What follows belongs to an exercise in optimizing a design on an open flow for small area; a production flow would make more cautious choices. RTL that was checked went through simulation tests only; none was proved equivalent to the original. Not every run is shown, and edits may drop behaviour that the tests do not exercise. For runs 12 and 13, only the layout was checked, not whether the RTL still works.

==> design/flow/design.v <==
module dwt_mul_array (
    input  [23:0] a,
    input  [11:0] b,
    input  [23:0] c,
    output [35:0] s
);
    wire [23:0] pp [0:11];
    genvar gi;
    generate for (gi = 0; gi < 12; gi = gi + 1) begin : g_pp
        assign pp[gi] = a & {24{b[gi]}};
    end endgenerate
    wire s1;
    wire k2;
    wire s3;
    wire k4;
    wire s5;
    wire k6;
    wire s7;
    wire k8;
    wire s9;
    wire k10;
    wire s11;
    wire k12;
    wire s13;
    wire k14;
    wire s15;
    wire k16;
    wire s17;
    wire k18;
    wire s19;
    wire k20;
    wire s21;
    wire k22;
    wire s23;
    wire k24;
    wire s25;
    wire k26;
    wire s27;
    wire k28;
    wire s29;
    wire k30;
    wire s31;
    wire k32;
    wire s33;
    wire k34;
    wire s35;
    wire k36;
    wire s37;
    wire k38;
    wire s39;
    wire k40;
    wire s41;
    wire k42;
    wire s43;
    wire k44;
    wire s45;
    wire k46;
    wire s47;
    wire k48;
    wire s49;
    wire k50;
    wire s51;
    wire k52;
    wire s53;
    wire k54;
    wire s55;
    wire k56;
    wire s57;
    wire k58;
    wire s59;
    wire k60;
    wire s61;
    wire k62;
    wire s63;
    wire k64;
    wire s65;
    wire k66;
    wire s67;
    wire k68;
    wire s69;
    wire k70;
    wire s71;
    wire k72;
    wire s73;
    wire k74;
    wire s75;
    wire k76;
    wire s77;
    wire k78;
    wire s79;
    wire k80;
    wire s81;
    wire k82;
    wire s83;
    wire k84;
    wire s85;
    wire k86;
    wire s87;
    wire k88;
    wire s89;
    wire k90;
    wire s91;
    wire k92;
    wire s93;
    wire k94;
    wire s95;
    wire k96;
    wire s97;
    wire k98;
    wire s99;
    wire k100;
    wire s101;
    wire k102;
    wire s103;
    wire k104;
    wire s105;
    wire k106;
    wire s107;
    wire k108;
    wire s109;
    wire k110;
    wire s111;
    wire k112;
    wire s113;
    wire k114;
    wire s115;
    wire k116;
    wire s117;
    wire k118;
    wire s119;
    wire k120;
    wire s121;
    wire k122;
    wire s123;
    wire k124;
    wire s125;
    wire k126;
    wire s127;
    wire k128;
    wire s129;
    wire k130;
    wire s131;
    wire k132;
    wire s133;
    wire k134;
    wire s135;
    wire k136;
    wire s137;
    wire k138;
    wire s139;
    wire k140;
    wire s141;
    wire k142;
    wire s143;
    wire k144;
    wire s145;
    wire k146;
    wire s147;
    wire k148;
    wire s149;
    wire k150;
    wire s151;
    wire k152;
    wire s153;
    wire k154;
    wire s155;
    wire k156;
    wire s157;
    wire k158;
    wire s159;
    wire k160;
    wire s161;
    wire k162;
    wire s163;
    wire k164;
    wire s165;
    wire k166;
    wire s167;
    wire k168;
    wire s169;
    wire k170;
    wire s171;
    wire k172;
    wire s173;
    wire k174;
    wire s175;
    wire k176;
    wire s177;
    wire k178;
    wire s179;
    wire k180;
    wire s181;
    wire k182;
    wire s183;
    wire k184;
    wire s185;
    wire k186;
    wire s187;
    wire k188;
    wire s189;
    wire k190;
    wire s191;
    wire k192;
    wire s193;
    wire k194;
    wire s195;
    wire k196;
    wire s197;
    wire k198;
    wire s199;
    wire k200;
    wire s201;
    wire k202;
    wire s203;
    wire k204;
    wire s205;
    wire k206;
    wire s207;
    wire k208;
    wire s209;
    wire k210;
    wire s211;
    wire k212;
    wire s213;
    wire k214;
    wire s215;
    wire k216;
    wire s217;
    wire k218;
    wire s219;
    wire k220;
    wire s221;
    wire k222;
    wire s223;
    wire k224;
    wire s225;
    wire k226;
    wire s227;
    wire k228;
    wire s229;
    wire k230;
    wire s231;
    wire k232;
    wire s233;
    wire k234;
    wire s235;
    wire k236;
    wire s237;
    wire k238;
    wire s239;
    wire k240;
    wire s241;
    wire k242;
    wire s243;
    wire k244;
    wire s245;
    wire k246;
    wire s247;
    wire k248;
    wire s249;
    wire k250;
    wire s251;
    wire k252;
    wire s253;
    wire k254;
    wire s255;
    wire k256;
    wire s257;
    wire k258;
    wire s259;
    wire k260;
    wire s261;
    wire k262;
    wire s263;
    wire k264;
    wire s265;
    wire k266;
    wire s267;
    wire k268;
    wire s269;
    wire k270;
    wire s271;
    wire k272;
    wire s273;
    wire k274;
    wire s275;
    wire k276;
    wire s277;
    wire k278;
    wire s279;
    wire k280;
    wire s281;
    wire k282;
    wire s283;
    wire k284;
    wire s285;
    wire k286;
    wire s287;
    wire k288;
    wire s289;
    wire k290;
    wire s291;
    wire k292;
    wire s293;
    wire k294;
    wire s295;
    wire k296;
    wire s297;
    wire k298;
    wire s299;
    wire k300;
    wire s301;
    wire k302;
    wire s303;
    wire k304;
    wire s305;
    wire k306;
    wire s307;
    wire k308;
    wire s309;
    wire k310;
    wire s311;
    wire k312;
    wire s313;
    wire k314;
    wire s315;
    wire k316;
    wire s317;
    wire k318;
    wire s319;
    wire k320;
    wire s321;
    wire k322;
    wire s323;
    wire k324;
    wire s325;
    wire k326;
    wire s327;
    wire k328;
    wire s329;
    wire k330;
    wire s331;
    wire k332;
    wire s333;
    wire k334;
    wire s335;
    wire k336;
    wire s337;
    wire k338;
    wire s339;
    wire k340;
    wire s341;
    wire k342;
    wire s343;
    wire k344;
    wire s345;
    wire k346;
    wire s347;
    wire k348;
    wire s349;
    wire k350;
    wire s351;
    wire k352;
    wire s353;
    wire k354;
    wire s355;
    wire k356;
    wire s357;
    wire k358;
    wire s359;
    wire k360;
    wire s361;
    wire k362;
    wire s363;
    wire k364;
    wire s365;
    wire k366;
    wire s367;
    wire k368;
    wire s369;
    wire k370;
    wire s371;
    wire k372;
    wire s373;
    wire k374;
    wire s375;
    wire k376;
    wire s377;
    wire k378;
    wire s379;
    wire k380;
    wire s381;
    wire k382;
    wire s383;
    wire k384;
    wire s385;
    wire k386;
    wire s387;
    wire k388;
    wire s389;
    wire k390;
    wire s391;
    wire k392;
    wire s393;
    wire k394;
    wire s395;
    wire k396;
    wire s397;
    wire k398;
    wire s399;
    wire k400;
    wire s401;
    wire k402;
    wire s403;
    wire k404;
    wire s405;
    wire k406;
    wire s407;
    wire k408;
    wire s409;
    wire k410;
    wire s411;
    wire k412;
    wire s413;
    wire k414;
    wire s415;
    wire k416;
    wire s417;
    wire k418;
    wire s419;
    wire k420;
    wire s421;
    wire k422;
    wire s423;
    wire k424;
    wire s425;
    wire k426;
    wire s427;
    wire k428;
    wire s429;
    wire k430;
    wire s431;
    wire k432;
    wire s433;
    wire k434;
    wire s435;
    wire k436;
    wire s437;
    wire k438;
    wire s439;
    wire k440;
    wire s441;
    wire k442;
    wire s443;
    wire k444;
    wire s445;
    wire k446;
    wire s447;
    wire k448;
    wire s449;
    wire k450;
    wire s451;
    wire k452;
    wire s453;
    wire k454;
    wire s455;
    wire k456;
    wire s457;
    wire k458;
    wire s459;
    wire k460;
    wire s461;
    wire k462;
    wire s463;
    wire k464;
    wire s465;
    wire k466;
    wire s467;
    wire k468;
    wire s469;
    wire k470;
    wire s471;
    wire k472;
    wire s473;
    wire k474;
    wire s475;
    wire k476;
    wire s477;
    wire k478;
    wire s479;
    wire k480;
    wire s481;
    wire k482;
    wire s483;
    wire k484;
    wire s485;
    wire k486;
    wire s487;
    wire k488;
    wire s489;
    wire k490;
    wire s491;
    wire k492;
    wire s493;
    wire k494;
    wire s495;
    wire k496;
    wire s497;
    wire k498;
    wire s499;
    wire k500;
    wire s501;
    wire k502;
    wire s503;
    wire k504;
    wire s505;
    wire k506;
    assign s1 = pp[0][8] ^ pp[1][7];
    assign k2 = pp[0][8] & pp[1][7];
    assign s3 = pp[0][9] ^ pp[1][8] ^ pp[2][7];
    assign k4 = (pp[0][9] & pp[1][8]) | (pp[0][9] & pp[2][7]) | (pp[1][8] & pp[2][7]);
    assign s5 = pp[3][6] ^ pp[4][5];
    assign k6 = pp[3][6] & pp[4][5];
    assign s7 = pp[0][10] ^ pp[1][9] ^ pp[2][8];
    assign k8 = (pp[0][10] & pp[1][9]) | (pp[0][10] & pp[2][8]) | (pp[1][9] & pp[2][8]);
    assign s9 = pp[3][7] ^ pp[4][6] ^ pp[5][5];
    assign k10 = (pp[3][7] & pp[4][6]) | (pp[3][7] & pp[5][5]) | (pp[4][6] & pp[5][5]);
    assign s11 = pp[6][4] ^ pp[7][3];
    assign k12 = pp[6][4] & pp[7][3];
    assign s13 = pp[0][11] ^ pp[1][10] ^ pp[2][9];
    assign k14 = (pp[0][11] & pp[1][10]) | (pp[0][11] & pp[2][9]) | (pp[1][10] & pp[2][9]);
    assign s15 = pp[3][8] ^ pp[4][7] ^ pp[5][6];
    assign k16 = (pp[3][8] & pp[4][7]) | (pp[3][8] & pp[5][6]) | (pp[4][7] & pp[5][6]);
    assign s17 = pp[6][5] ^ pp[7][4] ^ pp[8][3];
    assign k18 = (pp[6][5] & pp[7][4]) | (pp[6][5] & pp[8][3]) | (pp[7][4] & pp[8][3]);
    assign s19 = pp[9][2] ^ pp[10][1];
    assign k20 = pp[9][2] & pp[10][1];
    assign s21 = pp[0][12] ^ pp[1][11] ^ pp[2][10];
    assign k22 = (pp[0][12] & pp[1][11]) | (pp[0][12] & pp[2][10]) | (pp[1][11] & pp[2][10]);
    assign s23 = pp[3][9] ^ pp[4][8] ^ pp[5][7];
    assign k24 = (pp[3][9] & pp[4][8]) | (pp[3][9] & pp[5][7]) | (pp[4][8] & pp[5][7]);
    assign s25 = pp[6][6] ^ pp[7][5] ^ pp[8][4];
    assign k26 = (pp[6][6] & pp[7][5]) | (pp[6][6] & pp[8][4]) | (pp[7][5] & pp[8][4]);
    assign s27 = pp[9][3] ^ pp[10][2] ^ pp[11][1];
    assign k28 = (pp[9][3] & pp[10][2]) | (pp[9][3] & pp[11][1]) | (pp[10][2] & pp[11][1]);
    assign s29 = pp[0][13] ^ pp[1][12] ^ pp[2][11];
    assign k30 = (pp[0][13] & pp[1][12]) | (pp[0][13] & pp[2][11]) | (pp[1][12] & pp[2][11]);
    assign s31 = pp[3][10] ^ pp[4][9] ^ pp[5][8];
    assign k32 = (pp[3][10] & pp[4][9]) | (pp[3][10] & pp[5][8]) | (pp[4][9] & pp[5][8]);
    assign s33 = pp[6][7] ^ pp[7][6] ^ pp[8][5];
    assign k34 = (pp[6][7] & pp[7][6]) | (pp[6][7] & pp[8][5]) | (pp[7][6] & pp[8][5]);
    assign s35 = pp[9][4] ^ pp[10][3] ^ pp[11][2];
    assign k36 = (pp[9][4] & pp[10][3]) | (pp[9][4] & pp[11][2]) | (pp[10][3] & pp[11][2]);
    assign s37 = pp[0][14] ^ pp[1][13] ^ pp[2][12];
    assign k38 = (pp[0][14] & pp[1][13]) | (pp[0][14] & pp[2][12]) | (pp[1][13] & pp[2][12]);
    assign s39 = pp[3][11] ^ pp[4][10] ^ pp[5][9];
    assign k40 = (pp[3][11] & pp[4][10]) | (pp[3][11] & pp[5][9]) | (pp[4][10] & pp[5][9]);
    assign s41 = pp[6][8] ^ pp[7][7] ^ pp[8][6];
    assign k42 = (pp[6][8] & pp[7][7]) | (pp[6][8] & pp[8][6]) | (pp[7][7] & pp[8][6]);
    assign s43 = pp[9][5] ^ pp[10][4] ^ pp[11][3];
    assign k44 = (pp[9][5] & pp[10][4]) | (pp[9][5] & pp[11][3]) | (pp[10][4] & pp[11][3]);
    assign s45 = pp[0][15] ^ pp[1][14] ^ pp[2][13];
    assign k46 = (pp[0][15] & pp[1][14]) | (pp[0][15] & pp[2][13]) | (pp[1][14] & pp[2][13]);
    assign s47 = pp[3][12] ^ pp[4][11] ^ pp[5][10];
    assign k48 = (pp[3][12] & pp[4][11]) | (pp[3][12] & pp[5][10]) | (pp[4][11] & pp[5][10]);
    assign s49 = pp[6][9] ^ pp[7][8] ^ pp[8][7];
    assign k50 = (pp[6][9] & pp[7][8]) | (pp[6][9] & pp[8][7]) | (pp[7][8] & pp[8][7]);
    assign s51 = pp[9][6] ^ pp[10][5] ^ pp[11][4];
    assign k52 = (pp[9][6] & pp[10][5]) | (pp[9][6] & pp[11][4]) | (pp[10][5] & pp[11][4]);
    assign s53 = pp[0][16] ^ pp[1][15] ^ pp[2][14];
    assign k54 = (pp[0][16] & pp[1][15]) | (pp[0][16] & pp[2][14]) | (pp[1][15] & pp[2][14]);
    assign s55 = pp[3][13] ^ pp[4][12] ^ pp[5][11];
    assign k56 = (pp[3][13] & pp[4][12]) | (pp[3][13] & pp[5][11]) | (pp[4][12] & pp[5][11]);
    assign s57 = pp[6][10] ^ pp[7][9] ^ pp[8][8];
    assign k58 = (pp[6][10] & pp[7][9]) | (pp[6][10] & pp[8][8]) | (pp[7][9] & pp[8][8]);
    assign s59 = pp[9][7] ^ pp[10][6] ^ pp[11][5];
    assign k60 = (pp[9][7] & pp[10][6]) | (pp[9][7] & pp[11][5]) | (pp[10][6] & pp[11][5]);
    assign s61 = pp[0][17] ^ pp[1][16] ^ pp[2][15];
    assign k62 = (pp[0][17] & pp[1][16]) | (pp[0][17] & pp[2][15]) | (pp[1][16] & pp[2][15]);
    assign s63 = pp[3][14] ^ pp[4][13] ^ pp[5][12];
    assign k64 = (pp[3][14] & pp[4][13]) | (pp[3][14] & pp[5][12]) | (pp[4][13] & pp[5][12]);
    assign s65 = pp[6][11] ^ pp[7][10] ^ pp[8][9];
    assign k66 = (pp[6][11] & pp[7][10]) | (pp[6][11] & pp[8][9]) | (pp[7][10] & pp[8][9]);
    assign s67 = pp[9][8] ^ pp[10][7] ^ pp[11][6];
    assign k68 = (pp[9][8] & pp[10][7]) | (pp[9][8] & pp[11][6]) | (pp[10][7] & pp[11][6]);
    assign s69 = pp[0][18] ^ pp[1][17] ^ pp[2][16];
    assign k70 = (pp[0][18] & pp[1][17]) | (pp[0][18] & pp[2][16]) | (pp[1][17] & pp[2][16]);
    assign s71 = pp[3][15] ^ pp[4][14] ^ pp[5][13];
    assign k72 = (pp[3][15] & pp[4][14]) | (pp[3][15] & pp[5][13]) | (pp[4][14] & pp[5][13]);
    assign s73 = pp[6][12] ^ pp[7][11] ^ pp[8][10];
    assign k74 = (pp[6][12] & pp[7][11]) | (pp[6][12] & pp[8][10]) | (pp[7][11] & pp[8][10]);
    assign s75 = pp[9][9] ^ pp[10][8] ^ pp[11][7];
    assign k76 = (pp[9][9] & pp[10][8]) | (pp[9][9] & pp[11][7]) | (pp[10][8] & pp[11][7]);
    assign s77 = pp[0][19] ^ pp[1][18] ^ pp[2][17];
    assign k78 = (pp[0][19] & pp[1][18]) | (pp[0][19] & pp[2][17]) | (pp[1][18] & pp[2][17]);
    assign s79 = pp[3][16] ^ pp[4][15] ^ pp[5][14];
    assign k80 = (pp[3][16] & pp[4][15]) | (pp[3][16] & pp[5][14]) | (pp[4][15] & pp[5][14]);
    assign s81 = pp[6][13] ^ pp[7][12] ^ pp[8][11];
    assign k82 = (pp[6][13] & pp[7][12]) | (pp[6][13] & pp[8][11]) | (pp[7][12] & pp[8][11]);
    assign s83 = pp[9][10] ^ pp[10][9] ^ pp[11][8];
    assign k84 = (pp[9][10] & pp[10][9]) | (pp[9][10] & pp[11][8]) | (pp[10][9] & pp[11][8]);
    assign s85 = pp[0][20] ^ pp[1][19] ^ pp[2][18];
    assign k86 = (pp[0][20] & pp[1][19]) | (pp[0][20] & pp[2][18]) | (pp[1][19] & pp[2][18]);
    assign s87 = pp[3][17] ^ pp[4][16] ^ pp[5][15];
    assign k88 = (pp[3][17] & pp[4][16]) | (pp[3][17] & pp[5][15]) | (pp[4][16] & pp[5][15]);
    assign s89 = pp[6][14] ^ pp[7][13] ^ pp[8][12];
    assign k90 = (pp[6][14] & pp[7][13]) | (pp[6][14] & pp[8][12]) | (pp[7][13] & pp[8][12]);
    assign s91 = pp[9][11] ^ pp[10][10] ^ pp[11][9];
    assign k92 = (pp[9][11] & pp[10][10]) | (pp[9][11] & pp[11][9]) | (pp[10][10] & pp[11][9]);
    assign s93 = pp[0][21] ^ pp[1][20] ^ pp[2][19];
    assign k94 = (pp[0][21] & pp[1][20]) | (pp[0][21] & pp[2][19]) | (pp[1][20] & pp[2][19]);
    assign s95 = pp[3][18] ^ pp[4][17] ^ pp[5][16];
    assign k96 = (pp[3][18] & pp[4][17]) | (pp[3][18] & pp[5][16]) | (pp[4][17] & pp[5][16]);
    assign s97 = pp[6][15] ^ pp[7][14] ^ pp[8][13];
    assign k98 = (pp[6][15] & pp[7][14]) | (pp[6][15] & pp[8][13]) | (pp[7][14] & pp[8][13]);
    assign s99 = pp[9][12] ^ pp[10][11] ^ pp[11][10];
    assign k100 = (pp[9][12] & pp[10][11]) | (pp[9][12] & pp[11][10]) | (pp[10][11] & pp[11][10]);
    assign s101 = pp[0][22] ^ pp[1][21] ^ pp[2][20];
    assign k102 = (pp[0][22] & pp[1][21]) | (pp[0][22] & pp[2][20]) | (pp[1][21] & pp[2][20]);
    assign s103 = pp[3][19] ^ pp[4][18] ^ pp[5][17];
    assign k104 = (pp[3][19] & pp[4][18]) | (pp[3][19] & pp[5][17]) | (pp[4][18] & pp[5][17]);
    assign s105 = pp[6][16] ^ pp[7][15] ^ pp[8][14];
    assign k106 = (pp[6][16] & pp[7][15]) | (pp[6][16] & pp[8][14]) | (pp[7][15] & pp[8][14]);
    assign s107 = pp[9][13] ^ pp[10][12] ^ pp[11][11];
    assign k108 = (pp[9][13] & pp[10][12]) | (pp[9][13] & pp[11][11]) | (pp[10][12] & pp[11][11]);
    assign s109 = pp[0][23] ^ pp[1][22] ^ pp[2][21];
    assign k110 = (pp[0][23] & pp[1][22]) | (pp[0][23] & pp[2][21]) | (pp[1][22] & pp[2][21]);
    assign s111 = pp[3][20] ^ pp[4][19] ^ pp[5][18];
    assign k112 = (pp[3][20] & pp[4][19]) | (pp[3][20] & pp[5][18]) | (pp[4][19] & pp[5][18]);
    assign s113 = pp[6][17] ^ pp[7][16] ^ pp[8][15];
    assign k114 = (pp[6][17] & pp[7][16]) | (pp[6][17] & pp[8][15]) | (pp[7][16] & pp[8][15]);
    assign s115 = pp[9][14] ^ pp[10][13] ^ pp[11][12];
    assign k116 = (pp[9][14] & pp[10][13]) | (pp[9][14] & pp[11][12]) | (pp[10][13] & pp[11][12]);
    assign s117 = pp[1][23] ^ pp[2][22] ^ pp[3][21];
    assign k118 = (pp[1][23] & pp[2][22]) | (pp[1][23] & pp[3][21]) | (pp[2][22] & pp[3][21]);
    assign s119 = pp[4][20] ^ pp[5][19] ^ pp[6][18];
    assign k120 = (pp[4][20] & pp[5][19]) | (pp[4][20] & pp[6][18]) | (pp[5][19] & pp[6][18]);
    assign s121 = pp[7][17] ^ pp[8][16] ^ pp[9][15];
    assign k122 = (pp[7][17] & pp[8][16]) | (pp[7][17] & pp[9][15]) | (pp[8][16] & pp[9][15]);
    assign s123 = pp[2][23] ^ pp[3][22] ^ pp[4][21];
    assign k124 = (pp[2][23] & pp[3][22]) | (pp[2][23] & pp[4][21]) | (pp[3][22] & pp[4][21]);
    assign s125 = pp[5][20] ^ pp[6][19] ^ pp[7][18];
    assign k126 = (pp[5][20] & pp[6][19]) | (pp[5][20] & pp[7][18]) | (pp[6][19] & pp[7][18]);
    assign s127 = pp[3][23] ^ pp[4][22] ^ pp[5][21];
    assign k128 = (pp[3][23] & pp[4][22]) | (pp[3][23] & pp[5][21]) | (pp[4][22] & pp[5][21]);
    assign s129 = pp[0][5] ^ pp[1][4];
    assign k130 = pp[0][5] & pp[1][4];
    assign s131 = pp[0][6] ^ pp[1][5] ^ pp[2][4];
    assign k132 = (pp[0][6] & pp[1][5]) | (pp[0][6] & pp[2][4]) | (pp[1][5] & pp[2][4]);
    assign s133 = pp[3][3] ^ pp[4][2];
    assign k134 = pp[3][3] & pp[4][2];
    assign s135 = pp[0][7] ^ pp[1][6] ^ pp[2][5];
    assign k136 = (pp[0][7] & pp[1][6]) | (pp[0][7] & pp[2][5]) | (pp[1][6] & pp[2][5]);
    assign s137 = pp[3][4] ^ pp[4][3] ^ pp[5][2];
    assign k138 = (pp[3][4] & pp[4][3]) | (pp[3][4] & pp[5][2]) | (pp[4][3] & pp[5][2]);
    assign s139 = pp[6][1] ^ pp[7][0];
    assign k140 = pp[6][1] & pp[7][0];
    assign s141 = pp[2][6] ^ pp[3][5] ^ pp[4][4];
    assign k142 = (pp[2][6] & pp[3][5]) | (pp[2][6] & pp[4][4]) | (pp[3][5] & pp[4][4]);
    assign s143 = pp[5][3] ^ pp[6][2] ^ pp[7][1];
    assign k144 = (pp[5][3] & pp[6][2]) | (pp[5][3] & pp[7][1]) | (pp[6][2] & pp[7][1]);
    assign s145 = pp[8][0] ^ c[8] ^ s1;
    assign k146 = (pp[8][0] & c[8]) | (pp[8][0] & s1) | (c[8] & s1);
    assign s147 = pp[5][4] ^ pp[6][3] ^ pp[7][2];
    assign k148 = (pp[5][4] & pp[6][3]) | (pp[5][4] & pp[7][2]) | (pp[6][3] & pp[7][2]);
    assign s149 = pp[8][1] ^ pp[9][0] ^ c[9];
    assign k150 = (pp[8][1] & pp[9][0]) | (pp[8][1] & c[9]) | (pp[9][0] & c[9]);
    assign s151 = k2 ^ s3 ^ s5;
    assign k152 = (k2 & s3) | (k2 & s5) | (s3 & s5);
    assign s153 = pp[8][2] ^ pp[9][1] ^ pp[10][0];
    assign k154 = (pp[8][2] & pp[9][1]) | (pp[8][2] & pp[10][0]) | (pp[9][1] & pp[10][0]);
    assign s155 = c[10] ^ k4 ^ k6;
    assign k156 = (c[10] & k4) | (c[10] & k6) | (k4 & k6);
    assign s157 = s7 ^ s9 ^ s11;
    assign k158 = (s7 & s9) | (s7 & s11) | (s9 & s11);
    assign s159 = pp[11][0] ^ c[11] ^ k8;
    assign k160 = (pp[11][0] & c[11]) | (pp[11][0] & k8) | (c[11] & k8);
    assign s161 = k10 ^ k12 ^ s13;
    assign k162 = (k10 & k12) | (k10 & s13) | (k12 & s13);
    assign s163 = s15 ^ s17 ^ s19;
    assign k164 = (s15 & s17) | (s15 & s19) | (s17 & s19);
    assign s165 = c[12] ^ k14 ^ k16;
    assign k166 = (c[12] & k14) | (c[12] & k16) | (k14 & k16);
    assign s167 = k18 ^ k20 ^ s21;
    assign k168 = (k18 & k20) | (k18 & s21) | (k20 & s21);
    assign s169 = s23 ^ s25 ^ s27;
    assign k170 = (s23 & s25) | (s23 & s27) | (s25 & s27);
    assign s171 = c[13] ^ k22 ^ k24;
    assign k172 = (c[13] & k22) | (c[13] & k24) | (k22 & k24);
    assign s173 = k26 ^ k28 ^ s29;
    assign k174 = (k26 & k28) | (k26 & s29) | (k28 & s29);
    assign s175 = s31 ^ s33 ^ s35;
    assign k176 = (s31 & s33) | (s31 & s35) | (s33 & s35);
    assign s177 = c[14] ^ k30 ^ k32;
    assign k178 = (c[14] & k30) | (c[14] & k32) | (k30 & k32);
    assign s179 = k34 ^ k36 ^ s37;
    assign k180 = (k34 & k36) | (k34 & s37) | (k36 & s37);
    assign s181 = s39 ^ s41 ^ s43;
    assign k182 = (s39 & s41) | (s39 & s43) | (s41 & s43);
    assign s183 = c[15] ^ k38 ^ k40;
    assign k184 = (c[15] & k38) | (c[15] & k40) | (k38 & k40);
    assign s185 = k42 ^ k44 ^ s45;
    assign k186 = (k42 & k44) | (k42 & s45) | (k44 & s45);
    assign s187 = s47 ^ s49 ^ s51;
    assign k188 = (s47 & s49) | (s47 & s51) | (s49 & s51);
    assign s189 = c[16] ^ k46 ^ k48;
    assign k190 = (c[16] & k46) | (c[16] & k48) | (k46 & k48);
    assign s191 = k50 ^ k52 ^ s53;
    assign k192 = (k50 & k52) | (k50 & s53) | (k52 & s53);
    assign s193 = s55 ^ s57 ^ s59;
    assign k194 = (s55 & s57) | (s55 & s59) | (s57 & s59);
    assign s195 = c[17] ^ k54 ^ k56;
    assign k196 = (c[17] & k54) | (c[17] & k56) | (k54 & k56);
    assign s197 = k58 ^ k60 ^ s61;
    assign k198 = (k58 & k60) | (k58 & s61) | (k60 & s61);
    assign s199 = s63 ^ s65 ^ s67;
    assign k200 = (s63 & s65) | (s63 & s67) | (s65 & s67);
    assign s201 = c[18] ^ k62 ^ k64;
    assign k202 = (c[18] & k62) | (c[18] & k64) | (k62 & k64);
    assign s203 = k66 ^ k68 ^ s69;
    assign k204 = (k66 & k68) | (k66 & s69) | (k68 & s69);
    assign s205 = s71 ^ s73 ^ s75;
    assign k206 = (s71 & s73) | (s71 & s75) | (s73 & s75);
    assign s207 = c[19] ^ k70 ^ k72;
    assign k208 = (c[19] & k70) | (c[19] & k72) | (k70 & k72);
    assign s209 = k74 ^ k76 ^ s77;
    assign k210 = (k74 & k76) | (k74 & s77) | (k76 & s77);
    assign s211 = s79 ^ s81 ^ s83;
    assign k212 = (s79 & s81) | (s79 & s83) | (s81 & s83);
    assign s213 = c[20] ^ k78 ^ k80;
    assign k214 = (c[20] & k78) | (c[20] & k80) | (k78 & k80);
    assign s215 = k82 ^ k84 ^ s85;
    assign k216 = (k82 & k84) | (k82 & s85) | (k84 & s85);
    assign s217 = s87 ^ s89 ^ s91;
    assign k218 = (s87 & s89) | (s87 & s91) | (s89 & s91);
    assign s219 = c[21] ^ k86 ^ k88;
    assign k220 = (c[21] & k86) | (c[21] & k88) | (k86 & k88);
    assign s221 = k90 ^ k92 ^ s93;
    assign k222 = (k90 & k92) | (k90 & s93) | (k92 & s93);
    assign s223 = s95 ^ s97 ^ s99;
    assign k224 = (s95 & s97) | (s95 & s99) | (s97 & s99);
    assign s225 = c[22] ^ k94 ^ k96;
    assign k226 = (c[22] & k94) | (c[22] & k96) | (k94 & k96);
    assign s227 = k98 ^ k100 ^ s101;
    assign k228 = (k98 & k100) | (k98 & s101) | (k100 & s101);
    assign s229 = s103 ^ s105 ^ s107;
    assign k230 = (s103 & s105) | (s103 & s107) | (s105 & s107);
    assign s231 = c[23] ^ k102 ^ k104;
    assign k232 = (c[23] & k102) | (c[23] & k104) | (k102 & k104);
    assign s233 = k106 ^ k108 ^ s109;
    assign k234 = (k106 & k108) | (k106 & s109) | (k108 & s109);
    assign s235 = s111 ^ s113 ^ s115;
    assign k236 = (s111 & s113) | (s111 & s115) | (s113 & s115);
    assign s237 = pp[10][14] ^ pp[11][13] ^ k110;
    assign k238 = (pp[10][14] & pp[11][13]) | (pp[10][14] & k110) | (pp[11][13] & k110);
    assign s239 = k112 ^ k114 ^ k116;
    assign k240 = (k112 & k114) | (k112 & k116) | (k114 & k116);
    assign s241 = s117 ^ s119 ^ s121;
    assign k242 = (s117 & s119) | (s117 & s121) | (s119 & s121);
    assign s243 = pp[8][17] ^ pp[9][16] ^ pp[10][15];
    assign k244 = (pp[8][17] & pp[9][16]) | (pp[8][17] & pp[10][15]) | (pp[9][16] & pp[10][15]);
    assign s245 = pp[11][14] ^ k118 ^ k120;
    assign k246 = (pp[11][14] & k118) | (pp[11][14] & k120) | (k118 & k120);
    assign s247 = k122 ^ s123 ^ s125;
    assign k248 = (k122 & s123) | (k122 & s125) | (s123 & s125);
    assign s249 = pp[6][20] ^ pp[7][19] ^ pp[8][18];
    assign k250 = (pp[6][20] & pp[7][19]) | (pp[6][20] & pp[8][18]) | (pp[7][19] & pp[8][18]);
    assign s251 = pp[9][17] ^ pp[10][16] ^ pp[11][15];
    assign k252 = (pp[9][17] & pp[10][16]) | (pp[9][17] & pp[11][15]) | (pp[10][16] & pp[11][15]);
    assign s253 = k124 ^ k126 ^ s127;
    assign k254 = (k124 & k126) | (k124 & s127) | (k126 & s127);
    assign s255 = pp[4][23] ^ pp[5][22] ^ pp[6][21];
    assign k256 = (pp[4][23] & pp[5][22]) | (pp[4][23] & pp[6][21]) | (pp[5][22] & pp[6][21]);
    assign s257 = pp[7][20] ^ pp[8][19] ^ pp[9][18];
    assign k258 = (pp[7][20] & pp[8][19]) | (pp[7][20] & pp[9][18]) | (pp[8][19] & pp[9][18]);
    assign s259 = pp[10][17] ^ pp[11][16] ^ k128;
    assign k260 = (pp[10][17] & pp[11][16]) | (pp[10][17] & k128) | (pp[11][16] & k128);
    assign s261 = pp[5][23] ^ pp[6][22] ^ pp[7][21];
    assign k262 = (pp[5][23] & pp[6][22]) | (pp[5][23] & pp[7][21]) | (pp[6][22] & pp[7][21]);
    assign s263 = pp[8][20] ^ pp[9][19] ^ pp[10][18];
    assign k264 = (pp[8][20] & pp[9][19]) | (pp[8][20] & pp[10][18]) | (pp[9][19] & pp[10][18]);
    assign s265 = pp[6][23] ^ pp[7][22] ^ pp[8][21];
    assign k266 = (pp[6][23] & pp[7][22]) | (pp[6][23] & pp[8][21]) | (pp[7][22] & pp[8][21]);
    assign s267 = pp[0][3] ^ pp[1][2];
    assign k268 = pp[0][3] & pp[1][2];
    assign s269 = pp[0][4] ^ pp[1][3] ^ pp[2][2];
    assign k270 = (pp[0][4] & pp[1][3]) | (pp[0][4] & pp[2][2]) | (pp[1][3] & pp[2][2]);
    assign s271 = pp[3][1] ^ pp[4][0];
    assign k272 = pp[3][1] & pp[4][0];
    assign s273 = pp[2][3] ^ pp[3][2] ^ pp[4][1];
    assign k274 = (pp[2][3] & pp[3][2]) | (pp[2][3] & pp[4][1]) | (pp[3][2] & pp[4][1]);
    assign s275 = pp[5][0] ^ c[5] ^ s129;
    assign k276 = (pp[5][0] & c[5]) | (pp[5][0] & s129) | (c[5] & s129);
    assign s277 = pp[5][1] ^ pp[6][0] ^ c[6];
    assign k278 = (pp[5][1] & pp[6][0]) | (pp[5][1] & c[6]) | (pp[6][0] & c[6]);
    assign s279 = k130 ^ s131 ^ s133;
    assign k280 = (k130 & s131) | (k130 & s133) | (s131 & s133);
    assign s281 = c[7] ^ k132 ^ k134;
    assign k282 = (c[7] & k132) | (c[7] & k134) | (k132 & k134);
    assign s283 = s135 ^ s137 ^ s139;
    assign k284 = (s135 & s137) | (s135 & s139) | (s137 & s139);
    assign s285 = k136 ^ k138 ^ k140;
    assign k286 = (k136 & k138) | (k136 & k140) | (k138 & k140);
    assign s287 = s141 ^ s143 ^ s145;
    assign k288 = (s141 & s143) | (s141 & s145) | (s143 & s145);
    assign s289 = k142 ^ k144 ^ k146;
    assign k290 = (k142 & k144) | (k142 & k146) | (k144 & k146);
    assign s291 = s147 ^ s149 ^ s151;
    assign k292 = (s147 & s149) | (s147 & s151) | (s149 & s151);
    assign s293 = k148 ^ k150 ^ k152;
    assign k294 = (k148 & k150) | (k148 & k152) | (k150 & k152);
    assign s295 = s153 ^ s155 ^ s157;
    assign k296 = (s153 & s155) | (s153 & s157) | (s155 & s157);
    assign s297 = k154 ^ k156 ^ k158;
    assign k298 = (k154 & k156) | (k154 & k158) | (k156 & k158);
    assign s299 = s159 ^ s161 ^ s163;
    assign k300 = (s159 & s161) | (s159 & s163) | (s161 & s163);
    assign s301 = k160 ^ k162 ^ k164;
    assign k302 = (k160 & k162) | (k160 & k164) | (k162 & k164);
    assign s303 = s165 ^ s167 ^ s169;
    assign k304 = (s165 & s167) | (s165 & s169) | (s167 & s169);
    assign s305 = k166 ^ k168 ^ k170;
    assign k306 = (k166 & k168) | (k166 & k170) | (k168 & k170);
    assign s307 = s171 ^ s173 ^ s175;
    assign k308 = (s171 & s173) | (s171 & s175) | (s173 & s175);
    assign s309 = k172 ^ k174 ^ k176;
    assign k310 = (k172 & k174) | (k172 & k176) | (k174 & k176);
    assign s311 = s177 ^ s179 ^ s181;
    assign k312 = (s177 & s179) | (s177 & s181) | (s179 & s181);
    assign s313 = k178 ^ k180 ^ k182;
    assign k314 = (k178 & k180) | (k178 & k182) | (k180 & k182);
    assign s315 = s183 ^ s185 ^ s187;
    assign k316 = (s183 & s185) | (s183 & s187) | (s185 & s187);
    assign s317 = k184 ^ k186 ^ k188;
    assign k318 = (k184 & k186) | (k184 & k188) | (k186 & k188);
    assign s319 = s189 ^ s191 ^ s193;
    assign k320 = (s189 & s191) | (s189 & s193) | (s191 & s193);
    assign s321 = k190 ^ k192 ^ k194;
    assign k322 = (k190 & k192) | (k190 & k194) | (k192 & k194);
    assign s323 = s195 ^ s197 ^ s199;
    assign k324 = (s195 & s197) | (s195 & s199) | (s197 & s199);
    assign s325 = k196 ^ k198 ^ k200;
    assign k326 = (k196 & k198) | (k196 & k200) | (k198 & k200);
    assign s327 = s201 ^ s203 ^ s205;
    assign k328 = (s201 & s203) | (s201 & s205) | (s203 & s205);
    assign s329 = k202 ^ k204 ^ k206;
    assign k330 = (k202 & k204) | (k202 & k206) | (k204 & k206);
    assign s331 = s207 ^ s209 ^ s211;
    assign k332 = (s207 & s209) | (s207 & s211) | (s209 & s211);
    assign s333 = k208 ^ k210 ^ k212;
    assign k334 = (k208 & k210) | (k208 & k212) | (k210 & k212);
    assign s335 = s213 ^ s215 ^ s217;
    assign k336 = (s213 & s215) | (s213 & s217) | (s215 & s217);
    assign s337 = k214 ^ k216 ^ k218;
    assign k338 = (k214 & k216) | (k214 & k218) | (k216 & k218);
    assign s339 = s219 ^ s221 ^ s223;
    assign k340 = (s219 & s221) | (s219 & s223) | (s221 & s223);
    assign s341 = k220 ^ k222 ^ k224;
    assign k342 = (k220 & k222) | (k220 & k224) | (k222 & k224);
    assign s343 = s225 ^ s227 ^ s229;
    assign k344 = (s225 & s227) | (s225 & s229) | (s227 & s229);
    assign s345 = k226 ^ k228 ^ k230;
    assign k346 = (k226 & k228) | (k226 & k230) | (k228 & k230);
    assign s347 = s231 ^ s233 ^ s235;
    assign k348 = (s231 & s233) | (s231 & s235) | (s233 & s235);
    assign s349 = k232 ^ k234 ^ k236;
    assign k350 = (k232 & k234) | (k232 & k236) | (k234 & k236);
    assign s351 = s237 ^ s239 ^ s241;
    assign k352 = (s237 & s239) | (s237 & s241) | (s239 & s241);
    assign s353 = k238 ^ k240 ^ k242;
    assign k354 = (k238 & k240) | (k238 & k242) | (k240 & k242);
    assign s355 = s243 ^ s245 ^ s247;
    assign k356 = (s243 & s245) | (s243 & s247) | (s245 & s247);
    assign s357 = k244 ^ k246 ^ k248;
    assign k358 = (k244 & k246) | (k244 & k248) | (k246 & k248);
    assign s359 = s249 ^ s251 ^ s253;
    assign k360 = (s249 & s251) | (s249 & s253) | (s251 & s253);
    assign s361 = k250 ^ k252 ^ k254;
    assign k362 = (k250 & k252) | (k250 & k254) | (k252 & k254);
    assign s363 = s255 ^ s257 ^ s259;
    assign k364 = (s255 & s257) | (s255 & s259) | (s257 & s259);
    assign s365 = pp[11][17] ^ k256 ^ k258;
    assign k366 = (pp[11][17] & k256) | (pp[11][17] & k258) | (k256 & k258);
    assign s367 = k260 ^ s261 ^ s263;
    assign k368 = (k260 & s261) | (k260 & s263) | (s261 & s263);
    assign s369 = pp[9][20] ^ pp[10][19] ^ pp[11][18];
    assign k370 = (pp[9][20] & pp[10][19]) | (pp[9][20] & pp[11][18]) | (pp[10][19] & pp[11][18]);
    assign s371 = k262 ^ k264 ^ s265;
    assign k372 = (k262 & k264) | (k262 & s265) | (k264 & s265);
    assign s373 = pp[7][23] ^ pp[8][22] ^ pp[9][21];
    assign k374 = (pp[7][23] & pp[8][22]) | (pp[7][23] & pp[9][21]) | (pp[8][22] & pp[9][21]);
    assign s375 = pp[10][20] ^ pp[11][19] ^ k266;
    assign k376 = (pp[10][20] & pp[11][19]) | (pp[10][20] & k266) | (pp[11][19] & k266);
    assign s377 = pp[8][23] ^ pp[9][22] ^ pp[10][21];
    assign k378 = (pp[8][23] & pp[9][22]) | (pp[8][23] & pp[10][21]) | (pp[9][22] & pp[10][21]);
    assign s379 = pp[0][2] ^ pp[1][1];
    assign k380 = pp[0][2] & pp[1][1];
    assign s381 = pp[2][1] ^ pp[3][0] ^ c[3];
    assign k382 = (pp[2][1] & pp[3][0]) | (pp[2][1] & c[3]) | (pp[3][0] & c[3]);
    assign s383 = c[4] ^ k268 ^ s269;
    assign k384 = (c[4] & k268) | (c[4] & s269) | (k268 & s269);
    assign s385 = k270 ^ k272 ^ s273;
    assign k386 = (k270 & k272) | (k270 & s273) | (k272 & s273);
    assign s387 = k274 ^ k276 ^ s277;
    assign k388 = (k274 & k276) | (k274 & s277) | (k276 & s277);
    assign s389 = k278 ^ k280 ^ s281;
    assign k390 = (k278 & k280) | (k278 & s281) | (k280 & s281);
    assign s391 = k282 ^ k284 ^ s285;
    assign k392 = (k282 & k284) | (k282 & s285) | (k284 & s285);
    assign s393 = k286 ^ k288 ^ s289;
    assign k394 = (k286 & k288) | (k286 & s289) | (k288 & s289);
    assign s395 = k290 ^ k292 ^ s293;
    assign k396 = (k290 & k292) | (k290 & s293) | (k292 & s293);
    assign s397 = k294 ^ k296 ^ s297;
    assign k398 = (k294 & k296) | (k294 & s297) | (k296 & s297);
    assign s399 = k298 ^ k300 ^ s301;
    assign k400 = (k298 & k300) | (k298 & s301) | (k300 & s301);
    assign s401 = k302 ^ k304 ^ s305;
    assign k402 = (k302 & k304) | (k302 & s305) | (k304 & s305);
    assign s403 = k306 ^ k308 ^ s309;
    assign k404 = (k306 & k308) | (k306 & s309) | (k308 & s309);
    assign s405 = k310 ^ k312 ^ s313;
    assign k406 = (k310 & k312) | (k310 & s313) | (k312 & s313);
    assign s407 = k314 ^ k316 ^ s317;
    assign k408 = (k314 & k316) | (k314 & s317) | (k316 & s317);
    assign s409 = k318 ^ k320 ^ s321;
    assign k410 = (k318 & k320) | (k318 & s321) | (k320 & s321);
    assign s411 = k322 ^ k324 ^ s325;
    assign k412 = (k322 & k324) | (k322 & s325) | (k324 & s325);
    assign s413 = k326 ^ k328 ^ s329;
    assign k414 = (k326 & k328) | (k326 & s329) | (k328 & s329);
    assign s415 = k330 ^ k332 ^ s333;
    assign k416 = (k330 & k332) | (k330 & s333) | (k332 & s333);
    assign s417 = k334 ^ k336 ^ s337;
    assign k418 = (k334 & k336) | (k334 & s337) | (k336 & s337);
    assign s419 = k338 ^ k340 ^ s341;
    assign k420 = (k338 & k340) | (k338 & s341) | (k340 & s341);
    assign s421 = k342 ^ k344 ^ s345;
    assign k422 = (k342 & k344) | (k342 & s345) | (k344 & s345);
    assign s423 = k346 ^ k348 ^ s349;
    assign k424 = (k346 & k348) | (k346 & s349) | (k348 & s349);
    assign s425 = k350 ^ k352 ^ s353;
    assign k426 = (k350 & k352) | (k350 & s353) | (k352 & s353);
    assign s427 = k354 ^ k356 ^ s357;
    assign k428 = (k354 & k356) | (k354 & s357) | (k356 & s357);
    assign s429 = k358 ^ k360 ^ s361;
    assign k430 = (k358 & k360) | (k358 & s361) | (k360 & s361);
    assign s431 = k362 ^ k364 ^ s365;
    assign k432 = (k362 & k364) | (k362 & s365) | (k364 & s365);
    assign s433 = k366 ^ k368 ^ s369;
    assign k434 = (k366 & k368) | (k366 & s369) | (k368 & s369);
    assign s435 = k370 ^ k372 ^ s373;
    assign k436 = (k370 & k372) | (k370 & s373) | (k372 & s373);
    assign s437 = pp[11][20] ^ k374 ^ k376;
    assign k438 = (pp[11][20] & k374) | (pp[11][20] & k376) | (k374 & k376);
    assign s439 = pp[9][23] ^ pp[10][22] ^ pp[11][21];
    assign k440 = (pp[9][23] & pp[10][22]) | (pp[9][23] & pp[11][21]) | (pp[10][22] & pp[11][21]);
    assign s441 = pp[0][1] ^ pp[1][0];
    assign k442 = pp[0][1] & pp[1][0];
    assign s443 = pp[2][0] ^ c[2] ^ s379;
    assign k444 = (pp[2][0] & c[2]) | (pp[2][0] & s379) | (c[2] & s379);
    assign s445 = s267 ^ k380 ^ s381;
    assign k446 = (s267 & k380) | (s267 & s381) | (k380 & s381);
    assign s447 = s271 ^ k382 ^ s383;
    assign k448 = (s271 & k382) | (s271 & s383) | (k382 & s383);
    assign s449 = s275 ^ k384 ^ s385;
    assign k450 = (s275 & k384) | (s275 & s385) | (k384 & s385);
    assign s451 = s279 ^ k386 ^ s387;
    assign k452 = (s279 & k386) | (s279 & s387) | (k386 & s387);
    assign s453 = s283 ^ k388 ^ s389;
    assign k454 = (s283 & k388) | (s283 & s389) | (k388 & s389);
    assign s455 = s287 ^ k390 ^ s391;
    assign k456 = (s287 & k390) | (s287 & s391) | (k390 & s391);
    assign s457 = s291 ^ k392 ^ s393;
    assign k458 = (s291 & k392) | (s291 & s393) | (k392 & s393);
    assign s459 = s295 ^ k394 ^ s395;
    assign k460 = (s295 & k394) | (s295 & s395) | (k394 & s395);
    assign s461 = s299 ^ k396 ^ s397;
    assign k462 = (s299 & k396) | (s299 & s397) | (k396 & s397);
    assign s463 = s303 ^ k398 ^ s399;
    assign k464 = (s303 & k398) | (s303 & s399) | (k398 & s399);
    assign s465 = s307 ^ k400 ^ s401;
    assign k466 = (s307 & k400) | (s307 & s401) | (k400 & s401);
    assign s467 = s311 ^ k402 ^ s403;
    assign k468 = (s311 & k402) | (s311 & s403) | (k402 & s403);
    assign s469 = s315 ^ k404 ^ s405;
    assign k470 = (s315 & k404) | (s315 & s405) | (k404 & s405);
    assign s471 = s319 ^ k406 ^ s407;
    assign k472 = (s319 & k406) | (s319 & s407) | (k406 & s407);
    assign s473 = s323 ^ k408 ^ s409;
    assign k474 = (s323 & k408) | (s323 & s409) | (k408 & s409);
    assign s475 = s327 ^ k410 ^ s411;
    assign k476 = (s327 & k410) | (s327 & s411) | (k410 & s411);
    assign s477 = s331 ^ k412 ^ s413;
    assign k478 = (s331 & k412) | (s331 & s413) | (k412 & s413);
    assign s479 = s335 ^ k414 ^ s415;
    assign k480 = (s335 & k414) | (s335 & s415) | (k414 & s415);
    assign s481 = s339 ^ k416 ^ s417;
    assign k482 = (s339 & k416) | (s339 & s417) | (k416 & s417);
    assign s483 = s343 ^ k418 ^ s419;
    assign k484 = (s343 & k418) | (s343 & s419) | (k418 & s419);
    assign s485 = s347 ^ k420 ^ s421;
    assign k486 = (s347 & k420) | (s347 & s421) | (k420 & s421);
    assign s487 = s351 ^ k422 ^ s423;
    assign k488 = (s351 & k422) | (s351 & s423) | (k422 & s423);
    assign s489 = s355 ^ k424 ^ s425;
    assign k490 = (s355 & k424) | (s355 & s425) | (k424 & s425);
    assign s491 = s359 ^ k426 ^ s427;
    assign k492 = (s359 & k426) | (s359 & s427) | (k426 & s427);
    assign s493 = s363 ^ k428 ^ s429;
    assign k494 = (s363 & k428) | (s363 & s429) | (k428 & s429);
    assign s495 = s367 ^ k430 ^ s431;
    assign k496 = (s367 & k430) | (s367 & s431) | (k430 & s431);
    assign s497 = s371 ^ k432 ^ s433;
    assign k498 = (s371 & k432) | (s371 & s433) | (k432 & s433);
    assign s499 = s375 ^ k434 ^ s435;
    assign k500 = (s375 & k434) | (s375 & s435) | (k434 & s435);
    assign s501 = s377 ^ k436 ^ s437;
    assign k502 = (s377 & k436) | (s377 & s437) | (k436 & s437);
    assign s503 = k378 ^ k438 ^ s439;
    assign k504 = (k378 & k438) | (k378 & s439) | (k438 & s439);
    assign s505 = pp[10][23] ^ pp[11][22] ^ k440;
    assign k506 = (pp[10][23] & pp[11][22]) | (pp[10][23] & k440) | (pp[11][22] & k440);
    wire [35:0] x = {1'b0, pp[11][23], k504, k502, k500, k498, k496, k494, k492, k490, k488, k486, k484, k482, k480, k478, k476, k474, k472, k470, k468, k466, k464, k462, k460, k458, k456, k454, k452, k450, k448, k446, k444, k442, c[1], pp[0][0]};
    wire [35:0] y = {1'b0, k506, s505, s503, s501, s499, s497, s495, s493, s491, s489, s487, s485, s483, s481, s479, s477, s475, s473, s471, s469, s467, s465, s463, s461, s459, s457, s455, s453, s451, s449, s447, s445, s443, s441, c[0]};
    assign s = x + y;
endmodule
module dwt_fadd (
    input  [31:0] x,
    input  [31:0] y,
    output [31:0] z
);
    wire [7:0]  ex = x[30:23];
    wire [7:0]  ey = y[30:23];
    wire        e_lt = ex < ey;
    wire        e_eq = ex == ey;
    wire        m_lt = x[22:0] < y[22:0];
    wire        rev  = e_eq & m_lt;            
    wire        swap = e_lt | rev;             
    wire        exc  = (&ex) | (&ey);
    wire        sub  = x[31] ^ y[31];
    wire [7:0]  dxy  = ex - ey;
    wire [7:0]  dyx  = ey - ex;
    wire [7:0]  d    = e_lt ? dyx : dxy;
    wire [7:0]  ea   = e_lt ? ey : ex;
    wire [23:0] sx   = {|ex, x[22:0]};
    wire [23:0] sy   = {|ey, y[22:0]};
    wire [23:0] sa   = e_lt ? sy : sx;
    wire [23:0] sb   = e_lt ? sx : sy;
    wire [23:0] sbs  = sb >> d;
    wire [24:0] S = {1'b0, sa ^ {24{sub & rev}}} + {1'b0, sbs ^ {24{sub & ~rev}}} + {24'd0, sub};
    wire        sbz = rev ? ~(|sa) : ~(|sbs);
    wire [24:0] T = {S[24] & ~sub, S[23:0]};
    reg  [4:0]  sh;
    integer i;
    always @* begin
        sh = 5'd25;
        for (i = 0; i < 24; i = i + 1)
            if (S[i]) sh = 5'd24 - i[4:0];
        if (sbz) sh = 5'd1;
        if (~sub) sh = {4'd0, ~S[24]};
    end
    wire [24:0] N = T << sh;
    wire [7:0]  en = ea + 8'd1 - {3'd0, sh};
    assign z = exc ? 32'd0 : {swap ? y[31] : x[31], en, N[23:1]};
endmodule
module dwt_pe #(parameter DATA_WIDTH = 32)
(
    input clk,
    input rst,
    input[DATA_WIDTH-1:0] transform1,
    input[DATA_WIDTH-1:0] transform2,
    input[DATA_WIDTH-1:0] transform3,
    input[DATA_WIDTH-1:0] transform4,
    input[DATA_WIDTH-1:0] transform5,
    input[DATA_WIDTH-1:0] transform6,
    input[DATA_WIDTH-1:0] data_in1,
    input[DATA_WIDTH-1:0] data_in2,
    input[DATA_WIDTH-1:0] data_in3,
    input[DATA_WIDTH-1:0] data_in4,
    input[DATA_WIDTH-1:0] data_in5,
    input[DATA_WIDTH-1:0] data_in6,
    output reg [DATA_WIDTH-1:0] data_out
);
    reg [3:0] t;
    wire hi = t[0];
    wire [5:0] ks;
    assign ks[0] = (t[3:1] == 3'd0);
    assign ks[1] = (t[3:1] == 3'd1);
    assign ks[2] = (t[3:1] == 3'd2);
    assign ks[3] = (t[3:1] == 3'd3);
    assign ks[4] = (t[3:1] == 3'd4);
    assign ks[5] = (t[3:1] == 3'd5);
    wire [31:0] ta = (transform1 & {32{ks[0]}}) | (transform2 & {32{ks[1]}}) |
                     (transform3 & {32{ks[2]}}) | (transform4 & {32{ks[3]}}) |
                     (transform5 & {32{ks[4]}}) | (transform6 & {32{ks[5]}});
    wire [31:0] db = (data_in1 & {32{ks[0]}}) | (data_in2 & {32{ks[1]}}) |
                     (data_in3 & {32{ks[2]}}) | (data_in4 & {32{ks[3]}}) |
                     (data_in5 & {32{ks[4]}}) | (data_in6 & {32{ks[5]}});
    reg  [23:0] acc;      
    reg         stk;      
    reg         g1, g0;   
    reg  [8:0]  es;       
    reg         sg, ex;   
    wire [23:0] ma = {|ta[30:23], ta[22:0]};
    wire [23:0] mb = {|db[30:23], db[22:0]};
    wire [35:0] s;
    dwt_mul_array mul (
        .a(ma), .b(hi ? mb[23:12] : mb[11:0]), .c(acc & {24{hi}}), .s(s)
    );
    wire [8:0]  esum;
    wire [8:0]  ec;
    assign ec[0] = 1'b0;
    genvar gi;
    generate for (gi = 0; gi < 8; gi = gi + 1) begin : g_es
        assign esum[gi] = ta[23+gi] ^ db[23+gi] ^ ec[gi];
        assign ec[gi+1] = (ta[23+gi] & db[23+gi]) | (ta[23+gi] & ec[gi]) | (db[23+gi] & ec[gi]);
    end endgenerate
    assign esum[8] = ec[8];
    always @(posedge clk) begin
        acc <= s[35:12];
        stk <= hi ? (stk | (|s[9:0])) : (|s[11:0]);
        g1  <= s[11];
        g0  <= s[10];
        es  <= esum;
        sg  <= ta[31] ^ db[31];
        ex  <= (&ta[30:23]) | (&db[30:23]);
    end
    wire        norm  = acc[23];
    wire [22:0] mraw  = norm ? acc[22:0] : {acc[21:0], g1};
    wire        rnd   = (norm ? g1 : g0) & (stk | (norm & g0));
    wire [22:0] mant;
    wire [23:0] ic;
    assign ic[0] = rnd;
    generate for (gi = 0; gi < 23; gi = gi + 1) begin : g_inc
        assign mant[gi] = mraw[gi] ^ ic[gi];
        assign ic[gi+1] = mraw[gi] & ic[gi];
    end endgenerate
    wire        zero  = rnd ? (&mraw) : ~(|mraw);
    wire [8:0]  expo;
    wire [9:0]  xc;
    assign xc[0] = norm;
    generate for (gi = 0; gi < 9; gi = gi + 1) begin : g_ex
        if (gi == 0 || gi == 7 || gi == 8) begin : g1
            assign expo[gi] = ~(es[gi] ^ xc[gi]);
            assign xc[gi+1] = es[gi] | xc[gi];
        end else begin : g0
            assign expo[gi] = es[gi] ^ xc[gi];
            assign xc[gi+1] = es[gi] & xc[gi];
        end
    end endgenerate
    wire [31:0] prod  = ex   ? 32'd0 :
                        zero ? {sg, 31'd0} :
                        expo[8] ? (expo[7] ? {sg, 31'd0} : {sg, 8'hff, 23'd0}) :
                        {sg, expo[7:0], mant};
    reg  [31:0] U, V, W;
    wire [31:0] sum;
    dwt_fadd add (.x(U), .y(V), .z(sum));
    always @(posedge clk) begin
        if (rst || t == 4'd11) t <= 4'd0;
        else t <= t + 4'd1;
        case (t)
            4'd2, 4'd6, 4'd10: U <= prod;
            4'd9:              U <= W;
            4'd1:              U <= sum;
            default: ;
        endcase
        case (t)
            4'd0, 4'd4, 4'd8:  V <= prod;
            4'd9:              V <= sum;
            4'd1:              V <= W;
            default: ;
        endcase
        if (t == 4'd5 || t == 4'd10) W <= sum;
        if (rst) data_out <= 32'd0;
        else if (t == 4'd2) data_out <= sum;
    end
endmodule
==> design/flow/flow/run.sh <==
#!/bin/bash
# The standard layout (standard.sh) with three changes:
#  - port buffers are buf_1, the smallest buffer, instead of the resizer's
#    own pick (clkdlybuf4s50_1);
#  - synthesis extracts full adders (extract_fa) before the quick abc pass of
#    yosys's fine step rather than after it, so the explicit full adders of
#    the RTL map to fa_1 cells without inverters between them;
#  - the final technology mapping uses flow/map.abc (one &nf pass with area
#    recovery) in place of ORFS's ABC script.
# The rest of synthesis is synth_recipe.tcl and ORFS's synth.tcl unchanged, so
# the registers (their inference, names and cells) are the standard ones.
set -euo pipefail
W=$PWD
sed -e "s|^source \$::env(SCRIPTS_DIR)/synth_preamble.tcl\$|&\nlset abc_args 1 $W/flow/map.abc|" \
    -e 's|^  synth -top $::env(DESIGN_NAME) -run fine: {\*}$synth_full_args$|  synth -top $::env(DESIGN_NAME) -run fine:check -noabc {*}$synth_full_args\n  extract_fa\n  techmap -map $::env(ADDER_MAP_FILE)\n  techmap\n  opt -fast\n  abc -fast\n  opt -fast\n  synth -top $::env(DESIGN_NAME) -run check: {*}$synth_full_args|' \
    "$FLOW_HOME/scripts/synth.tcl" > "$W/synth_map.tcl"
grep -q "^lset abc_args 1 " "$W/synth_map.tcl"
grep -q "^  extract_fa$" "$W/synth_map.tcl"
sed "s|source \$::env(SCRIPTS_DIR)/synth.tcl|source $W/synth_map.tcl|" \
    "$W/synth_recipe.tcl" > "$W/synth_recipe_map.tcl"
grep -q "synth_map.tcl" "$W/synth_recipe_map.tcl"
sed "s|SYNTH_SCRIPT=[^ ]*|SYNTH_SCRIPT=$W/synth_recipe_map.tcl|" "$W/standard.sh" > "$W/standard_map.sh"
grep -q "synth_recipe_map.tcl" "$W/standard_map.sh"
export BUFFER_PORTS_ARGS="-buffer_cell sky130_fd_sc_hd__buf_1"
bash "$W/standard_map.sh" > "$W/standard.log" 2>&1
==> design/flow/flow/map.abc <==
&get -n
&st
&dch
&nf -p -R 20 -F 8
&put
buffer -c
topo
stime -c
upsize -c
dnsize -c
==> design/flow/standard.sh <==
#!/bin/bash
# synth_recipe.tcl (not shown) runs the flow's synth.tcl, then flattens the netlist and writes it again
# the make line also repeats each setting of config.mk as NAME=value (left out here)
make -C /OpenROAD-flow-scripts/flow DESIGN_CONFIG=/design/flow/config.mk WORK_HOME=/design/flow/orfs CLKGATE_MAP_FILE= SYNTH_SCRIPT=/design/flow/synth_recipe.tcl "${@:-finish}"
==> design/flow/config.mk <==
export PLATFORM = sky130hd
export DESIGN_NAME = dwt_pe
export DESIGN_NICKNAME = dwt_pe
export VERILOG_FILES = /design/flow/design.v
export SDC_FILE = /design/flow/constraint.sdc
export NUM_CORES = 4
export LEC_CHECK = 0
export ABC_AREA = 1
export CAP_MARGIN = 0
export CORE_MARGIN = 2
export CORE_UTILIZATION = 40
export PLACE_DENSITY = 0.6
export SLEW_MARGIN = 0
==> design/flow/constraint.sdc <==
create_clock -name core_clock -period 10.0 [get_ports {clk}]
set_input_delay 2.0000 -clock core_clock [delete_from_list [all_inputs] [get_ports {clk}]]
set_output_delay 2.0000 -clock core_clock [all_outputs]
set_load 0.01 [all_outputs]
**Run 1: met2 routing**

(2 px per micron)
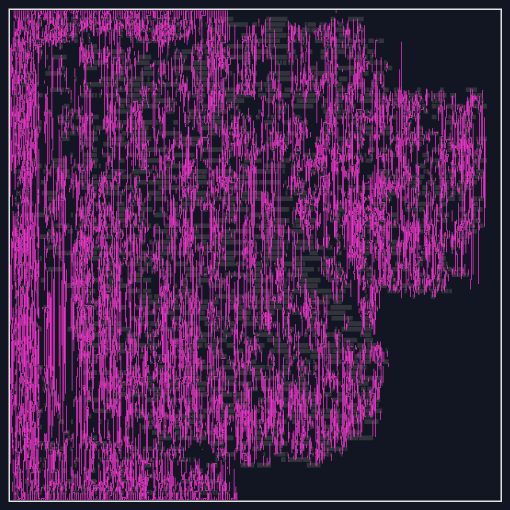
3329 nets have wire on it. The layer carries 40.4 mm of wire. The longest straight run is 122 microns.

**Run 1: power grid**

(2 px per micron) Pins as bars on the die edge. Tap cells in gray.
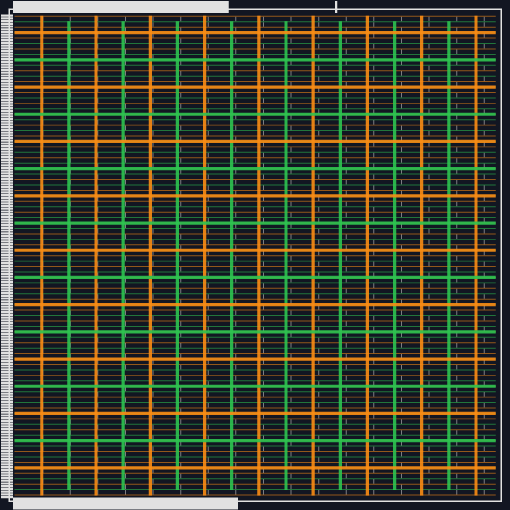
Key: orange = VSS; green = VDD
765 tap cells. The core has 88 rows.

**Run 1: sequential cells colored by netlist name**

(1.5 px per micron) Other sequential cells in the stronger gray, the rest of the logic in the fainter gray.
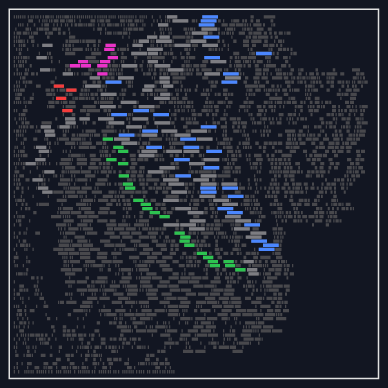
Key: green = acc [flops 24, where center]; blue = U [flops 32]; red = t [flops 4, where upper left]; magenta = es [flops 9, where upper left]
Another 101 sequential cells are not colored.

==> flow_summary.toml, run 1 <==
[min_path]
holdPathEnd = "data_out[29]"
whs_path_depth = 2
worstHoldStart = "data_out[29]"
hold_path_class = "reg2reg"

[sta]
fin_worst_skew_ps = 10.8
worst_pin_slew_ps = 1170
maxSlewHeadroom = 0.219
worst_slack_ps = 577
min_period_ps = 9420
holdWs_ps = 493
setup_tns_ps = 0
setup_viol = 0
clock.fmax_mhz = 106
slew_violations = 0

[clocking]
tritoncts = "yes"
root_buffer = "clkbuf_16"
cts_resized = 0
htreeDepth = 4
clk_latency_ps = 440
cts_buffer_depth = 2

[final_layout]
n_clock_buffer = 18
nFlopsAndLatches = 170
largest_cell_class = "multi-input gates"
final_area_sq_um = 26700
drive_above_1_share = 0.0728
multi_input_area_sq_um = 18000
num-multi-input-gates = 2245
final_core_util = 0.464

[yosys]
ys_types = 81
synthMuxAreaShare = 0.0379
synth-async-reset-ratio = 0
synth_xor_area_frac = 0.0462
netlist_top_cells_count = "441 x nor2_1, 258 x nand2_1, 255 x fa_1, 157 x ha_1, 152 x a21oi_1"
synth_compound_gate_area_share = 0.187
syn_area_per_cell_sq_um = 8.67
synth_top_family_by_area = "adder cells"
synth_area_leaders = "fa_1 22%, edfxtp_1 12%, ha_1 8.4%, nor2_1 7.1%, dfxtp_1 6.4%"
netlist_instances = 2684

[setup_path]
startpoint = "U[23]"
cp_max_fo = 20
crit_family = "compound AO/OA/AOI/OAI gates"
cp_slowest_cell = "fa_1"
reg2reg_to = "U[30]"
path_buf_inv = 4
critical_path_required_ps = 10300
ff2ff_setup_slack_ps = 580
ff2ff_path_depth = 45

[detailed_routing]
ant_nets = 0
dr.pass1.iters = 11
drtIter0Drc = 2357
highest_layer = "met4"
wl_met2_microns = 40400
wl_met1_microns = 36700

[floorplan]
die_area_sq_um = 60100
io_pins = 418
initial_utilization = 0.404

[run_status]
status = "timing/DRC/antenna clean"

[global_routing]
grtUsageTotal = 0.283
grt.overflow.total = 0
antenna_found_initial = 9
grt_pass1_vias = 22700

[placed_design]
placed_area_sq_um = 26000
pre_cts_slack_ps = 395

[run]
maxCapViolations = 0
**Run 1: worst path highlighted**

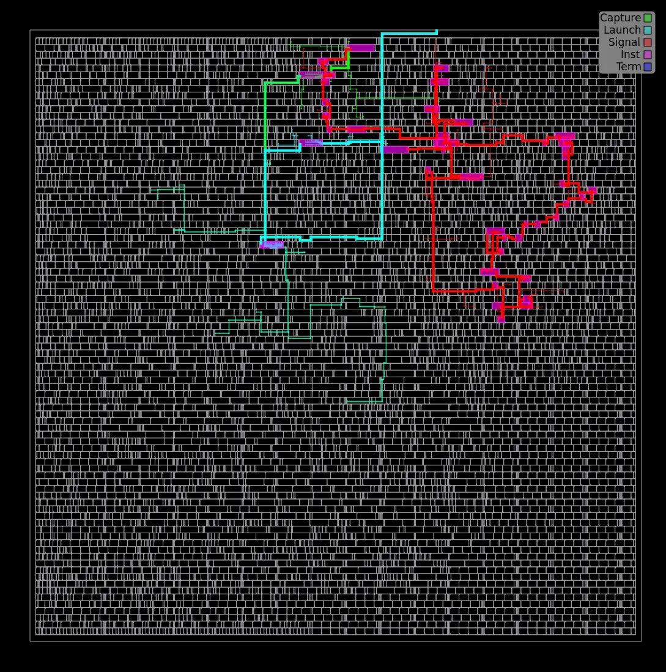

==> run 2, diff against run 1 <==
==> design/flow/flow/map.abc (replaced) <==
&get -n
&st
&dch
&nf -p -R 50
&put
buffer -c
topo
stime -c
upsize -c
dnsize -c
--- a/design/flow/config.mk
+++ b/design/flow/config.mk
@@ -7,7 +7,7 @@
 export LEC_CHECK = 0
 export ABC_AREA = 1
-export CAP_MARGIN = 0
+export CAP_MARGIN = 20
 export CORE_MARGIN = 2
 export CORE_UTILIZATION = 40
 export PLACE_DENSITY = 0.6
-export SLEW_MARGIN = 0
+export SLEW_MARGIN = 20
**Run 2: worst path highlighted**

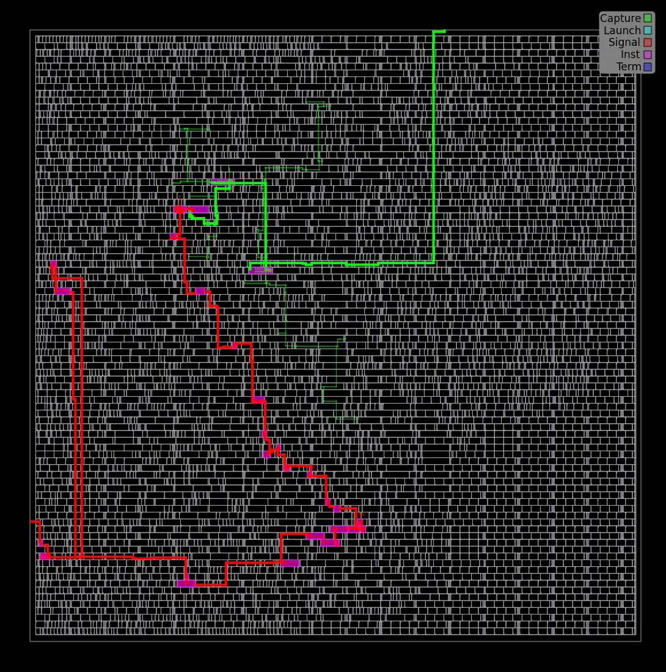
post-route setup TNS: 0 ps
Final min period: 9460 ps
setup slack after layout: 536 ps
Final Util: 0.463
Finished Layout Cells: 3813

**Run 2: sequential cells colored by netlist name**

(1.5 px per micron) Other sequential cells in the stronger gray, the rest of the logic in the fainter gray.
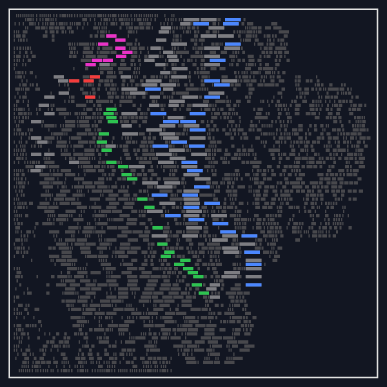
Seq/total area: 0.164

==> run 2 against run 1 <==
Effect of this change: still clean; critical path type is now in2reg; largest cell class unchanged; synthesized cell count is 1.0% lower; global-route usage down 0.70 points; register-to-register slack better by 70 ps.
==> flow_summary.toml, run 2 <==
[run_status]
status = "timing/DRC/antenna clean"

[sta]
rsz0062_at_grt = "yes"
fin_worst_skew_ps = 10.8
setup_viol = 0
slew_violations = 0
hold_viol = 0
fin_crit_sh = 0.946
holdWs_ps = 495
maxSlewHeadroom = 0.261
worst_pin_slew_ps = 1110
clock.fmax_mhz = 106

[yosys]
synth_top_family_by_area = "adder cells"
synth_fa_ha_area_frac = 0.306
netlist_instances = 2657
yosysTopAreaCell = "fa_1"
synth_warnings = 3
yosysMostFrequentCell = "nor2_1"
synth_edf_count = 96
ys_types = 68
synth-async-reset-ratio = 0
synth_area_leaders = "fa_1 22%, edfxtp_1 12%, ha_1 8.5%, nor2_1 8.2%, dfxtp_1 6.4%"
netlist_top_cells_count = "507 x nor2_1, 255 x fa_1, 206 x nand2_1, 174 x a21oi_1, 157 x ha_1"
synthMuxAreaShare = 0.0549
synth-seq-cells = 170
synth_simple_gate_area_share = 0.189
syn_area_per_cell_sq_um = 8.70
synth-main-ff-cell = "edfxtp_1"
synth_compound_gate_area_share = 0.170
synth_sequential_area_ratio = 0.189
syn-cell-area_sq_um = 23100
synth_top_area_share = 0.221
synth_nets = 3455
synth_xor_area_frac = 0.0481

[setup_path]
path_buf_inv = 1
critPathLaunchType = "primary input"
cp_slowest_cell = "a222oi_1"
ff2ff_setup_slack_ps = 650
crit_family = "compound AO/OA/AOI/OAI gates"
startpoint = "data_in2[2]"
crit_arrival_ps = 9770
endpoint = "acc[21]"
crit_type = "in2reg"
ff2ff_path_depth = 47
max_stage_delay_ps = 890
cp_max_fo = 4
critical_path_required_ps = 10310
reg2reg_to = "U[30]"

[final_layout]
drive_above_1_share = 0.0700
final_common_cell = "nor2_1"
nets = 3827
n_clock_buffer = 18
fillers = 5668
largest_cell_class = "multi-input gates"
multi_input_area_sq_um = 17900
clock_area_frac = 0.0213
nFlopsAndLatches = 170
n_all_buffers = 531
num-multi-input-gates = 2229
final_cell_mix = "504 x nor2_1, 417 x buf_1, 255 x fa_1, 206 x nand2_1, 170 x a21oi_1"
multi_input_area_share = 0.673
final-nonclk-buf-share = 0.0934
regArea_sq_um = 4360
n_antenna_cell = 6
final_area_sq_um = 26600

[detailed_routing]
wl_met2_microns = 39800
vias = 22300
dr.pass1.iters = 15
highest_layer = "met5"
dr_wl_met3_microns = 5630
ant_nets = 0
drtIter0Drc = 2471
wl_met1_microns = 34500
drc_errors = 0
via_per_inst = 5.85

[global_routing]
antenna_found_initial = 8
grt.overflow.total = 0
grt_pass1_wl_microns = 128000
use_met1 = 0.357
grt_pass1_vias = 22200

[clocking]
cts_resized = 0
cts.sinks = 170
tritoncts = "yes"
post_cts_buffers = 0
clk_latency_ps = 420
root_buffer = "clkbuf_16"
cts_buffer_depth = 2
htreeDepth = 4

[placed_design]
dp_cells = 3768
io_buffers = 417
pre_cts_slack_ps = 70.5
placed_area_sq_um = 25800

[min_path]
holdPathEnd = "data_out[30]"
whs_path_depth = 2
worstHoldStart = "data_out[30]"
hold_path_class = "reg2reg"

[run]
maxCapViolations = 0

[floorplan]
rows = 88
die_area_sq_um = 59800
tap_cells = 765
die_x_microns = 244
io_pins = 418
initial_utilization = 0.402
**Run 2: track usage over the die**

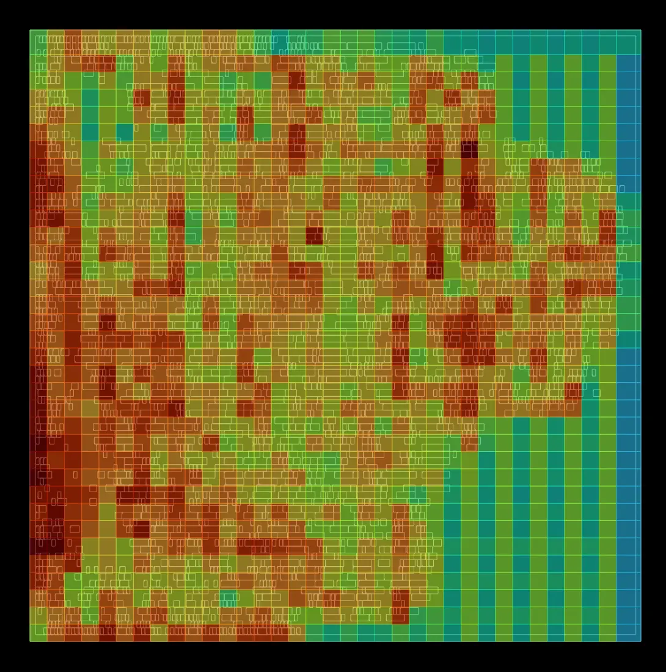
Tot GR Track Use: 0.276
wire length per cell: 22.1 microns
routing usage on met2: 0.461

**Run 2: met2 routing**

(2 px per micron)
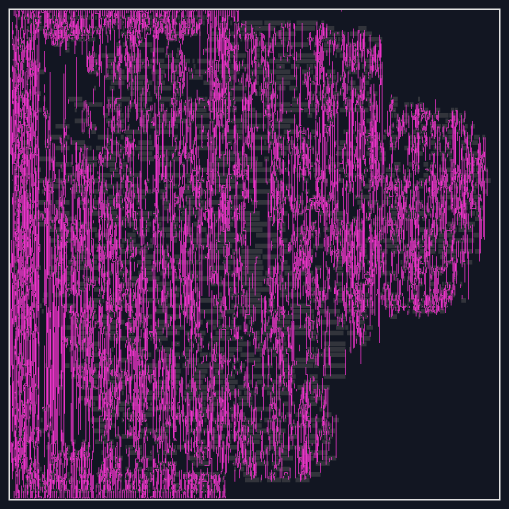

==> run 3, diff against run 2 <==
==> design/flow/flow/map.abc (replaced) <==
&get -n
&st
&dch
&nf -p -R 20 -F 8
&put
topo
stime -c
upsize -c
dnsize -c
**Run 3: met2 routing**

(2 px per micron)
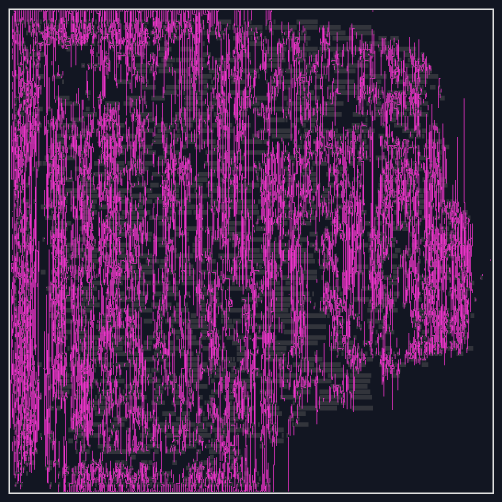
The wires run mostly vertical. The longest straight run is 83.3 microns. The layer carries 39.2 mm of wire. 3327 nets have wire on it.

**Run 3: power grid**

(2 px per micron) Pins as bars on the die edge. Tap cells in gray.
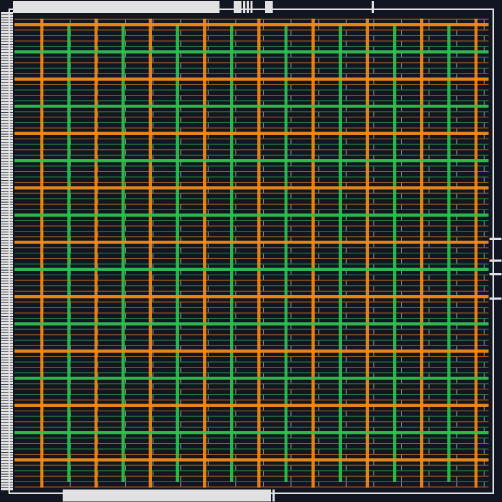
Key: green = VDD; orange = VSS
The core has 86 rows. 87 met1 rails follow the rows. 418 signal pins sit on the boundary. 17 straps on met4. 748 tap cells.

==> run 3 against run 2 <==
Effect of this change: via count grew 2.4%; die area down 2.6%; clock-buffer cell count is 1 higher; maximum frequency grew 1.1%; cell count fell by 0.84%; sequential share of layout area barely moved; largest cell class unchanged; critical path depth up 17; first-iteration DRC count down 1.5%; final area is essentially flat; highest routed layer is now met4.
==> flow_summary.toml, run 3 <==
[final_layout]
clock_area_frac = 0.0226
nFlopsAndLatches = 170
final_core_util = 0.480
multi_input_area_sq_um = 18200
final_common_cell = "nor2_1"
num-multi-input-gates = 2246
n_antenna_cell = 4
n_clock_buffer = 19
drive_above_1_share = 0.0660
final_cell_mix = "440 x nor2_1, 416 x buf_1, 254 x nand2_1, 252 x fa_1, 151 x ha_1"
fillers = 5340
final_area_sq_um = 26600
largest_cell_class = "multi-input gates"
nets = 3814
final-nonclk-buf-share = 0.0823

[sta]
maxSlewHeadroom = 0.216
worst_pin_slew_ps = 1180
holdWs_ps = 495
setup_viol = 0
clock.fmax_mhz = 107
hold_viol = 0
rsz0062_at_grt = "no"
fin_worst_skew_ps = 10.6
fin_crit_sh = 0.936

[detailed_routing]
ant_nets = 0
wl_met2_microns = 39200
wl_met1_microns = 33900
drc_errors = 0
wire_per_inst_microns = 21.9
via_per_inst = 6.04
drtIter0Drc = 2433
highest_layer = "met4"
dr.pass1.iters = 10

[clocking]
htreeDepth = 4
tritoncts = "yes"
cts.sinks = 170
cts_buffer_depth = 2
post_cts_buffers = 0
cts_resized = 0
root_buffer = "clkbuf_16"

[min_path]
hold_path_class = "reg2reg"
worstHoldStart = "data_out[27]"
holdPathEnd = "data_out[27]"
whs_path_depth = 2

[yosys]
yosysMostFrequentCell = "nor2_1"
synth-seq-cells = 170
synth_sequential_area_ratio = 0.194
synth_xor_area_frac = 0.0483
netlist_top_cells_count = "442 x nor2_1, 257 x nand2_1, 255 x fa_1, 157 x ha_1, 154 x a21oi_1"
synth_warnings = 3
yosysTopAreaCell = "fa_1"
syn-cell-area_sq_um = 22500
ys_types = 75
netlist_instances = 2501
synth_top_area_share = 0.227
synth_area_leaders = "fa_1 23%, edfxtp_1 13%, ha_1 8.7%, nor2_1 7.4%, dfxtp_1 6.6%"
synth_fa_ha_area_frac = 0.314
synth_top_family_by_area = "adder cells"
synth_simple_gate_area_share = 0.199
synth_edf_count = 96
synth_compound_gate_area_share = 0.191
synthMuxAreaShare = 0.0395

[placed_design]
dp_cells = 3740
placed_area_sq_um = 25900
pre_cts_slack_ps = 366
io_buffers = 417

[floorplan]
rows = 86
die_x_microns = 241
initial_utilization = 0.406
die_area_sq_um = 58200
io_pins = 418

[setup_path]
cp_max_fo = 124
ff2ff_setup_slack_ps = 640
max_stage_delay_ps = 520
startpoint = "U[23]"
cp_slowest_cell = "mux2_2"
crit_arrival_ps = 9710
endpoint = "data_out[30]"
critical_path_required_ps = 10350
crit_type = "reg2reg"
critPathLaunchType = "flop"

[global_routing]
grt.overflow.total = 0
grt_pass1_wl_microns = 127000
grtUsageTotal = 0.282
antenna_found_initial = 4
grt_pass1_vias = 22800

[run]
maxCapViolations = 0

[run_status]
status = "timing/DRC/antenna clean"
**Run 3: worst path highlighted**

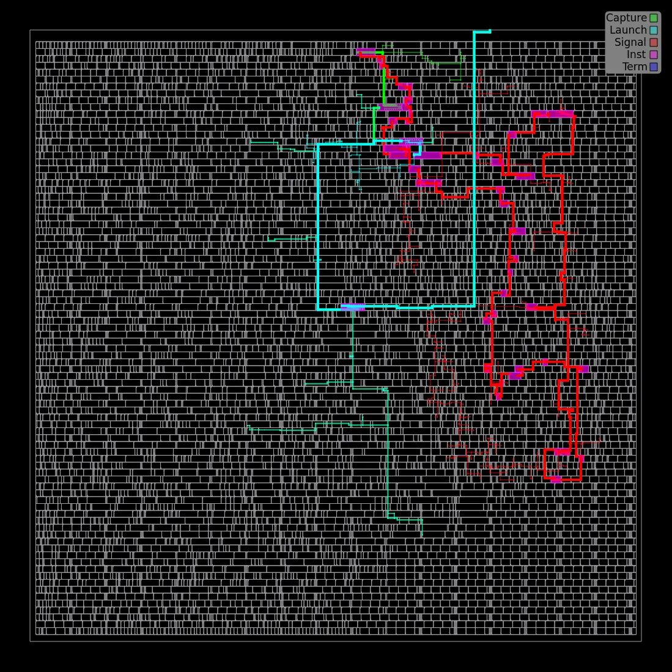
Final min period: 9360 ps
Finished Layout Cells: 3781

**Run 3: track usage over the die**

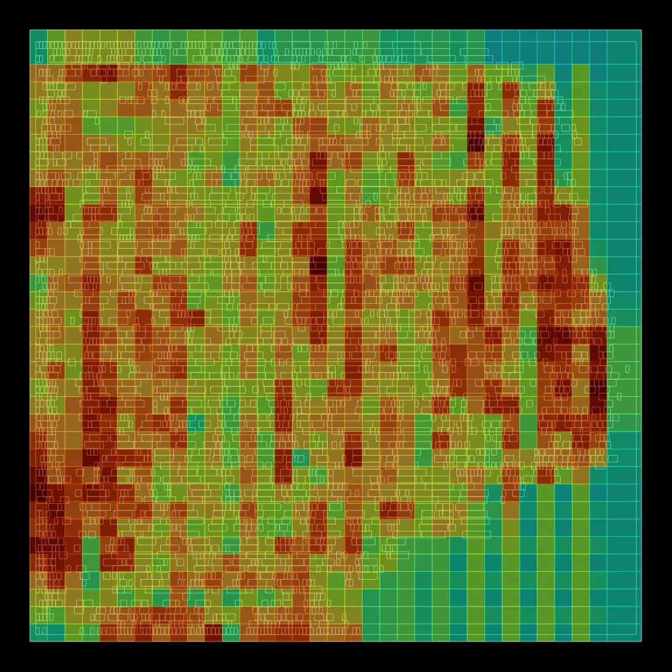

==> run 4, diff against run 3 <==
==> design/flow/flow/map.abc (replaced) <==
&get -n
&st
&dch
&nf -p -R 20 -F 8
&put
**Run 4: track usage over the die**

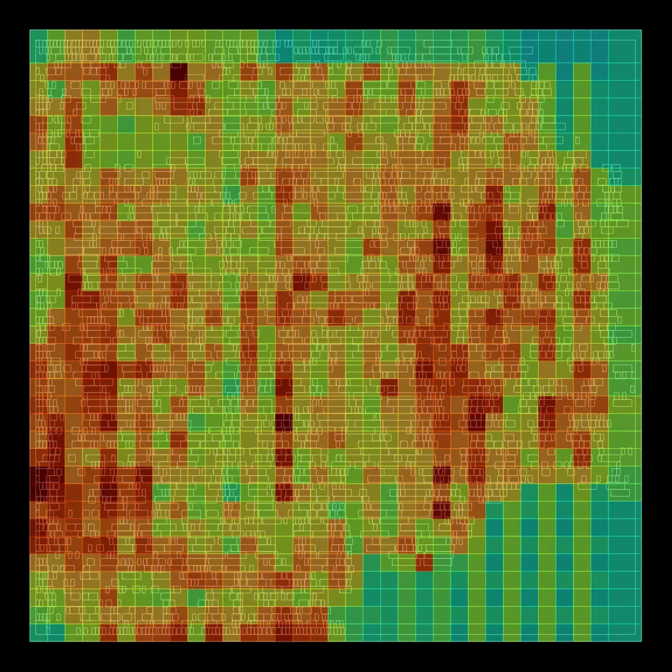
routing usage on met2: 0.486
Tot GR Track Use: 0.289

**Run 4: worst path highlighted**

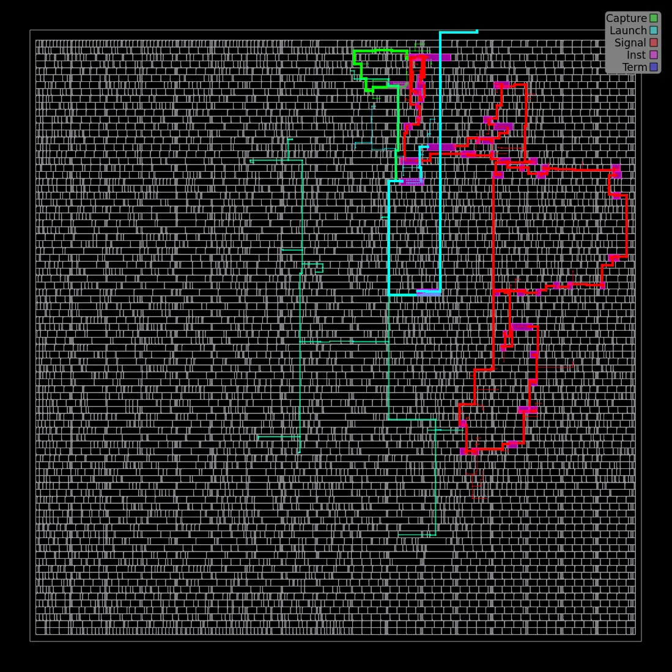
setup slack after layout: 765 ps
Final min period: 9230 ps
Finished Layout Cells: 3816

**Run 4: cells by drive strength**

(2 px per micron)
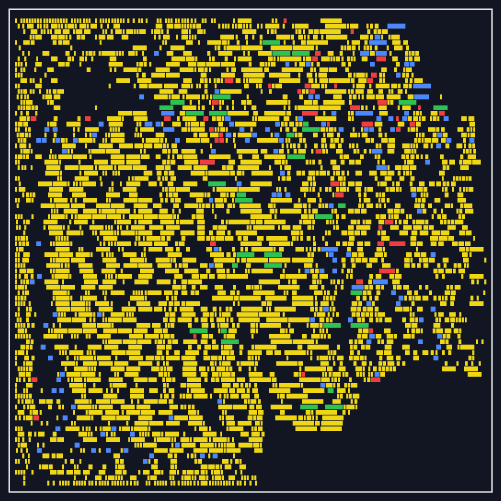
Key: red = drive 2 [cells 49]; green = drive 6 and up [cells 32]; blue = drive 3 to 4 [cells 132]; yellow = drive 1 or less [cells 2852]

==> run 4 against run 3 <==
Effect of this change: global-route usage rose by 0.68 points; worst setup slack improved by 120 ps; clock skew fell by 1.3 ps; sequential share of layout area fell by 0.094 points; register-to-register slack improved by 120 ps; largest cell class unchanged; cell count rose by 0.93%; critical path depth rose by 2.
==> flow_summary.toml, run 4 <==
[run_status]
status = "timing/DRC/antenna clean"

[final_layout]
nFlopsAndLatches = 170
largest_cell_class = "multi-input gates"
regArea_sq_um = 4370
final_core_util = 0.485
clock_area_frac = 0.0227
final-nonclk-buf-share = 0.0930
final_common_cell = "nor2_1"
multi_input_area_share = 0.674
final_area_sq_um = 26800
num-multi-input-gates = 2245
fillers = 5367
multi_input_area_sq_um = 18000
n_all_buffers = 532
seq_share = 0.163
n_antenna_cell = 3
final_cell_mix = "441 x nor2_1, 416 x buf_1, 253 x nand2_1, 252 x fa_1, 152 x ha_1"
syn_to_final_growth_pct = 19.5
n_clock_buffer = 21
drive_above_1_share = 0.0695

[sta]
worst_pin_slew_ps = 1110
setup_viol = 0
hold_viol = 0
holdWs_ps = 493
setup_tns_ps = 0
rsz0062_at_grt = "no"
maxSlewHeadroom = 0.258
slew_violations = 0
fin_worst_skew_ps = 9.29
fin_crit_sh = 0.923

[detailed_routing]
dr_wl_met3_microns = 5370
dr.pass1.iters = 10
drc_errors = 0
wl_met2_microns = 40400
vias = 22600
wl_met1_microns = 35400
drtIter0Drc = 2192
ant_nets = 0
highest_layer = "met4"
wire_per_inst_microns = 22.1

[global_routing]
grt.overflow.total = 0
use_met1 = 0.379
grt_busiest_layer = "met2"
antenna_found_initial = 2
grt_pass1_wl_microns = 129000

[yosys]
synth_top_area_share = 0.228
yosysTopAreaCell = "fa_1"
synth_fa_ha_area_frac = 0.316
synth_xor_area_frac = 0.0477
synth-seq-cells = 170
syn_area_per_cell_sq_um = 8.96
ys_types = 60
synth_area_leaders = "fa_1 23%, edfxtp_1 13%, ha_1 8.8%, nor2_1 7.4%, dfxtp_1 6.6%"
synth_top_family_by_area = "adder cells"
syn-cell-area_sq_um = 22400
synth_edf_count = 96
synth_warnings = 3
synth_sequential_area_ratio = 0.195
synth-async-reset-ratio = 0
synth-main-ff-cell = "edfxtp_1"
netlist_top_cells_count = "442 x nor2_1, 258 x nand2_1, 255 x fa_1, 157 x ha_1, 155 x a21oi_1"
netlist_instances = 2501
synth_nets = 3299
yosysMostFrequentCell = "nor2_1"

[placed_design]
dp_cells = 3777
placed_area_sq_um = 26100
io_buffers = 417

[clocking]
root_buffer = "clkbuf_16"
post_cts_buffers = 0
cts_buffer_depth = 2
cts_resized = 0
htreeDepth = 4
cts_buffers = 17
tritoncts = "yes"
cts.sinks = 170

[floorplan]
io_pins = 418
rows = 86
die_area_sq_um = 57900
tap_cells = 748
initial_utilization = 0.406

[setup_path]
max_stage_delay_ps = 490
crit_arrival_ps = 9560
crit_type = "reg2reg"
crit_family = "compound AO/OA/AOI/OAI gates"
critical_path_required_ps = 10320
reg2reg_to = "U[30]"
startpoint = "U[23]"
endpoint = "U[30]"
ff2ff_setup_slack_ps = 770
ff2ff_path_depth = 45

[min_path]
holdPathEnd = "data_out[30]"
whs_path_depth = 2
hold_path_class = "reg2reg"

[run]
maxCapViolations = 0
**Run 4: met2 routing**

(2 px per micron)
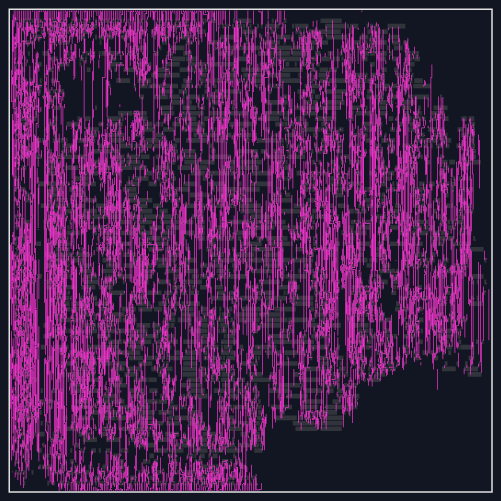

==> run 5, diff against run 4 <==
==> design/flow/flow/map.abc (replaced) <==
&get -n
&st
&dch
&nf -p -R 20 -F 8
&put
buffer -c
topo
stime -c
upsize -c
dnsize -c
**Run 5: met2 routing**

(2 px per micron)
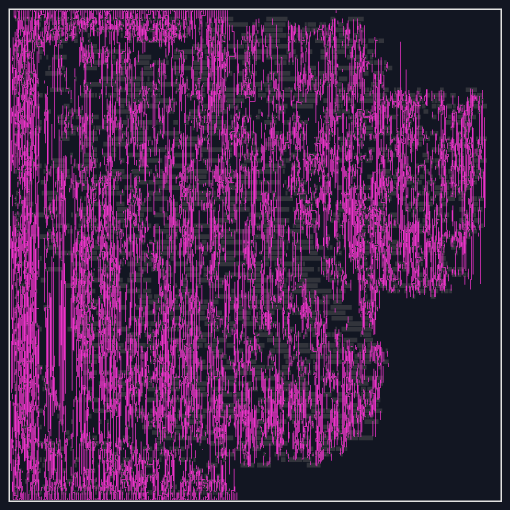
3324 nets have wire on it. The layer holds 46% of the routed length.

**Run 5: sequential cells colored by netlist name**

(1.5 px per micron) Other sequential cells in the stronger gray, the rest of the logic in the fainter gray.
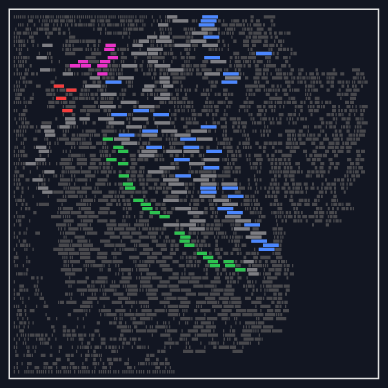
Final Util: 0.464
Seq/total area: 0.163
FF/Latch Area: 4360 sq um

**Run 5: cells by drive strength**

(2 px per micron)
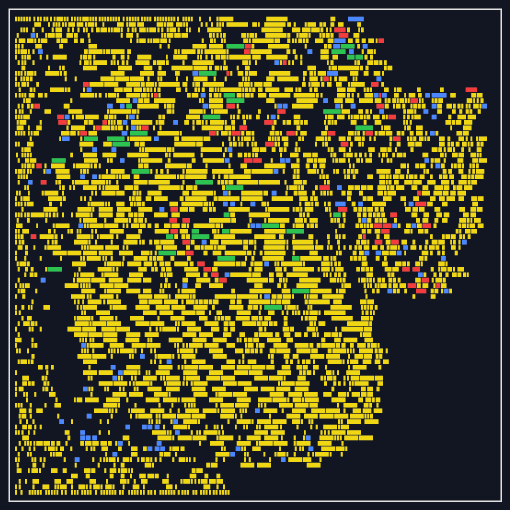
Non-clk bufs: 531
post-route cell area: 26700 sq um
Area growth syn-to-layout: 14.8%
setup slack after layout: 602 ps

==> run 5 against run 4 <==
Effect of this change: utilization decreased by 2.1 points; critical endpoint unchanged; synthesized area increased by 3.9%; critical path type unchanged; largest cell class unchanged; final area decreased by 0.13%; clock-buffer cell count decreased by 3.
==> flow_summary.toml, run 5 <==
[final_layout]
nets = 3849
multi_input_area_share = 0.672
final-nonclk-buf-share = 0.0946
fillers = 5609
n_antenna_cell = 9
drive_above_1_share = 0.0721
clock_area_frac = 0.0211
largest_cell_class = "multi-input gates"
final_common_cell = "nor2_1"
nFlopsAndLatches = 170
post_layout_nonfiller_instances = 3838
n_clock_buffer = 18

[detailed_routing]
ant_nets = 0
dr.pass1.iters = 14
drc_errors = 0
dr_wl_met3_microns = 6520
wl_met1_microns = 36500
via_per_inst = 5.97
highest_layer = "met4"
drtIter0Drc = 2441
wire_per_inst_microns = 22.6

[clocking]
tritoncts = "yes"
cts.sinks = 170
clk_latency_ps = 440
cts_buffer_depth = 2
htreeDepth = 4
cts_resized = 0
root_buffer = "clkbuf_16"
post_cts_buffers = 0

[sta]
setup_viol = 0
rsz0062_at_grt = "no"
holdWs_ps = 492
min_period_ps = 9400
clock.fmax_mhz = 106
fin_crit_sh = 0.940
worst_pin_slew_ps = 1040
setup_tns_ps = 0

[setup_path]
ff2ff_setup_slack_ps = 600
cp_max_fo = 20
critPathLaunchType = "flop"
cp_slowest_cell = "fa_1"
crit_type = "reg2reg"
crit_arrival_ps = 9710
crit_family = "compound AO/OA/AOI/OAI gates"
endpoint = "U[30]"
reg2reg_to = "U[30]"
critical_path_required_ps = 10310
ff2ff_path_depth = 45
startpoint = "U[23]"

[global_routing]
grt.overflow.total = 0
grt_busiest_layer = "met2"
use_met1 = 0.384
grtUsageTotal = 0.283
grt_pass1_vias = 22700

[yosys]
synth_nets = 3482
netlist_top_cells_count = "441 x nor2_1, 258 x nand2_1, 255 x fa_1, 157 x ha_1, 152 x a21oi_1"
synth_simple_gate_area_share = 0.192
synth_edf_count = 96
synth_fa_ha_area_frac = 0.304
synth-seq-cells = 170
synth_area_leaders = "fa_1 22%, edfxtp_1 12%, ha_1 8.4%, nor2_1 7.1%, dfxtp_1 6.4%"
synth_top_area_share = 0.219
yosysTopAreaCell = "fa_1"
synthMuxAreaShare = 0.0379
synth_xor_area_frac = 0.0462

[floorplan]
rows = 88
die_x_microns = 245
die_area_sq_um = 60100
tap_cells = 765
initial_utilization = 0.404
io_pins = 418

[min_path]
whs_path_depth = 2
hold_path_class = "reg2reg"

[placed_design]
placed_area_sq_um = 26000

[run_status]
status = "timing/DRC/antenna clean"
**Run 5: worst path highlighted**

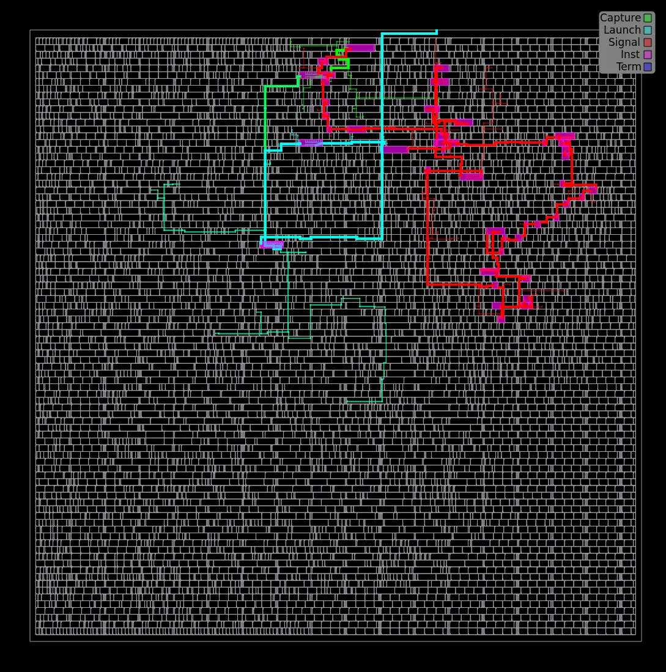

==> run 6, diff against run 5 <==
--- a/design/flow/config.mk
+++ b/design/flow/config.mk
@@ -10,4 +10,6 @@
 export CORE_MARGIN = 2
 export CORE_UTILIZATION = 40
+export CTS_BUF_LIST = sky130_fd_sc_hd__clkbuf_8
+export CTS_CLUSTER_SIZE = 12
 export PLACE_DENSITY = 0.6
 export SLEW_MARGIN = 20
**Run 6: worst path highlighted**

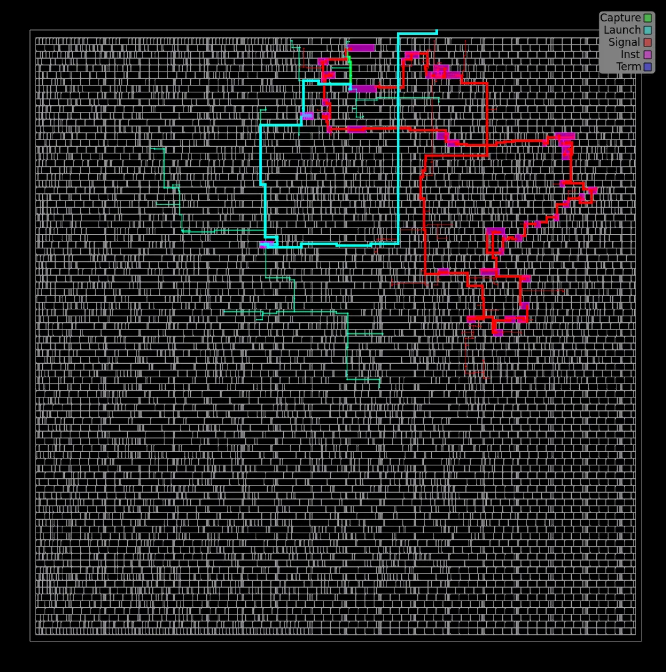
Final min period: 9360 ps
Final Util: 0.461
Finished Layout Cells: 3844
setup slack after layout: 644 ps

**Run 6: track usage over the die**

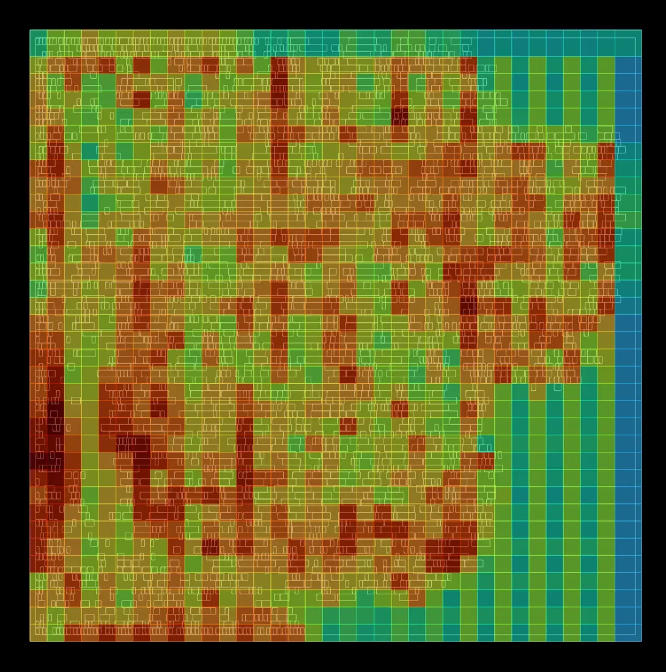
GR Layer Usage met3: 0.0363
wire length per cell: 22.6 microns
routing usage on met2: 0.460
Tot GR Track Use: 0.282

**Run 6: sequential cells colored by netlist name**

(1.5 px per micron) Other sequential cells in the stronger gray, the rest of the logic in the fainter gray.
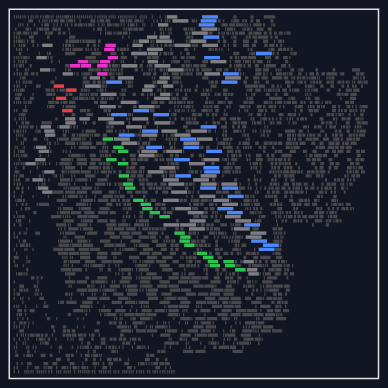
Key: magenta = es [flops 9, where upper left]; blue = U [flops 32]; red = t [flops 4, where upper left]; green = acc [flops 24, where center]
Another 101 sequential cells are not colored.

==> run 6 against run 5 <==
Effect of this change: via count down 0.12%; routed wire length is essentially flat; utilization fell by 0.28 points; worst hold slack better by 4.9 ps; first-iteration DRC count fell by 0.20%; global-route usage is essentially flat; die area unchanged; worst setup slack gained 42 ps; non-clock buffer count grew 6; clock-buffer cell count is 1 lower; critical path depth decreased by 2; critical path type unchanged.
==> flow_summary.toml, run 6 <==
[run_status]
status = "timing/DRC/antenna clean"

[min_path]
holdPathEnd = "data_out[29]"
whs_path_depth = 2
hold_path_class = "reg2reg"
worstHoldStart = "data_out[29]"

[global_routing]
grt.overflow.total = 0
use_met1 = 0.383
grt_busiest_layer = "met2"
grt_pass1_vias = 22600
grt_pass1_wl_microns = 132000
antenna_found_initial = 9

[setup_path]
max_stage_delay_ps = 520
critical_path_required_ps = 10340
crit_arrival_ps = 9700
critPathLaunchType = "flop"
crit_family = "compound AO/OA/AOI/OAI gates"
crit_type = "reg2reg"
endpoint = "U[30]"
ff2ff_path_depth = 43
cp_slowest_cell = "mux2_2"
ff2ff_setup_slack_ps = 640
cp_max_fo = 23
reg2reg_to = "U[30]"

[final_layout]
clock_area_frac = 0.0140
n_all_buffers = 537
multi_input_area_share = 0.676
multi_input_area_sq_um = 18000
n_antenna_cell = 9
nets = 3855
seq_share = 0.164
n_clock_buffer = 17
final_area_sq_um = 26600
regArea_sq_um = 4360
final_cell_mix = "440 x nor2_1, 417 x buf_1, 258 x nand2_1, 255 x fa_1, 156 x ha_1"
num-multi-input-gates = 2245
drive_above_1_share = 0.0743
largest_cell_class = "multi-input gates"
final_common_cell = "nor2_1"
fillers = 5641

[placed_design]
hpwl_microns = 70500
dp_cells = 3788
pre_cts_slack_ps = 395
placed_area_sq_um = 26000
gp_congestion = 0.963

[sta]
worst_pin_slew_ps = 1020
maxSlewHeadroom = 0.315
hold_viol = 0
holdWs_ps = 496
fin_crit_sh = 0.936
setup_tns_ps = 0
slew_violations = 0

[clocking]
cts_resized = 0
cts_buffers = 17
clk_latency_ps = 470
cts.sinks = 170
root_buffer = "clkbuf_8"
tritoncts = "yes"
cts_buffer_depth = 2

[floorplan]
initial_utilization = 0.404
die_x_microns = 245
die_area_sq_um = 60100
rows = 88
tap_cells = 765

[yosys]
synth_compound_gate_area_share = 0.187
ys_types = 81
synth_fa_ha_area_frac = 0.304
synth_nets = 3482
synth_sequential_area_ratio = 0.187
synth_xor_area_frac = 0.0462
synth_top_family_by_area = "adder cells"
yosysTopAreaCell = "fa_1"
synth_area_leaders = "fa_1 22%, edfxtp_1 12%, ha_1 8.4%, nor2_1 7.1%, dfxtp_1 6.4%"
synthMuxAreaShare = 0.0379
synth-async-reset-ratio = 0
synth_edf_count = 96
synth_top_area_share = 0.219
syn_area_per_cell_sq_um = 8.67
netlist_instances = 2684
netlist_top_cells_count = "441 x nor2_1, 258 x nand2_1, 255 x fa_1, 157 x ha_1, 152 x a21oi_1"

[run]
maxCapViolations = 0

[detailed_routing]
dr.pass1.iters = 14
drc_errors = 0
wl_met2_microns = 40400
via_per_inst = 5.95
dr_wl_met3_microns = 6310
vias = 22900
drtIter0Drc = 2436
**Run 6: met2 routing**

(2 px per micron)
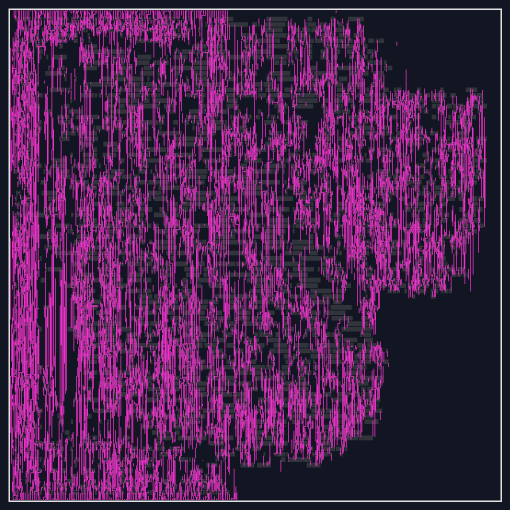

==> run 7, diff against run 6 <==
--- a/design/flow/design.v
+++ b/design/flow/design.v
@@ -1036,6 +1036,5 @@
     wire        e_eq = ex == ey;
     wire        m_lt = x[22:0] < y[22:0];
-    wire        rev  = e_eq & m_lt;            
-    wire        swap = e_lt | rev;             
+    wire        swap = e_lt | (e_eq & m_lt);   
     wire        exc  = (&ex) | (&ey);
     wire        sub  = x[31] ^ y[31];
@@ -1044,11 +1043,12 @@
     wire [7:0]  d    = e_lt ? dyx : dxy;
     wire [7:0]  ea   = e_lt ? ey : ex;
+    wire [7:0]  ea1  = ea + 8'd1;
     wire [23:0] sx   = {|ex, x[22:0]};
     wire [23:0] sy   = {|ey, y[22:0]};
-    wire [23:0] sa   = e_lt ? sy : sx;
-    wire [23:0] sb   = e_lt ? sx : sy;
+    wire [23:0] sa   = swap ? sy : sx;
+    wire [23:0] sb   = swap ? sx : sy;
     wire [23:0] sbs  = sb >> d;
-    wire [24:0] S = {1'b0, sa ^ {24{sub & rev}}} + {1'b0, sbs ^ {24{sub & ~rev}}} + {24'd0, sub};
-    wire        sbz = rev ? ~(|sa) : ~(|sbs);
+    wire [24:0] S = {1'b0, sa} + {1'b0, sbs ^ {24{sub}}} + {24'd0, sub};
+    wire        sbz = ~(|sbs);
     wire [24:0] T = {S[24] & ~sub, S[23:0]};
     reg  [4:0]  sh;
@@ -1062,5 +1062,5 @@
     end
     wire [24:0] N = T << sh;
-    wire [7:0]  en = ea + 8'd1 - {3'd0, sh};
+    wire [7:0]  en = ea1 - {3'd0, sh};
     assign z = exc ? 32'd0 : {swap ? y[31] : x[31], en, N[23:1]};
 endmodule
**Run 7: met2 routing**

(2 px per micron)
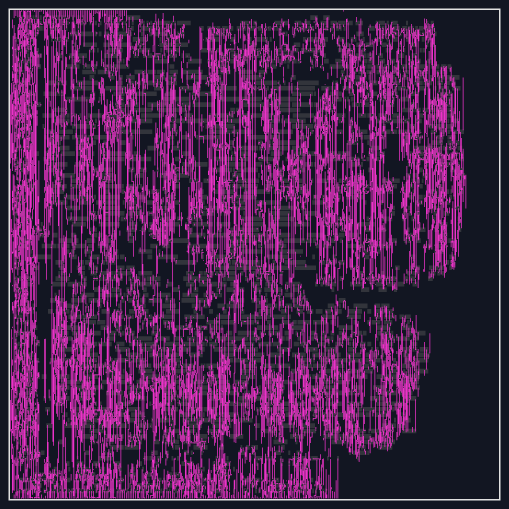
The layer carries 41.2 mm of wire. 3374 nets have wire on it. The layer holds 46% of the routed length.

**Run 7: track usage over the die**

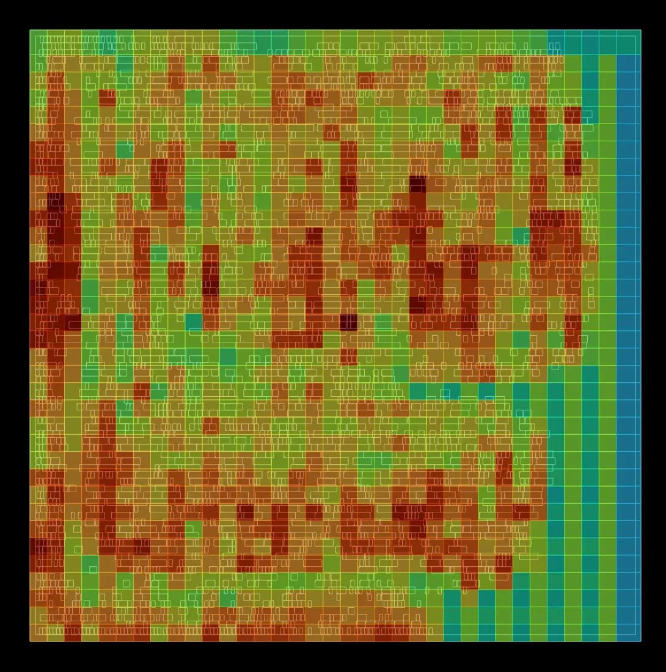
Final Util: 0.466
GR Layer Usage met3: 0.0388
routing usage on met2: 0.474
Tot GR Track Use: 0.296
wire length per cell: 23.5 microns

==> run 7 against run 6 <==
Effect of this change: still clean; die area shrank 0.60%; routed wire length grew 3.9%; first-iteration DRC count shrank 5.3%; worst setup slack lost 130 ps; sequential cell count is the same; via count grew 0.26%; global-route usage grew 1.3 points; maximum frequency shrank 1.4%; utilization grew 0.44 points; register-to-register slack lost 130 ps.
==> flow_summary.toml, run 7 <==
[final_layout]
clock_area_frac = 0.0160
syn_to_final_growth_pct = 15.7
n_clock_buffer = 17
regArea_sq_um = 4370
drive_above_1_share = 0.0902
multi_input_area_share = 0.671
final_cell_mix = "431 x nor2_1, 417 x buf_1, 254 x fa_1, 222 x nand2_1, 176 x a21oi_1"
final_area_sq_um = 26800
final-nonclk-buf-share = 0.102
seq_share = 0.163
n_antenna_cell = 2
nFlopsAndLatches = 170
final_common_cell = "nor2_1"
post_layout_nonfiller_instances = 3838
nets = 3858
largest_cell_class = "multi-input gates"

[sta]
setup_viol = 0
clock.fmax_mhz = 105
setup_tns_ps = 0
worst_slack_ps = 513
fin_crit_sh = 0.949
fin_worst_skew_ps = 26.4
maxSlewHeadroom = 0.299
hold_viol = 0
min_period_ps = 9490

[detailed_routing]
drtIter0Drc = 2306
vias = 22900
drc_errors = 0
wl_met1_microns = 38300
dr_wl_met3_microns = 6240
via_per_inst = 5.97
highest_layer = "met5"

[global_routing]
use_met1 = 0.398
grt_pass1_vias = 23100
grt.overflow.total = 0
antenna_found_initial = 2

[min_path]
hold_path_class = "reg2reg"
whs_path_depth = 2
holdPathEnd = "data_out[29]"
worstHoldStart = "data_out[29]"

[placed_design]
pre_cts_slack_ps = 189
io_buffers = 417
placed_area_sq_um = 25900

[setup_path]
ff2ff_path_depth = 45
path_buf_inv = 7
endpoint = "U[30]"
ff2ff_setup_slack_ps = 510
critPathLaunchType = "flop"
crit_family = "compound AO/OA/AOI/OAI gates"
crit_arrival_ps = 9730
cp_max_fo = 14
startpoint = "V[23]"
crit_type = "reg2reg"

[yosys]
synth_edf_count = 96
synth_top_family_by_area = "adder cells"
synth_compound_gate_area_share = 0.205
ys_types = 86
synth_warnings = 3
synth_xor_area_frac = 0.0348
yosysMostFrequentCell = "nor2_1"
synth-async-reset-ratio = 0
synth_fa_ha_area_frac = 0.307
synth_top_area_share = 0.221
synth_simple_gate_area_share = 0.189
synth_nets = 3469
syn_area_per_cell_sq_um = 8.67
yosysTopAreaCell = "fa_1"

[clocking]
post_cts_buffers = 0
cts_buffers = 17
cts.sinks = 170
clk_latency_ps = 480
tritoncts = "yes"

[floorplan]
tap_cells = 765
die_x_microns = 245
rows = 88
initial_utilization = 0.403
io_pins = 418

[run_status]
status = "timing/DRC/antenna clean"

[run]
maxCapViolations = 0
**Run 7: sequential cells colored by netlist name**

(1.5 px per micron) Other sequential cells in the stronger gray, the rest of the logic in the fainter gray.
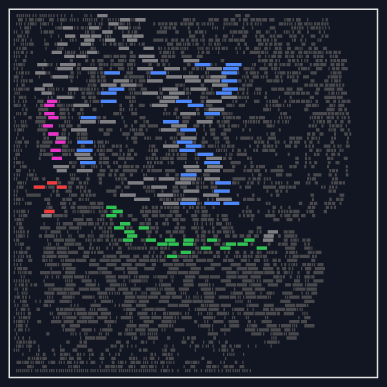
Key: green = acc [flops 24]; red = t [flops 4, where middle left]; blue = U [flops 32]; magenta = es [flops 9]
Another 101 sequential cells are not colored.

**Run 7: cells by drive strength**

(2 px per micron)
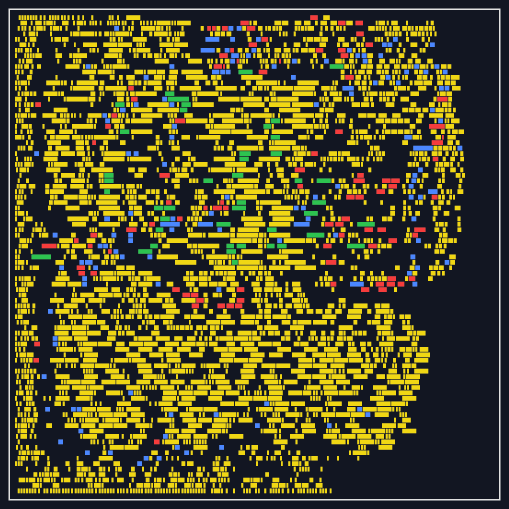

==> run 8, diff against run 7 <==
--- a/design/flow/config.mk
+++ b/design/flow/config.mk
@@ -10,6 +10,4 @@
 export CORE_MARGIN = 2
 export CORE_UTILIZATION = 40
-export CTS_BUF_LIST = sky130_fd_sc_hd__clkbuf_8
-export CTS_CLUSTER_SIZE = 12
 export PLACE_DENSITY = 0.6
 export SLEW_MARGIN = 20
**Run 8: cells by drive strength**

(2 px per micron)
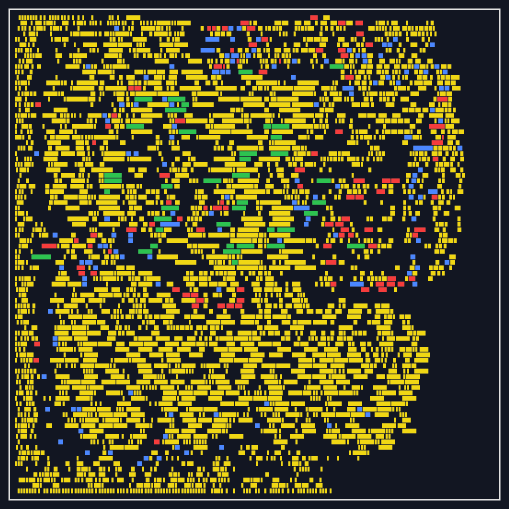
Key: yellow = drive 1 or less [cells 2797]; blue = drive 3 to 4 [cells 134]; red = drive 2 [cells 96]; green = drive 6 and up [cells 40]

**Run 8: sequential cells colored by netlist name**

(1.5 px per micron) Other sequential cells in the stronger gray, the rest of the logic in the fainter gray.
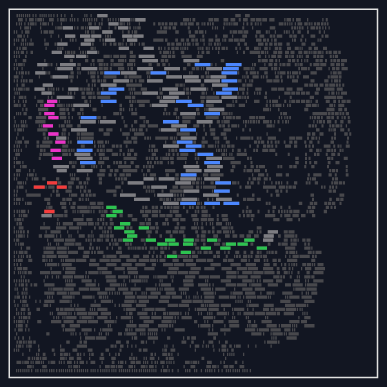
FF/Latch Area: 4370 sq um
Seq/total area: 0.163

**Run 8: met2 routing**

(2 px per micron)
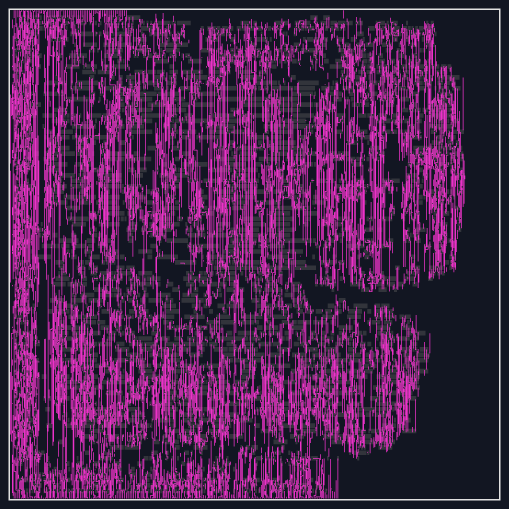
routed wire length: 89600 microns
routing usage on met2: 0.475

==> run 8 against run 7 <==
Effect of this change: synthesized cell count stayed put; maximum frequency hardly changed; critical path depth did not move; first-iteration DRC count up 3.3%; clock skew decreased by 8.7 ps; utilization is 0.17 points higher; routed wire length is 0.64% lower; register-to-register slack about the same; critical path type unchanged; highest routed layer unchanged.
==> flow_summary.toml, run 8 <==
[run_status]
status = "timing/DRC/antenna clean"

[placed_design]
placed_area_sq_um = 25900
hpwl_microns = 72400
gp_congestion = 1.04

[min_path]
hold_path_class = "reg2reg"
whs_path_depth = 2
holdPathEnd = "data_out[29]"

[final_layout]
n_antenna_cell = 3
n_clock_buffer = 17
fillers = 5652
num-multi-input-gates = 2234
final-nonclk-buf-share = 0.0991
final_cell_mix = "431 x nor2_1, 417 x buf_1, 254 x fa_1, 222 x nand2_1, 176 x a21oi_1"
clock_area_frac = 0.0231
multi_input_area_sq_um = 17900
final_common_cell = "nor2_1"
nFlopsAndLatches = 170

[detailed_routing]
drtIter0Drc = 2382
vias = 22900
dr.pass1.iters = 10
wl_met1_microns = 38200
wire_per_inst_microns = 23.4
highest_layer = "met5"
drc_errors = 0
via_per_inst = 5.96

[yosys]
synth_warnings = 3
synth-async-reset-ratio = 0
syn_area_per_cell_sq_um = 8.67
synth_simple_gate_area_share = 0.189
syn-cell-area_sq_um = 23100
netlist_top_cells_count = "432 x nor2_1, 255 x fa_1, 224 x nand2_1, 182 x a21oi_1, 159 x ha_1"
synth_area_leaders = "fa_1 22%, edfxtp_1 12%, ha_1 8.6%, nor2_1 7.0%, dfxtp_1 6.4%"
synth_sequential_area_ratio = 0.189
synth_edf_count = 96
synth-main-ff-cell = "edfxtp_1"
yosysTopAreaCell = "fa_1"
synth_top_family_by_area = "adder cells"

[clocking]
post_cts_buffers = 0
cts.sinks = 170
tritoncts = "yes"
cts_buffers = 17
clk_latency_ps = 440
cts_buffer_depth = 2

[floorplan]
tap_cells = 765

[setup_path]
cp_max_fo = 19
crit_family = "compound AO/OA/AOI/OAI gates"
crit_type = "reg2reg"
reg2reg_to = "U[30]"
endpoint = "U[30]"
crit_arrival_ps = 9680
ff2ff_path_depth = 45
startpoint = "V[25]"
critical_path_required_ps = 10190

[sta]
worst_slack_ps = 516
clock.fmax_mhz = 105
setup_tns_ps = 0
rsz0062_at_grt = "no"
hold_viol = 0
holdWs_ps = 491
setup_viol = 0

[run]
maxCapViolations = 0

[global_routing]
grt.overflow.total = 0
gr-usage-met3 = 0.0378
grtUsageTotal = 0.296
**Run 8: track usage over the die**

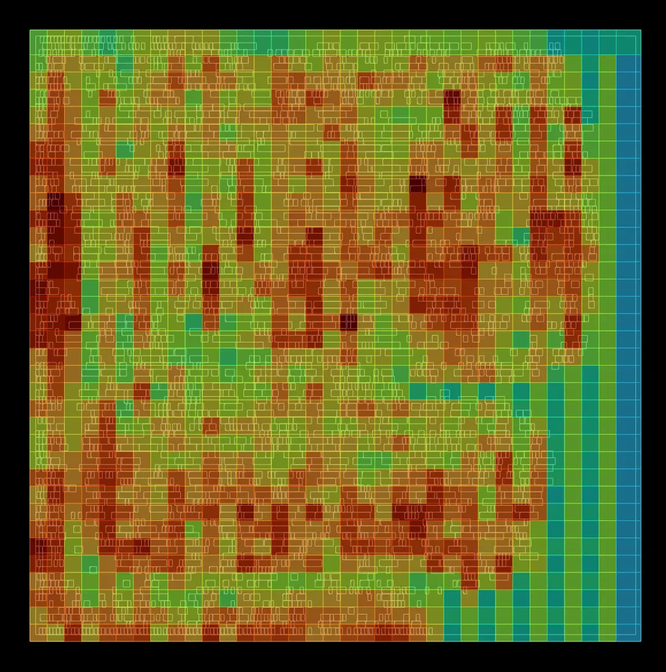

==> run 9, diff against run 8 <==
==> design/flow/flow/map.abc (replaced) <==
&get -n
&st
&dch
&nf -p -R 50
&put
buffer -c
topo
stime -c
upsize -c
dnsize -c
**Run 9: track usage over the die**

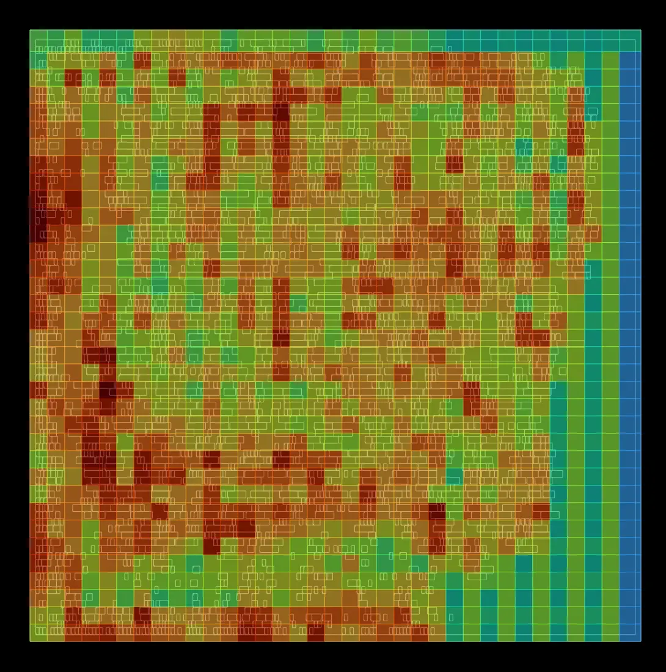
grt peak-use layer: met2
wire length per cell: 22.5 microns
Final Util: 0.468

**Run 9: cells by drive strength**

(2 px per micron)
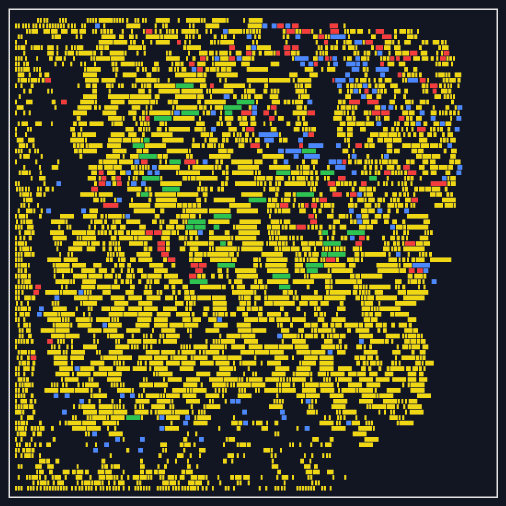
Key: blue = drive 3 to 4 [cells 138]; red = drive 2 [cells 107]; yellow = drive 1 or less [cells 2716]; green = drive 6 and up [cells 37]

**Run 9: met2 routing**

(2 px per micron)
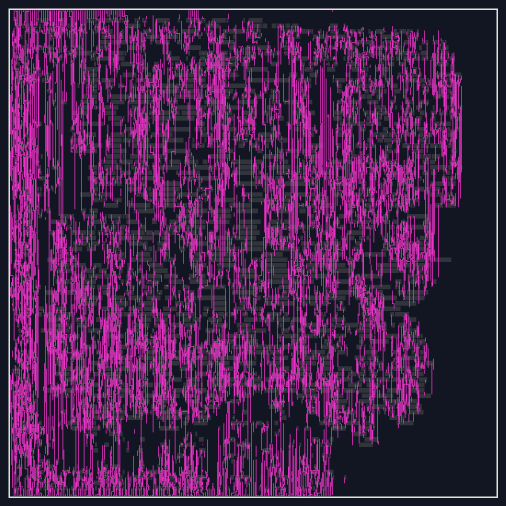
The layer carries 38.1 mm of wire. The wires run mostly vertical. The longest straight run is 92.1 microns. 3292 nets have wire on it.

==> run 9 against run 8 <==
Effect of this change: clock skew up 5.9 ps; first-iteration DRC count down 6.2%; non-clock buffer count decreased by 5; critical path type unchanged; register-to-register slack improved by 140 ps; maximum frequency up 1.5%; critical endpoint is now U[16]; worst hold slack improved by 5.8 ps; synthesized area shrank 1.1%; sequential share of layout area is 0.25 points higher; routed wire length shrank 5.6%.
==> flow_summary.toml, run 9 <==
[yosys]
synth_compound_gate_area_share = 0.177
synth_sequential_area_ratio = 0.191
synth_area_leaders = "fa_1 22%, edfxtp_1 13%, ha_1 8.7%, nor2_1 7.9%, dfxtp_1 6.5%"
synth_xor_area_frac = 0.0375
synth_edf_count = 96
netlist_instances = 2595
synth-main-ff-cell = "edfxtp_1"
synth_nets = 3395
synthMuxAreaShare = 0.0527
synth_top_area_share = 0.223
yosysTopAreaCell = "fa_1"
synth-seq-cells = 170
synth_top_family_by_area = "adder cells"
yosysMostFrequentCell = "nor2_1"
synth-async-reset-ratio = 0
synth_simple_gate_area_share = 0.185
syn-cell-area_sq_um = 22900
ys_types = 79
netlist_top_cells_count = "479 x nor2_1, 255 x fa_1, 212 x nand2_1, 173 x a21oi_1, 159 x ha_1"

[placed_design]
gp_congestion = 0.997
io_buffers = 417
hpwl_microns = 69500
pre_cts_slack_ps = 161
dp_cells = 3708

[global_routing]
grt_use_met2 = 0.444
antenna_found_initial = 8
gr-usage-met3 = 0.0513
grt_pass1_vias = 22500
grt_pass1_wl_microns = 130000
use_met1 = 0.375
grtUsageTotal = 0.283

[setup_path]
path_buf_inv = 4
critical_path_required_ps = 10160
critPathLaunchType = "flop"
endpoint = "U[16]"
startpoint = "U[27]"
max_stage_delay_ps = 440
cp_slowest_cell = "a211oi_1"
ff2ff_setup_slack_ps = 660
crit_family = "compound AO/OA/AOI/OAI gates"

[detailed_routing]
dr.pass1.iters = 9
drtIter0Drc = 2234
vias = 22000
ant_nets = 0
drc_errors = 0
wl_met2_microns = 38100
dr_wl_met3_microns = 6150
highest_layer = "met4"
wl_met1_microns = 36100

[final_layout]
final_common_cell = "nor2_1"
nets = 3785
multi_input_area_share = 0.667
multi_input_area_sq_um = 17600
n_antenna_cell = 8
final_cell_mix = "478 x nor2_1, 417 x buf_1, 254 x fa_1, 212 x nand2_1, 165 x a21oi_1"
drive_above_1_share = 0.0941
largest_cell_class = "multi-input gates"
syn_to_final_growth_pct = 15.6
final_area_sq_um = 26500
fillers = 5490
nFlopsAndLatches = 170
seq_share = 0.165
regArea_sq_um = 4370

[clocking]
cts.sinks = 170
clk_latency_ps = 450
root_buffer = "clkbuf_16"
cts_resized = 0
cts_buffer_depth = 2
post_cts_buffers = 0
htreeDepth = 4
cts_buffers = 17

[sta]
min_period_ps = 9340
holdWs_ps = 497
fin_crit_sh = 0.934
maxSlewHeadroom = 0.299
setup_viol = 0
worst_slack_ps = 660
hold_viol = 0
setup_tns_ps = 0
fin_worst_skew_ps = 23.6

[run]
maxCapViolations = 0

[min_path]
whs_path_depth = 2
worstHoldStart = "data_out[12]"
holdPathEnd = "data_out[12]"

[floorplan]
rows = 87
tap_cells = 756
die_x_microns = 243
initial_utilization = 0.405

[run_status]
status = "timing/DRC/antenna clean"
**Run 9: sequential cells colored by netlist name**

(1.5 px per micron) Other sequential cells in the stronger gray, the rest of the logic in the fainter gray.
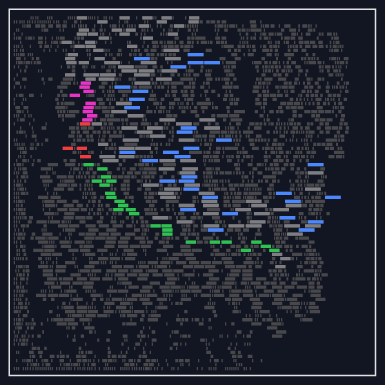

==> run 10, diff against run 9 <==
--- a/design/flow/flow/run.sh
+++ b/design/flow/flow/run.sh
@@ -7,5 +7,7 @@
 #    the RTL map to fa_1 cells without inverters between them;
 #  - the final technology mapping uses flow/map.abc (one &nf pass with area
-#    recovery) in place of ORFS's ABC script.
+#    recovery) in place of ORFS's ABC script;
+#  - after global routing, ORFS's own power recovery (RECOVER_POWER, which
+#    downsizes gates on paths with positive slack) runs on 100% of those paths.
 # The rest of synthesis is synth_recipe.tcl and ORFS's synth.tcl unchanged, so
 # the registers (their inference, names and cells) are the standard ones.
@@ -23,3 +25,4 @@
 grep -q "synth_recipe_map.tcl" "$W/standard_map.sh"
 export BUFFER_PORTS_ARGS="-buffer_cell sky130_fd_sc_hd__buf_1"
+export RECOVER_POWER=100
 bash "$W/standard_map.sh" > "$W/standard.log" 2>&1
**Run 10: sequential cells colored by netlist name**

(1.5 px per micron) Other sequential cells in the stronger gray, the rest of the logic in the fainter gray.
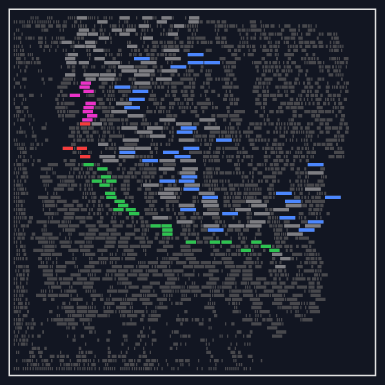
Key: magenta = es [flops 9, where upper left]; red = t [flops 4]; green = acc [flops 24]; blue = U [flops 32]

**Run 10: met2 routing**

(2 px per micron)
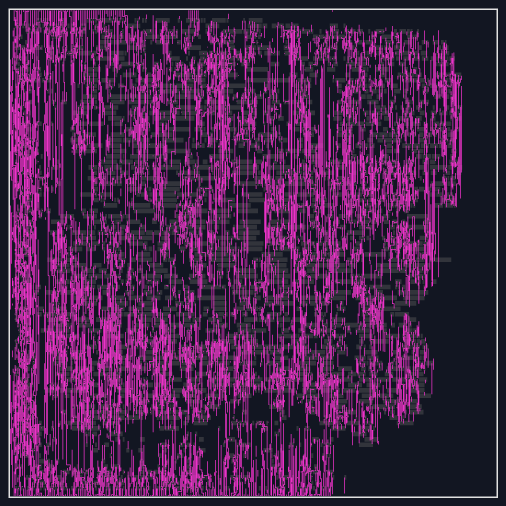
The layer holds 45% of the routed length. The longest straight run is 104 microns. 3292 nets have wire on it.

**Run 10: power grid**

(2 px per micron) Pins as bars on the die edge. Tap cells in gray.
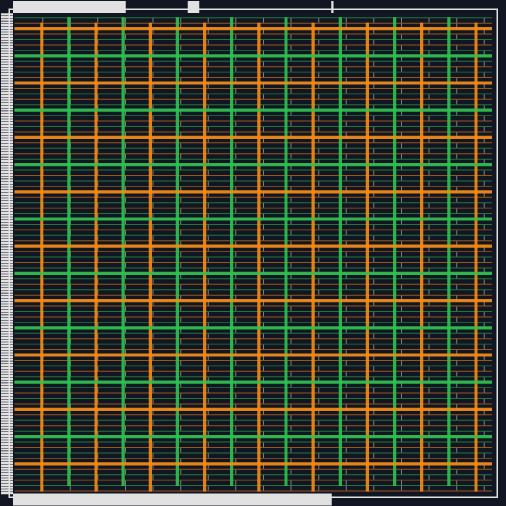
Key: orange = VSS; green = VDD
418 signal pins sit on the boundary. 17 straps on met4.

==> run 10 against run 9 <==
Effect of this change: now fails the layout checks on max-capacitance violations, max-slew violations; critical path depth unchanged; die area unchanged; worst setup slack improved by 21 ps; global-route usage did not move; clock skew shrank 1.7 ps; maximum frequency grew 0.23%; cell count unchanged; synthesized cell count is the same; non-clock buffer count unchanged; worst hold slack lost 0.65 ps; largest cell class unchanged.
==> flow_summary.toml, run 10 <==
[run]
maxCapViolations = 4

[yosys]
ys_types = 79
synth_xor_area_frac = 0.0375
synth_edf_count = 96
synth-seq-cells = 170
synth_sequential_area_ratio = 0.191
yosysMostFrequentCell = "nor2_1"
netlist_top_cells_count = "479 x nor2_1, 255 x fa_1, 212 x nand2_1, 173 x a21oi_1, 159 x ha_1"
netlist_instances = 2595
synth_simple_gate_area_share = 0.185
synth_top_area_share = 0.223

[sta]
fin_worst_skew_ps = 21.9
holdWs_ps = 496
fin_crit_sh = 0.932
min_period_ps = 9320
slew_violations = 143
maxSlewHeadroom = -0.472
setup_viol = 0
worst_pin_slew_ps = 2210
worst_slack_ps = 681

[min_path]
hold_path_class = "reg2reg"

[final_layout]
multi_input_area_share = 0.667
nets = 3785
final_cell_mix = "478 x nor2_1, 417 x buf_1, 254 x fa_1, 212 x nand2_1, 165 x a21oi_1"
nFlopsAndLatches = 170
n_antenna_cell = 8
seq_share = 0.165
n_all_buffers = 541
n_clock_buffer = 17
num-multi-input-gates = 2174
largest_cell_class = "multi-input gates"
final_common_cell = "nor2_1"

[floorplan]
die_x_microns = 243
die_area_sq_um = 59200
io_pins = 418

[setup_path]
ff2ff_path_depth = 46
crit_family = "compound AO/OA/AOI/OAI gates"
critical_path_required_ps = 10160
cp_slowest_cell = "fa_2"
reg2reg_to = "U[16]"

[run_status]
violations = "max-capacitance violations, max-slew violations"
status = "failed layout checks"

[global_routing]
gr-usage-met3 = 0.0513
antenna_found_initial = 8
grt.overflow.total = 0
use_met1 = 0.375
grt_pass1_wl_microns = 130000

[detailed_routing]
vias = 21900
dr.pass1.iters = 13
totalWireLength_microns = 84600
via_per_inst = 5.82

[clocking]
htreeDepth = 4
post_cts_buffers = 0
cts_buffers = 17
root_buffer = "clkbuf_16"
==> run 11, diff against run 10 <==
--- a/design/flow/flow/run.sh
+++ b/design/flow/flow/run.sh
@@ -9,5 +9,5 @@
 #    recovery) in place of ORFS's ABC script;
 #  - after global routing, ORFS's own power recovery (RECOVER_POWER, which
-#    downsizes gates on paths with positive slack) runs on 100% of those paths.
+#    downsizes gates on paths with positive slack) runs on 50% of those paths.
 # The rest of synthesis is synth_recipe.tcl and ORFS's synth.tcl unchanged, so
 # the registers (their inference, names and cells) are the standard ones.
@@ -25,4 +25,4 @@
 grep -q "synth_recipe_map.tcl" "$W/standard_map.sh"
 export BUFFER_PORTS_ARGS="-buffer_cell sky130_fd_sc_hd__buf_1"
-export RECOVER_POWER=100
+export RECOVER_POWER=50
 bash "$W/standard_map.sh" > "$W/standard.log" 2>&1
**Run 11: cells by drive strength**

(2 px per micron)
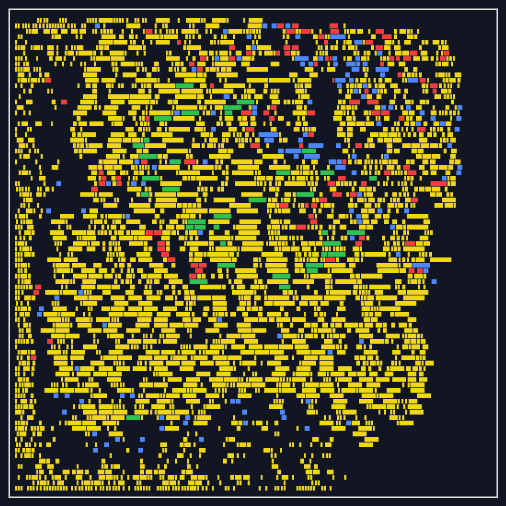
Key: yellow = drive 1 or less [cells 2722]; green = drive 6 and up [cells 37]; blue = drive 3 to 4 [cells 133]; red = drive 2 [cells 106]

**Run 11: worst path highlighted**

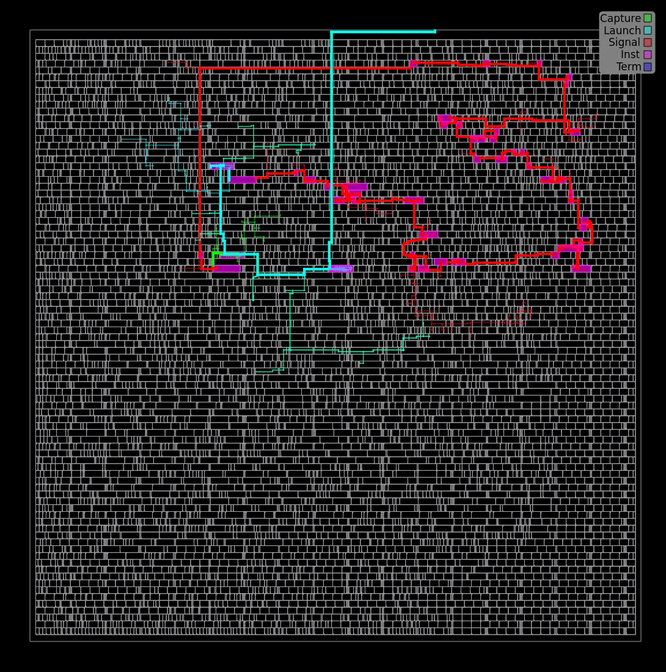
Finished Layout Cells: 3762
Final Util: 0.468
Final min period: 9320 ps
setup slack after layout: 681 ps

==> run 11 against run 10 <==
Effect of this change: still fails the layout checks on max-capacitance violations, max-slew violations; synthesized area unchanged; highest routed layer unchanged; utilization unchanged; final area unchanged; global-route usage stayed put; first-iteration DRC count did not move; sequential cell count is the same; via count unchanged; critical path depth did not move.
==> flow_summary.toml, run 11 <==
[clocking]
cts.sinks = 170
cts_resized = 0
clk_latency_ps = 450
htreeDepth = 4

[floorplan]
die_area_sq_um = 59200
tap_cells = 756
die_x_microns = 243
rows = 87

[detailed_routing]
via_per_inst = 5.82
dr.pass1.iters = 13
dr_wl_met3_microns = 6330

[global_routing]
grt_busiest_layer = "met2"

[final_layout]
n_antenna_cell = 8
final-nonclk-buf-share = 0.0970
num-multi-input-gates = 2174
multi_input_area_sq_um = 17600
multi_input_area_share = 0.667
nFlopsAndLatches = 170

[setup_path]
reg2reg_to = "U[16]"
critPathLaunchType = "flop"
crit_type = "reg2reg"
ff2ff_setup_slack_ps = 680
ff2ff_path_depth = 46

[run]
maxCapViolations = 4

[placed_design]
pre_cts_slack_ps = 161

[yosys]
yosysTopAreaCell = "fa_1"
synth_xor_area_frac = 0.0375
synth_simple_gate_area_share = 0.185
syn_area_per_cell_sq_um = 8.82
netlist_instances = 2595
syn-cell-area_sq_um = 22900

[sta]
slew_violations = 143
maxSlewHeadroom = -0.472
setup_tns_ps = 0
setup_viol = 0

[run_status]
status = "failed layout checks"
violations = "max-capacitance violations, max-slew violations"

[min_path]
holdPathEnd = "data_out[8]"
**Run 11: track usage over the die**

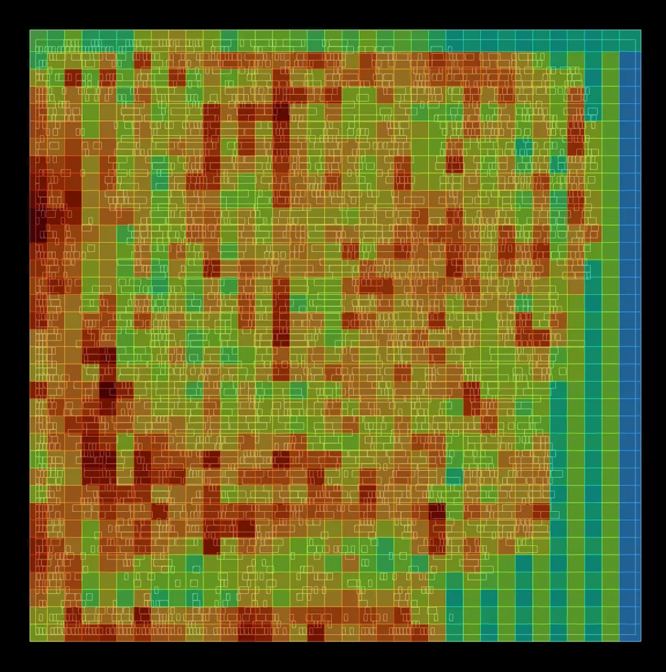
GRT met1 Usage: 0.375
Tot GR Track Use: 0.283
wire length per cell: 22.5 microns

==> run 12, diff against run 11 <==
--- a/design/flow/design.v
+++ b/design/flow/design.v
@@ -1024,5 +1024,187 @@
     wire [35:0] x = {1'b0, pp[11][23], k504, k502, k500, k498, k496, k494, k492, k490, k488, k486, k484, k482, k480, k478, k476, k474, k472, k470, k468, k466, k464, k462, k460, k458, k456, k454, k452, k450, k448, k446, k444, k442, c[1], pp[0][0]};
     wire [35:0] y = {1'b0, k506, s505, s503, s501, s499, s497, s495, s493, s491, s489, s487, s485, s483, s481, s479, s477, s475, s473, s471, s469, s467, s465, s463, s461, s459, s457, s455, s453, s451, s449, s447, s445, s443, s441, c[0]};
-    assign s = x + y;
+    dwt_add36 cpa (.a(x), .b(y), .ci(1'b0), .s(s));
+endmodule
+module dwt_add36 (input [35:0] a, input [35:0] b, input ci, output [35:0] s);
+    wire [35:0] p = a ^ b;
+    wire [35:0] g = a & b;
+    wire G0c = g[0] | (p[0] & ci);
+    wire G1 = g[1] | (p[1] & G0c);
+    wire G2 = g[3] | (p[3] & g[2]);
+    wire P2 = p[3] & p[2];
+    wire G3 = g[5] | (p[5] & g[4]);
+    wire P3 = p[5] & p[4];
+    wire G4 = g[7] | (p[7] & g[6]);
+    wire P4 = p[7] & p[6];
+    wire G5 = g[9] | (p[9] & g[8]);
+    wire P5 = p[9] & p[8];
+    wire G6 = g[11] | (p[11] & g[10]);
+    wire P6 = p[11] & p[10];
+    wire G7 = g[13] | (p[13] & g[12]);
+    wire P7 = p[13] & p[12];
+    wire G8 = g[15] | (p[15] & g[14]);
+    wire P8 = p[15] & p[14];
+    wire G9 = g[17] | (p[17] & g[16]);
+    wire P9 = p[17] & p[16];
+    wire G10 = g[19] | (p[19] & g[18]);
+    wire P10 = p[19] & p[18];
+    wire G11 = g[21] | (p[21] & g[20]);
+    wire P11 = p[21] & p[20];
+    wire G12 = g[23] | (p[23] & g[22]);
+    wire P12 = p[23] & p[22];
+    wire G13 = g[25] | (p[25] & g[24]);
+    wire P13 = p[25] & p[24];
+    wire G14 = g[27] | (p[27] & g[26]);
+    wire P14 = p[27] & p[26];
+    wire G15 = g[29] | (p[29] & g[28]);
+    wire P15 = p[29] & p[28];
+    wire G16 = g[31] | (p[31] & g[30]);
+    wire P16 = p[31] & p[30];
+    wire G17 = g[33] | (p[33] & g[32]);
+    wire P17 = p[33] & p[32];
+    wire G18 = g[35] | (p[35] & g[34]);
+    wire P18 = p[35] & p[34];
+    wire G19 = g[2] | (p[2] & G1);
+    wire G20 = G2 | (P2 & G1);
+    wire G21 = g[6] | (p[6] & G3);
+    wire P21 = p[6] & P3;
+    wire G22 = G4 | (P4 & G3);
+    wire P22 = P4 & P3;
+    wire G23 = g[10] | (p[10] & G5);
+    wire P23 = p[10] & P5;
+    wire G24 = G6 | (P6 & G5);
+    wire P24 = P6 & P5;
+    wire G25 = g[14] | (p[14] & G7);
+    wire P25 = p[14] & P7;
+    wire G26 = G8 | (P8 & G7);
+    wire P26 = P8 & P7;
+    wire G27 = g[18] | (p[18] & G9);
+    wire P27 = p[18] & P9;
+    wire G28 = G10 | (P10 & G9);
+    wire P28 = P10 & P9;
+    wire G29 = g[22] | (p[22] & G11);
+    wire P29 = p[22] & P11;
+    wire G30 = G12 | (P12 & G11);
+    wire P30 = P12 & P11;
+    wire G31 = g[26] | (p[26] & G13);
+    wire P31 = p[26] & P13;
+    wire G32 = G14 | (P14 & G13);
+    wire P32 = P14 & P13;
+    wire G33 = g[30] | (p[30] & G15);
+    wire P33 = p[30] & P15;
+    wire G34 = G16 | (P16 & G15);
+    wire P34 = P16 & P15;
+    wire G35 = g[34] | (p[34] & G17);
+    wire P35 = p[34] & P17;
+    wire G36 = G18 | (P18 & G17);
+    wire P36 = P18 & P17;
+    wire G37 = g[4] | (p[4] & G20);
+    wire G38 = G3 | (P3 & G20);
+    wire G39 = G21 | (P21 & G20);
+    wire G40 = G22 | (P22 & G20);
+    wire G41 = g[12] | (p[12] & G24);
+    wire P41 = p[12] & P24;
+    wire G42 = G7 | (P7 & G24);
+    wire P42 = P7 & P24;
+    wire G43 = G25 | (P25 & G24);
+    wire P43 = P25 & P24;
+    wire G44 = G26 | (P26 & G24);
+    wire P44 = P26 & P24;
+    wire G45 = g[20] | (p[20] & G28);
+    wire P45 = p[20] & P28;
+    wire G46 = G11 | (P11 & G28);
+    wire P46 = P11 & P28;
+    wire G47 = G29 | (P29 & G28);
+    wire P47 = P29 & P28;
+    wire G48 = G30 | (P30 & G28);
+    wire P48 = P30 & P28;
+    wire G49 = g[28] | (p[28] & G32);
+    wire P49 = p[28] & P32;
+    wire G50 = G15 | (P15 & G32);
+    wire P50 = P15 & P32;
+    wire G51 = G33 | (P33 & G32);
+    wire P51 = P33 & P32;
+    wire G52 = G34 | (P34 & G32);
+    wire P52 = P34 & P32;
+    wire G53 = g[8] | (p[8] & G40);
+    wire G54 = G5 | (P5 & G40);
+    wire G55 = G23 | (P23 & G40);
+    wire G56 = G24 | (P24 & G40);
+    wire G57 = G41 | (P41 & G40);
+    wire G58 = G42 | (P42 & G40);
+    wire G59 = G43 | (P43 & G40);
+    wire G60 = G44 | (P44 & G40);
+    wire G61 = g[24] | (p[24] & G48);
+    wire P61 = p[24] & P48;
+    wire G62 = G13 | (P13 & G48);
+    wire P62 = P13 & P48;
+    wire G63 = G31 | (P31 & G48);
+    wire P63 = P31 & P48;
+    wire G64 = G32 | (P32 & G48);
+    wire P64 = P32 & P48;
+    wire G65 = G49 | (P49 & G48);
+    wire P65 = P49 & P48;
+    wire G66 = G50 | (P50 & G48);
+    wire P66 = P50 & P48;
+    wire G67 = G51 | (P51 & G48);
+    wire P67 = P51 & P48;
+    wire G68 = G52 | (P52 & G48);
+    wire P68 = P52 & P48;
+    wire G69 = g[16] | (p[16] & G60);
+    wire G70 = G9 | (P9 & G60);
+    wire G71 = G27 | (P27 & G60);
+    wire G72 = G28 | (P28 & G60);
+    wire G73 = G45 | (P45 & G60);
+    wire G74 = G46 | (P46 & G60);
+    wire G75 = G47 | (P47 & G60);
+    wire G76 = G48 | (P48 & G60);
+    wire G77 = G61 | (P61 & G60);
+    wire G78 = G62 | (P62 & G60);
+    wire G79 = G63 | (P63 & G60);
+    wire G80 = G64 | (P64 & G60);
+    wire G81 = G65 | (P65 & G60);
+    wire G82 = G66 | (P66 & G60);
+    wire G83 = G67 | (P67 & G60);
+    wire G84 = G68 | (P68 & G60);
+    wire G85 = g[32] | (p[32] & G84);
+    wire G86 = G17 | (P17 & G84);
+    wire G87 = G35 | (P35 & G84);
+    wire G88 = G36 | (P36 & G84);
+    assign s[0] = p[0] ^ ci;
+    assign s[1] = p[1] ^ G0c;
+    assign s[2] = p[2] ^ G1;
+    assign s[3] = p[3] ^ G19;
+    assign s[4] = p[4] ^ G20;
+    assign s[5] = p[5] ^ G37;
+    assign s[6] = p[6] ^ G38;
+    assign s[7] = p[7] ^ G39;
+    assign s[8] = p[8] ^ G40;
+    assign s[9] = p[9] ^ G53;
+    assign s[10] = p[10] ^ G54;
+    assign s[11] = p[11] ^ G55;
+    assign s[12] = p[12] ^ G56;
+    assign s[13] = p[13] ^ G57;
+    assign s[14] = p[14] ^ G58;
+    assign s[15] = p[15] ^ G59;
+    assign s[16] = p[16] ^ G60;
+    assign s[17] = p[17] ^ G69;
+    assign s[18] = p[18] ^ G70;
+    assign s[19] = p[19] ^ G71;
+    assign s[20] = p[20] ^ G72;
+    assign s[21] = p[21] ^ G73;
+    assign s[22] = p[22] ^ G74;
+    assign s[23] = p[23] ^ G75;
+    assign s[24] = p[24] ^ G76;
+    assign s[25] = p[25] ^ G77;
+    assign s[26] = p[26] ^ G78;
+    assign s[27] = p[27] ^ G79;
+    assign s[28] = p[28] ^ G80;
+    assign s[29] = p[29] ^ G81;
+    assign s[30] = p[30] ^ G82;
+    assign s[31] = p[31] ^ G83;
+    assign s[32] = p[32] ^ G84;
+    assign s[33] = p[33] ^ G85;
+    assign s[34] = p[34] ^ G86;
+    assign s[35] = p[35] ^ G87;
 endmodule
 module dwt_fadd (
@@ -1036,5 +1218,6 @@
     wire        e_eq = ex == ey;
     wire        m_lt = x[22:0] < y[22:0];
-    wire        swap = e_lt | (e_eq & m_lt);   
+    wire        rev  = e_eq & m_lt;            
+    wire        swap = e_lt | rev;             
     wire        exc  = (&ex) | (&ey);
     wire        sub  = x[31] ^ y[31];
@@ -1043,12 +1226,11 @@
     wire [7:0]  d    = e_lt ? dyx : dxy;
     wire [7:0]  ea   = e_lt ? ey : ex;
-    wire [7:0]  ea1  = ea + 8'd1;
     wire [23:0] sx   = {|ex, x[22:0]};
     wire [23:0] sy   = {|ey, y[22:0]};
-    wire [23:0] sa   = swap ? sy : sx;
-    wire [23:0] sb   = swap ? sx : sy;
+    wire [23:0] sa   = e_lt ? sy : sx;
+    wire [23:0] sb   = e_lt ? sx : sy;
     wire [23:0] sbs  = sb >> d;
-    wire [24:0] S = {1'b0, sa} + {1'b0, sbs ^ {24{sub}}} + {24'd0, sub};
-    wire        sbz = ~(|sbs);
+    wire [24:0] S = {1'b0, sa ^ {24{sub & rev}}} + {1'b0, sbs ^ {24{sub & ~rev}}} + {24'd0, sub};
+    wire        sbz = rev ? ~(|sa) : ~(|sbs);
     wire [24:0] T = {S[24] & ~sub, S[23:0]};
     reg  [4:0]  sh;
@@ -1062,5 +1244,5 @@
     end
     wire [24:0] N = T << sh;
-    wire [7:0]  en = ea1 - {3'd0, sh};
+    wire [7:0]  en = ea + 8'd1 - {3'd0, sh};
     assign z = exc ? 32'd0 : {swap ? y[31] : x[31], en, N[23:1]};
 endmodule
==> design/flow/flow/run.sh (replaced) <==
#!/bin/bash
# The standard layout, with the smallest buffer (buf_1) as the port
# buffers in place of the resizer's own pick (clkdlybuf4s50_1).
set -euo pipefail
export BUFFER_PORTS_ARGS="-buffer_cell sky130_fd_sc_hd__buf_1"
bash standard.sh > standard.log 2>&1
--- a/design/flow/config.mk
+++ b/design/flow/config.mk
@@ -6,5 +6,4 @@
 export NUM_CORES = 4
 export LEC_CHECK = 0
-export ABC_AREA = 1
 export CAP_MARGIN = 20
 export CORE_MARGIN = 2
removed: design/flow/flow/map.abc
**Run 12: sequential cells colored by netlist name**

(1.5 px per micron) Other sequential cells in the stronger gray, the rest of the logic in the fainter gray.
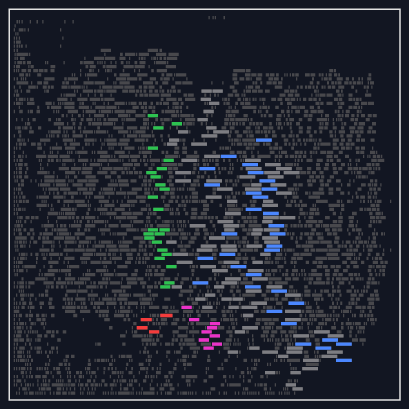
Seq/total area: 0.149
Final Util: 0.456

**Run 12: worst path highlighted**

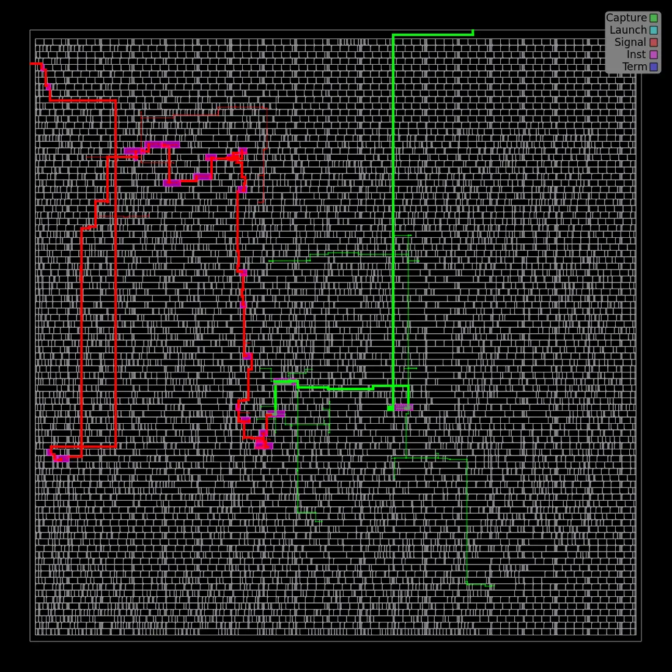
setup slack after layout: 660 ps
Finished Layout Cells: 4187

**Run 12: power grid**

(2 px per micron) Pins as bars on the die edge. Tap cells in gray.
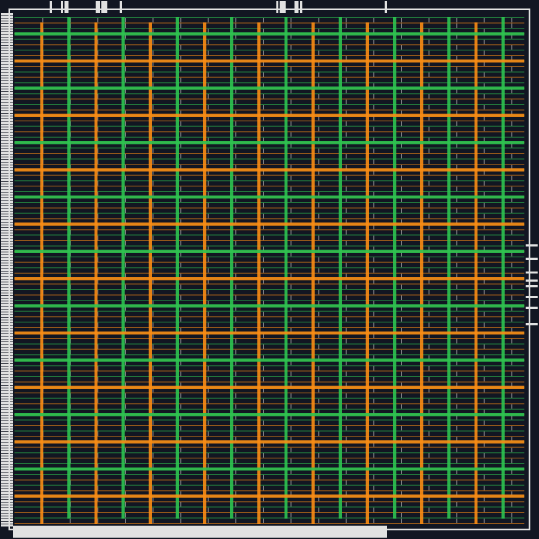
Key: orange = VSS; green = VDD
The core has 93 rows. 94 met1 rails follow the rows. 18 straps on met4. 855 tap cells. 418 signal pins sit on the boundary.

==> run 12 against run 11 <==
Effect of this change: now clean on timing, DRC and antenna; maximum frequency shrank 0.23%; worst hold slack lost 46 ps; synthesized cell count grew 14%; routed wire length grew 15%; sequential share of layout area shrank 1.7 points; sequential cell count is the same; critical path type is now in2reg.
==> flow_summary.toml, run 12 <==
[run_status]
status = "timing/DRC/antenna clean"

[clocking]
cts.sinks = 170
cts_buffer_depth = 2
cts_buffers = 17

[final_layout]
clock_area_frac = 0.0202
nFlopsAndLatches = 170
final_cell_mix = "417 x buf_1, 328 x nand2_1, 307 x inv_1, 260 x fa_1, 177 x mux2i_1"
n_all_buffers = 504
final-nonclk-buf-share = 0.0759
multi_input_area_sq_um = 20000
n_antenna_cell = 6
nets = 4112

[sta]
setup_tns_ps = 0
setup_viol = 0
fin_worst_skew_ps = 12.5
worst_pin_slew_ps = 1120

[yosys]
syn-cell-area_sq_um = 26100
synth_area_leaders = "fa_1 20%, edfxtp_1 11%, ha_1 7.3%, mux2i_1 6.8%, dfxtp_1 5.7%"
syn_area_per_cell_sq_um = 8.80
synth-main-ff-cell = "edfxtp_1"
ys_types = 101
synthMuxAreaShare = 0.110
synth-seq-cells = 170
yosysMostFrequentCell = "nand2_1"
synth_top_area_share = 0.199
synth_top_family_by_area = "adder cells"

[min_path]
whs_path_depth = 2
holdPathEnd = "data_out[22]"

[global_routing]
grt.overflow.total = 0
use_met1 = 0.368

[placed_design]
hpwl_microns = 79500
gp_congestion = 0.974
pre_cts_slack_ps = 290

[setup_path]
path_buf_inv = 2
crit_type = "in2reg"
crit_family = "compound AO/OA/AOI/OAI gates"
crit_arrival_ps = 9670
cp_slowest_cell = "a31oi_2"

[floorplan]
tap_cells = 855
die_area_sq_um = 67300

[detailed_routing]
wire_per_inst_microns = 23.3
wl_met1_microns = 40100

[pwr]
**Run 12: cells by drive strength**

(2 px per micron)
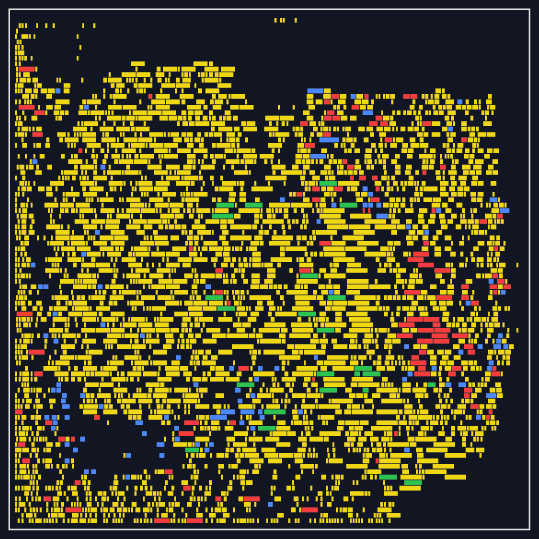

--- run 13 (changed files replaced; the others as in run 12) ---
==> design/flow/design.v <==
module dwt_mul_booth (
    input  [23:0] a,
    input  [23:0] b,
    input         hi,
    input  [23:0] c,
    output [35:0] s
);
    wire [12:0] w = hi ? b[23:11] : {b[11:0], 1'b0};
    wire [5:0] neg, one, two;
    wire [24:0] q0, q1, q2, q3, q4, q5;
    wire [24:0] ax = {1'b0, a};
    wire [24:0] a2 = {a, 1'b0};
    assign neg[0] = w[2];
    assign one[0] = w[1] ^ w[0];
    assign two[0] = (w[2] & ~w[1] & ~w[0]) | (~w[2] & w[1] & w[0]);
    assign q0 = ((ax & {25{one[0]}}) | (a2 & {25{two[0]}})) ^ {25{neg[0]}};
    assign neg[1] = w[4];
    assign one[1] = w[3] ^ w[2];
    assign two[1] = (w[4] & ~w[3] & ~w[2]) | (~w[4] & w[3] & w[2]);
    assign q1 = ((ax & {25{one[1]}}) | (a2 & {25{two[1]}})) ^ {25{neg[1]}};
    assign neg[2] = w[6];
    assign one[2] = w[5] ^ w[4];
    assign two[2] = (w[6] & ~w[5] & ~w[4]) | (~w[6] & w[5] & w[4]);
    assign q2 = ((ax & {25{one[2]}}) | (a2 & {25{two[2]}})) ^ {25{neg[2]}};
    assign neg[3] = w[8];
    assign one[3] = w[7] ^ w[6];
    assign two[3] = (w[8] & ~w[7] & ~w[6]) | (~w[8] & w[7] & w[6]);
    assign q3 = ((ax & {25{one[3]}}) | (a2 & {25{two[3]}})) ^ {25{neg[3]}};
    assign neg[4] = w[10];
    assign one[4] = w[9] ^ w[8];
    assign two[4] = (w[10] & ~w[9] & ~w[8]) | (~w[10] & w[9] & w[8]);
    assign q4 = ((ax & {25{one[4]}}) | (a2 & {25{two[4]}})) ^ {25{neg[4]}};
    assign neg[5] = w[12];
    assign one[5] = w[11] ^ w[10];
    assign two[5] = (w[12] & ~w[11] & ~w[10]) | (~w[12] & w[11] & w[10]);
    assign q5 = ((ax & {25{one[5]}}) | (a2 & {25{two[5]}})) ^ {25{neg[5]}};
    wire [23:0] r6 = a & {24{hi & b[23]}};
    wire [22:0] cg = c[22:0] & {23{hi}};
    wire cg23n = ~(hi & c[23]);
    wire t1;
    wire t2;
    wire t3;
    wire t4;
    wire t5;
    wire t6;
    wire t7;
    wire s8;
    wire k9;
    wire s10;
    wire k11;
    wire s12;
    wire k13;
    wire s14;
    wire k15;
    wire s16;
    wire k17;
    wire s18;
    wire k19;
    wire s20;
    wire k21;
    wire s22;
    wire k23;
    wire s24;
    wire k25;
    wire s26;
    wire k27;
    wire s28;
    wire k29;
    wire s30;
    wire k31;
    wire s32;
    wire k33;
    wire s34;
    wire k35;
    wire s36;
    wire k37;
    wire s38;
    wire k39;
    wire s40;
    wire k41;
    wire s42;
    wire k43;
    wire s44;
    wire k45;
    wire s46;
    wire k47;
    wire s48;
    wire k49;
    wire s50;
    wire k51;
    wire s52;
    wire k53;
    wire s54;
    wire k55;
    wire s56;
    wire k57;
    wire s58;
    wire k59;
    wire s60;
    wire k61;
    wire s62;
    wire k63;
    wire s64;
    wire k65;
    wire s66;
    wire k67;
    wire s68;
    wire k69;
    wire s70;
    wire k71;
    wire s72;
    wire k73;
    wire s74;
    wire k75;
    wire s76;
    wire k77;
    wire s78;
    wire k79;
    wire s80;
    wire k81;
    wire s82;
    wire k83;
    wire s84;
    wire k85;
    wire s86;
    wire k87;
    wire s88;
    wire k89;
    wire s90;
    wire k91;
    wire s92;
    wire k93;
    wire s94;
    wire k95;
    wire s96;
    wire k97;
    wire s98;
    wire k99;
    wire s100;
    wire k101;
    wire s102;
    wire k103;
    wire s104;
    wire k105;
    wire s106;
    wire k107;
    wire s108;
    wire k109;
    wire s110;
    wire k111;
    wire s112;
    wire k113;
    wire s114;
    wire k115;
    wire s116;
    wire k117;
    wire s118;
    wire k119;
    wire s120;
    wire k121;
    wire s122;
    wire k123;
    wire s124;
    wire k125;
    wire s126;
    wire k127;
    wire s128;
    wire k129;
    wire s130;
    wire k131;
    wire s132;
    wire k133;
    wire s134;
    wire k135;
    wire s136;
    wire k137;
    wire s138;
    wire k139;
    wire s140;
    wire k141;
    wire s142;
    wire k143;
    wire s144;
    wire k145;
    wire s146;
    wire k147;
    wire s148;
    wire k149;
    wire s150;
    wire k151;
    wire s152;
    wire k153;
    wire s154;
    wire k155;
    wire s156;
    wire k157;
    wire s158;
    wire k159;
    wire s160;
    wire k161;
    wire s162;
    wire k163;
    wire s164;
    wire k165;
    wire s166;
    wire k167;
    wire s168;
    wire k169;
    wire s170;
    wire k171;
    wire s172;
    wire k173;
    wire s174;
    wire k175;
    wire s176;
    wire k177;
    wire s178;
    wire k179;
    wire s180;
    wire k181;
    wire s182;
    wire k183;
    wire s184;
    wire k185;
    wire s186;
    wire k187;
    wire s188;
    wire k189;
    wire s190;
    wire k191;
    wire s192;
    wire k193;
    wire s194;
    wire k195;
    wire s196;
    wire k197;
    wire s198;
    wire k199;
    wire s200;
    wire k201;
    wire s202;
    wire k203;
    wire s204;
    wire k205;
    wire s206;
    wire k207;
    wire s208;
    wire k209;
    wire s210;
    wire k211;
    wire s212;
    wire k213;
    wire s214;
    wire k215;
    wire s216;
    wire k217;
    wire s218;
    wire k219;
    wire s220;
    wire k221;
    wire s222;
    wire k223;
    wire s224;
    wire k225;
    wire s226;
    wire k227;
    wire s228;
    wire k229;
    wire s230;
    wire k231;
    wire s232;
    wire k233;
    wire s234;
    wire k235;
    wire s236;
    wire k237;
    wire s238;
    wire k239;
    wire s240;
    wire k241;
    wire s242;
    wire k243;
    wire s244;
    wire k245;
    wire s246;
    wire k247;
    wire s248;
    wire k249;
    wire s250;
    wire k251;
    wire s252;
    wire k253;
    wire s254;
    wire k255;
    wire s256;
    wire k257;
    wire s258;
    wire k259;
    wire s260;
    wire k261;
    wire s262;
    wire k263;
    wire s264;
    wire k265;
    wire s266;
    wire k267;
    wire s268;
    wire k269;
    wire s270;
    wire k271;
    wire s272;
    wire k273;
    wire s274;
    wire k275;
    wire s276;
    wire k277;
    wire s278;
    wire k279;
    wire s280;
    wire k281;
    wire s282;
    wire k283;
    wire s284;
    wire k285;
    wire s286;
    wire k287;
    wire s288;
    wire k289;
    wire s290;
    wire k291;
    wire s292;
    wire k293;
    wire s294;
    wire k295;
    wire s296;
    wire k297;
    wire s298;
    wire k299;
    wire s300;
    wire k301;
    wire s302;
    wire k303;
    wire s304;
    wire k305;
    wire s306;
    wire k307;
    wire s308;
    wire k309;
    wire s310;
    wire k311;
    wire s312;
    wire k313;
    wire s314;
    wire k315;
    wire s316;
    wire k317;
    wire s318;
    wire k319;
    assign t1 = ~(q0[23]);
    assign t2 = ~(q0[24]);
    assign t3 = ~(q1[24]);
    assign t4 = ~(q2[24]);
    assign t5 = ~(q3[24]);
    assign t6 = ~(q4[24]);
    assign t7 = ~(q5[24]);
    assign s8 = q0[8] ^ q1[6];
    assign k9 = q0[8] & q1[6];
    assign s10 = q0[9] ^ q1[7];
    assign k11 = q0[9] & q1[7];
    assign s12 = q0[10] ^ q1[8] ^ q2[6];
    assign k13 = (q0[10] & q1[8]) | (q0[10] & q2[6]) | (q1[8] & q2[6]);
    assign s14 = q3[4] ^ q4[2];
    assign k15 = q3[4] & q4[2];
    assign s16 = q0[11] ^ q1[9] ^ q2[7];
    assign k17 = (q0[11] & q1[9]) | (q0[11] & q2[7]) | (q1[9] & q2[7]);
    assign s18 = q3[5] ^ q4[3];
    assign k19 = q3[5] & q4[3];
    assign s20 = q0[12] ^ q1[10] ^ q2[8];
    assign k21 = (q0[12] & q1[10]) | (q0[12] & q2[8]) | (q1[10] & q2[8]);
    assign s22 = q3[6] ^ q4[4] ^ q5[2];
    assign k23 = (q3[6] & q4[4]) | (q3[6] & q5[2]) | (q4[4] & q5[2]);
    assign s24 = q0[13] ^ q1[11] ^ q2[9];
    assign k25 = (q0[13] & q1[11]) | (q0[13] & q2[9]) | (q1[11] & q2[9]);
    assign s26 = q3[7] ^ q4[5] ^ q5[3];
    assign k27 = (q3[7] & q4[5]) | (q3[7] & q5[3]) | (q4[5] & q5[3]);
    assign s28 = q0[14] ^ q1[12] ^ q2[10];
    assign k29 = (q0[14] & q1[12]) | (q0[14] & q2[10]) | (q1[12] & q2[10]);
    assign s30 = q3[8] ^ q4[6] ^ q5[4];
    assign k31 = (q3[8] & q4[6]) | (q3[8] & q5[4]) | (q4[6] & q5[4]);
    assign s32 = q0[15] ^ q1[13] ^ q2[11];
    assign k33 = (q0[15] & q1[13]) | (q0[15] & q2[11]) | (q1[13] & q2[11]);
    assign s34 = q3[9] ^ q4[7] ^ q5[5];
    assign k35 = (q3[9] & q4[7]) | (q3[9] & q5[5]) | (q4[7] & q5[5]);
    assign s36 = q0[16] ^ q1[14] ^ q2[12];
    assign k37 = (q0[16] & q1[14]) | (q0[16] & q2[12]) | (q1[14] & q2[12]);
    assign s38 = q3[10] ^ q4[8] ^ q5[6];
    assign k39 = (q3[10] & q4[8]) | (q3[10] & q5[6]) | (q4[8] & q5[6]);
    assign s40 = q0[17] ^ q1[15] ^ q2[13];
    assign k41 = (q0[17] & q1[15]) | (q0[17] & q2[13]) | (q1[15] & q2[13]);
    assign s42 = q3[11] ^ q4[9] ^ q5[7];
    assign k43 = (q3[11] & q4[9]) | (q3[11] & q5[7]) | (q4[9] & q5[7]);
    assign s44 = q0[18] ^ q1[16] ^ q2[14];
    assign k45 = (q0[18] & q1[16]) | (q0[18] & q2[14]) | (q1[16] & q2[14]);
    assign s46 = q3[12] ^ q4[10] ^ q5[8];
    assign k47 = (q3[12] & q4[10]) | (q3[12] & q5[8]) | (q4[10] & q5[8]);
    assign s48 = q0[19] ^ q1[17] ^ q2[15];
    assign k49 = (q0[19] & q1[17]) | (q0[19] & q2[15]) | (q1[17] & q2[15]);
    assign s50 = q3[13] ^ q4[11] ^ q5[9];
    assign k51 = (q3[13] & q4[11]) | (q3[13] & q5[9]) | (q4[11] & q5[9]);
    assign s52 = q0[20] ^ q1[18] ^ q2[16];
    assign k53 = (q0[20] & q1[18]) | (q0[20] & q2[16]) | (q1[18] & q2[16]);
    assign s54 = q3[14] ^ q4[12] ^ q5[10];
    assign k55 = (q3[14] & q4[12]) | (q3[14] & q5[10]) | (q4[12] & q5[10]);
    assign s56 = q0[21] ^ q1[19] ^ q2[17];
    assign k57 = (q0[21] & q1[19]) | (q0[21] & q2[17]) | (q1[19] & q2[17]);
    assign s58 = q3[15] ^ q4[13] ^ q5[11];
    assign k59 = (q3[15] & q4[13]) | (q3[15] & q5[11]) | (q4[13] & q5[11]);
    assign s60 = q0[22] ^ q1[20] ^ q2[18];
    assign k61 = (q0[22] & q1[20]) | (q0[22] & q2[18]) | (q1[20] & q2[18]);
    assign s62 = q3[16] ^ q4[14] ^ q5[12];
    assign k63 = (q3[16] & q4[14]) | (q3[16] & q5[12]) | (q4[14] & q5[12]);
    assign s64 = q1[21] ^ q2[19] ^ q3[17];
    assign k65 = (q1[21] & q2[19]) | (q1[21] & q3[17]) | (q2[19] & q3[17]);
    assign s66 = q4[15] ^ q5[13] ^ r6[11];
    assign k67 = (q4[15] & q5[13]) | (q4[15] & r6[11]) | (q5[13] & r6[11]);
    assign s68 = q1[22] ^ q2[20] ^ q3[18];
    assign k69 = (q1[22] & q2[20]) | (q1[22] & q3[18]) | (q2[20] & q3[18]);
    assign s70 = q4[16] ^ q5[14] ^ r6[12];
    assign k71 = (q4[16] & q5[14]) | (q4[16] & r6[12]) | (q5[14] & r6[12]);
    assign s72 = (~neg[0]) ^ q1[23] ^ q2[21];
    assign k73 = ((~neg[0]) & q1[23]) | ((~neg[0]) & q2[21]) | (q1[23] & q2[21]);
    assign s74 = q3[19] ^ q4[17] ^ q5[15];
    assign k75 = (q3[19] & q4[17]) | (q3[19] & q5[15]) | (q4[17] & q5[15]);
    assign s76 = q2[22] ^ q3[20] ^ q4[18];
    assign k77 = (q2[22] & q3[20]) | (q2[22] & q4[18]) | (q3[20] & q4[18]);
    assign s78 = (~neg[1]) ^ q2[23] ^ q3[21];
    assign k79 = ((~neg[1]) & q2[23]) | ((~neg[1]) & q3[21]) | (q2[23] & q3[21]);
    assign s80 = q0[4] ^ q1[2];
    assign k81 = q0[4] & q1[2];
    assign s82 = q0[5] ^ q1[3];
    assign k83 = q0[5] & q1[3];
    assign s84 = q0[6] ^ q1[4] ^ q2[2];
    assign k85 = (q0[6] & q1[4]) | (q0[6] & q2[2]) | (q1[4] & q2[2]);
    assign s86 = q3[0] ^ neg[3];
    assign k87 = q3[0] & neg[3];
    assign s88 = q0[7] ^ q1[5] ^ q2[3];
    assign k89 = (q0[7] & q1[5]) | (q0[7] & q2[3]) | (q1[5] & q2[3]);
    assign s90 = q3[1] ^ cg[7];
    assign k91 = q3[1] & cg[7];
    assign s92 = q2[4] ^ q3[2] ^ q4[0];
    assign k93 = (q2[4] & q3[2]) | (q2[4] & q4[0]) | (q3[2] & q4[0]);
    assign s94 = neg[4] ^ cg[8] ^ s8;
    assign k95 = (neg[4] & cg[8]) | (neg[4] & s8) | (cg[8] & s8);
    assign s96 = q2[5] ^ q3[3] ^ q4[1];
    assign k97 = (q2[5] & q3[3]) | (q2[5] & q4[1]) | (q3[3] & q4[1]);
    assign s98 = cg[9] ^ k9 ^ s10;
    assign k99 = (cg[9] & k9) | (cg[9] & s10) | (k9 & s10);
    assign s100 = q5[0] ^ neg[5] ^ cg[10];
    assign k101 = (q5[0] & neg[5]) | (q5[0] & cg[10]) | (neg[5] & cg[10]);
    assign s102 = k11 ^ s12 ^ s14;
    assign k103 = (k11 & s12) | (k11 & s14) | (s12 & s14);
    assign s104 = q5[1] ^ cg[11] ^ k13;
    assign k105 = (q5[1] & cg[11]) | (q5[1] & k13) | (cg[11] & k13);
    assign s106 = k15 ^ s16 ^ s18;
    assign k107 = (k15 & s16) | (k15 & s18) | (s16 & s18);
    assign s108 = r6[0] ^ cg[12] ^ k17;
    assign k109 = (r6[0] & cg[12]) | (r6[0] & k17) | (cg[12] & k17);
    assign s110 = k19 ^ s20 ^ s22;
    assign k111 = (k19 & s20) | (k19 & s22) | (s20 & s22);
    assign s112 = r6[1] ^ cg[13] ^ k21;
    assign k113 = (r6[1] & cg[13]) | (r6[1] & k21) | (cg[13] & k21);
    assign s114 = k23 ^ s24 ^ s26;
    assign k115 = (k23 & s24) | (k23 & s26) | (s24 & s26);
    assign s116 = r6[2] ^ cg[14] ^ k25;
    assign k117 = (r6[2] & cg[14]) | (r6[2] & k25) | (cg[14] & k25);
    assign s118 = k27 ^ s28 ^ s30;
    assign k119 = (k27 & s28) | (k27 & s30) | (s28 & s30);
    assign s120 = r6[3] ^ cg[15] ^ k29;
    assign k121 = (r6[3] & cg[15]) | (r6[3] & k29) | (cg[15] & k29);
    assign s122 = k31 ^ s32 ^ s34;
    assign k123 = (k31 & s32) | (k31 & s34) | (s32 & s34);
    assign s124 = r6[4] ^ cg[16] ^ k33;
    assign k125 = (r6[4] & cg[16]) | (r6[4] & k33) | (cg[16] & k33);
    assign s126 = k35 ^ s36 ^ s38;
    assign k127 = (k35 & s36) | (k35 & s38) | (s36 & s38);
    assign s128 = r6[5] ^ cg[17] ^ k37;
    assign k129 = (r6[5] & cg[17]) | (r6[5] & k37) | (cg[17] & k37);
    assign s130 = k39 ^ s40 ^ s42;
    assign k131 = (k39 & s40) | (k39 & s42) | (s40 & s42);
    assign s132 = r6[6] ^ cg[18] ^ k41;
    assign k133 = (r6[6] & cg[18]) | (r6[6] & k41) | (cg[18] & k41);
    assign s134 = k43 ^ s44 ^ s46;
    assign k135 = (k43 & s44) | (k43 & s46) | (s44 & s46);
    assign s136 = r6[7] ^ cg[19] ^ k45;
    assign k137 = (r6[7] & cg[19]) | (r6[7] & k45) | (cg[19] & k45);
    assign s138 = k47 ^ s48 ^ s50;
    assign k139 = (k47 & s48) | (k47 & s50) | (s48 & s50);
    assign s140 = r6[8] ^ cg[20] ^ k49;
    assign k141 = (r6[8] & cg[20]) | (r6[8] & k49) | (cg[20] & k49);
    assign s142 = k51 ^ s52 ^ s54;
    assign k143 = (k51 & s52) | (k51 & s54) | (s52 & s54);
    assign s144 = r6[9] ^ cg[21] ^ k53;
    assign k145 = (r6[9] & cg[21]) | (r6[9] & k53) | (cg[21] & k53);
    assign s146 = k55 ^ s56 ^ s58;
    assign k147 = (k55 & s56) | (k55 & s58) | (s56 & s58);
    assign s148 = r6[10] ^ cg[22] ^ k57;
    assign k149 = (r6[10] & cg[22]) | (r6[10] & k57) | (cg[22] & k57);
    assign s150 = k59 ^ s60 ^ s62;
    assign k151 = (k59 & s60) | (k59 & s62) | (s60 & s62);
    assign s152 = cg23n ^ t1 ^ k61;
    assign k153 = (cg23n & t1) | (cg23n & k61) | (t1 & k61);
    assign s154 = k63 ^ s64 ^ s66;
    assign k155 = (k63 & s64) | (k63 & s66) | (s64 & s66);
    assign s156 = q0[23] ^ t2 ^ k65;
    assign k157 = (q0[23] & t2) | (q0[23] & k65) | (t2 & k65);
    assign s158 = k67 ^ s68 ^ s70;
    assign k159 = (k67 & s68) | (k67 & s70) | (s68 & s70);
    assign s160 = r6[13] ^ q0[24] ^ k69;
    assign k161 = (r6[13] & q0[24]) | (r6[13] & k69) | (q0[24] & k69);
    assign s162 = k71 ^ s72 ^ s74;
    assign k163 = (k71 & s72) | (k71 & s74) | (s72 & s74);
    assign s164 = q5[16] ^ r6[14] ^ t3;
    assign k165 = (q5[16] & r6[14]) | (q5[16] & t3) | (r6[14] & t3);
    assign s166 = k73 ^ k75 ^ s76;
    assign k167 = (k73 & k75) | (k73 & s76) | (k75 & s76);
    assign s168 = q4[19] ^ q5[17] ^ r6[15];
    assign k169 = (q4[19] & q5[17]) | (q4[19] & r6[15]) | (q5[17] & r6[15]);
    assign s170 = q1[24] ^ k77 ^ s78;
    assign k171 = (q1[24] & k77) | (q1[24] & s78) | (k77 & s78);
    assign s172 = q3[22] ^ q4[20] ^ q5[18];
    assign k173 = (q3[22] & q4[20]) | (q3[22] & q5[18]) | (q4[20] & q5[18]);
    assign s174 = r6[16] ^ t4 ^ k79;
    assign k175 = (r6[16] & t4) | (r6[16] & k79) | (t4 & k79);
    assign s176 = (~neg[2]) ^ q3[23] ^ q4[21];
    assign k177 = ((~neg[2]) & q3[23]) | ((~neg[2]) & q4[21]) | (q3[23] & q4[21]);
    assign s178 = q5[19] ^ r6[17] ^ q2[24];
    assign k179 = (q5[19] & r6[17]) | (q5[19] & q2[24]) | (r6[17] & q2[24]);
    assign s180 = q4[22] ^ q5[20] ^ r6[18];
    assign k181 = (q4[22] & q5[20]) | (q4[22] & r6[18]) | (q5[20] & r6[18]);
    assign s182 = (~neg[3]) ^ q4[23] ^ q5[21];
    assign k183 = ((~neg[3]) & q4[23]) | ((~neg[3]) & q5[21]) | (q4[23] & q5[21]);
    assign s184 = q0[2] ^ q1[0];
    assign k185 = q0[2] & q1[0];
    assign s186 = q0[3] ^ q1[1];
    assign k187 = q0[3] & q1[1];
    assign s188 = q2[0] ^ neg[2] ^ cg[4];
    assign k189 = (q2[0] & neg[2]) | (q2[0] & cg[4]) | (neg[2] & cg[4]);
    assign s190 = q2[1] ^ cg[5] ^ k81;
    assign k191 = (q2[1] & cg[5]) | (q2[1] & k81) | (cg[5] & k81);
    assign s192 = cg[6] ^ k83 ^ s84;
    assign k193 = (cg[6] & k83) | (cg[6] & s84) | (k83 & s84);
    assign s194 = k85 ^ k87 ^ s88;
    assign k195 = (k85 & k87) | (k85 & s88) | (k87 & s88);
    assign s196 = k89 ^ k91 ^ s92;
    assign k197 = (k89 & k91) | (k89 & s92) | (k91 & s92);
    assign s198 = k93 ^ k95 ^ s96;
    assign k199 = (k93 & k95) | (k93 & s96) | (k95 & s96);
    assign s200 = k97 ^ k99 ^ s100;
    assign k201 = (k97 & k99) | (k97 & s100) | (k99 & s100);
    assign s202 = k101 ^ k103 ^ s104;
    assign k203 = (k101 & k103) | (k101 & s104) | (k103 & s104);
    assign s204 = k105 ^ k107 ^ s108;
    assign k205 = (k105 & k107) | (k105 & s108) | (k107 & s108);
    assign s206 = k109 ^ k111 ^ s112;
    assign k207 = (k109 & k111) | (k109 & s112) | (k111 & s112);
    assign s208 = k113 ^ k115 ^ s116;
    assign k209 = (k113 & k115) | (k113 & s116) | (k115 & s116);
    assign s210 = k117 ^ k119 ^ s120;
    assign k211 = (k117 & k119) | (k117 & s120) | (k119 & s120);
    assign s212 = k121 ^ k123 ^ s124;
    assign k213 = (k121 & k123) | (k121 & s124) | (k123 & s124);
    assign s214 = k125 ^ k127 ^ s128;
    assign k215 = (k125 & k127) | (k125 & s128) | (k127 & s128);
    assign s216 = k129 ^ k131 ^ s132;
    assign k217 = (k129 & k131) | (k129 & s132) | (k131 & s132);
    assign s218 = k133 ^ k135 ^ s136;
    assign k219 = (k133 & k135) | (k133 & s136) | (k135 & s136);
    assign s220 = k137 ^ k139 ^ s140;
    assign k221 = (k137 & k139) | (k137 & s140) | (k139 & s140);
    assign s222 = k141 ^ k143 ^ s144;
    assign k223 = (k141 & k143) | (k141 & s144) | (k143 & s144);
    assign s224 = k145 ^ k147 ^ s148;
    assign k225 = (k145 & k147) | (k145 & s148) | (k147 & s148);
    assign s226 = k149 ^ k151 ^ s152;
    assign k227 = (k149 & k151) | (k149 & s152) | (k151 & s152);
    assign s228 = k153 ^ k155 ^ s156;
    assign k229 = (k153 & k155) | (k153 & s156) | (k155 & s156);
    assign s230 = k157 ^ k159 ^ s160;
    assign k231 = (k157 & k159) | (k157 & s160) | (k159 & s160);
    assign s232 = k161 ^ k163 ^ s164;
    assign k233 = (k161 & k163) | (k161 & s164) | (k163 & s164);
    assign s234 = k165 ^ k167 ^ s168;
    assign k235 = (k165 & k167) | (k165 & s168) | (k167 & s168);
    assign s236 = k169 ^ k171 ^ s172;
    assign k237 = (k169 & k171) | (k169 & s172) | (k171 & s172);
    assign s238 = k173 ^ k175 ^ s176;
    assign k239 = (k173 & k175) | (k173 & s176) | (k175 & s176);
    assign s240 = t5 ^ k177 ^ k179;
    assign k241 = (t5 & k177) | (t5 & k179) | (k177 & k179);
    assign s242 = r6[19] ^ q3[24] ^ k181;
    assign k243 = (r6[19] & q3[24]) | (r6[19] & k181) | (q3[24] & k181);
    assign s244 = q5[22] ^ r6[20] ^ t6;
    assign k245 = (q5[22] & r6[20]) | (q5[22] & t6) | (r6[20] & t6);
    assign s246 = (~neg[4]) ^ q5[23] ^ r6[21];
    assign k247 = ((~neg[4]) & q5[23]) | ((~neg[4]) & r6[21]) | (q5[23] & r6[21]);
    assign s248 = q0[0] ^ neg[0];
    assign k249 = q0[0] & neg[0];
    assign s250 = q0[1] ^ cg[1];
    assign k251 = q0[1] & cg[1];
    assign s252 = neg[1] ^ cg[2] ^ s184;
    assign k253 = (neg[1] & cg[2]) | (neg[1] & s184) | (cg[2] & s184);
    assign s254 = cg[3] ^ k185 ^ s186;
    assign k255 = (cg[3] & k185) | (cg[3] & s186) | (k185 & s186);
    assign s256 = s80 ^ k187 ^ s188;
    assign k257 = (s80 & k187) | (s80 & s188) | (k187 & s188);
    assign s258 = s82 ^ k189 ^ s190;
    assign k259 = (s82 & k189) | (s82 & s190) | (k189 & s190);
    assign s260 = s86 ^ k191 ^ s192;
    assign k261 = (s86 & k191) | (s86 & s192) | (k191 & s192);
    assign s262 = s90 ^ k193 ^ s194;
    assign k263 = (s90 & k193) | (s90 & s194) | (k193 & s194);
    assign s264 = s94 ^ k195 ^ s196;
    assign k265 = (s94 & k195) | (s94 & s196) | (k195 & s196);
    assign s266 = s98 ^ k197 ^ s198;
    assign k267 = (s98 & k197) | (s98 & s198) | (k197 & s198);
    assign s268 = s102 ^ k199 ^ s200;
    assign k269 = (s102 & k199) | (s102 & s200) | (k199 & s200);
    assign s270 = s106 ^ k201 ^ s202;
    assign k271 = (s106 & k201) | (s106 & s202) | (k201 & s202);
    assign s272 = s110 ^ k203 ^ s204;
    assign k273 = (s110 & k203) | (s110 & s204) | (k203 & s204);
    assign s274 = s114 ^ k205 ^ s206;
    assign k275 = (s114 & k205) | (s114 & s206) | (k205 & s206);
    assign s276 = s118 ^ k207 ^ s208;
    assign k277 = (s118 & k207) | (s118 & s208) | (k207 & s208);
    assign s278 = s122 ^ k209 ^ s210;
    assign k279 = (s122 & k209) | (s122 & s210) | (k209 & s210);
    assign s280 = s126 ^ k211 ^ s212;
    assign k281 = (s126 & k211) | (s126 & s212) | (k211 & s212);
    assign s282 = s130 ^ k213 ^ s214;
    assign k283 = (s130 & k213) | (s130 & s214) | (k213 & s214);
    assign s284 = s134 ^ k215 ^ s216;
    assign k285 = (s134 & k215) | (s134 & s216) | (k215 & s216);
    assign s286 = s138 ^ k217 ^ s218;
    assign k287 = (s138 & k217) | (s138 & s218) | (k217 & s218);
    assign s288 = s142 ^ k219 ^ s220;
    assign k289 = (s142 & k219) | (s142 & s220) | (k219 & s220);
    assign s290 = s146 ^ k221 ^ s222;
    assign k291 = (s146 & k221) | (s146 & s222) | (k221 & s222);
    assign s292 = s150 ^ k223 ^ s224;
    assign k293 = (s150 & k223) | (s150 & s224) | (k223 & s224);
    assign s294 = s154 ^ k225 ^ s226;
    assign k295 = (s154 & k225) | (s154 & s226) | (k225 & s226);
    assign s296 = s158 ^ k227 ^ s228;
    assign k297 = (s158 & k227) | (s158 & s228) | (k227 & s228);
    assign s298 = s162 ^ k229 ^ s230;
    assign k299 = (s162 & k229) | (s162 & s230) | (k229 & s230);
    assign s300 = s166 ^ k231 ^ s232;
    assign k301 = (s166 & k231) | (s166 & s232) | (k231 & s232);
    assign s302 = s170 ^ k233 ^ s234;
    assign k303 = (s170 & k233) | (s170 & s234) | (k233 & s234);
    assign s304 = s174 ^ k235 ^ s236;
    assign k305 = (s174 & k235) | (s174 & s236) | (k235 & s236);
    assign s306 = s178 ^ k237 ^ s238;
    assign k307 = (s178 & k237) | (s178 & s238) | (k237 & s238);
    assign s308 = s180 ^ k239 ^ s240;
    assign k309 = (s180 & k239) | (s180 & s240) | (k239 & s240);
    assign s310 = s182 ^ k241 ^ s242;
    assign k311 = (s182 & k241) | (s182 & s242) | (k241 & s242);
    assign s312 = k183 ^ k243 ^ s244;
    assign k313 = (k183 & k243) | (k183 & s244) | (k243 & s244);
    assign s314 = q4[24] ^ k245 ^ s246;
    assign k315 = (q4[24] & k245) | (q4[24] & s246) | (k245 & s246);
    assign s316 = r6[22] ^ t7 ^ k247;
    assign k317 = (r6[22] & t7) | (r6[22] & k247) | (t7 & k247);
    assign s318 = (~neg[5]) ^ r6[23] ^ q5[24];
    assign k319 = ((~neg[5]) & r6[23]) | ((~neg[5]) & q5[24]) | (r6[23] & q5[24]);
    wire [35:0] x = {k317, k315, k313, k311, k309, k307, k305, k303, k301, k299, k297, k295, k293, k291, k289, k287, k285, k283, k281, k279, k277, k275, k273, k271, k269, k267, k265, k263, k261, k259, k257, k255, k253, k251, k249, cg[0]};
    wire [35:0] y = {s318, s316, s314, s312, s310, s308, s306, s304, s302, s300, s298, s296, s294, s292, s290, s288, s286, s284, s282, s280, s278, s276, s274, s272, s270, s268, s266, s264, s262, s260, s258, s256, s254, s252, s250, s248};
    assign s = x + y;
endmodule
module dwt_fadd (
    input  [31:0] x,
    input  [31:0] y,
    output [31:0] z
);
    wire [7:0]  ex = x[30:23];
    wire [7:0]  ey = y[30:23];
    wire        e_lt = ex < ey;
    wire        e_eq = ex == ey;
    wire        m_lt = x[22:0] < y[22:0];
    wire        rev  = e_eq & m_lt;            
    wire        swap = e_lt | rev;             
    wire        exc  = (&ex) | (&ey);
    wire        sub  = x[31] ^ y[31];
    wire [7:0]  dxy  = ex - ey;
    wire [7:0]  dyx  = ey - ex;
    wire [7:0]  d    = e_lt ? dyx : dxy;
    wire [7:0]  ea   = e_lt ? ey : ex;
    wire [23:0] sx   = {|ex, x[22:0]};
    wire [23:0] sy   = {|ey, y[22:0]};
    wire [23:0] sa   = e_lt ? sy : sx;
    wire [23:0] sb   = e_lt ? sx : sy;
    wire [23:0] sbs  = sb >> d;
    wire [24:0] S = {1'b0, sa ^ {24{sub & rev}}} + {1'b0, sbs ^ {24{sub & ~rev}}} + {24'd0, sub};
    wire        sbz = rev ? ~(|sa) : ~(|sbs);
    wire [24:0] T = {S[24] & ~sub, S[23:0]};
    reg  [4:0]  sh;
    integer i;
    always @* begin
        sh = 5'd25;
        for (i = 0; i < 24; i = i + 1)
            if (S[i]) sh = 5'd24 - i[4:0];
        if (sbz) sh = 5'd1;
        if (~sub) sh = {4'd0, ~S[24]};
    end
    wire [24:0] N = T << sh;
    wire [7:0]  en = ea + 8'd1 - {3'd0, sh};
    assign z = exc ? 32'd0 : {swap ? y[31] : x[31], en, N[23:1]};
endmodule
module dwt_pe #(parameter DATA_WIDTH = 32)
(
    input clk,
    input rst,
    input[DATA_WIDTH-1:0] transform1,
    input[DATA_WIDTH-1:0] transform2,
    input[DATA_WIDTH-1:0] transform3,
    input[DATA_WIDTH-1:0] transform4,
    input[DATA_WIDTH-1:0] transform5,
    input[DATA_WIDTH-1:0] transform6,
    input[DATA_WIDTH-1:0] data_in1,
    input[DATA_WIDTH-1:0] data_in2,
    input[DATA_WIDTH-1:0] data_in3,
    input[DATA_WIDTH-1:0] data_in4,
    input[DATA_WIDTH-1:0] data_in5,
    input[DATA_WIDTH-1:0] data_in6,
    output reg [DATA_WIDTH-1:0] data_out
);
    reg [3:0] t;
    wire hi = t[0];
    wire [5:0] ks;
    assign ks[0] = (t[3:1] == 3'd0);
    assign ks[1] = (t[3:1] == 3'd1);
    assign ks[2] = (t[3:1] == 3'd2);
    assign ks[3] = (t[3:1] == 3'd3);
    assign ks[4] = (t[3:1] == 3'd4);
    assign ks[5] = (t[3:1] == 3'd5);
    wire [31:0] ta = (transform1 & {32{ks[0]}}) | (transform2 & {32{ks[1]}}) |
                     (transform3 & {32{ks[2]}}) | (transform4 & {32{ks[3]}}) |
                     (transform5 & {32{ks[4]}}) | (transform6 & {32{ks[5]}});
    wire [31:0] db = (data_in1 & {32{ks[0]}}) | (data_in2 & {32{ks[1]}}) |
                     (data_in3 & {32{ks[2]}}) | (data_in4 & {32{ks[3]}}) |
                     (data_in5 & {32{ks[4]}}) | (data_in6 & {32{ks[5]}});
    reg  [23:0] acc;      
    reg         stk;      
    reg         g1, g0;   
    reg  [8:0]  es;       
    reg         sg, ex;   
    wire [23:0] ma = {|ta[30:23], ta[22:0]};
    wire [23:0] mb = {|db[30:23], db[22:0]};
    wire [35:0] s;
    dwt_mul_booth mul (.a(ma), .b(mb), .hi(hi), .c(acc), .s(s));
    wire [8:0]  esum;
    wire [8:0]  ec;
    assign ec[0] = 1'b0;
    genvar gi;
    generate for (gi = 0; gi < 8; gi = gi + 1) begin : g_es
        assign esum[gi] = ta[23+gi] ^ db[23+gi] ^ ec[gi];
        assign ec[gi+1] = (ta[23+gi] & db[23+gi]) | (ta[23+gi] & ec[gi]) | (db[23+gi] & ec[gi]);
    end endgenerate
    assign esum[8] = ec[8];
    always @(posedge clk) begin
        acc <= s[35:12];
        stk <= hi ? (stk | (|s[9:0])) : (|s[11:0]);
        g1  <= s[11];
        g0  <= s[10];
        es  <= esum;
        sg  <= ta[31] ^ db[31];
        ex  <= (&ta[30:23]) | (&db[30:23]);
    end
    wire        norm  = acc[23];
    wire [22:0] mraw  = norm ? acc[22:0] : {acc[21:0], g1};
    wire        rnd   = (norm ? g1 : g0) & (stk | (norm & g0));
    wire [22:0] mant;
    wire [23:0] ic;
    assign ic[0] = rnd;
    generate for (gi = 0; gi < 23; gi = gi + 1) begin : g_inc
        assign mant[gi] = mraw[gi] ^ ic[gi];
        assign ic[gi+1] = mraw[gi] & ic[gi];
    end endgenerate
    wire        zero  = rnd ? (&mraw) : ~(|mraw);
    wire [8:0]  expo;
    wire [9:0]  xc;
    assign xc[0] = norm;
    generate for (gi = 0; gi < 9; gi = gi + 1) begin : g_ex
        if (gi == 0 || gi == 7 || gi == 8) begin : g1
            assign expo[gi] = ~(es[gi] ^ xc[gi]);
            assign xc[gi+1] = es[gi] | xc[gi];
        end else begin : g0
            assign expo[gi] = es[gi] ^ xc[gi];
            assign xc[gi+1] = es[gi] & xc[gi];
        end
    end endgenerate
    wire [31:0] prod  = ex   ? 32'd0 :
                        zero ? {sg, 31'd0} :
                        expo[8] ? (expo[7] ? {sg, 31'd0} : {sg, 8'hff, 23'd0}) :
                        {sg, expo[7:0], mant};
    reg  [31:0] U, V, W;
    wire [31:0] sum;
    dwt_fadd add (.x(U), .y(V), .z(sum));
    always @(posedge clk) begin
        if (rst || t == 4'd11) t <= 4'd0;
        else t <= t + 4'd1;
        case (t)
            4'd2, 4'd6, 4'd10: U <= prod;
            4'd9:              U <= W;
            4'd1:              U <= sum;
            default: ;
        endcase
        case (t)
            4'd0, 4'd4, 4'd8:  V <= prod;
            4'd9:              V <= sum;
            4'd1:              V <= W;
            default: ;
        endcase
        if (t == 4'd5 || t == 4'd10) W <= sum;
        if (rst) data_out <= 32'd0;
        else if (t == 4'd2) data_out <= sum;
    end
endmodule
==> design/flow/flow/run.sh <==
#!/bin/bash
# The standard layout (standard.sh) with three changes:
#  - port buffers are buf_1, the smallest buffer, instead of the resizer's
#    own pick (clkdlybuf4s50_1);
#  - synthesis extracts full adders (extract_fa) before the quick abc pass of
#    yosys's fine step rather than after it, so the explicit full adders of
#    the RTL map to fa_1 cells without inverters between them;
#  - the final technology mapping uses flow/map.abc (one &nf pass with area
#    recovery) in place of ORFS's ABC script.
# The rest of synthesis is synth_recipe.tcl and ORFS's synth.tcl unchanged, so
# the registers (their inference, names and cells) are the standard ones.
set -euo pipefail
W=$PWD
sed -e "s|^source \$::env(SCRIPTS_DIR)/synth_preamble.tcl\$|&\nlset abc_args 1 $W/flow/map.abc|" \
    -e 's|^  synth -top $::env(DESIGN_NAME) -run fine: {\*}$synth_full_args$|  synth -top $::env(DESIGN_NAME) -run fine:check -noabc {*}$synth_full_args\n  extract_fa\n  techmap -map $::env(ADDER_MAP_FILE)\n  techmap\n  opt -fast\n  abc -fast\n  opt -fast\n  synth -top $::env(DESIGN_NAME) -run check: {*}$synth_full_args|' \
    "$FLOW_HOME/scripts/synth.tcl" > "$W/synth_map.tcl"
grep -q "^lset abc_args 1 " "$W/synth_map.tcl"
grep -q "^  extract_fa$" "$W/synth_map.tcl"
sed "s|source \$::env(SCRIPTS_DIR)/synth.tcl|source $W/synth_map.tcl|" \
    "$W/synth_recipe.tcl" > "$W/synth_recipe_map.tcl"
grep -q "synth_map.tcl" "$W/synth_recipe_map.tcl"
sed "s|SYNTH_SCRIPT=[^ ]*|SYNTH_SCRIPT=$W/synth_recipe_map.tcl|" "$W/standard.sh" > "$W/standard_map.sh"
grep -q "synth_recipe_map.tcl" "$W/standard_map.sh"
export BUFFER_PORTS_ARGS="-buffer_cell sky130_fd_sc_hd__buf_1"
bash "$W/standard_map.sh" > "$W/standard.log" 2>&1
==> design/flow/flow/map.abc <==
&get -n
&st
&dch
&nf -p -R 20 -F 8
&put
buffer -c
topo
stime -c
upsize -c
dnsize -c
==> design/flow/config.mk <==
export PLATFORM = sky130hd
export DESIGN_NAME = dwt_pe
export DESIGN_NICKNAME = dwt_pe
export VERILOG_FILES = /design/flow/design.v
export SDC_FILE = /design/flow/constraint.sdc
export NUM_CORES = 4
export LEC_CHECK = 0
export ABC_AREA = 1
export CAP_MARGIN = 20
export CORE_MARGIN = 2
export CORE_UTILIZATION = 40
export PLACE_DENSITY = 0.6
export SLEW_MARGIN = 20
**Run 13: cells by drive strength**

(2 px per micron)
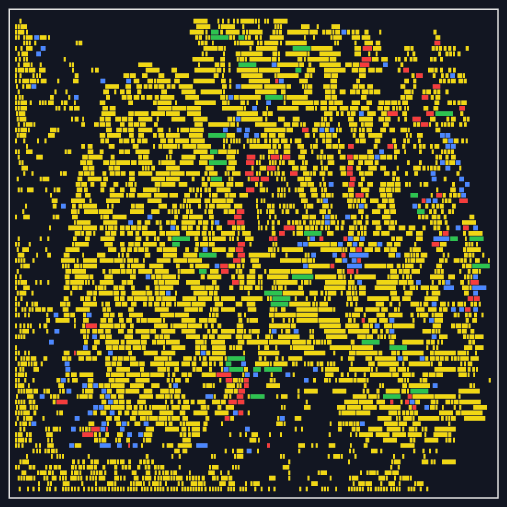
post-route cell area: 26700 sq um
setup slack after layout: 432 ps

**Run 13: power grid**

(2 px per micron) Pins as bars on the die edge. Tap cells in gray.
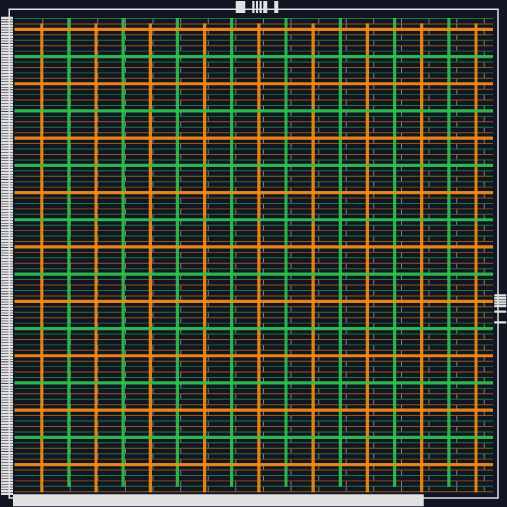
Key: green = VDD; orange = VSS
The core has 87 rows. 17 straps on met4. 17 straps on met5. 756 tap cells.

**Run 13: worst path highlighted**

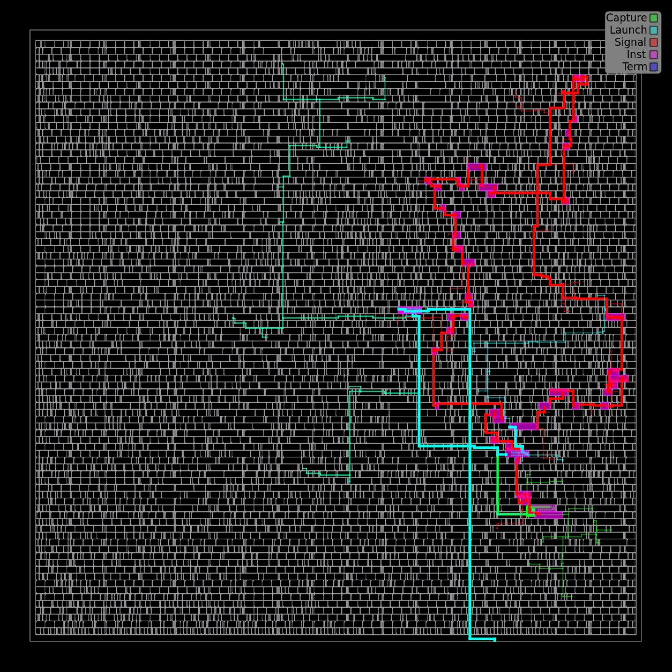
Finished Layout Cells: 3844
Final min period: 9570 ps
Final Util: 0.472

==> run 13 against run 12 <==
Effect of this change: still clean on timing, DRC and antenna; critical endpoint is now V[29]; final area shrank 9.2%; via count shrank 4.0%; synthesized cell count down 9.7%; critical path type is now reg2reg; clock-buffer cell count fell by 1; maximum frequency fell by 2.4%.
==> flow_summary.toml, run 13 <==
[run_status]
status = "timing/DRC/antenna clean"

[min_path]
hold_path_class = "reg2reg"
worstHoldStart = "data_out[3]"
whs_path_depth = 2
holdPathEnd = "data_out[3]"

[sta]
worst_pin_slew_ps = 1030
hold_viol = 0
setup_viol = 0
fin_crit_sh = 0.957
setup_tns_ps = 0
holdWs_ps = 491
fin_worst_skew_ps = 17.5
clock.fmax_mhz = 105

[global_routing]
grt_busiest_layer = "met2"
grt_pass1_wl_microns = 140000
antenna_found_initial = 8
gr-usage-met3 = 0.0421
use_met1 = 0.372
grt_pass1_vias = 23000
grtUsageTotal = 0.307
grt_use_met2 = 0.533
grt.overflow.total = 0

[final_layout]
seq_share = 0.163
n_all_buffers = 568
syn_to_final_growth_pct = 16.3
final_common_cell = "buf_1"
multi_input_area_sq_um = 17600
final-nonclk-buf-share = 0.104
nets = 3778
nFlopsAndLatches = 170
final_cell_mix = "416 x buf_1, 276 x nand2_1, 200 x xnor2_1, 196 x nor2_1, 164 x ha_1"
regArea_sq_um = 4370
largest_cell_class = "multi-input gates"
fillers = 5620

[yosys]
syn_area_per_cell_sq_um = 8.57
synth-seq-cells = 170
synth_fa_ha_area_frac = 0.225
synth_sequential_area_ratio = 0.190
synth_simple_gate_area_share = 0.158
synth_compound_gate_area_share = 0.214
synth-main-ff-cell = "edfxtp_1"
yosysTopAreaCell = "fa_1"
netlist_top_cells_count = "278 x nand2_1, 203 x xnor2_1, 201 x nor2_1, 164 x ha_1, 156 x fa_1"
synth_top_family_by_area = "adder cells"
synth-async-reset-ratio = 0
syn-cell-area_sq_um = 23000
synth_xor_area_frac = 0.104
synth_warnings = 2
synth_area_leaders = "fa_1 14%, edfxtp_1 13%, ha_1 8.9%, xnor2_1 7.7%, dfxtp_1 6.5%"
synth_top_area_share = 0.136
yosysMostFrequentCell = "nand2_1"
synth_edf_count = 96

[setup_path]
reg2reg_to = "V[29]"
crit_family = "compound AO/OA/AOI/OAI gates"
ff2ff_path_depth = 45
crit_type = "reg2reg"
critPathLaunchType = "flop"
cp_slowest_cell = "fa_1"
path_buf_inv = 3
cp_max_fo = 22
startpoint = "V[23]"
ff2ff_setup_slack_ps = 430
critical_path_required_ps = 10220
max_stage_delay_ps = 480
endpoint = "V[29]"

[detailed_routing]
vias = 23200
dr.pass1.iters = 9
via_per_inst = 6.05
highest_layer = "met5"
wl_met2_microns = 45600
dr_wl_met3_microns = 6050
wl_met1_microns = 37400
drc_errors = 0
ant_nets = 0
wire_per_inst_microns = 24.5
totalWireLength_microns = 94200

[clocking]
post_cts_buffers = 0
root_buffer = "clkbuf_16"
cts.sinks = 170
tritoncts = "yes"
cts_resized = 0
htreeDepth = 4
cts_buffer_depth = 2

[floorplan]
rows = 87
tap_cells = 756
die_area_sq_um = 59300
initial_utilization = 0.406

[placed_design]
gp_congestion = 1.05
io_buffers = 417
placed_area_sq_um = 25900

[run]
maxCapViolations = 0
**Run 13: track usage over the die**

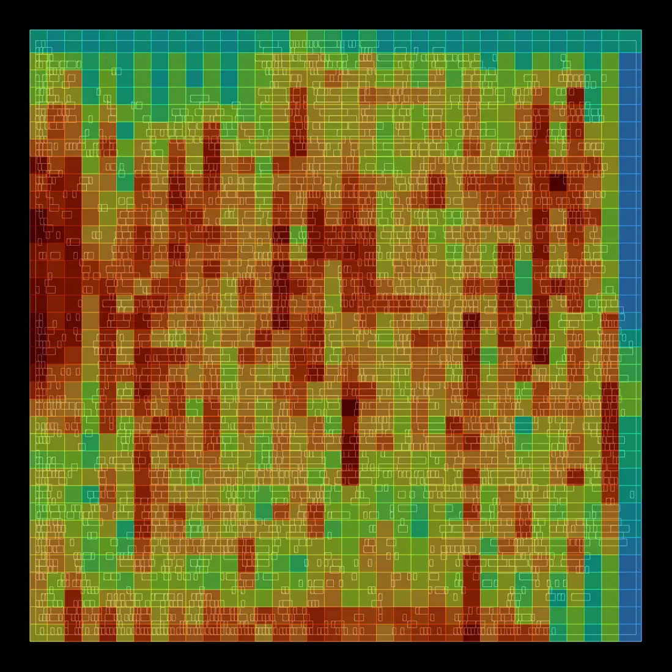

==> run 14, diff against run 13 <==
--- a/design/flow/design.v
+++ b/design/flow/design.v
@@ -690,6 +690,5 @@
     wire        e_eq = ex == ey;
     wire        m_lt = x[22:0] < y[22:0];
-    wire        rev  = e_eq & m_lt;            
-    wire        swap = e_lt | rev;             
+    wire        swap = e_lt | (e_eq & m_lt);   
     wire        exc  = (&ex) | (&ey);
     wire        sub  = x[31] ^ y[31];
@@ -698,11 +697,12 @@
     wire [7:0]  d    = e_lt ? dyx : dxy;
     wire [7:0]  ea   = e_lt ? ey : ex;
+    wire [7:0]  ea1  = ea + 8'd1;
     wire [23:0] sx   = {|ex, x[22:0]};
     wire [23:0] sy   = {|ey, y[22:0]};
-    wire [23:0] sa   = e_lt ? sy : sx;
-    wire [23:0] sb   = e_lt ? sx : sy;
+    wire [23:0] sa   = swap ? sy : sx;
+    wire [23:0] sb   = swap ? sx : sy;
     wire [23:0] sbs  = sb >> d;
-    wire [24:0] S = {1'b0, sa ^ {24{sub & rev}}} + {1'b0, sbs ^ {24{sub & ~rev}}} + {24'd0, sub};
-    wire        sbz = rev ? ~(|sa) : ~(|sbs);
+    wire [24:0] S = {1'b0, sa} + {1'b0, sbs ^ {24{sub}}} + {24'd0, sub};
+    wire        sbz = ~(|sbs);
     wire [24:0] T = {S[24] & ~sub, S[23:0]};
     reg  [4:0]  sh;
@@ -716,5 +716,5 @@
     end
     wire [24:0] N = T << sh;
-    wire [7:0]  en = ea + 8'd1 - {3'd0, sh};
+    wire [7:0]  en = ea1 - {3'd0, sh};
     assign z = exc ? 32'd0 : {swap ? y[31] : x[31], en, N[23:1]};
 endmodule
==> design/flow/flow/map.abc (replaced) <==
&get -n
&st
&dch
&nf -p -R 50
&put
buffer -c
topo
stime -c
upsize -c
dnsize -c
**Run 14: track usage over the die**

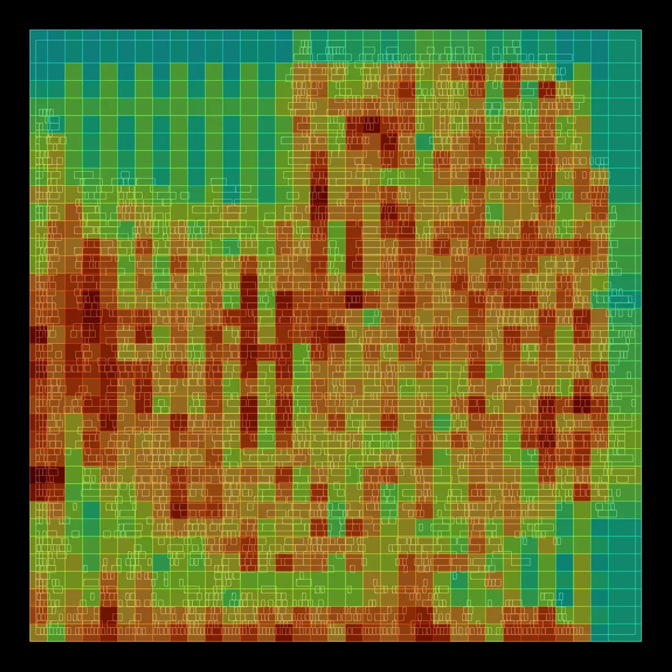
wire length per cell: 22.1 microns
GR Layer Usage met3: 0.0334
GRT met1 Usage: 0.358

**Run 14: met2 routing**

(2 px per micron)
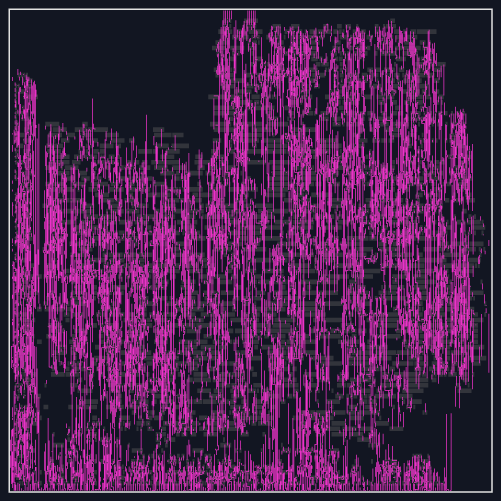
routing usage on met2: 0.466
routed wire length: 83000 microns
via count: 22400

**Run 14: sequential cells colored by netlist name**

(1.5 px per micron) Other sequential cells in the stronger gray, the rest of the logic in the fainter gray.
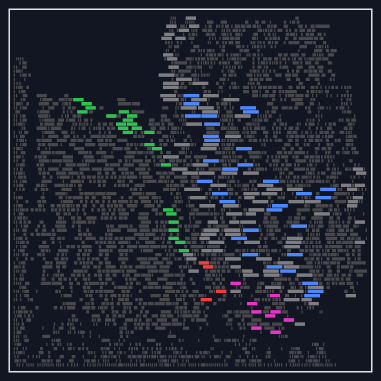
Key: blue = U [flops 32]; green = acc [flops 24]; red = t [flops 4, where bottom center]; magenta = es [flops 9, where lower right]

==> run 14 against run 13 <==
Effect of this change: still clean on timing, DRC and antenna; routed wire length is 12% lower; via count is 3.5% lower; synthesized area is 2.4% lower; die area is 2.4% lower; maximum frequency is 0.85% higher; worst setup slack better by 81 ps; critical path type unchanged; highest routed layer is now met4.
==> flow_summary.toml, run 14 <==
[run_status]
status = "timing/DRC/antenna clean"

[detailed_routing]
via_per_inst = 5.97
ant_nets = 0
highest_layer = "met4"

[min_path]
whs_path_depth = 2
worstHoldStart = "stk"
holdPathEnd = "stk"

[sta]
hold_viol = 0
holdWs_ps = 480
maxSlewHeadroom = 0.347
slew_violations = 0
setup_viol = 0
rsz0062_at_grt = "yes"

[yosys]
synth_edf_count = 96
synth_warnings = 2
synth_area_leaders = "fa_1 14%, edfxtp_1 13%, ha_1 9.2%, xnor2_1 7.6%, dfxtp_1 6.6%"
synth-seq-cells = 170
yosysMostFrequentCell = "nand2_1"
synth_xor_area_frac = 0.100
netlist_top_cells_count = "249 x nand2_1, 208 x nor2_1, 195 x xnor2_1, 167 x a21oi_1, 164 x ha_1"
syn-cell-area_sq_um = 22400
synth_top_area_share = 0.139

[floorplan]
initial_utilization = 0.406
tap_cells = 748
io_pins = 418

[final_layout]
multi_input_area_sq_um = 17300
final_core_util = 0.478
seq_share = 0.165
fillers = 5390
regArea_sq_um = 4370
final_common_cell = "buf_1"
multi_input_area_share = 0.655
nFlopsAndLatches = 170

[clocking]
cts_resized = 0
clk_latency_ps = 460
cts_buffers = 17
cts_buffer_depth = 2
post_cts_buffers = 0
htreeDepth = 4
root_buffer = "clkbuf_16"

[placed_design]
placed_area_sq_um = 25000
dp_cells = 3671
gp_congestion = 0.973

[global_routing]
grt.overflow.total = 0
grt_busiest_layer = "met2"

[setup_path]
critical_path_required_ps = 10200
path_buf_inv = 4
reg2reg_to = "V[30]"
ff2ff_path_depth = 50
crit_type = "reg2reg"
crit_arrival_ps = 9680
endpoint = "V[30]"
ff2ff_setup_slack_ps = 510

-- port drivers added, routing unchanged --
The flow's constraints put no driver on any port. The routed layouts listed below were extracted and timed again, unchanged, in two steps.
Step 1 assumes that a clkbuf_16 drives the clock port and a buf_2 every other input.
Step 2 moves the port delays by t, midway between the first and last clock arrival at a register: inputs arrive t later, outputs are due t later. That takes back most of the time a late clock gives input paths.
a / b / c = no drivers / after step 1 / after step 2; a / b = the first two.
run | t (ns) | setup slack, ns | worst setup path at the end | clock arrival spread, ns | worst register clock-pin slew, ns
run 1 | 0.485 | 0.577 / 0.577 / 0.373 | input to register | 0.011 / 0.011 | 0.07 / 0.07
run 2 | 0.472 | 0.536 / 0.563 / 0.091 | input to register | 0.011 / 0.010 | 0.07 / 0.07
run 3 | 0.491 | 0.641 / 0.641 / 0.410 | input to register | 0.011 / 0.011 | 0.07 / 0.07
run 4 | 0.499 | 0.765 / 0.765 / 0.493 | input to register | 0.009 / 0.009 | 0.08 / 0.08
run 5 | 0.484 | 0.602 / 0.602 / 0.389 | input to register | 0.011 / 0.011 | 0.08 / 0.08
run 6 | 0.502 | 0.644 / 0.644 / 0.369 | input to register | 0.021 / 0.021 | 0.11 / 0.11
run 7 | 0.516 | 0.513 / 0.513 / 0.513 | register to register | 0.026 / 0.026 | 0.12 / 0.12
run 8 | 0.484 | 0.516 / 0.516 / 0.516 | register to register | 0.018 / 0.018 | 0.08 / 0.08
run 9 | 0.478 | 0.660 / 0.660 / 0.541 | input to register | 0.024 / 0.024 | 0.09 / 0.09
run 10 | 0.479 | 0.681 / 0.681 / 0.450 | input to register | 0.022 / 0.022 | 0.09 / 0.09
run 11 | 0.479 | 0.681 / 0.681 / 0.450 | input to register | 0.022 / 0.022 | 0.09 / 0.09
run 12 | 0.494 | 0.660 / 0.692 / 0.197 | input to register | 0.012 / 0.013 | 0.07 / 0.07
run 13 | 0.510 | 0.432 / 0.432 / 0.432 | register to register | 0.019 / 0.019 | 0.08 / 0.08
run 14 | 0.502 | 0.513 / 0.513 / 0.187 | input to register | 0.021 / 0.021 | 0.09 / 0.09
For run 12, which loses most, drivers alone change the setup slack by +0.032 ns; drivers and shift together by -0.463 ns.
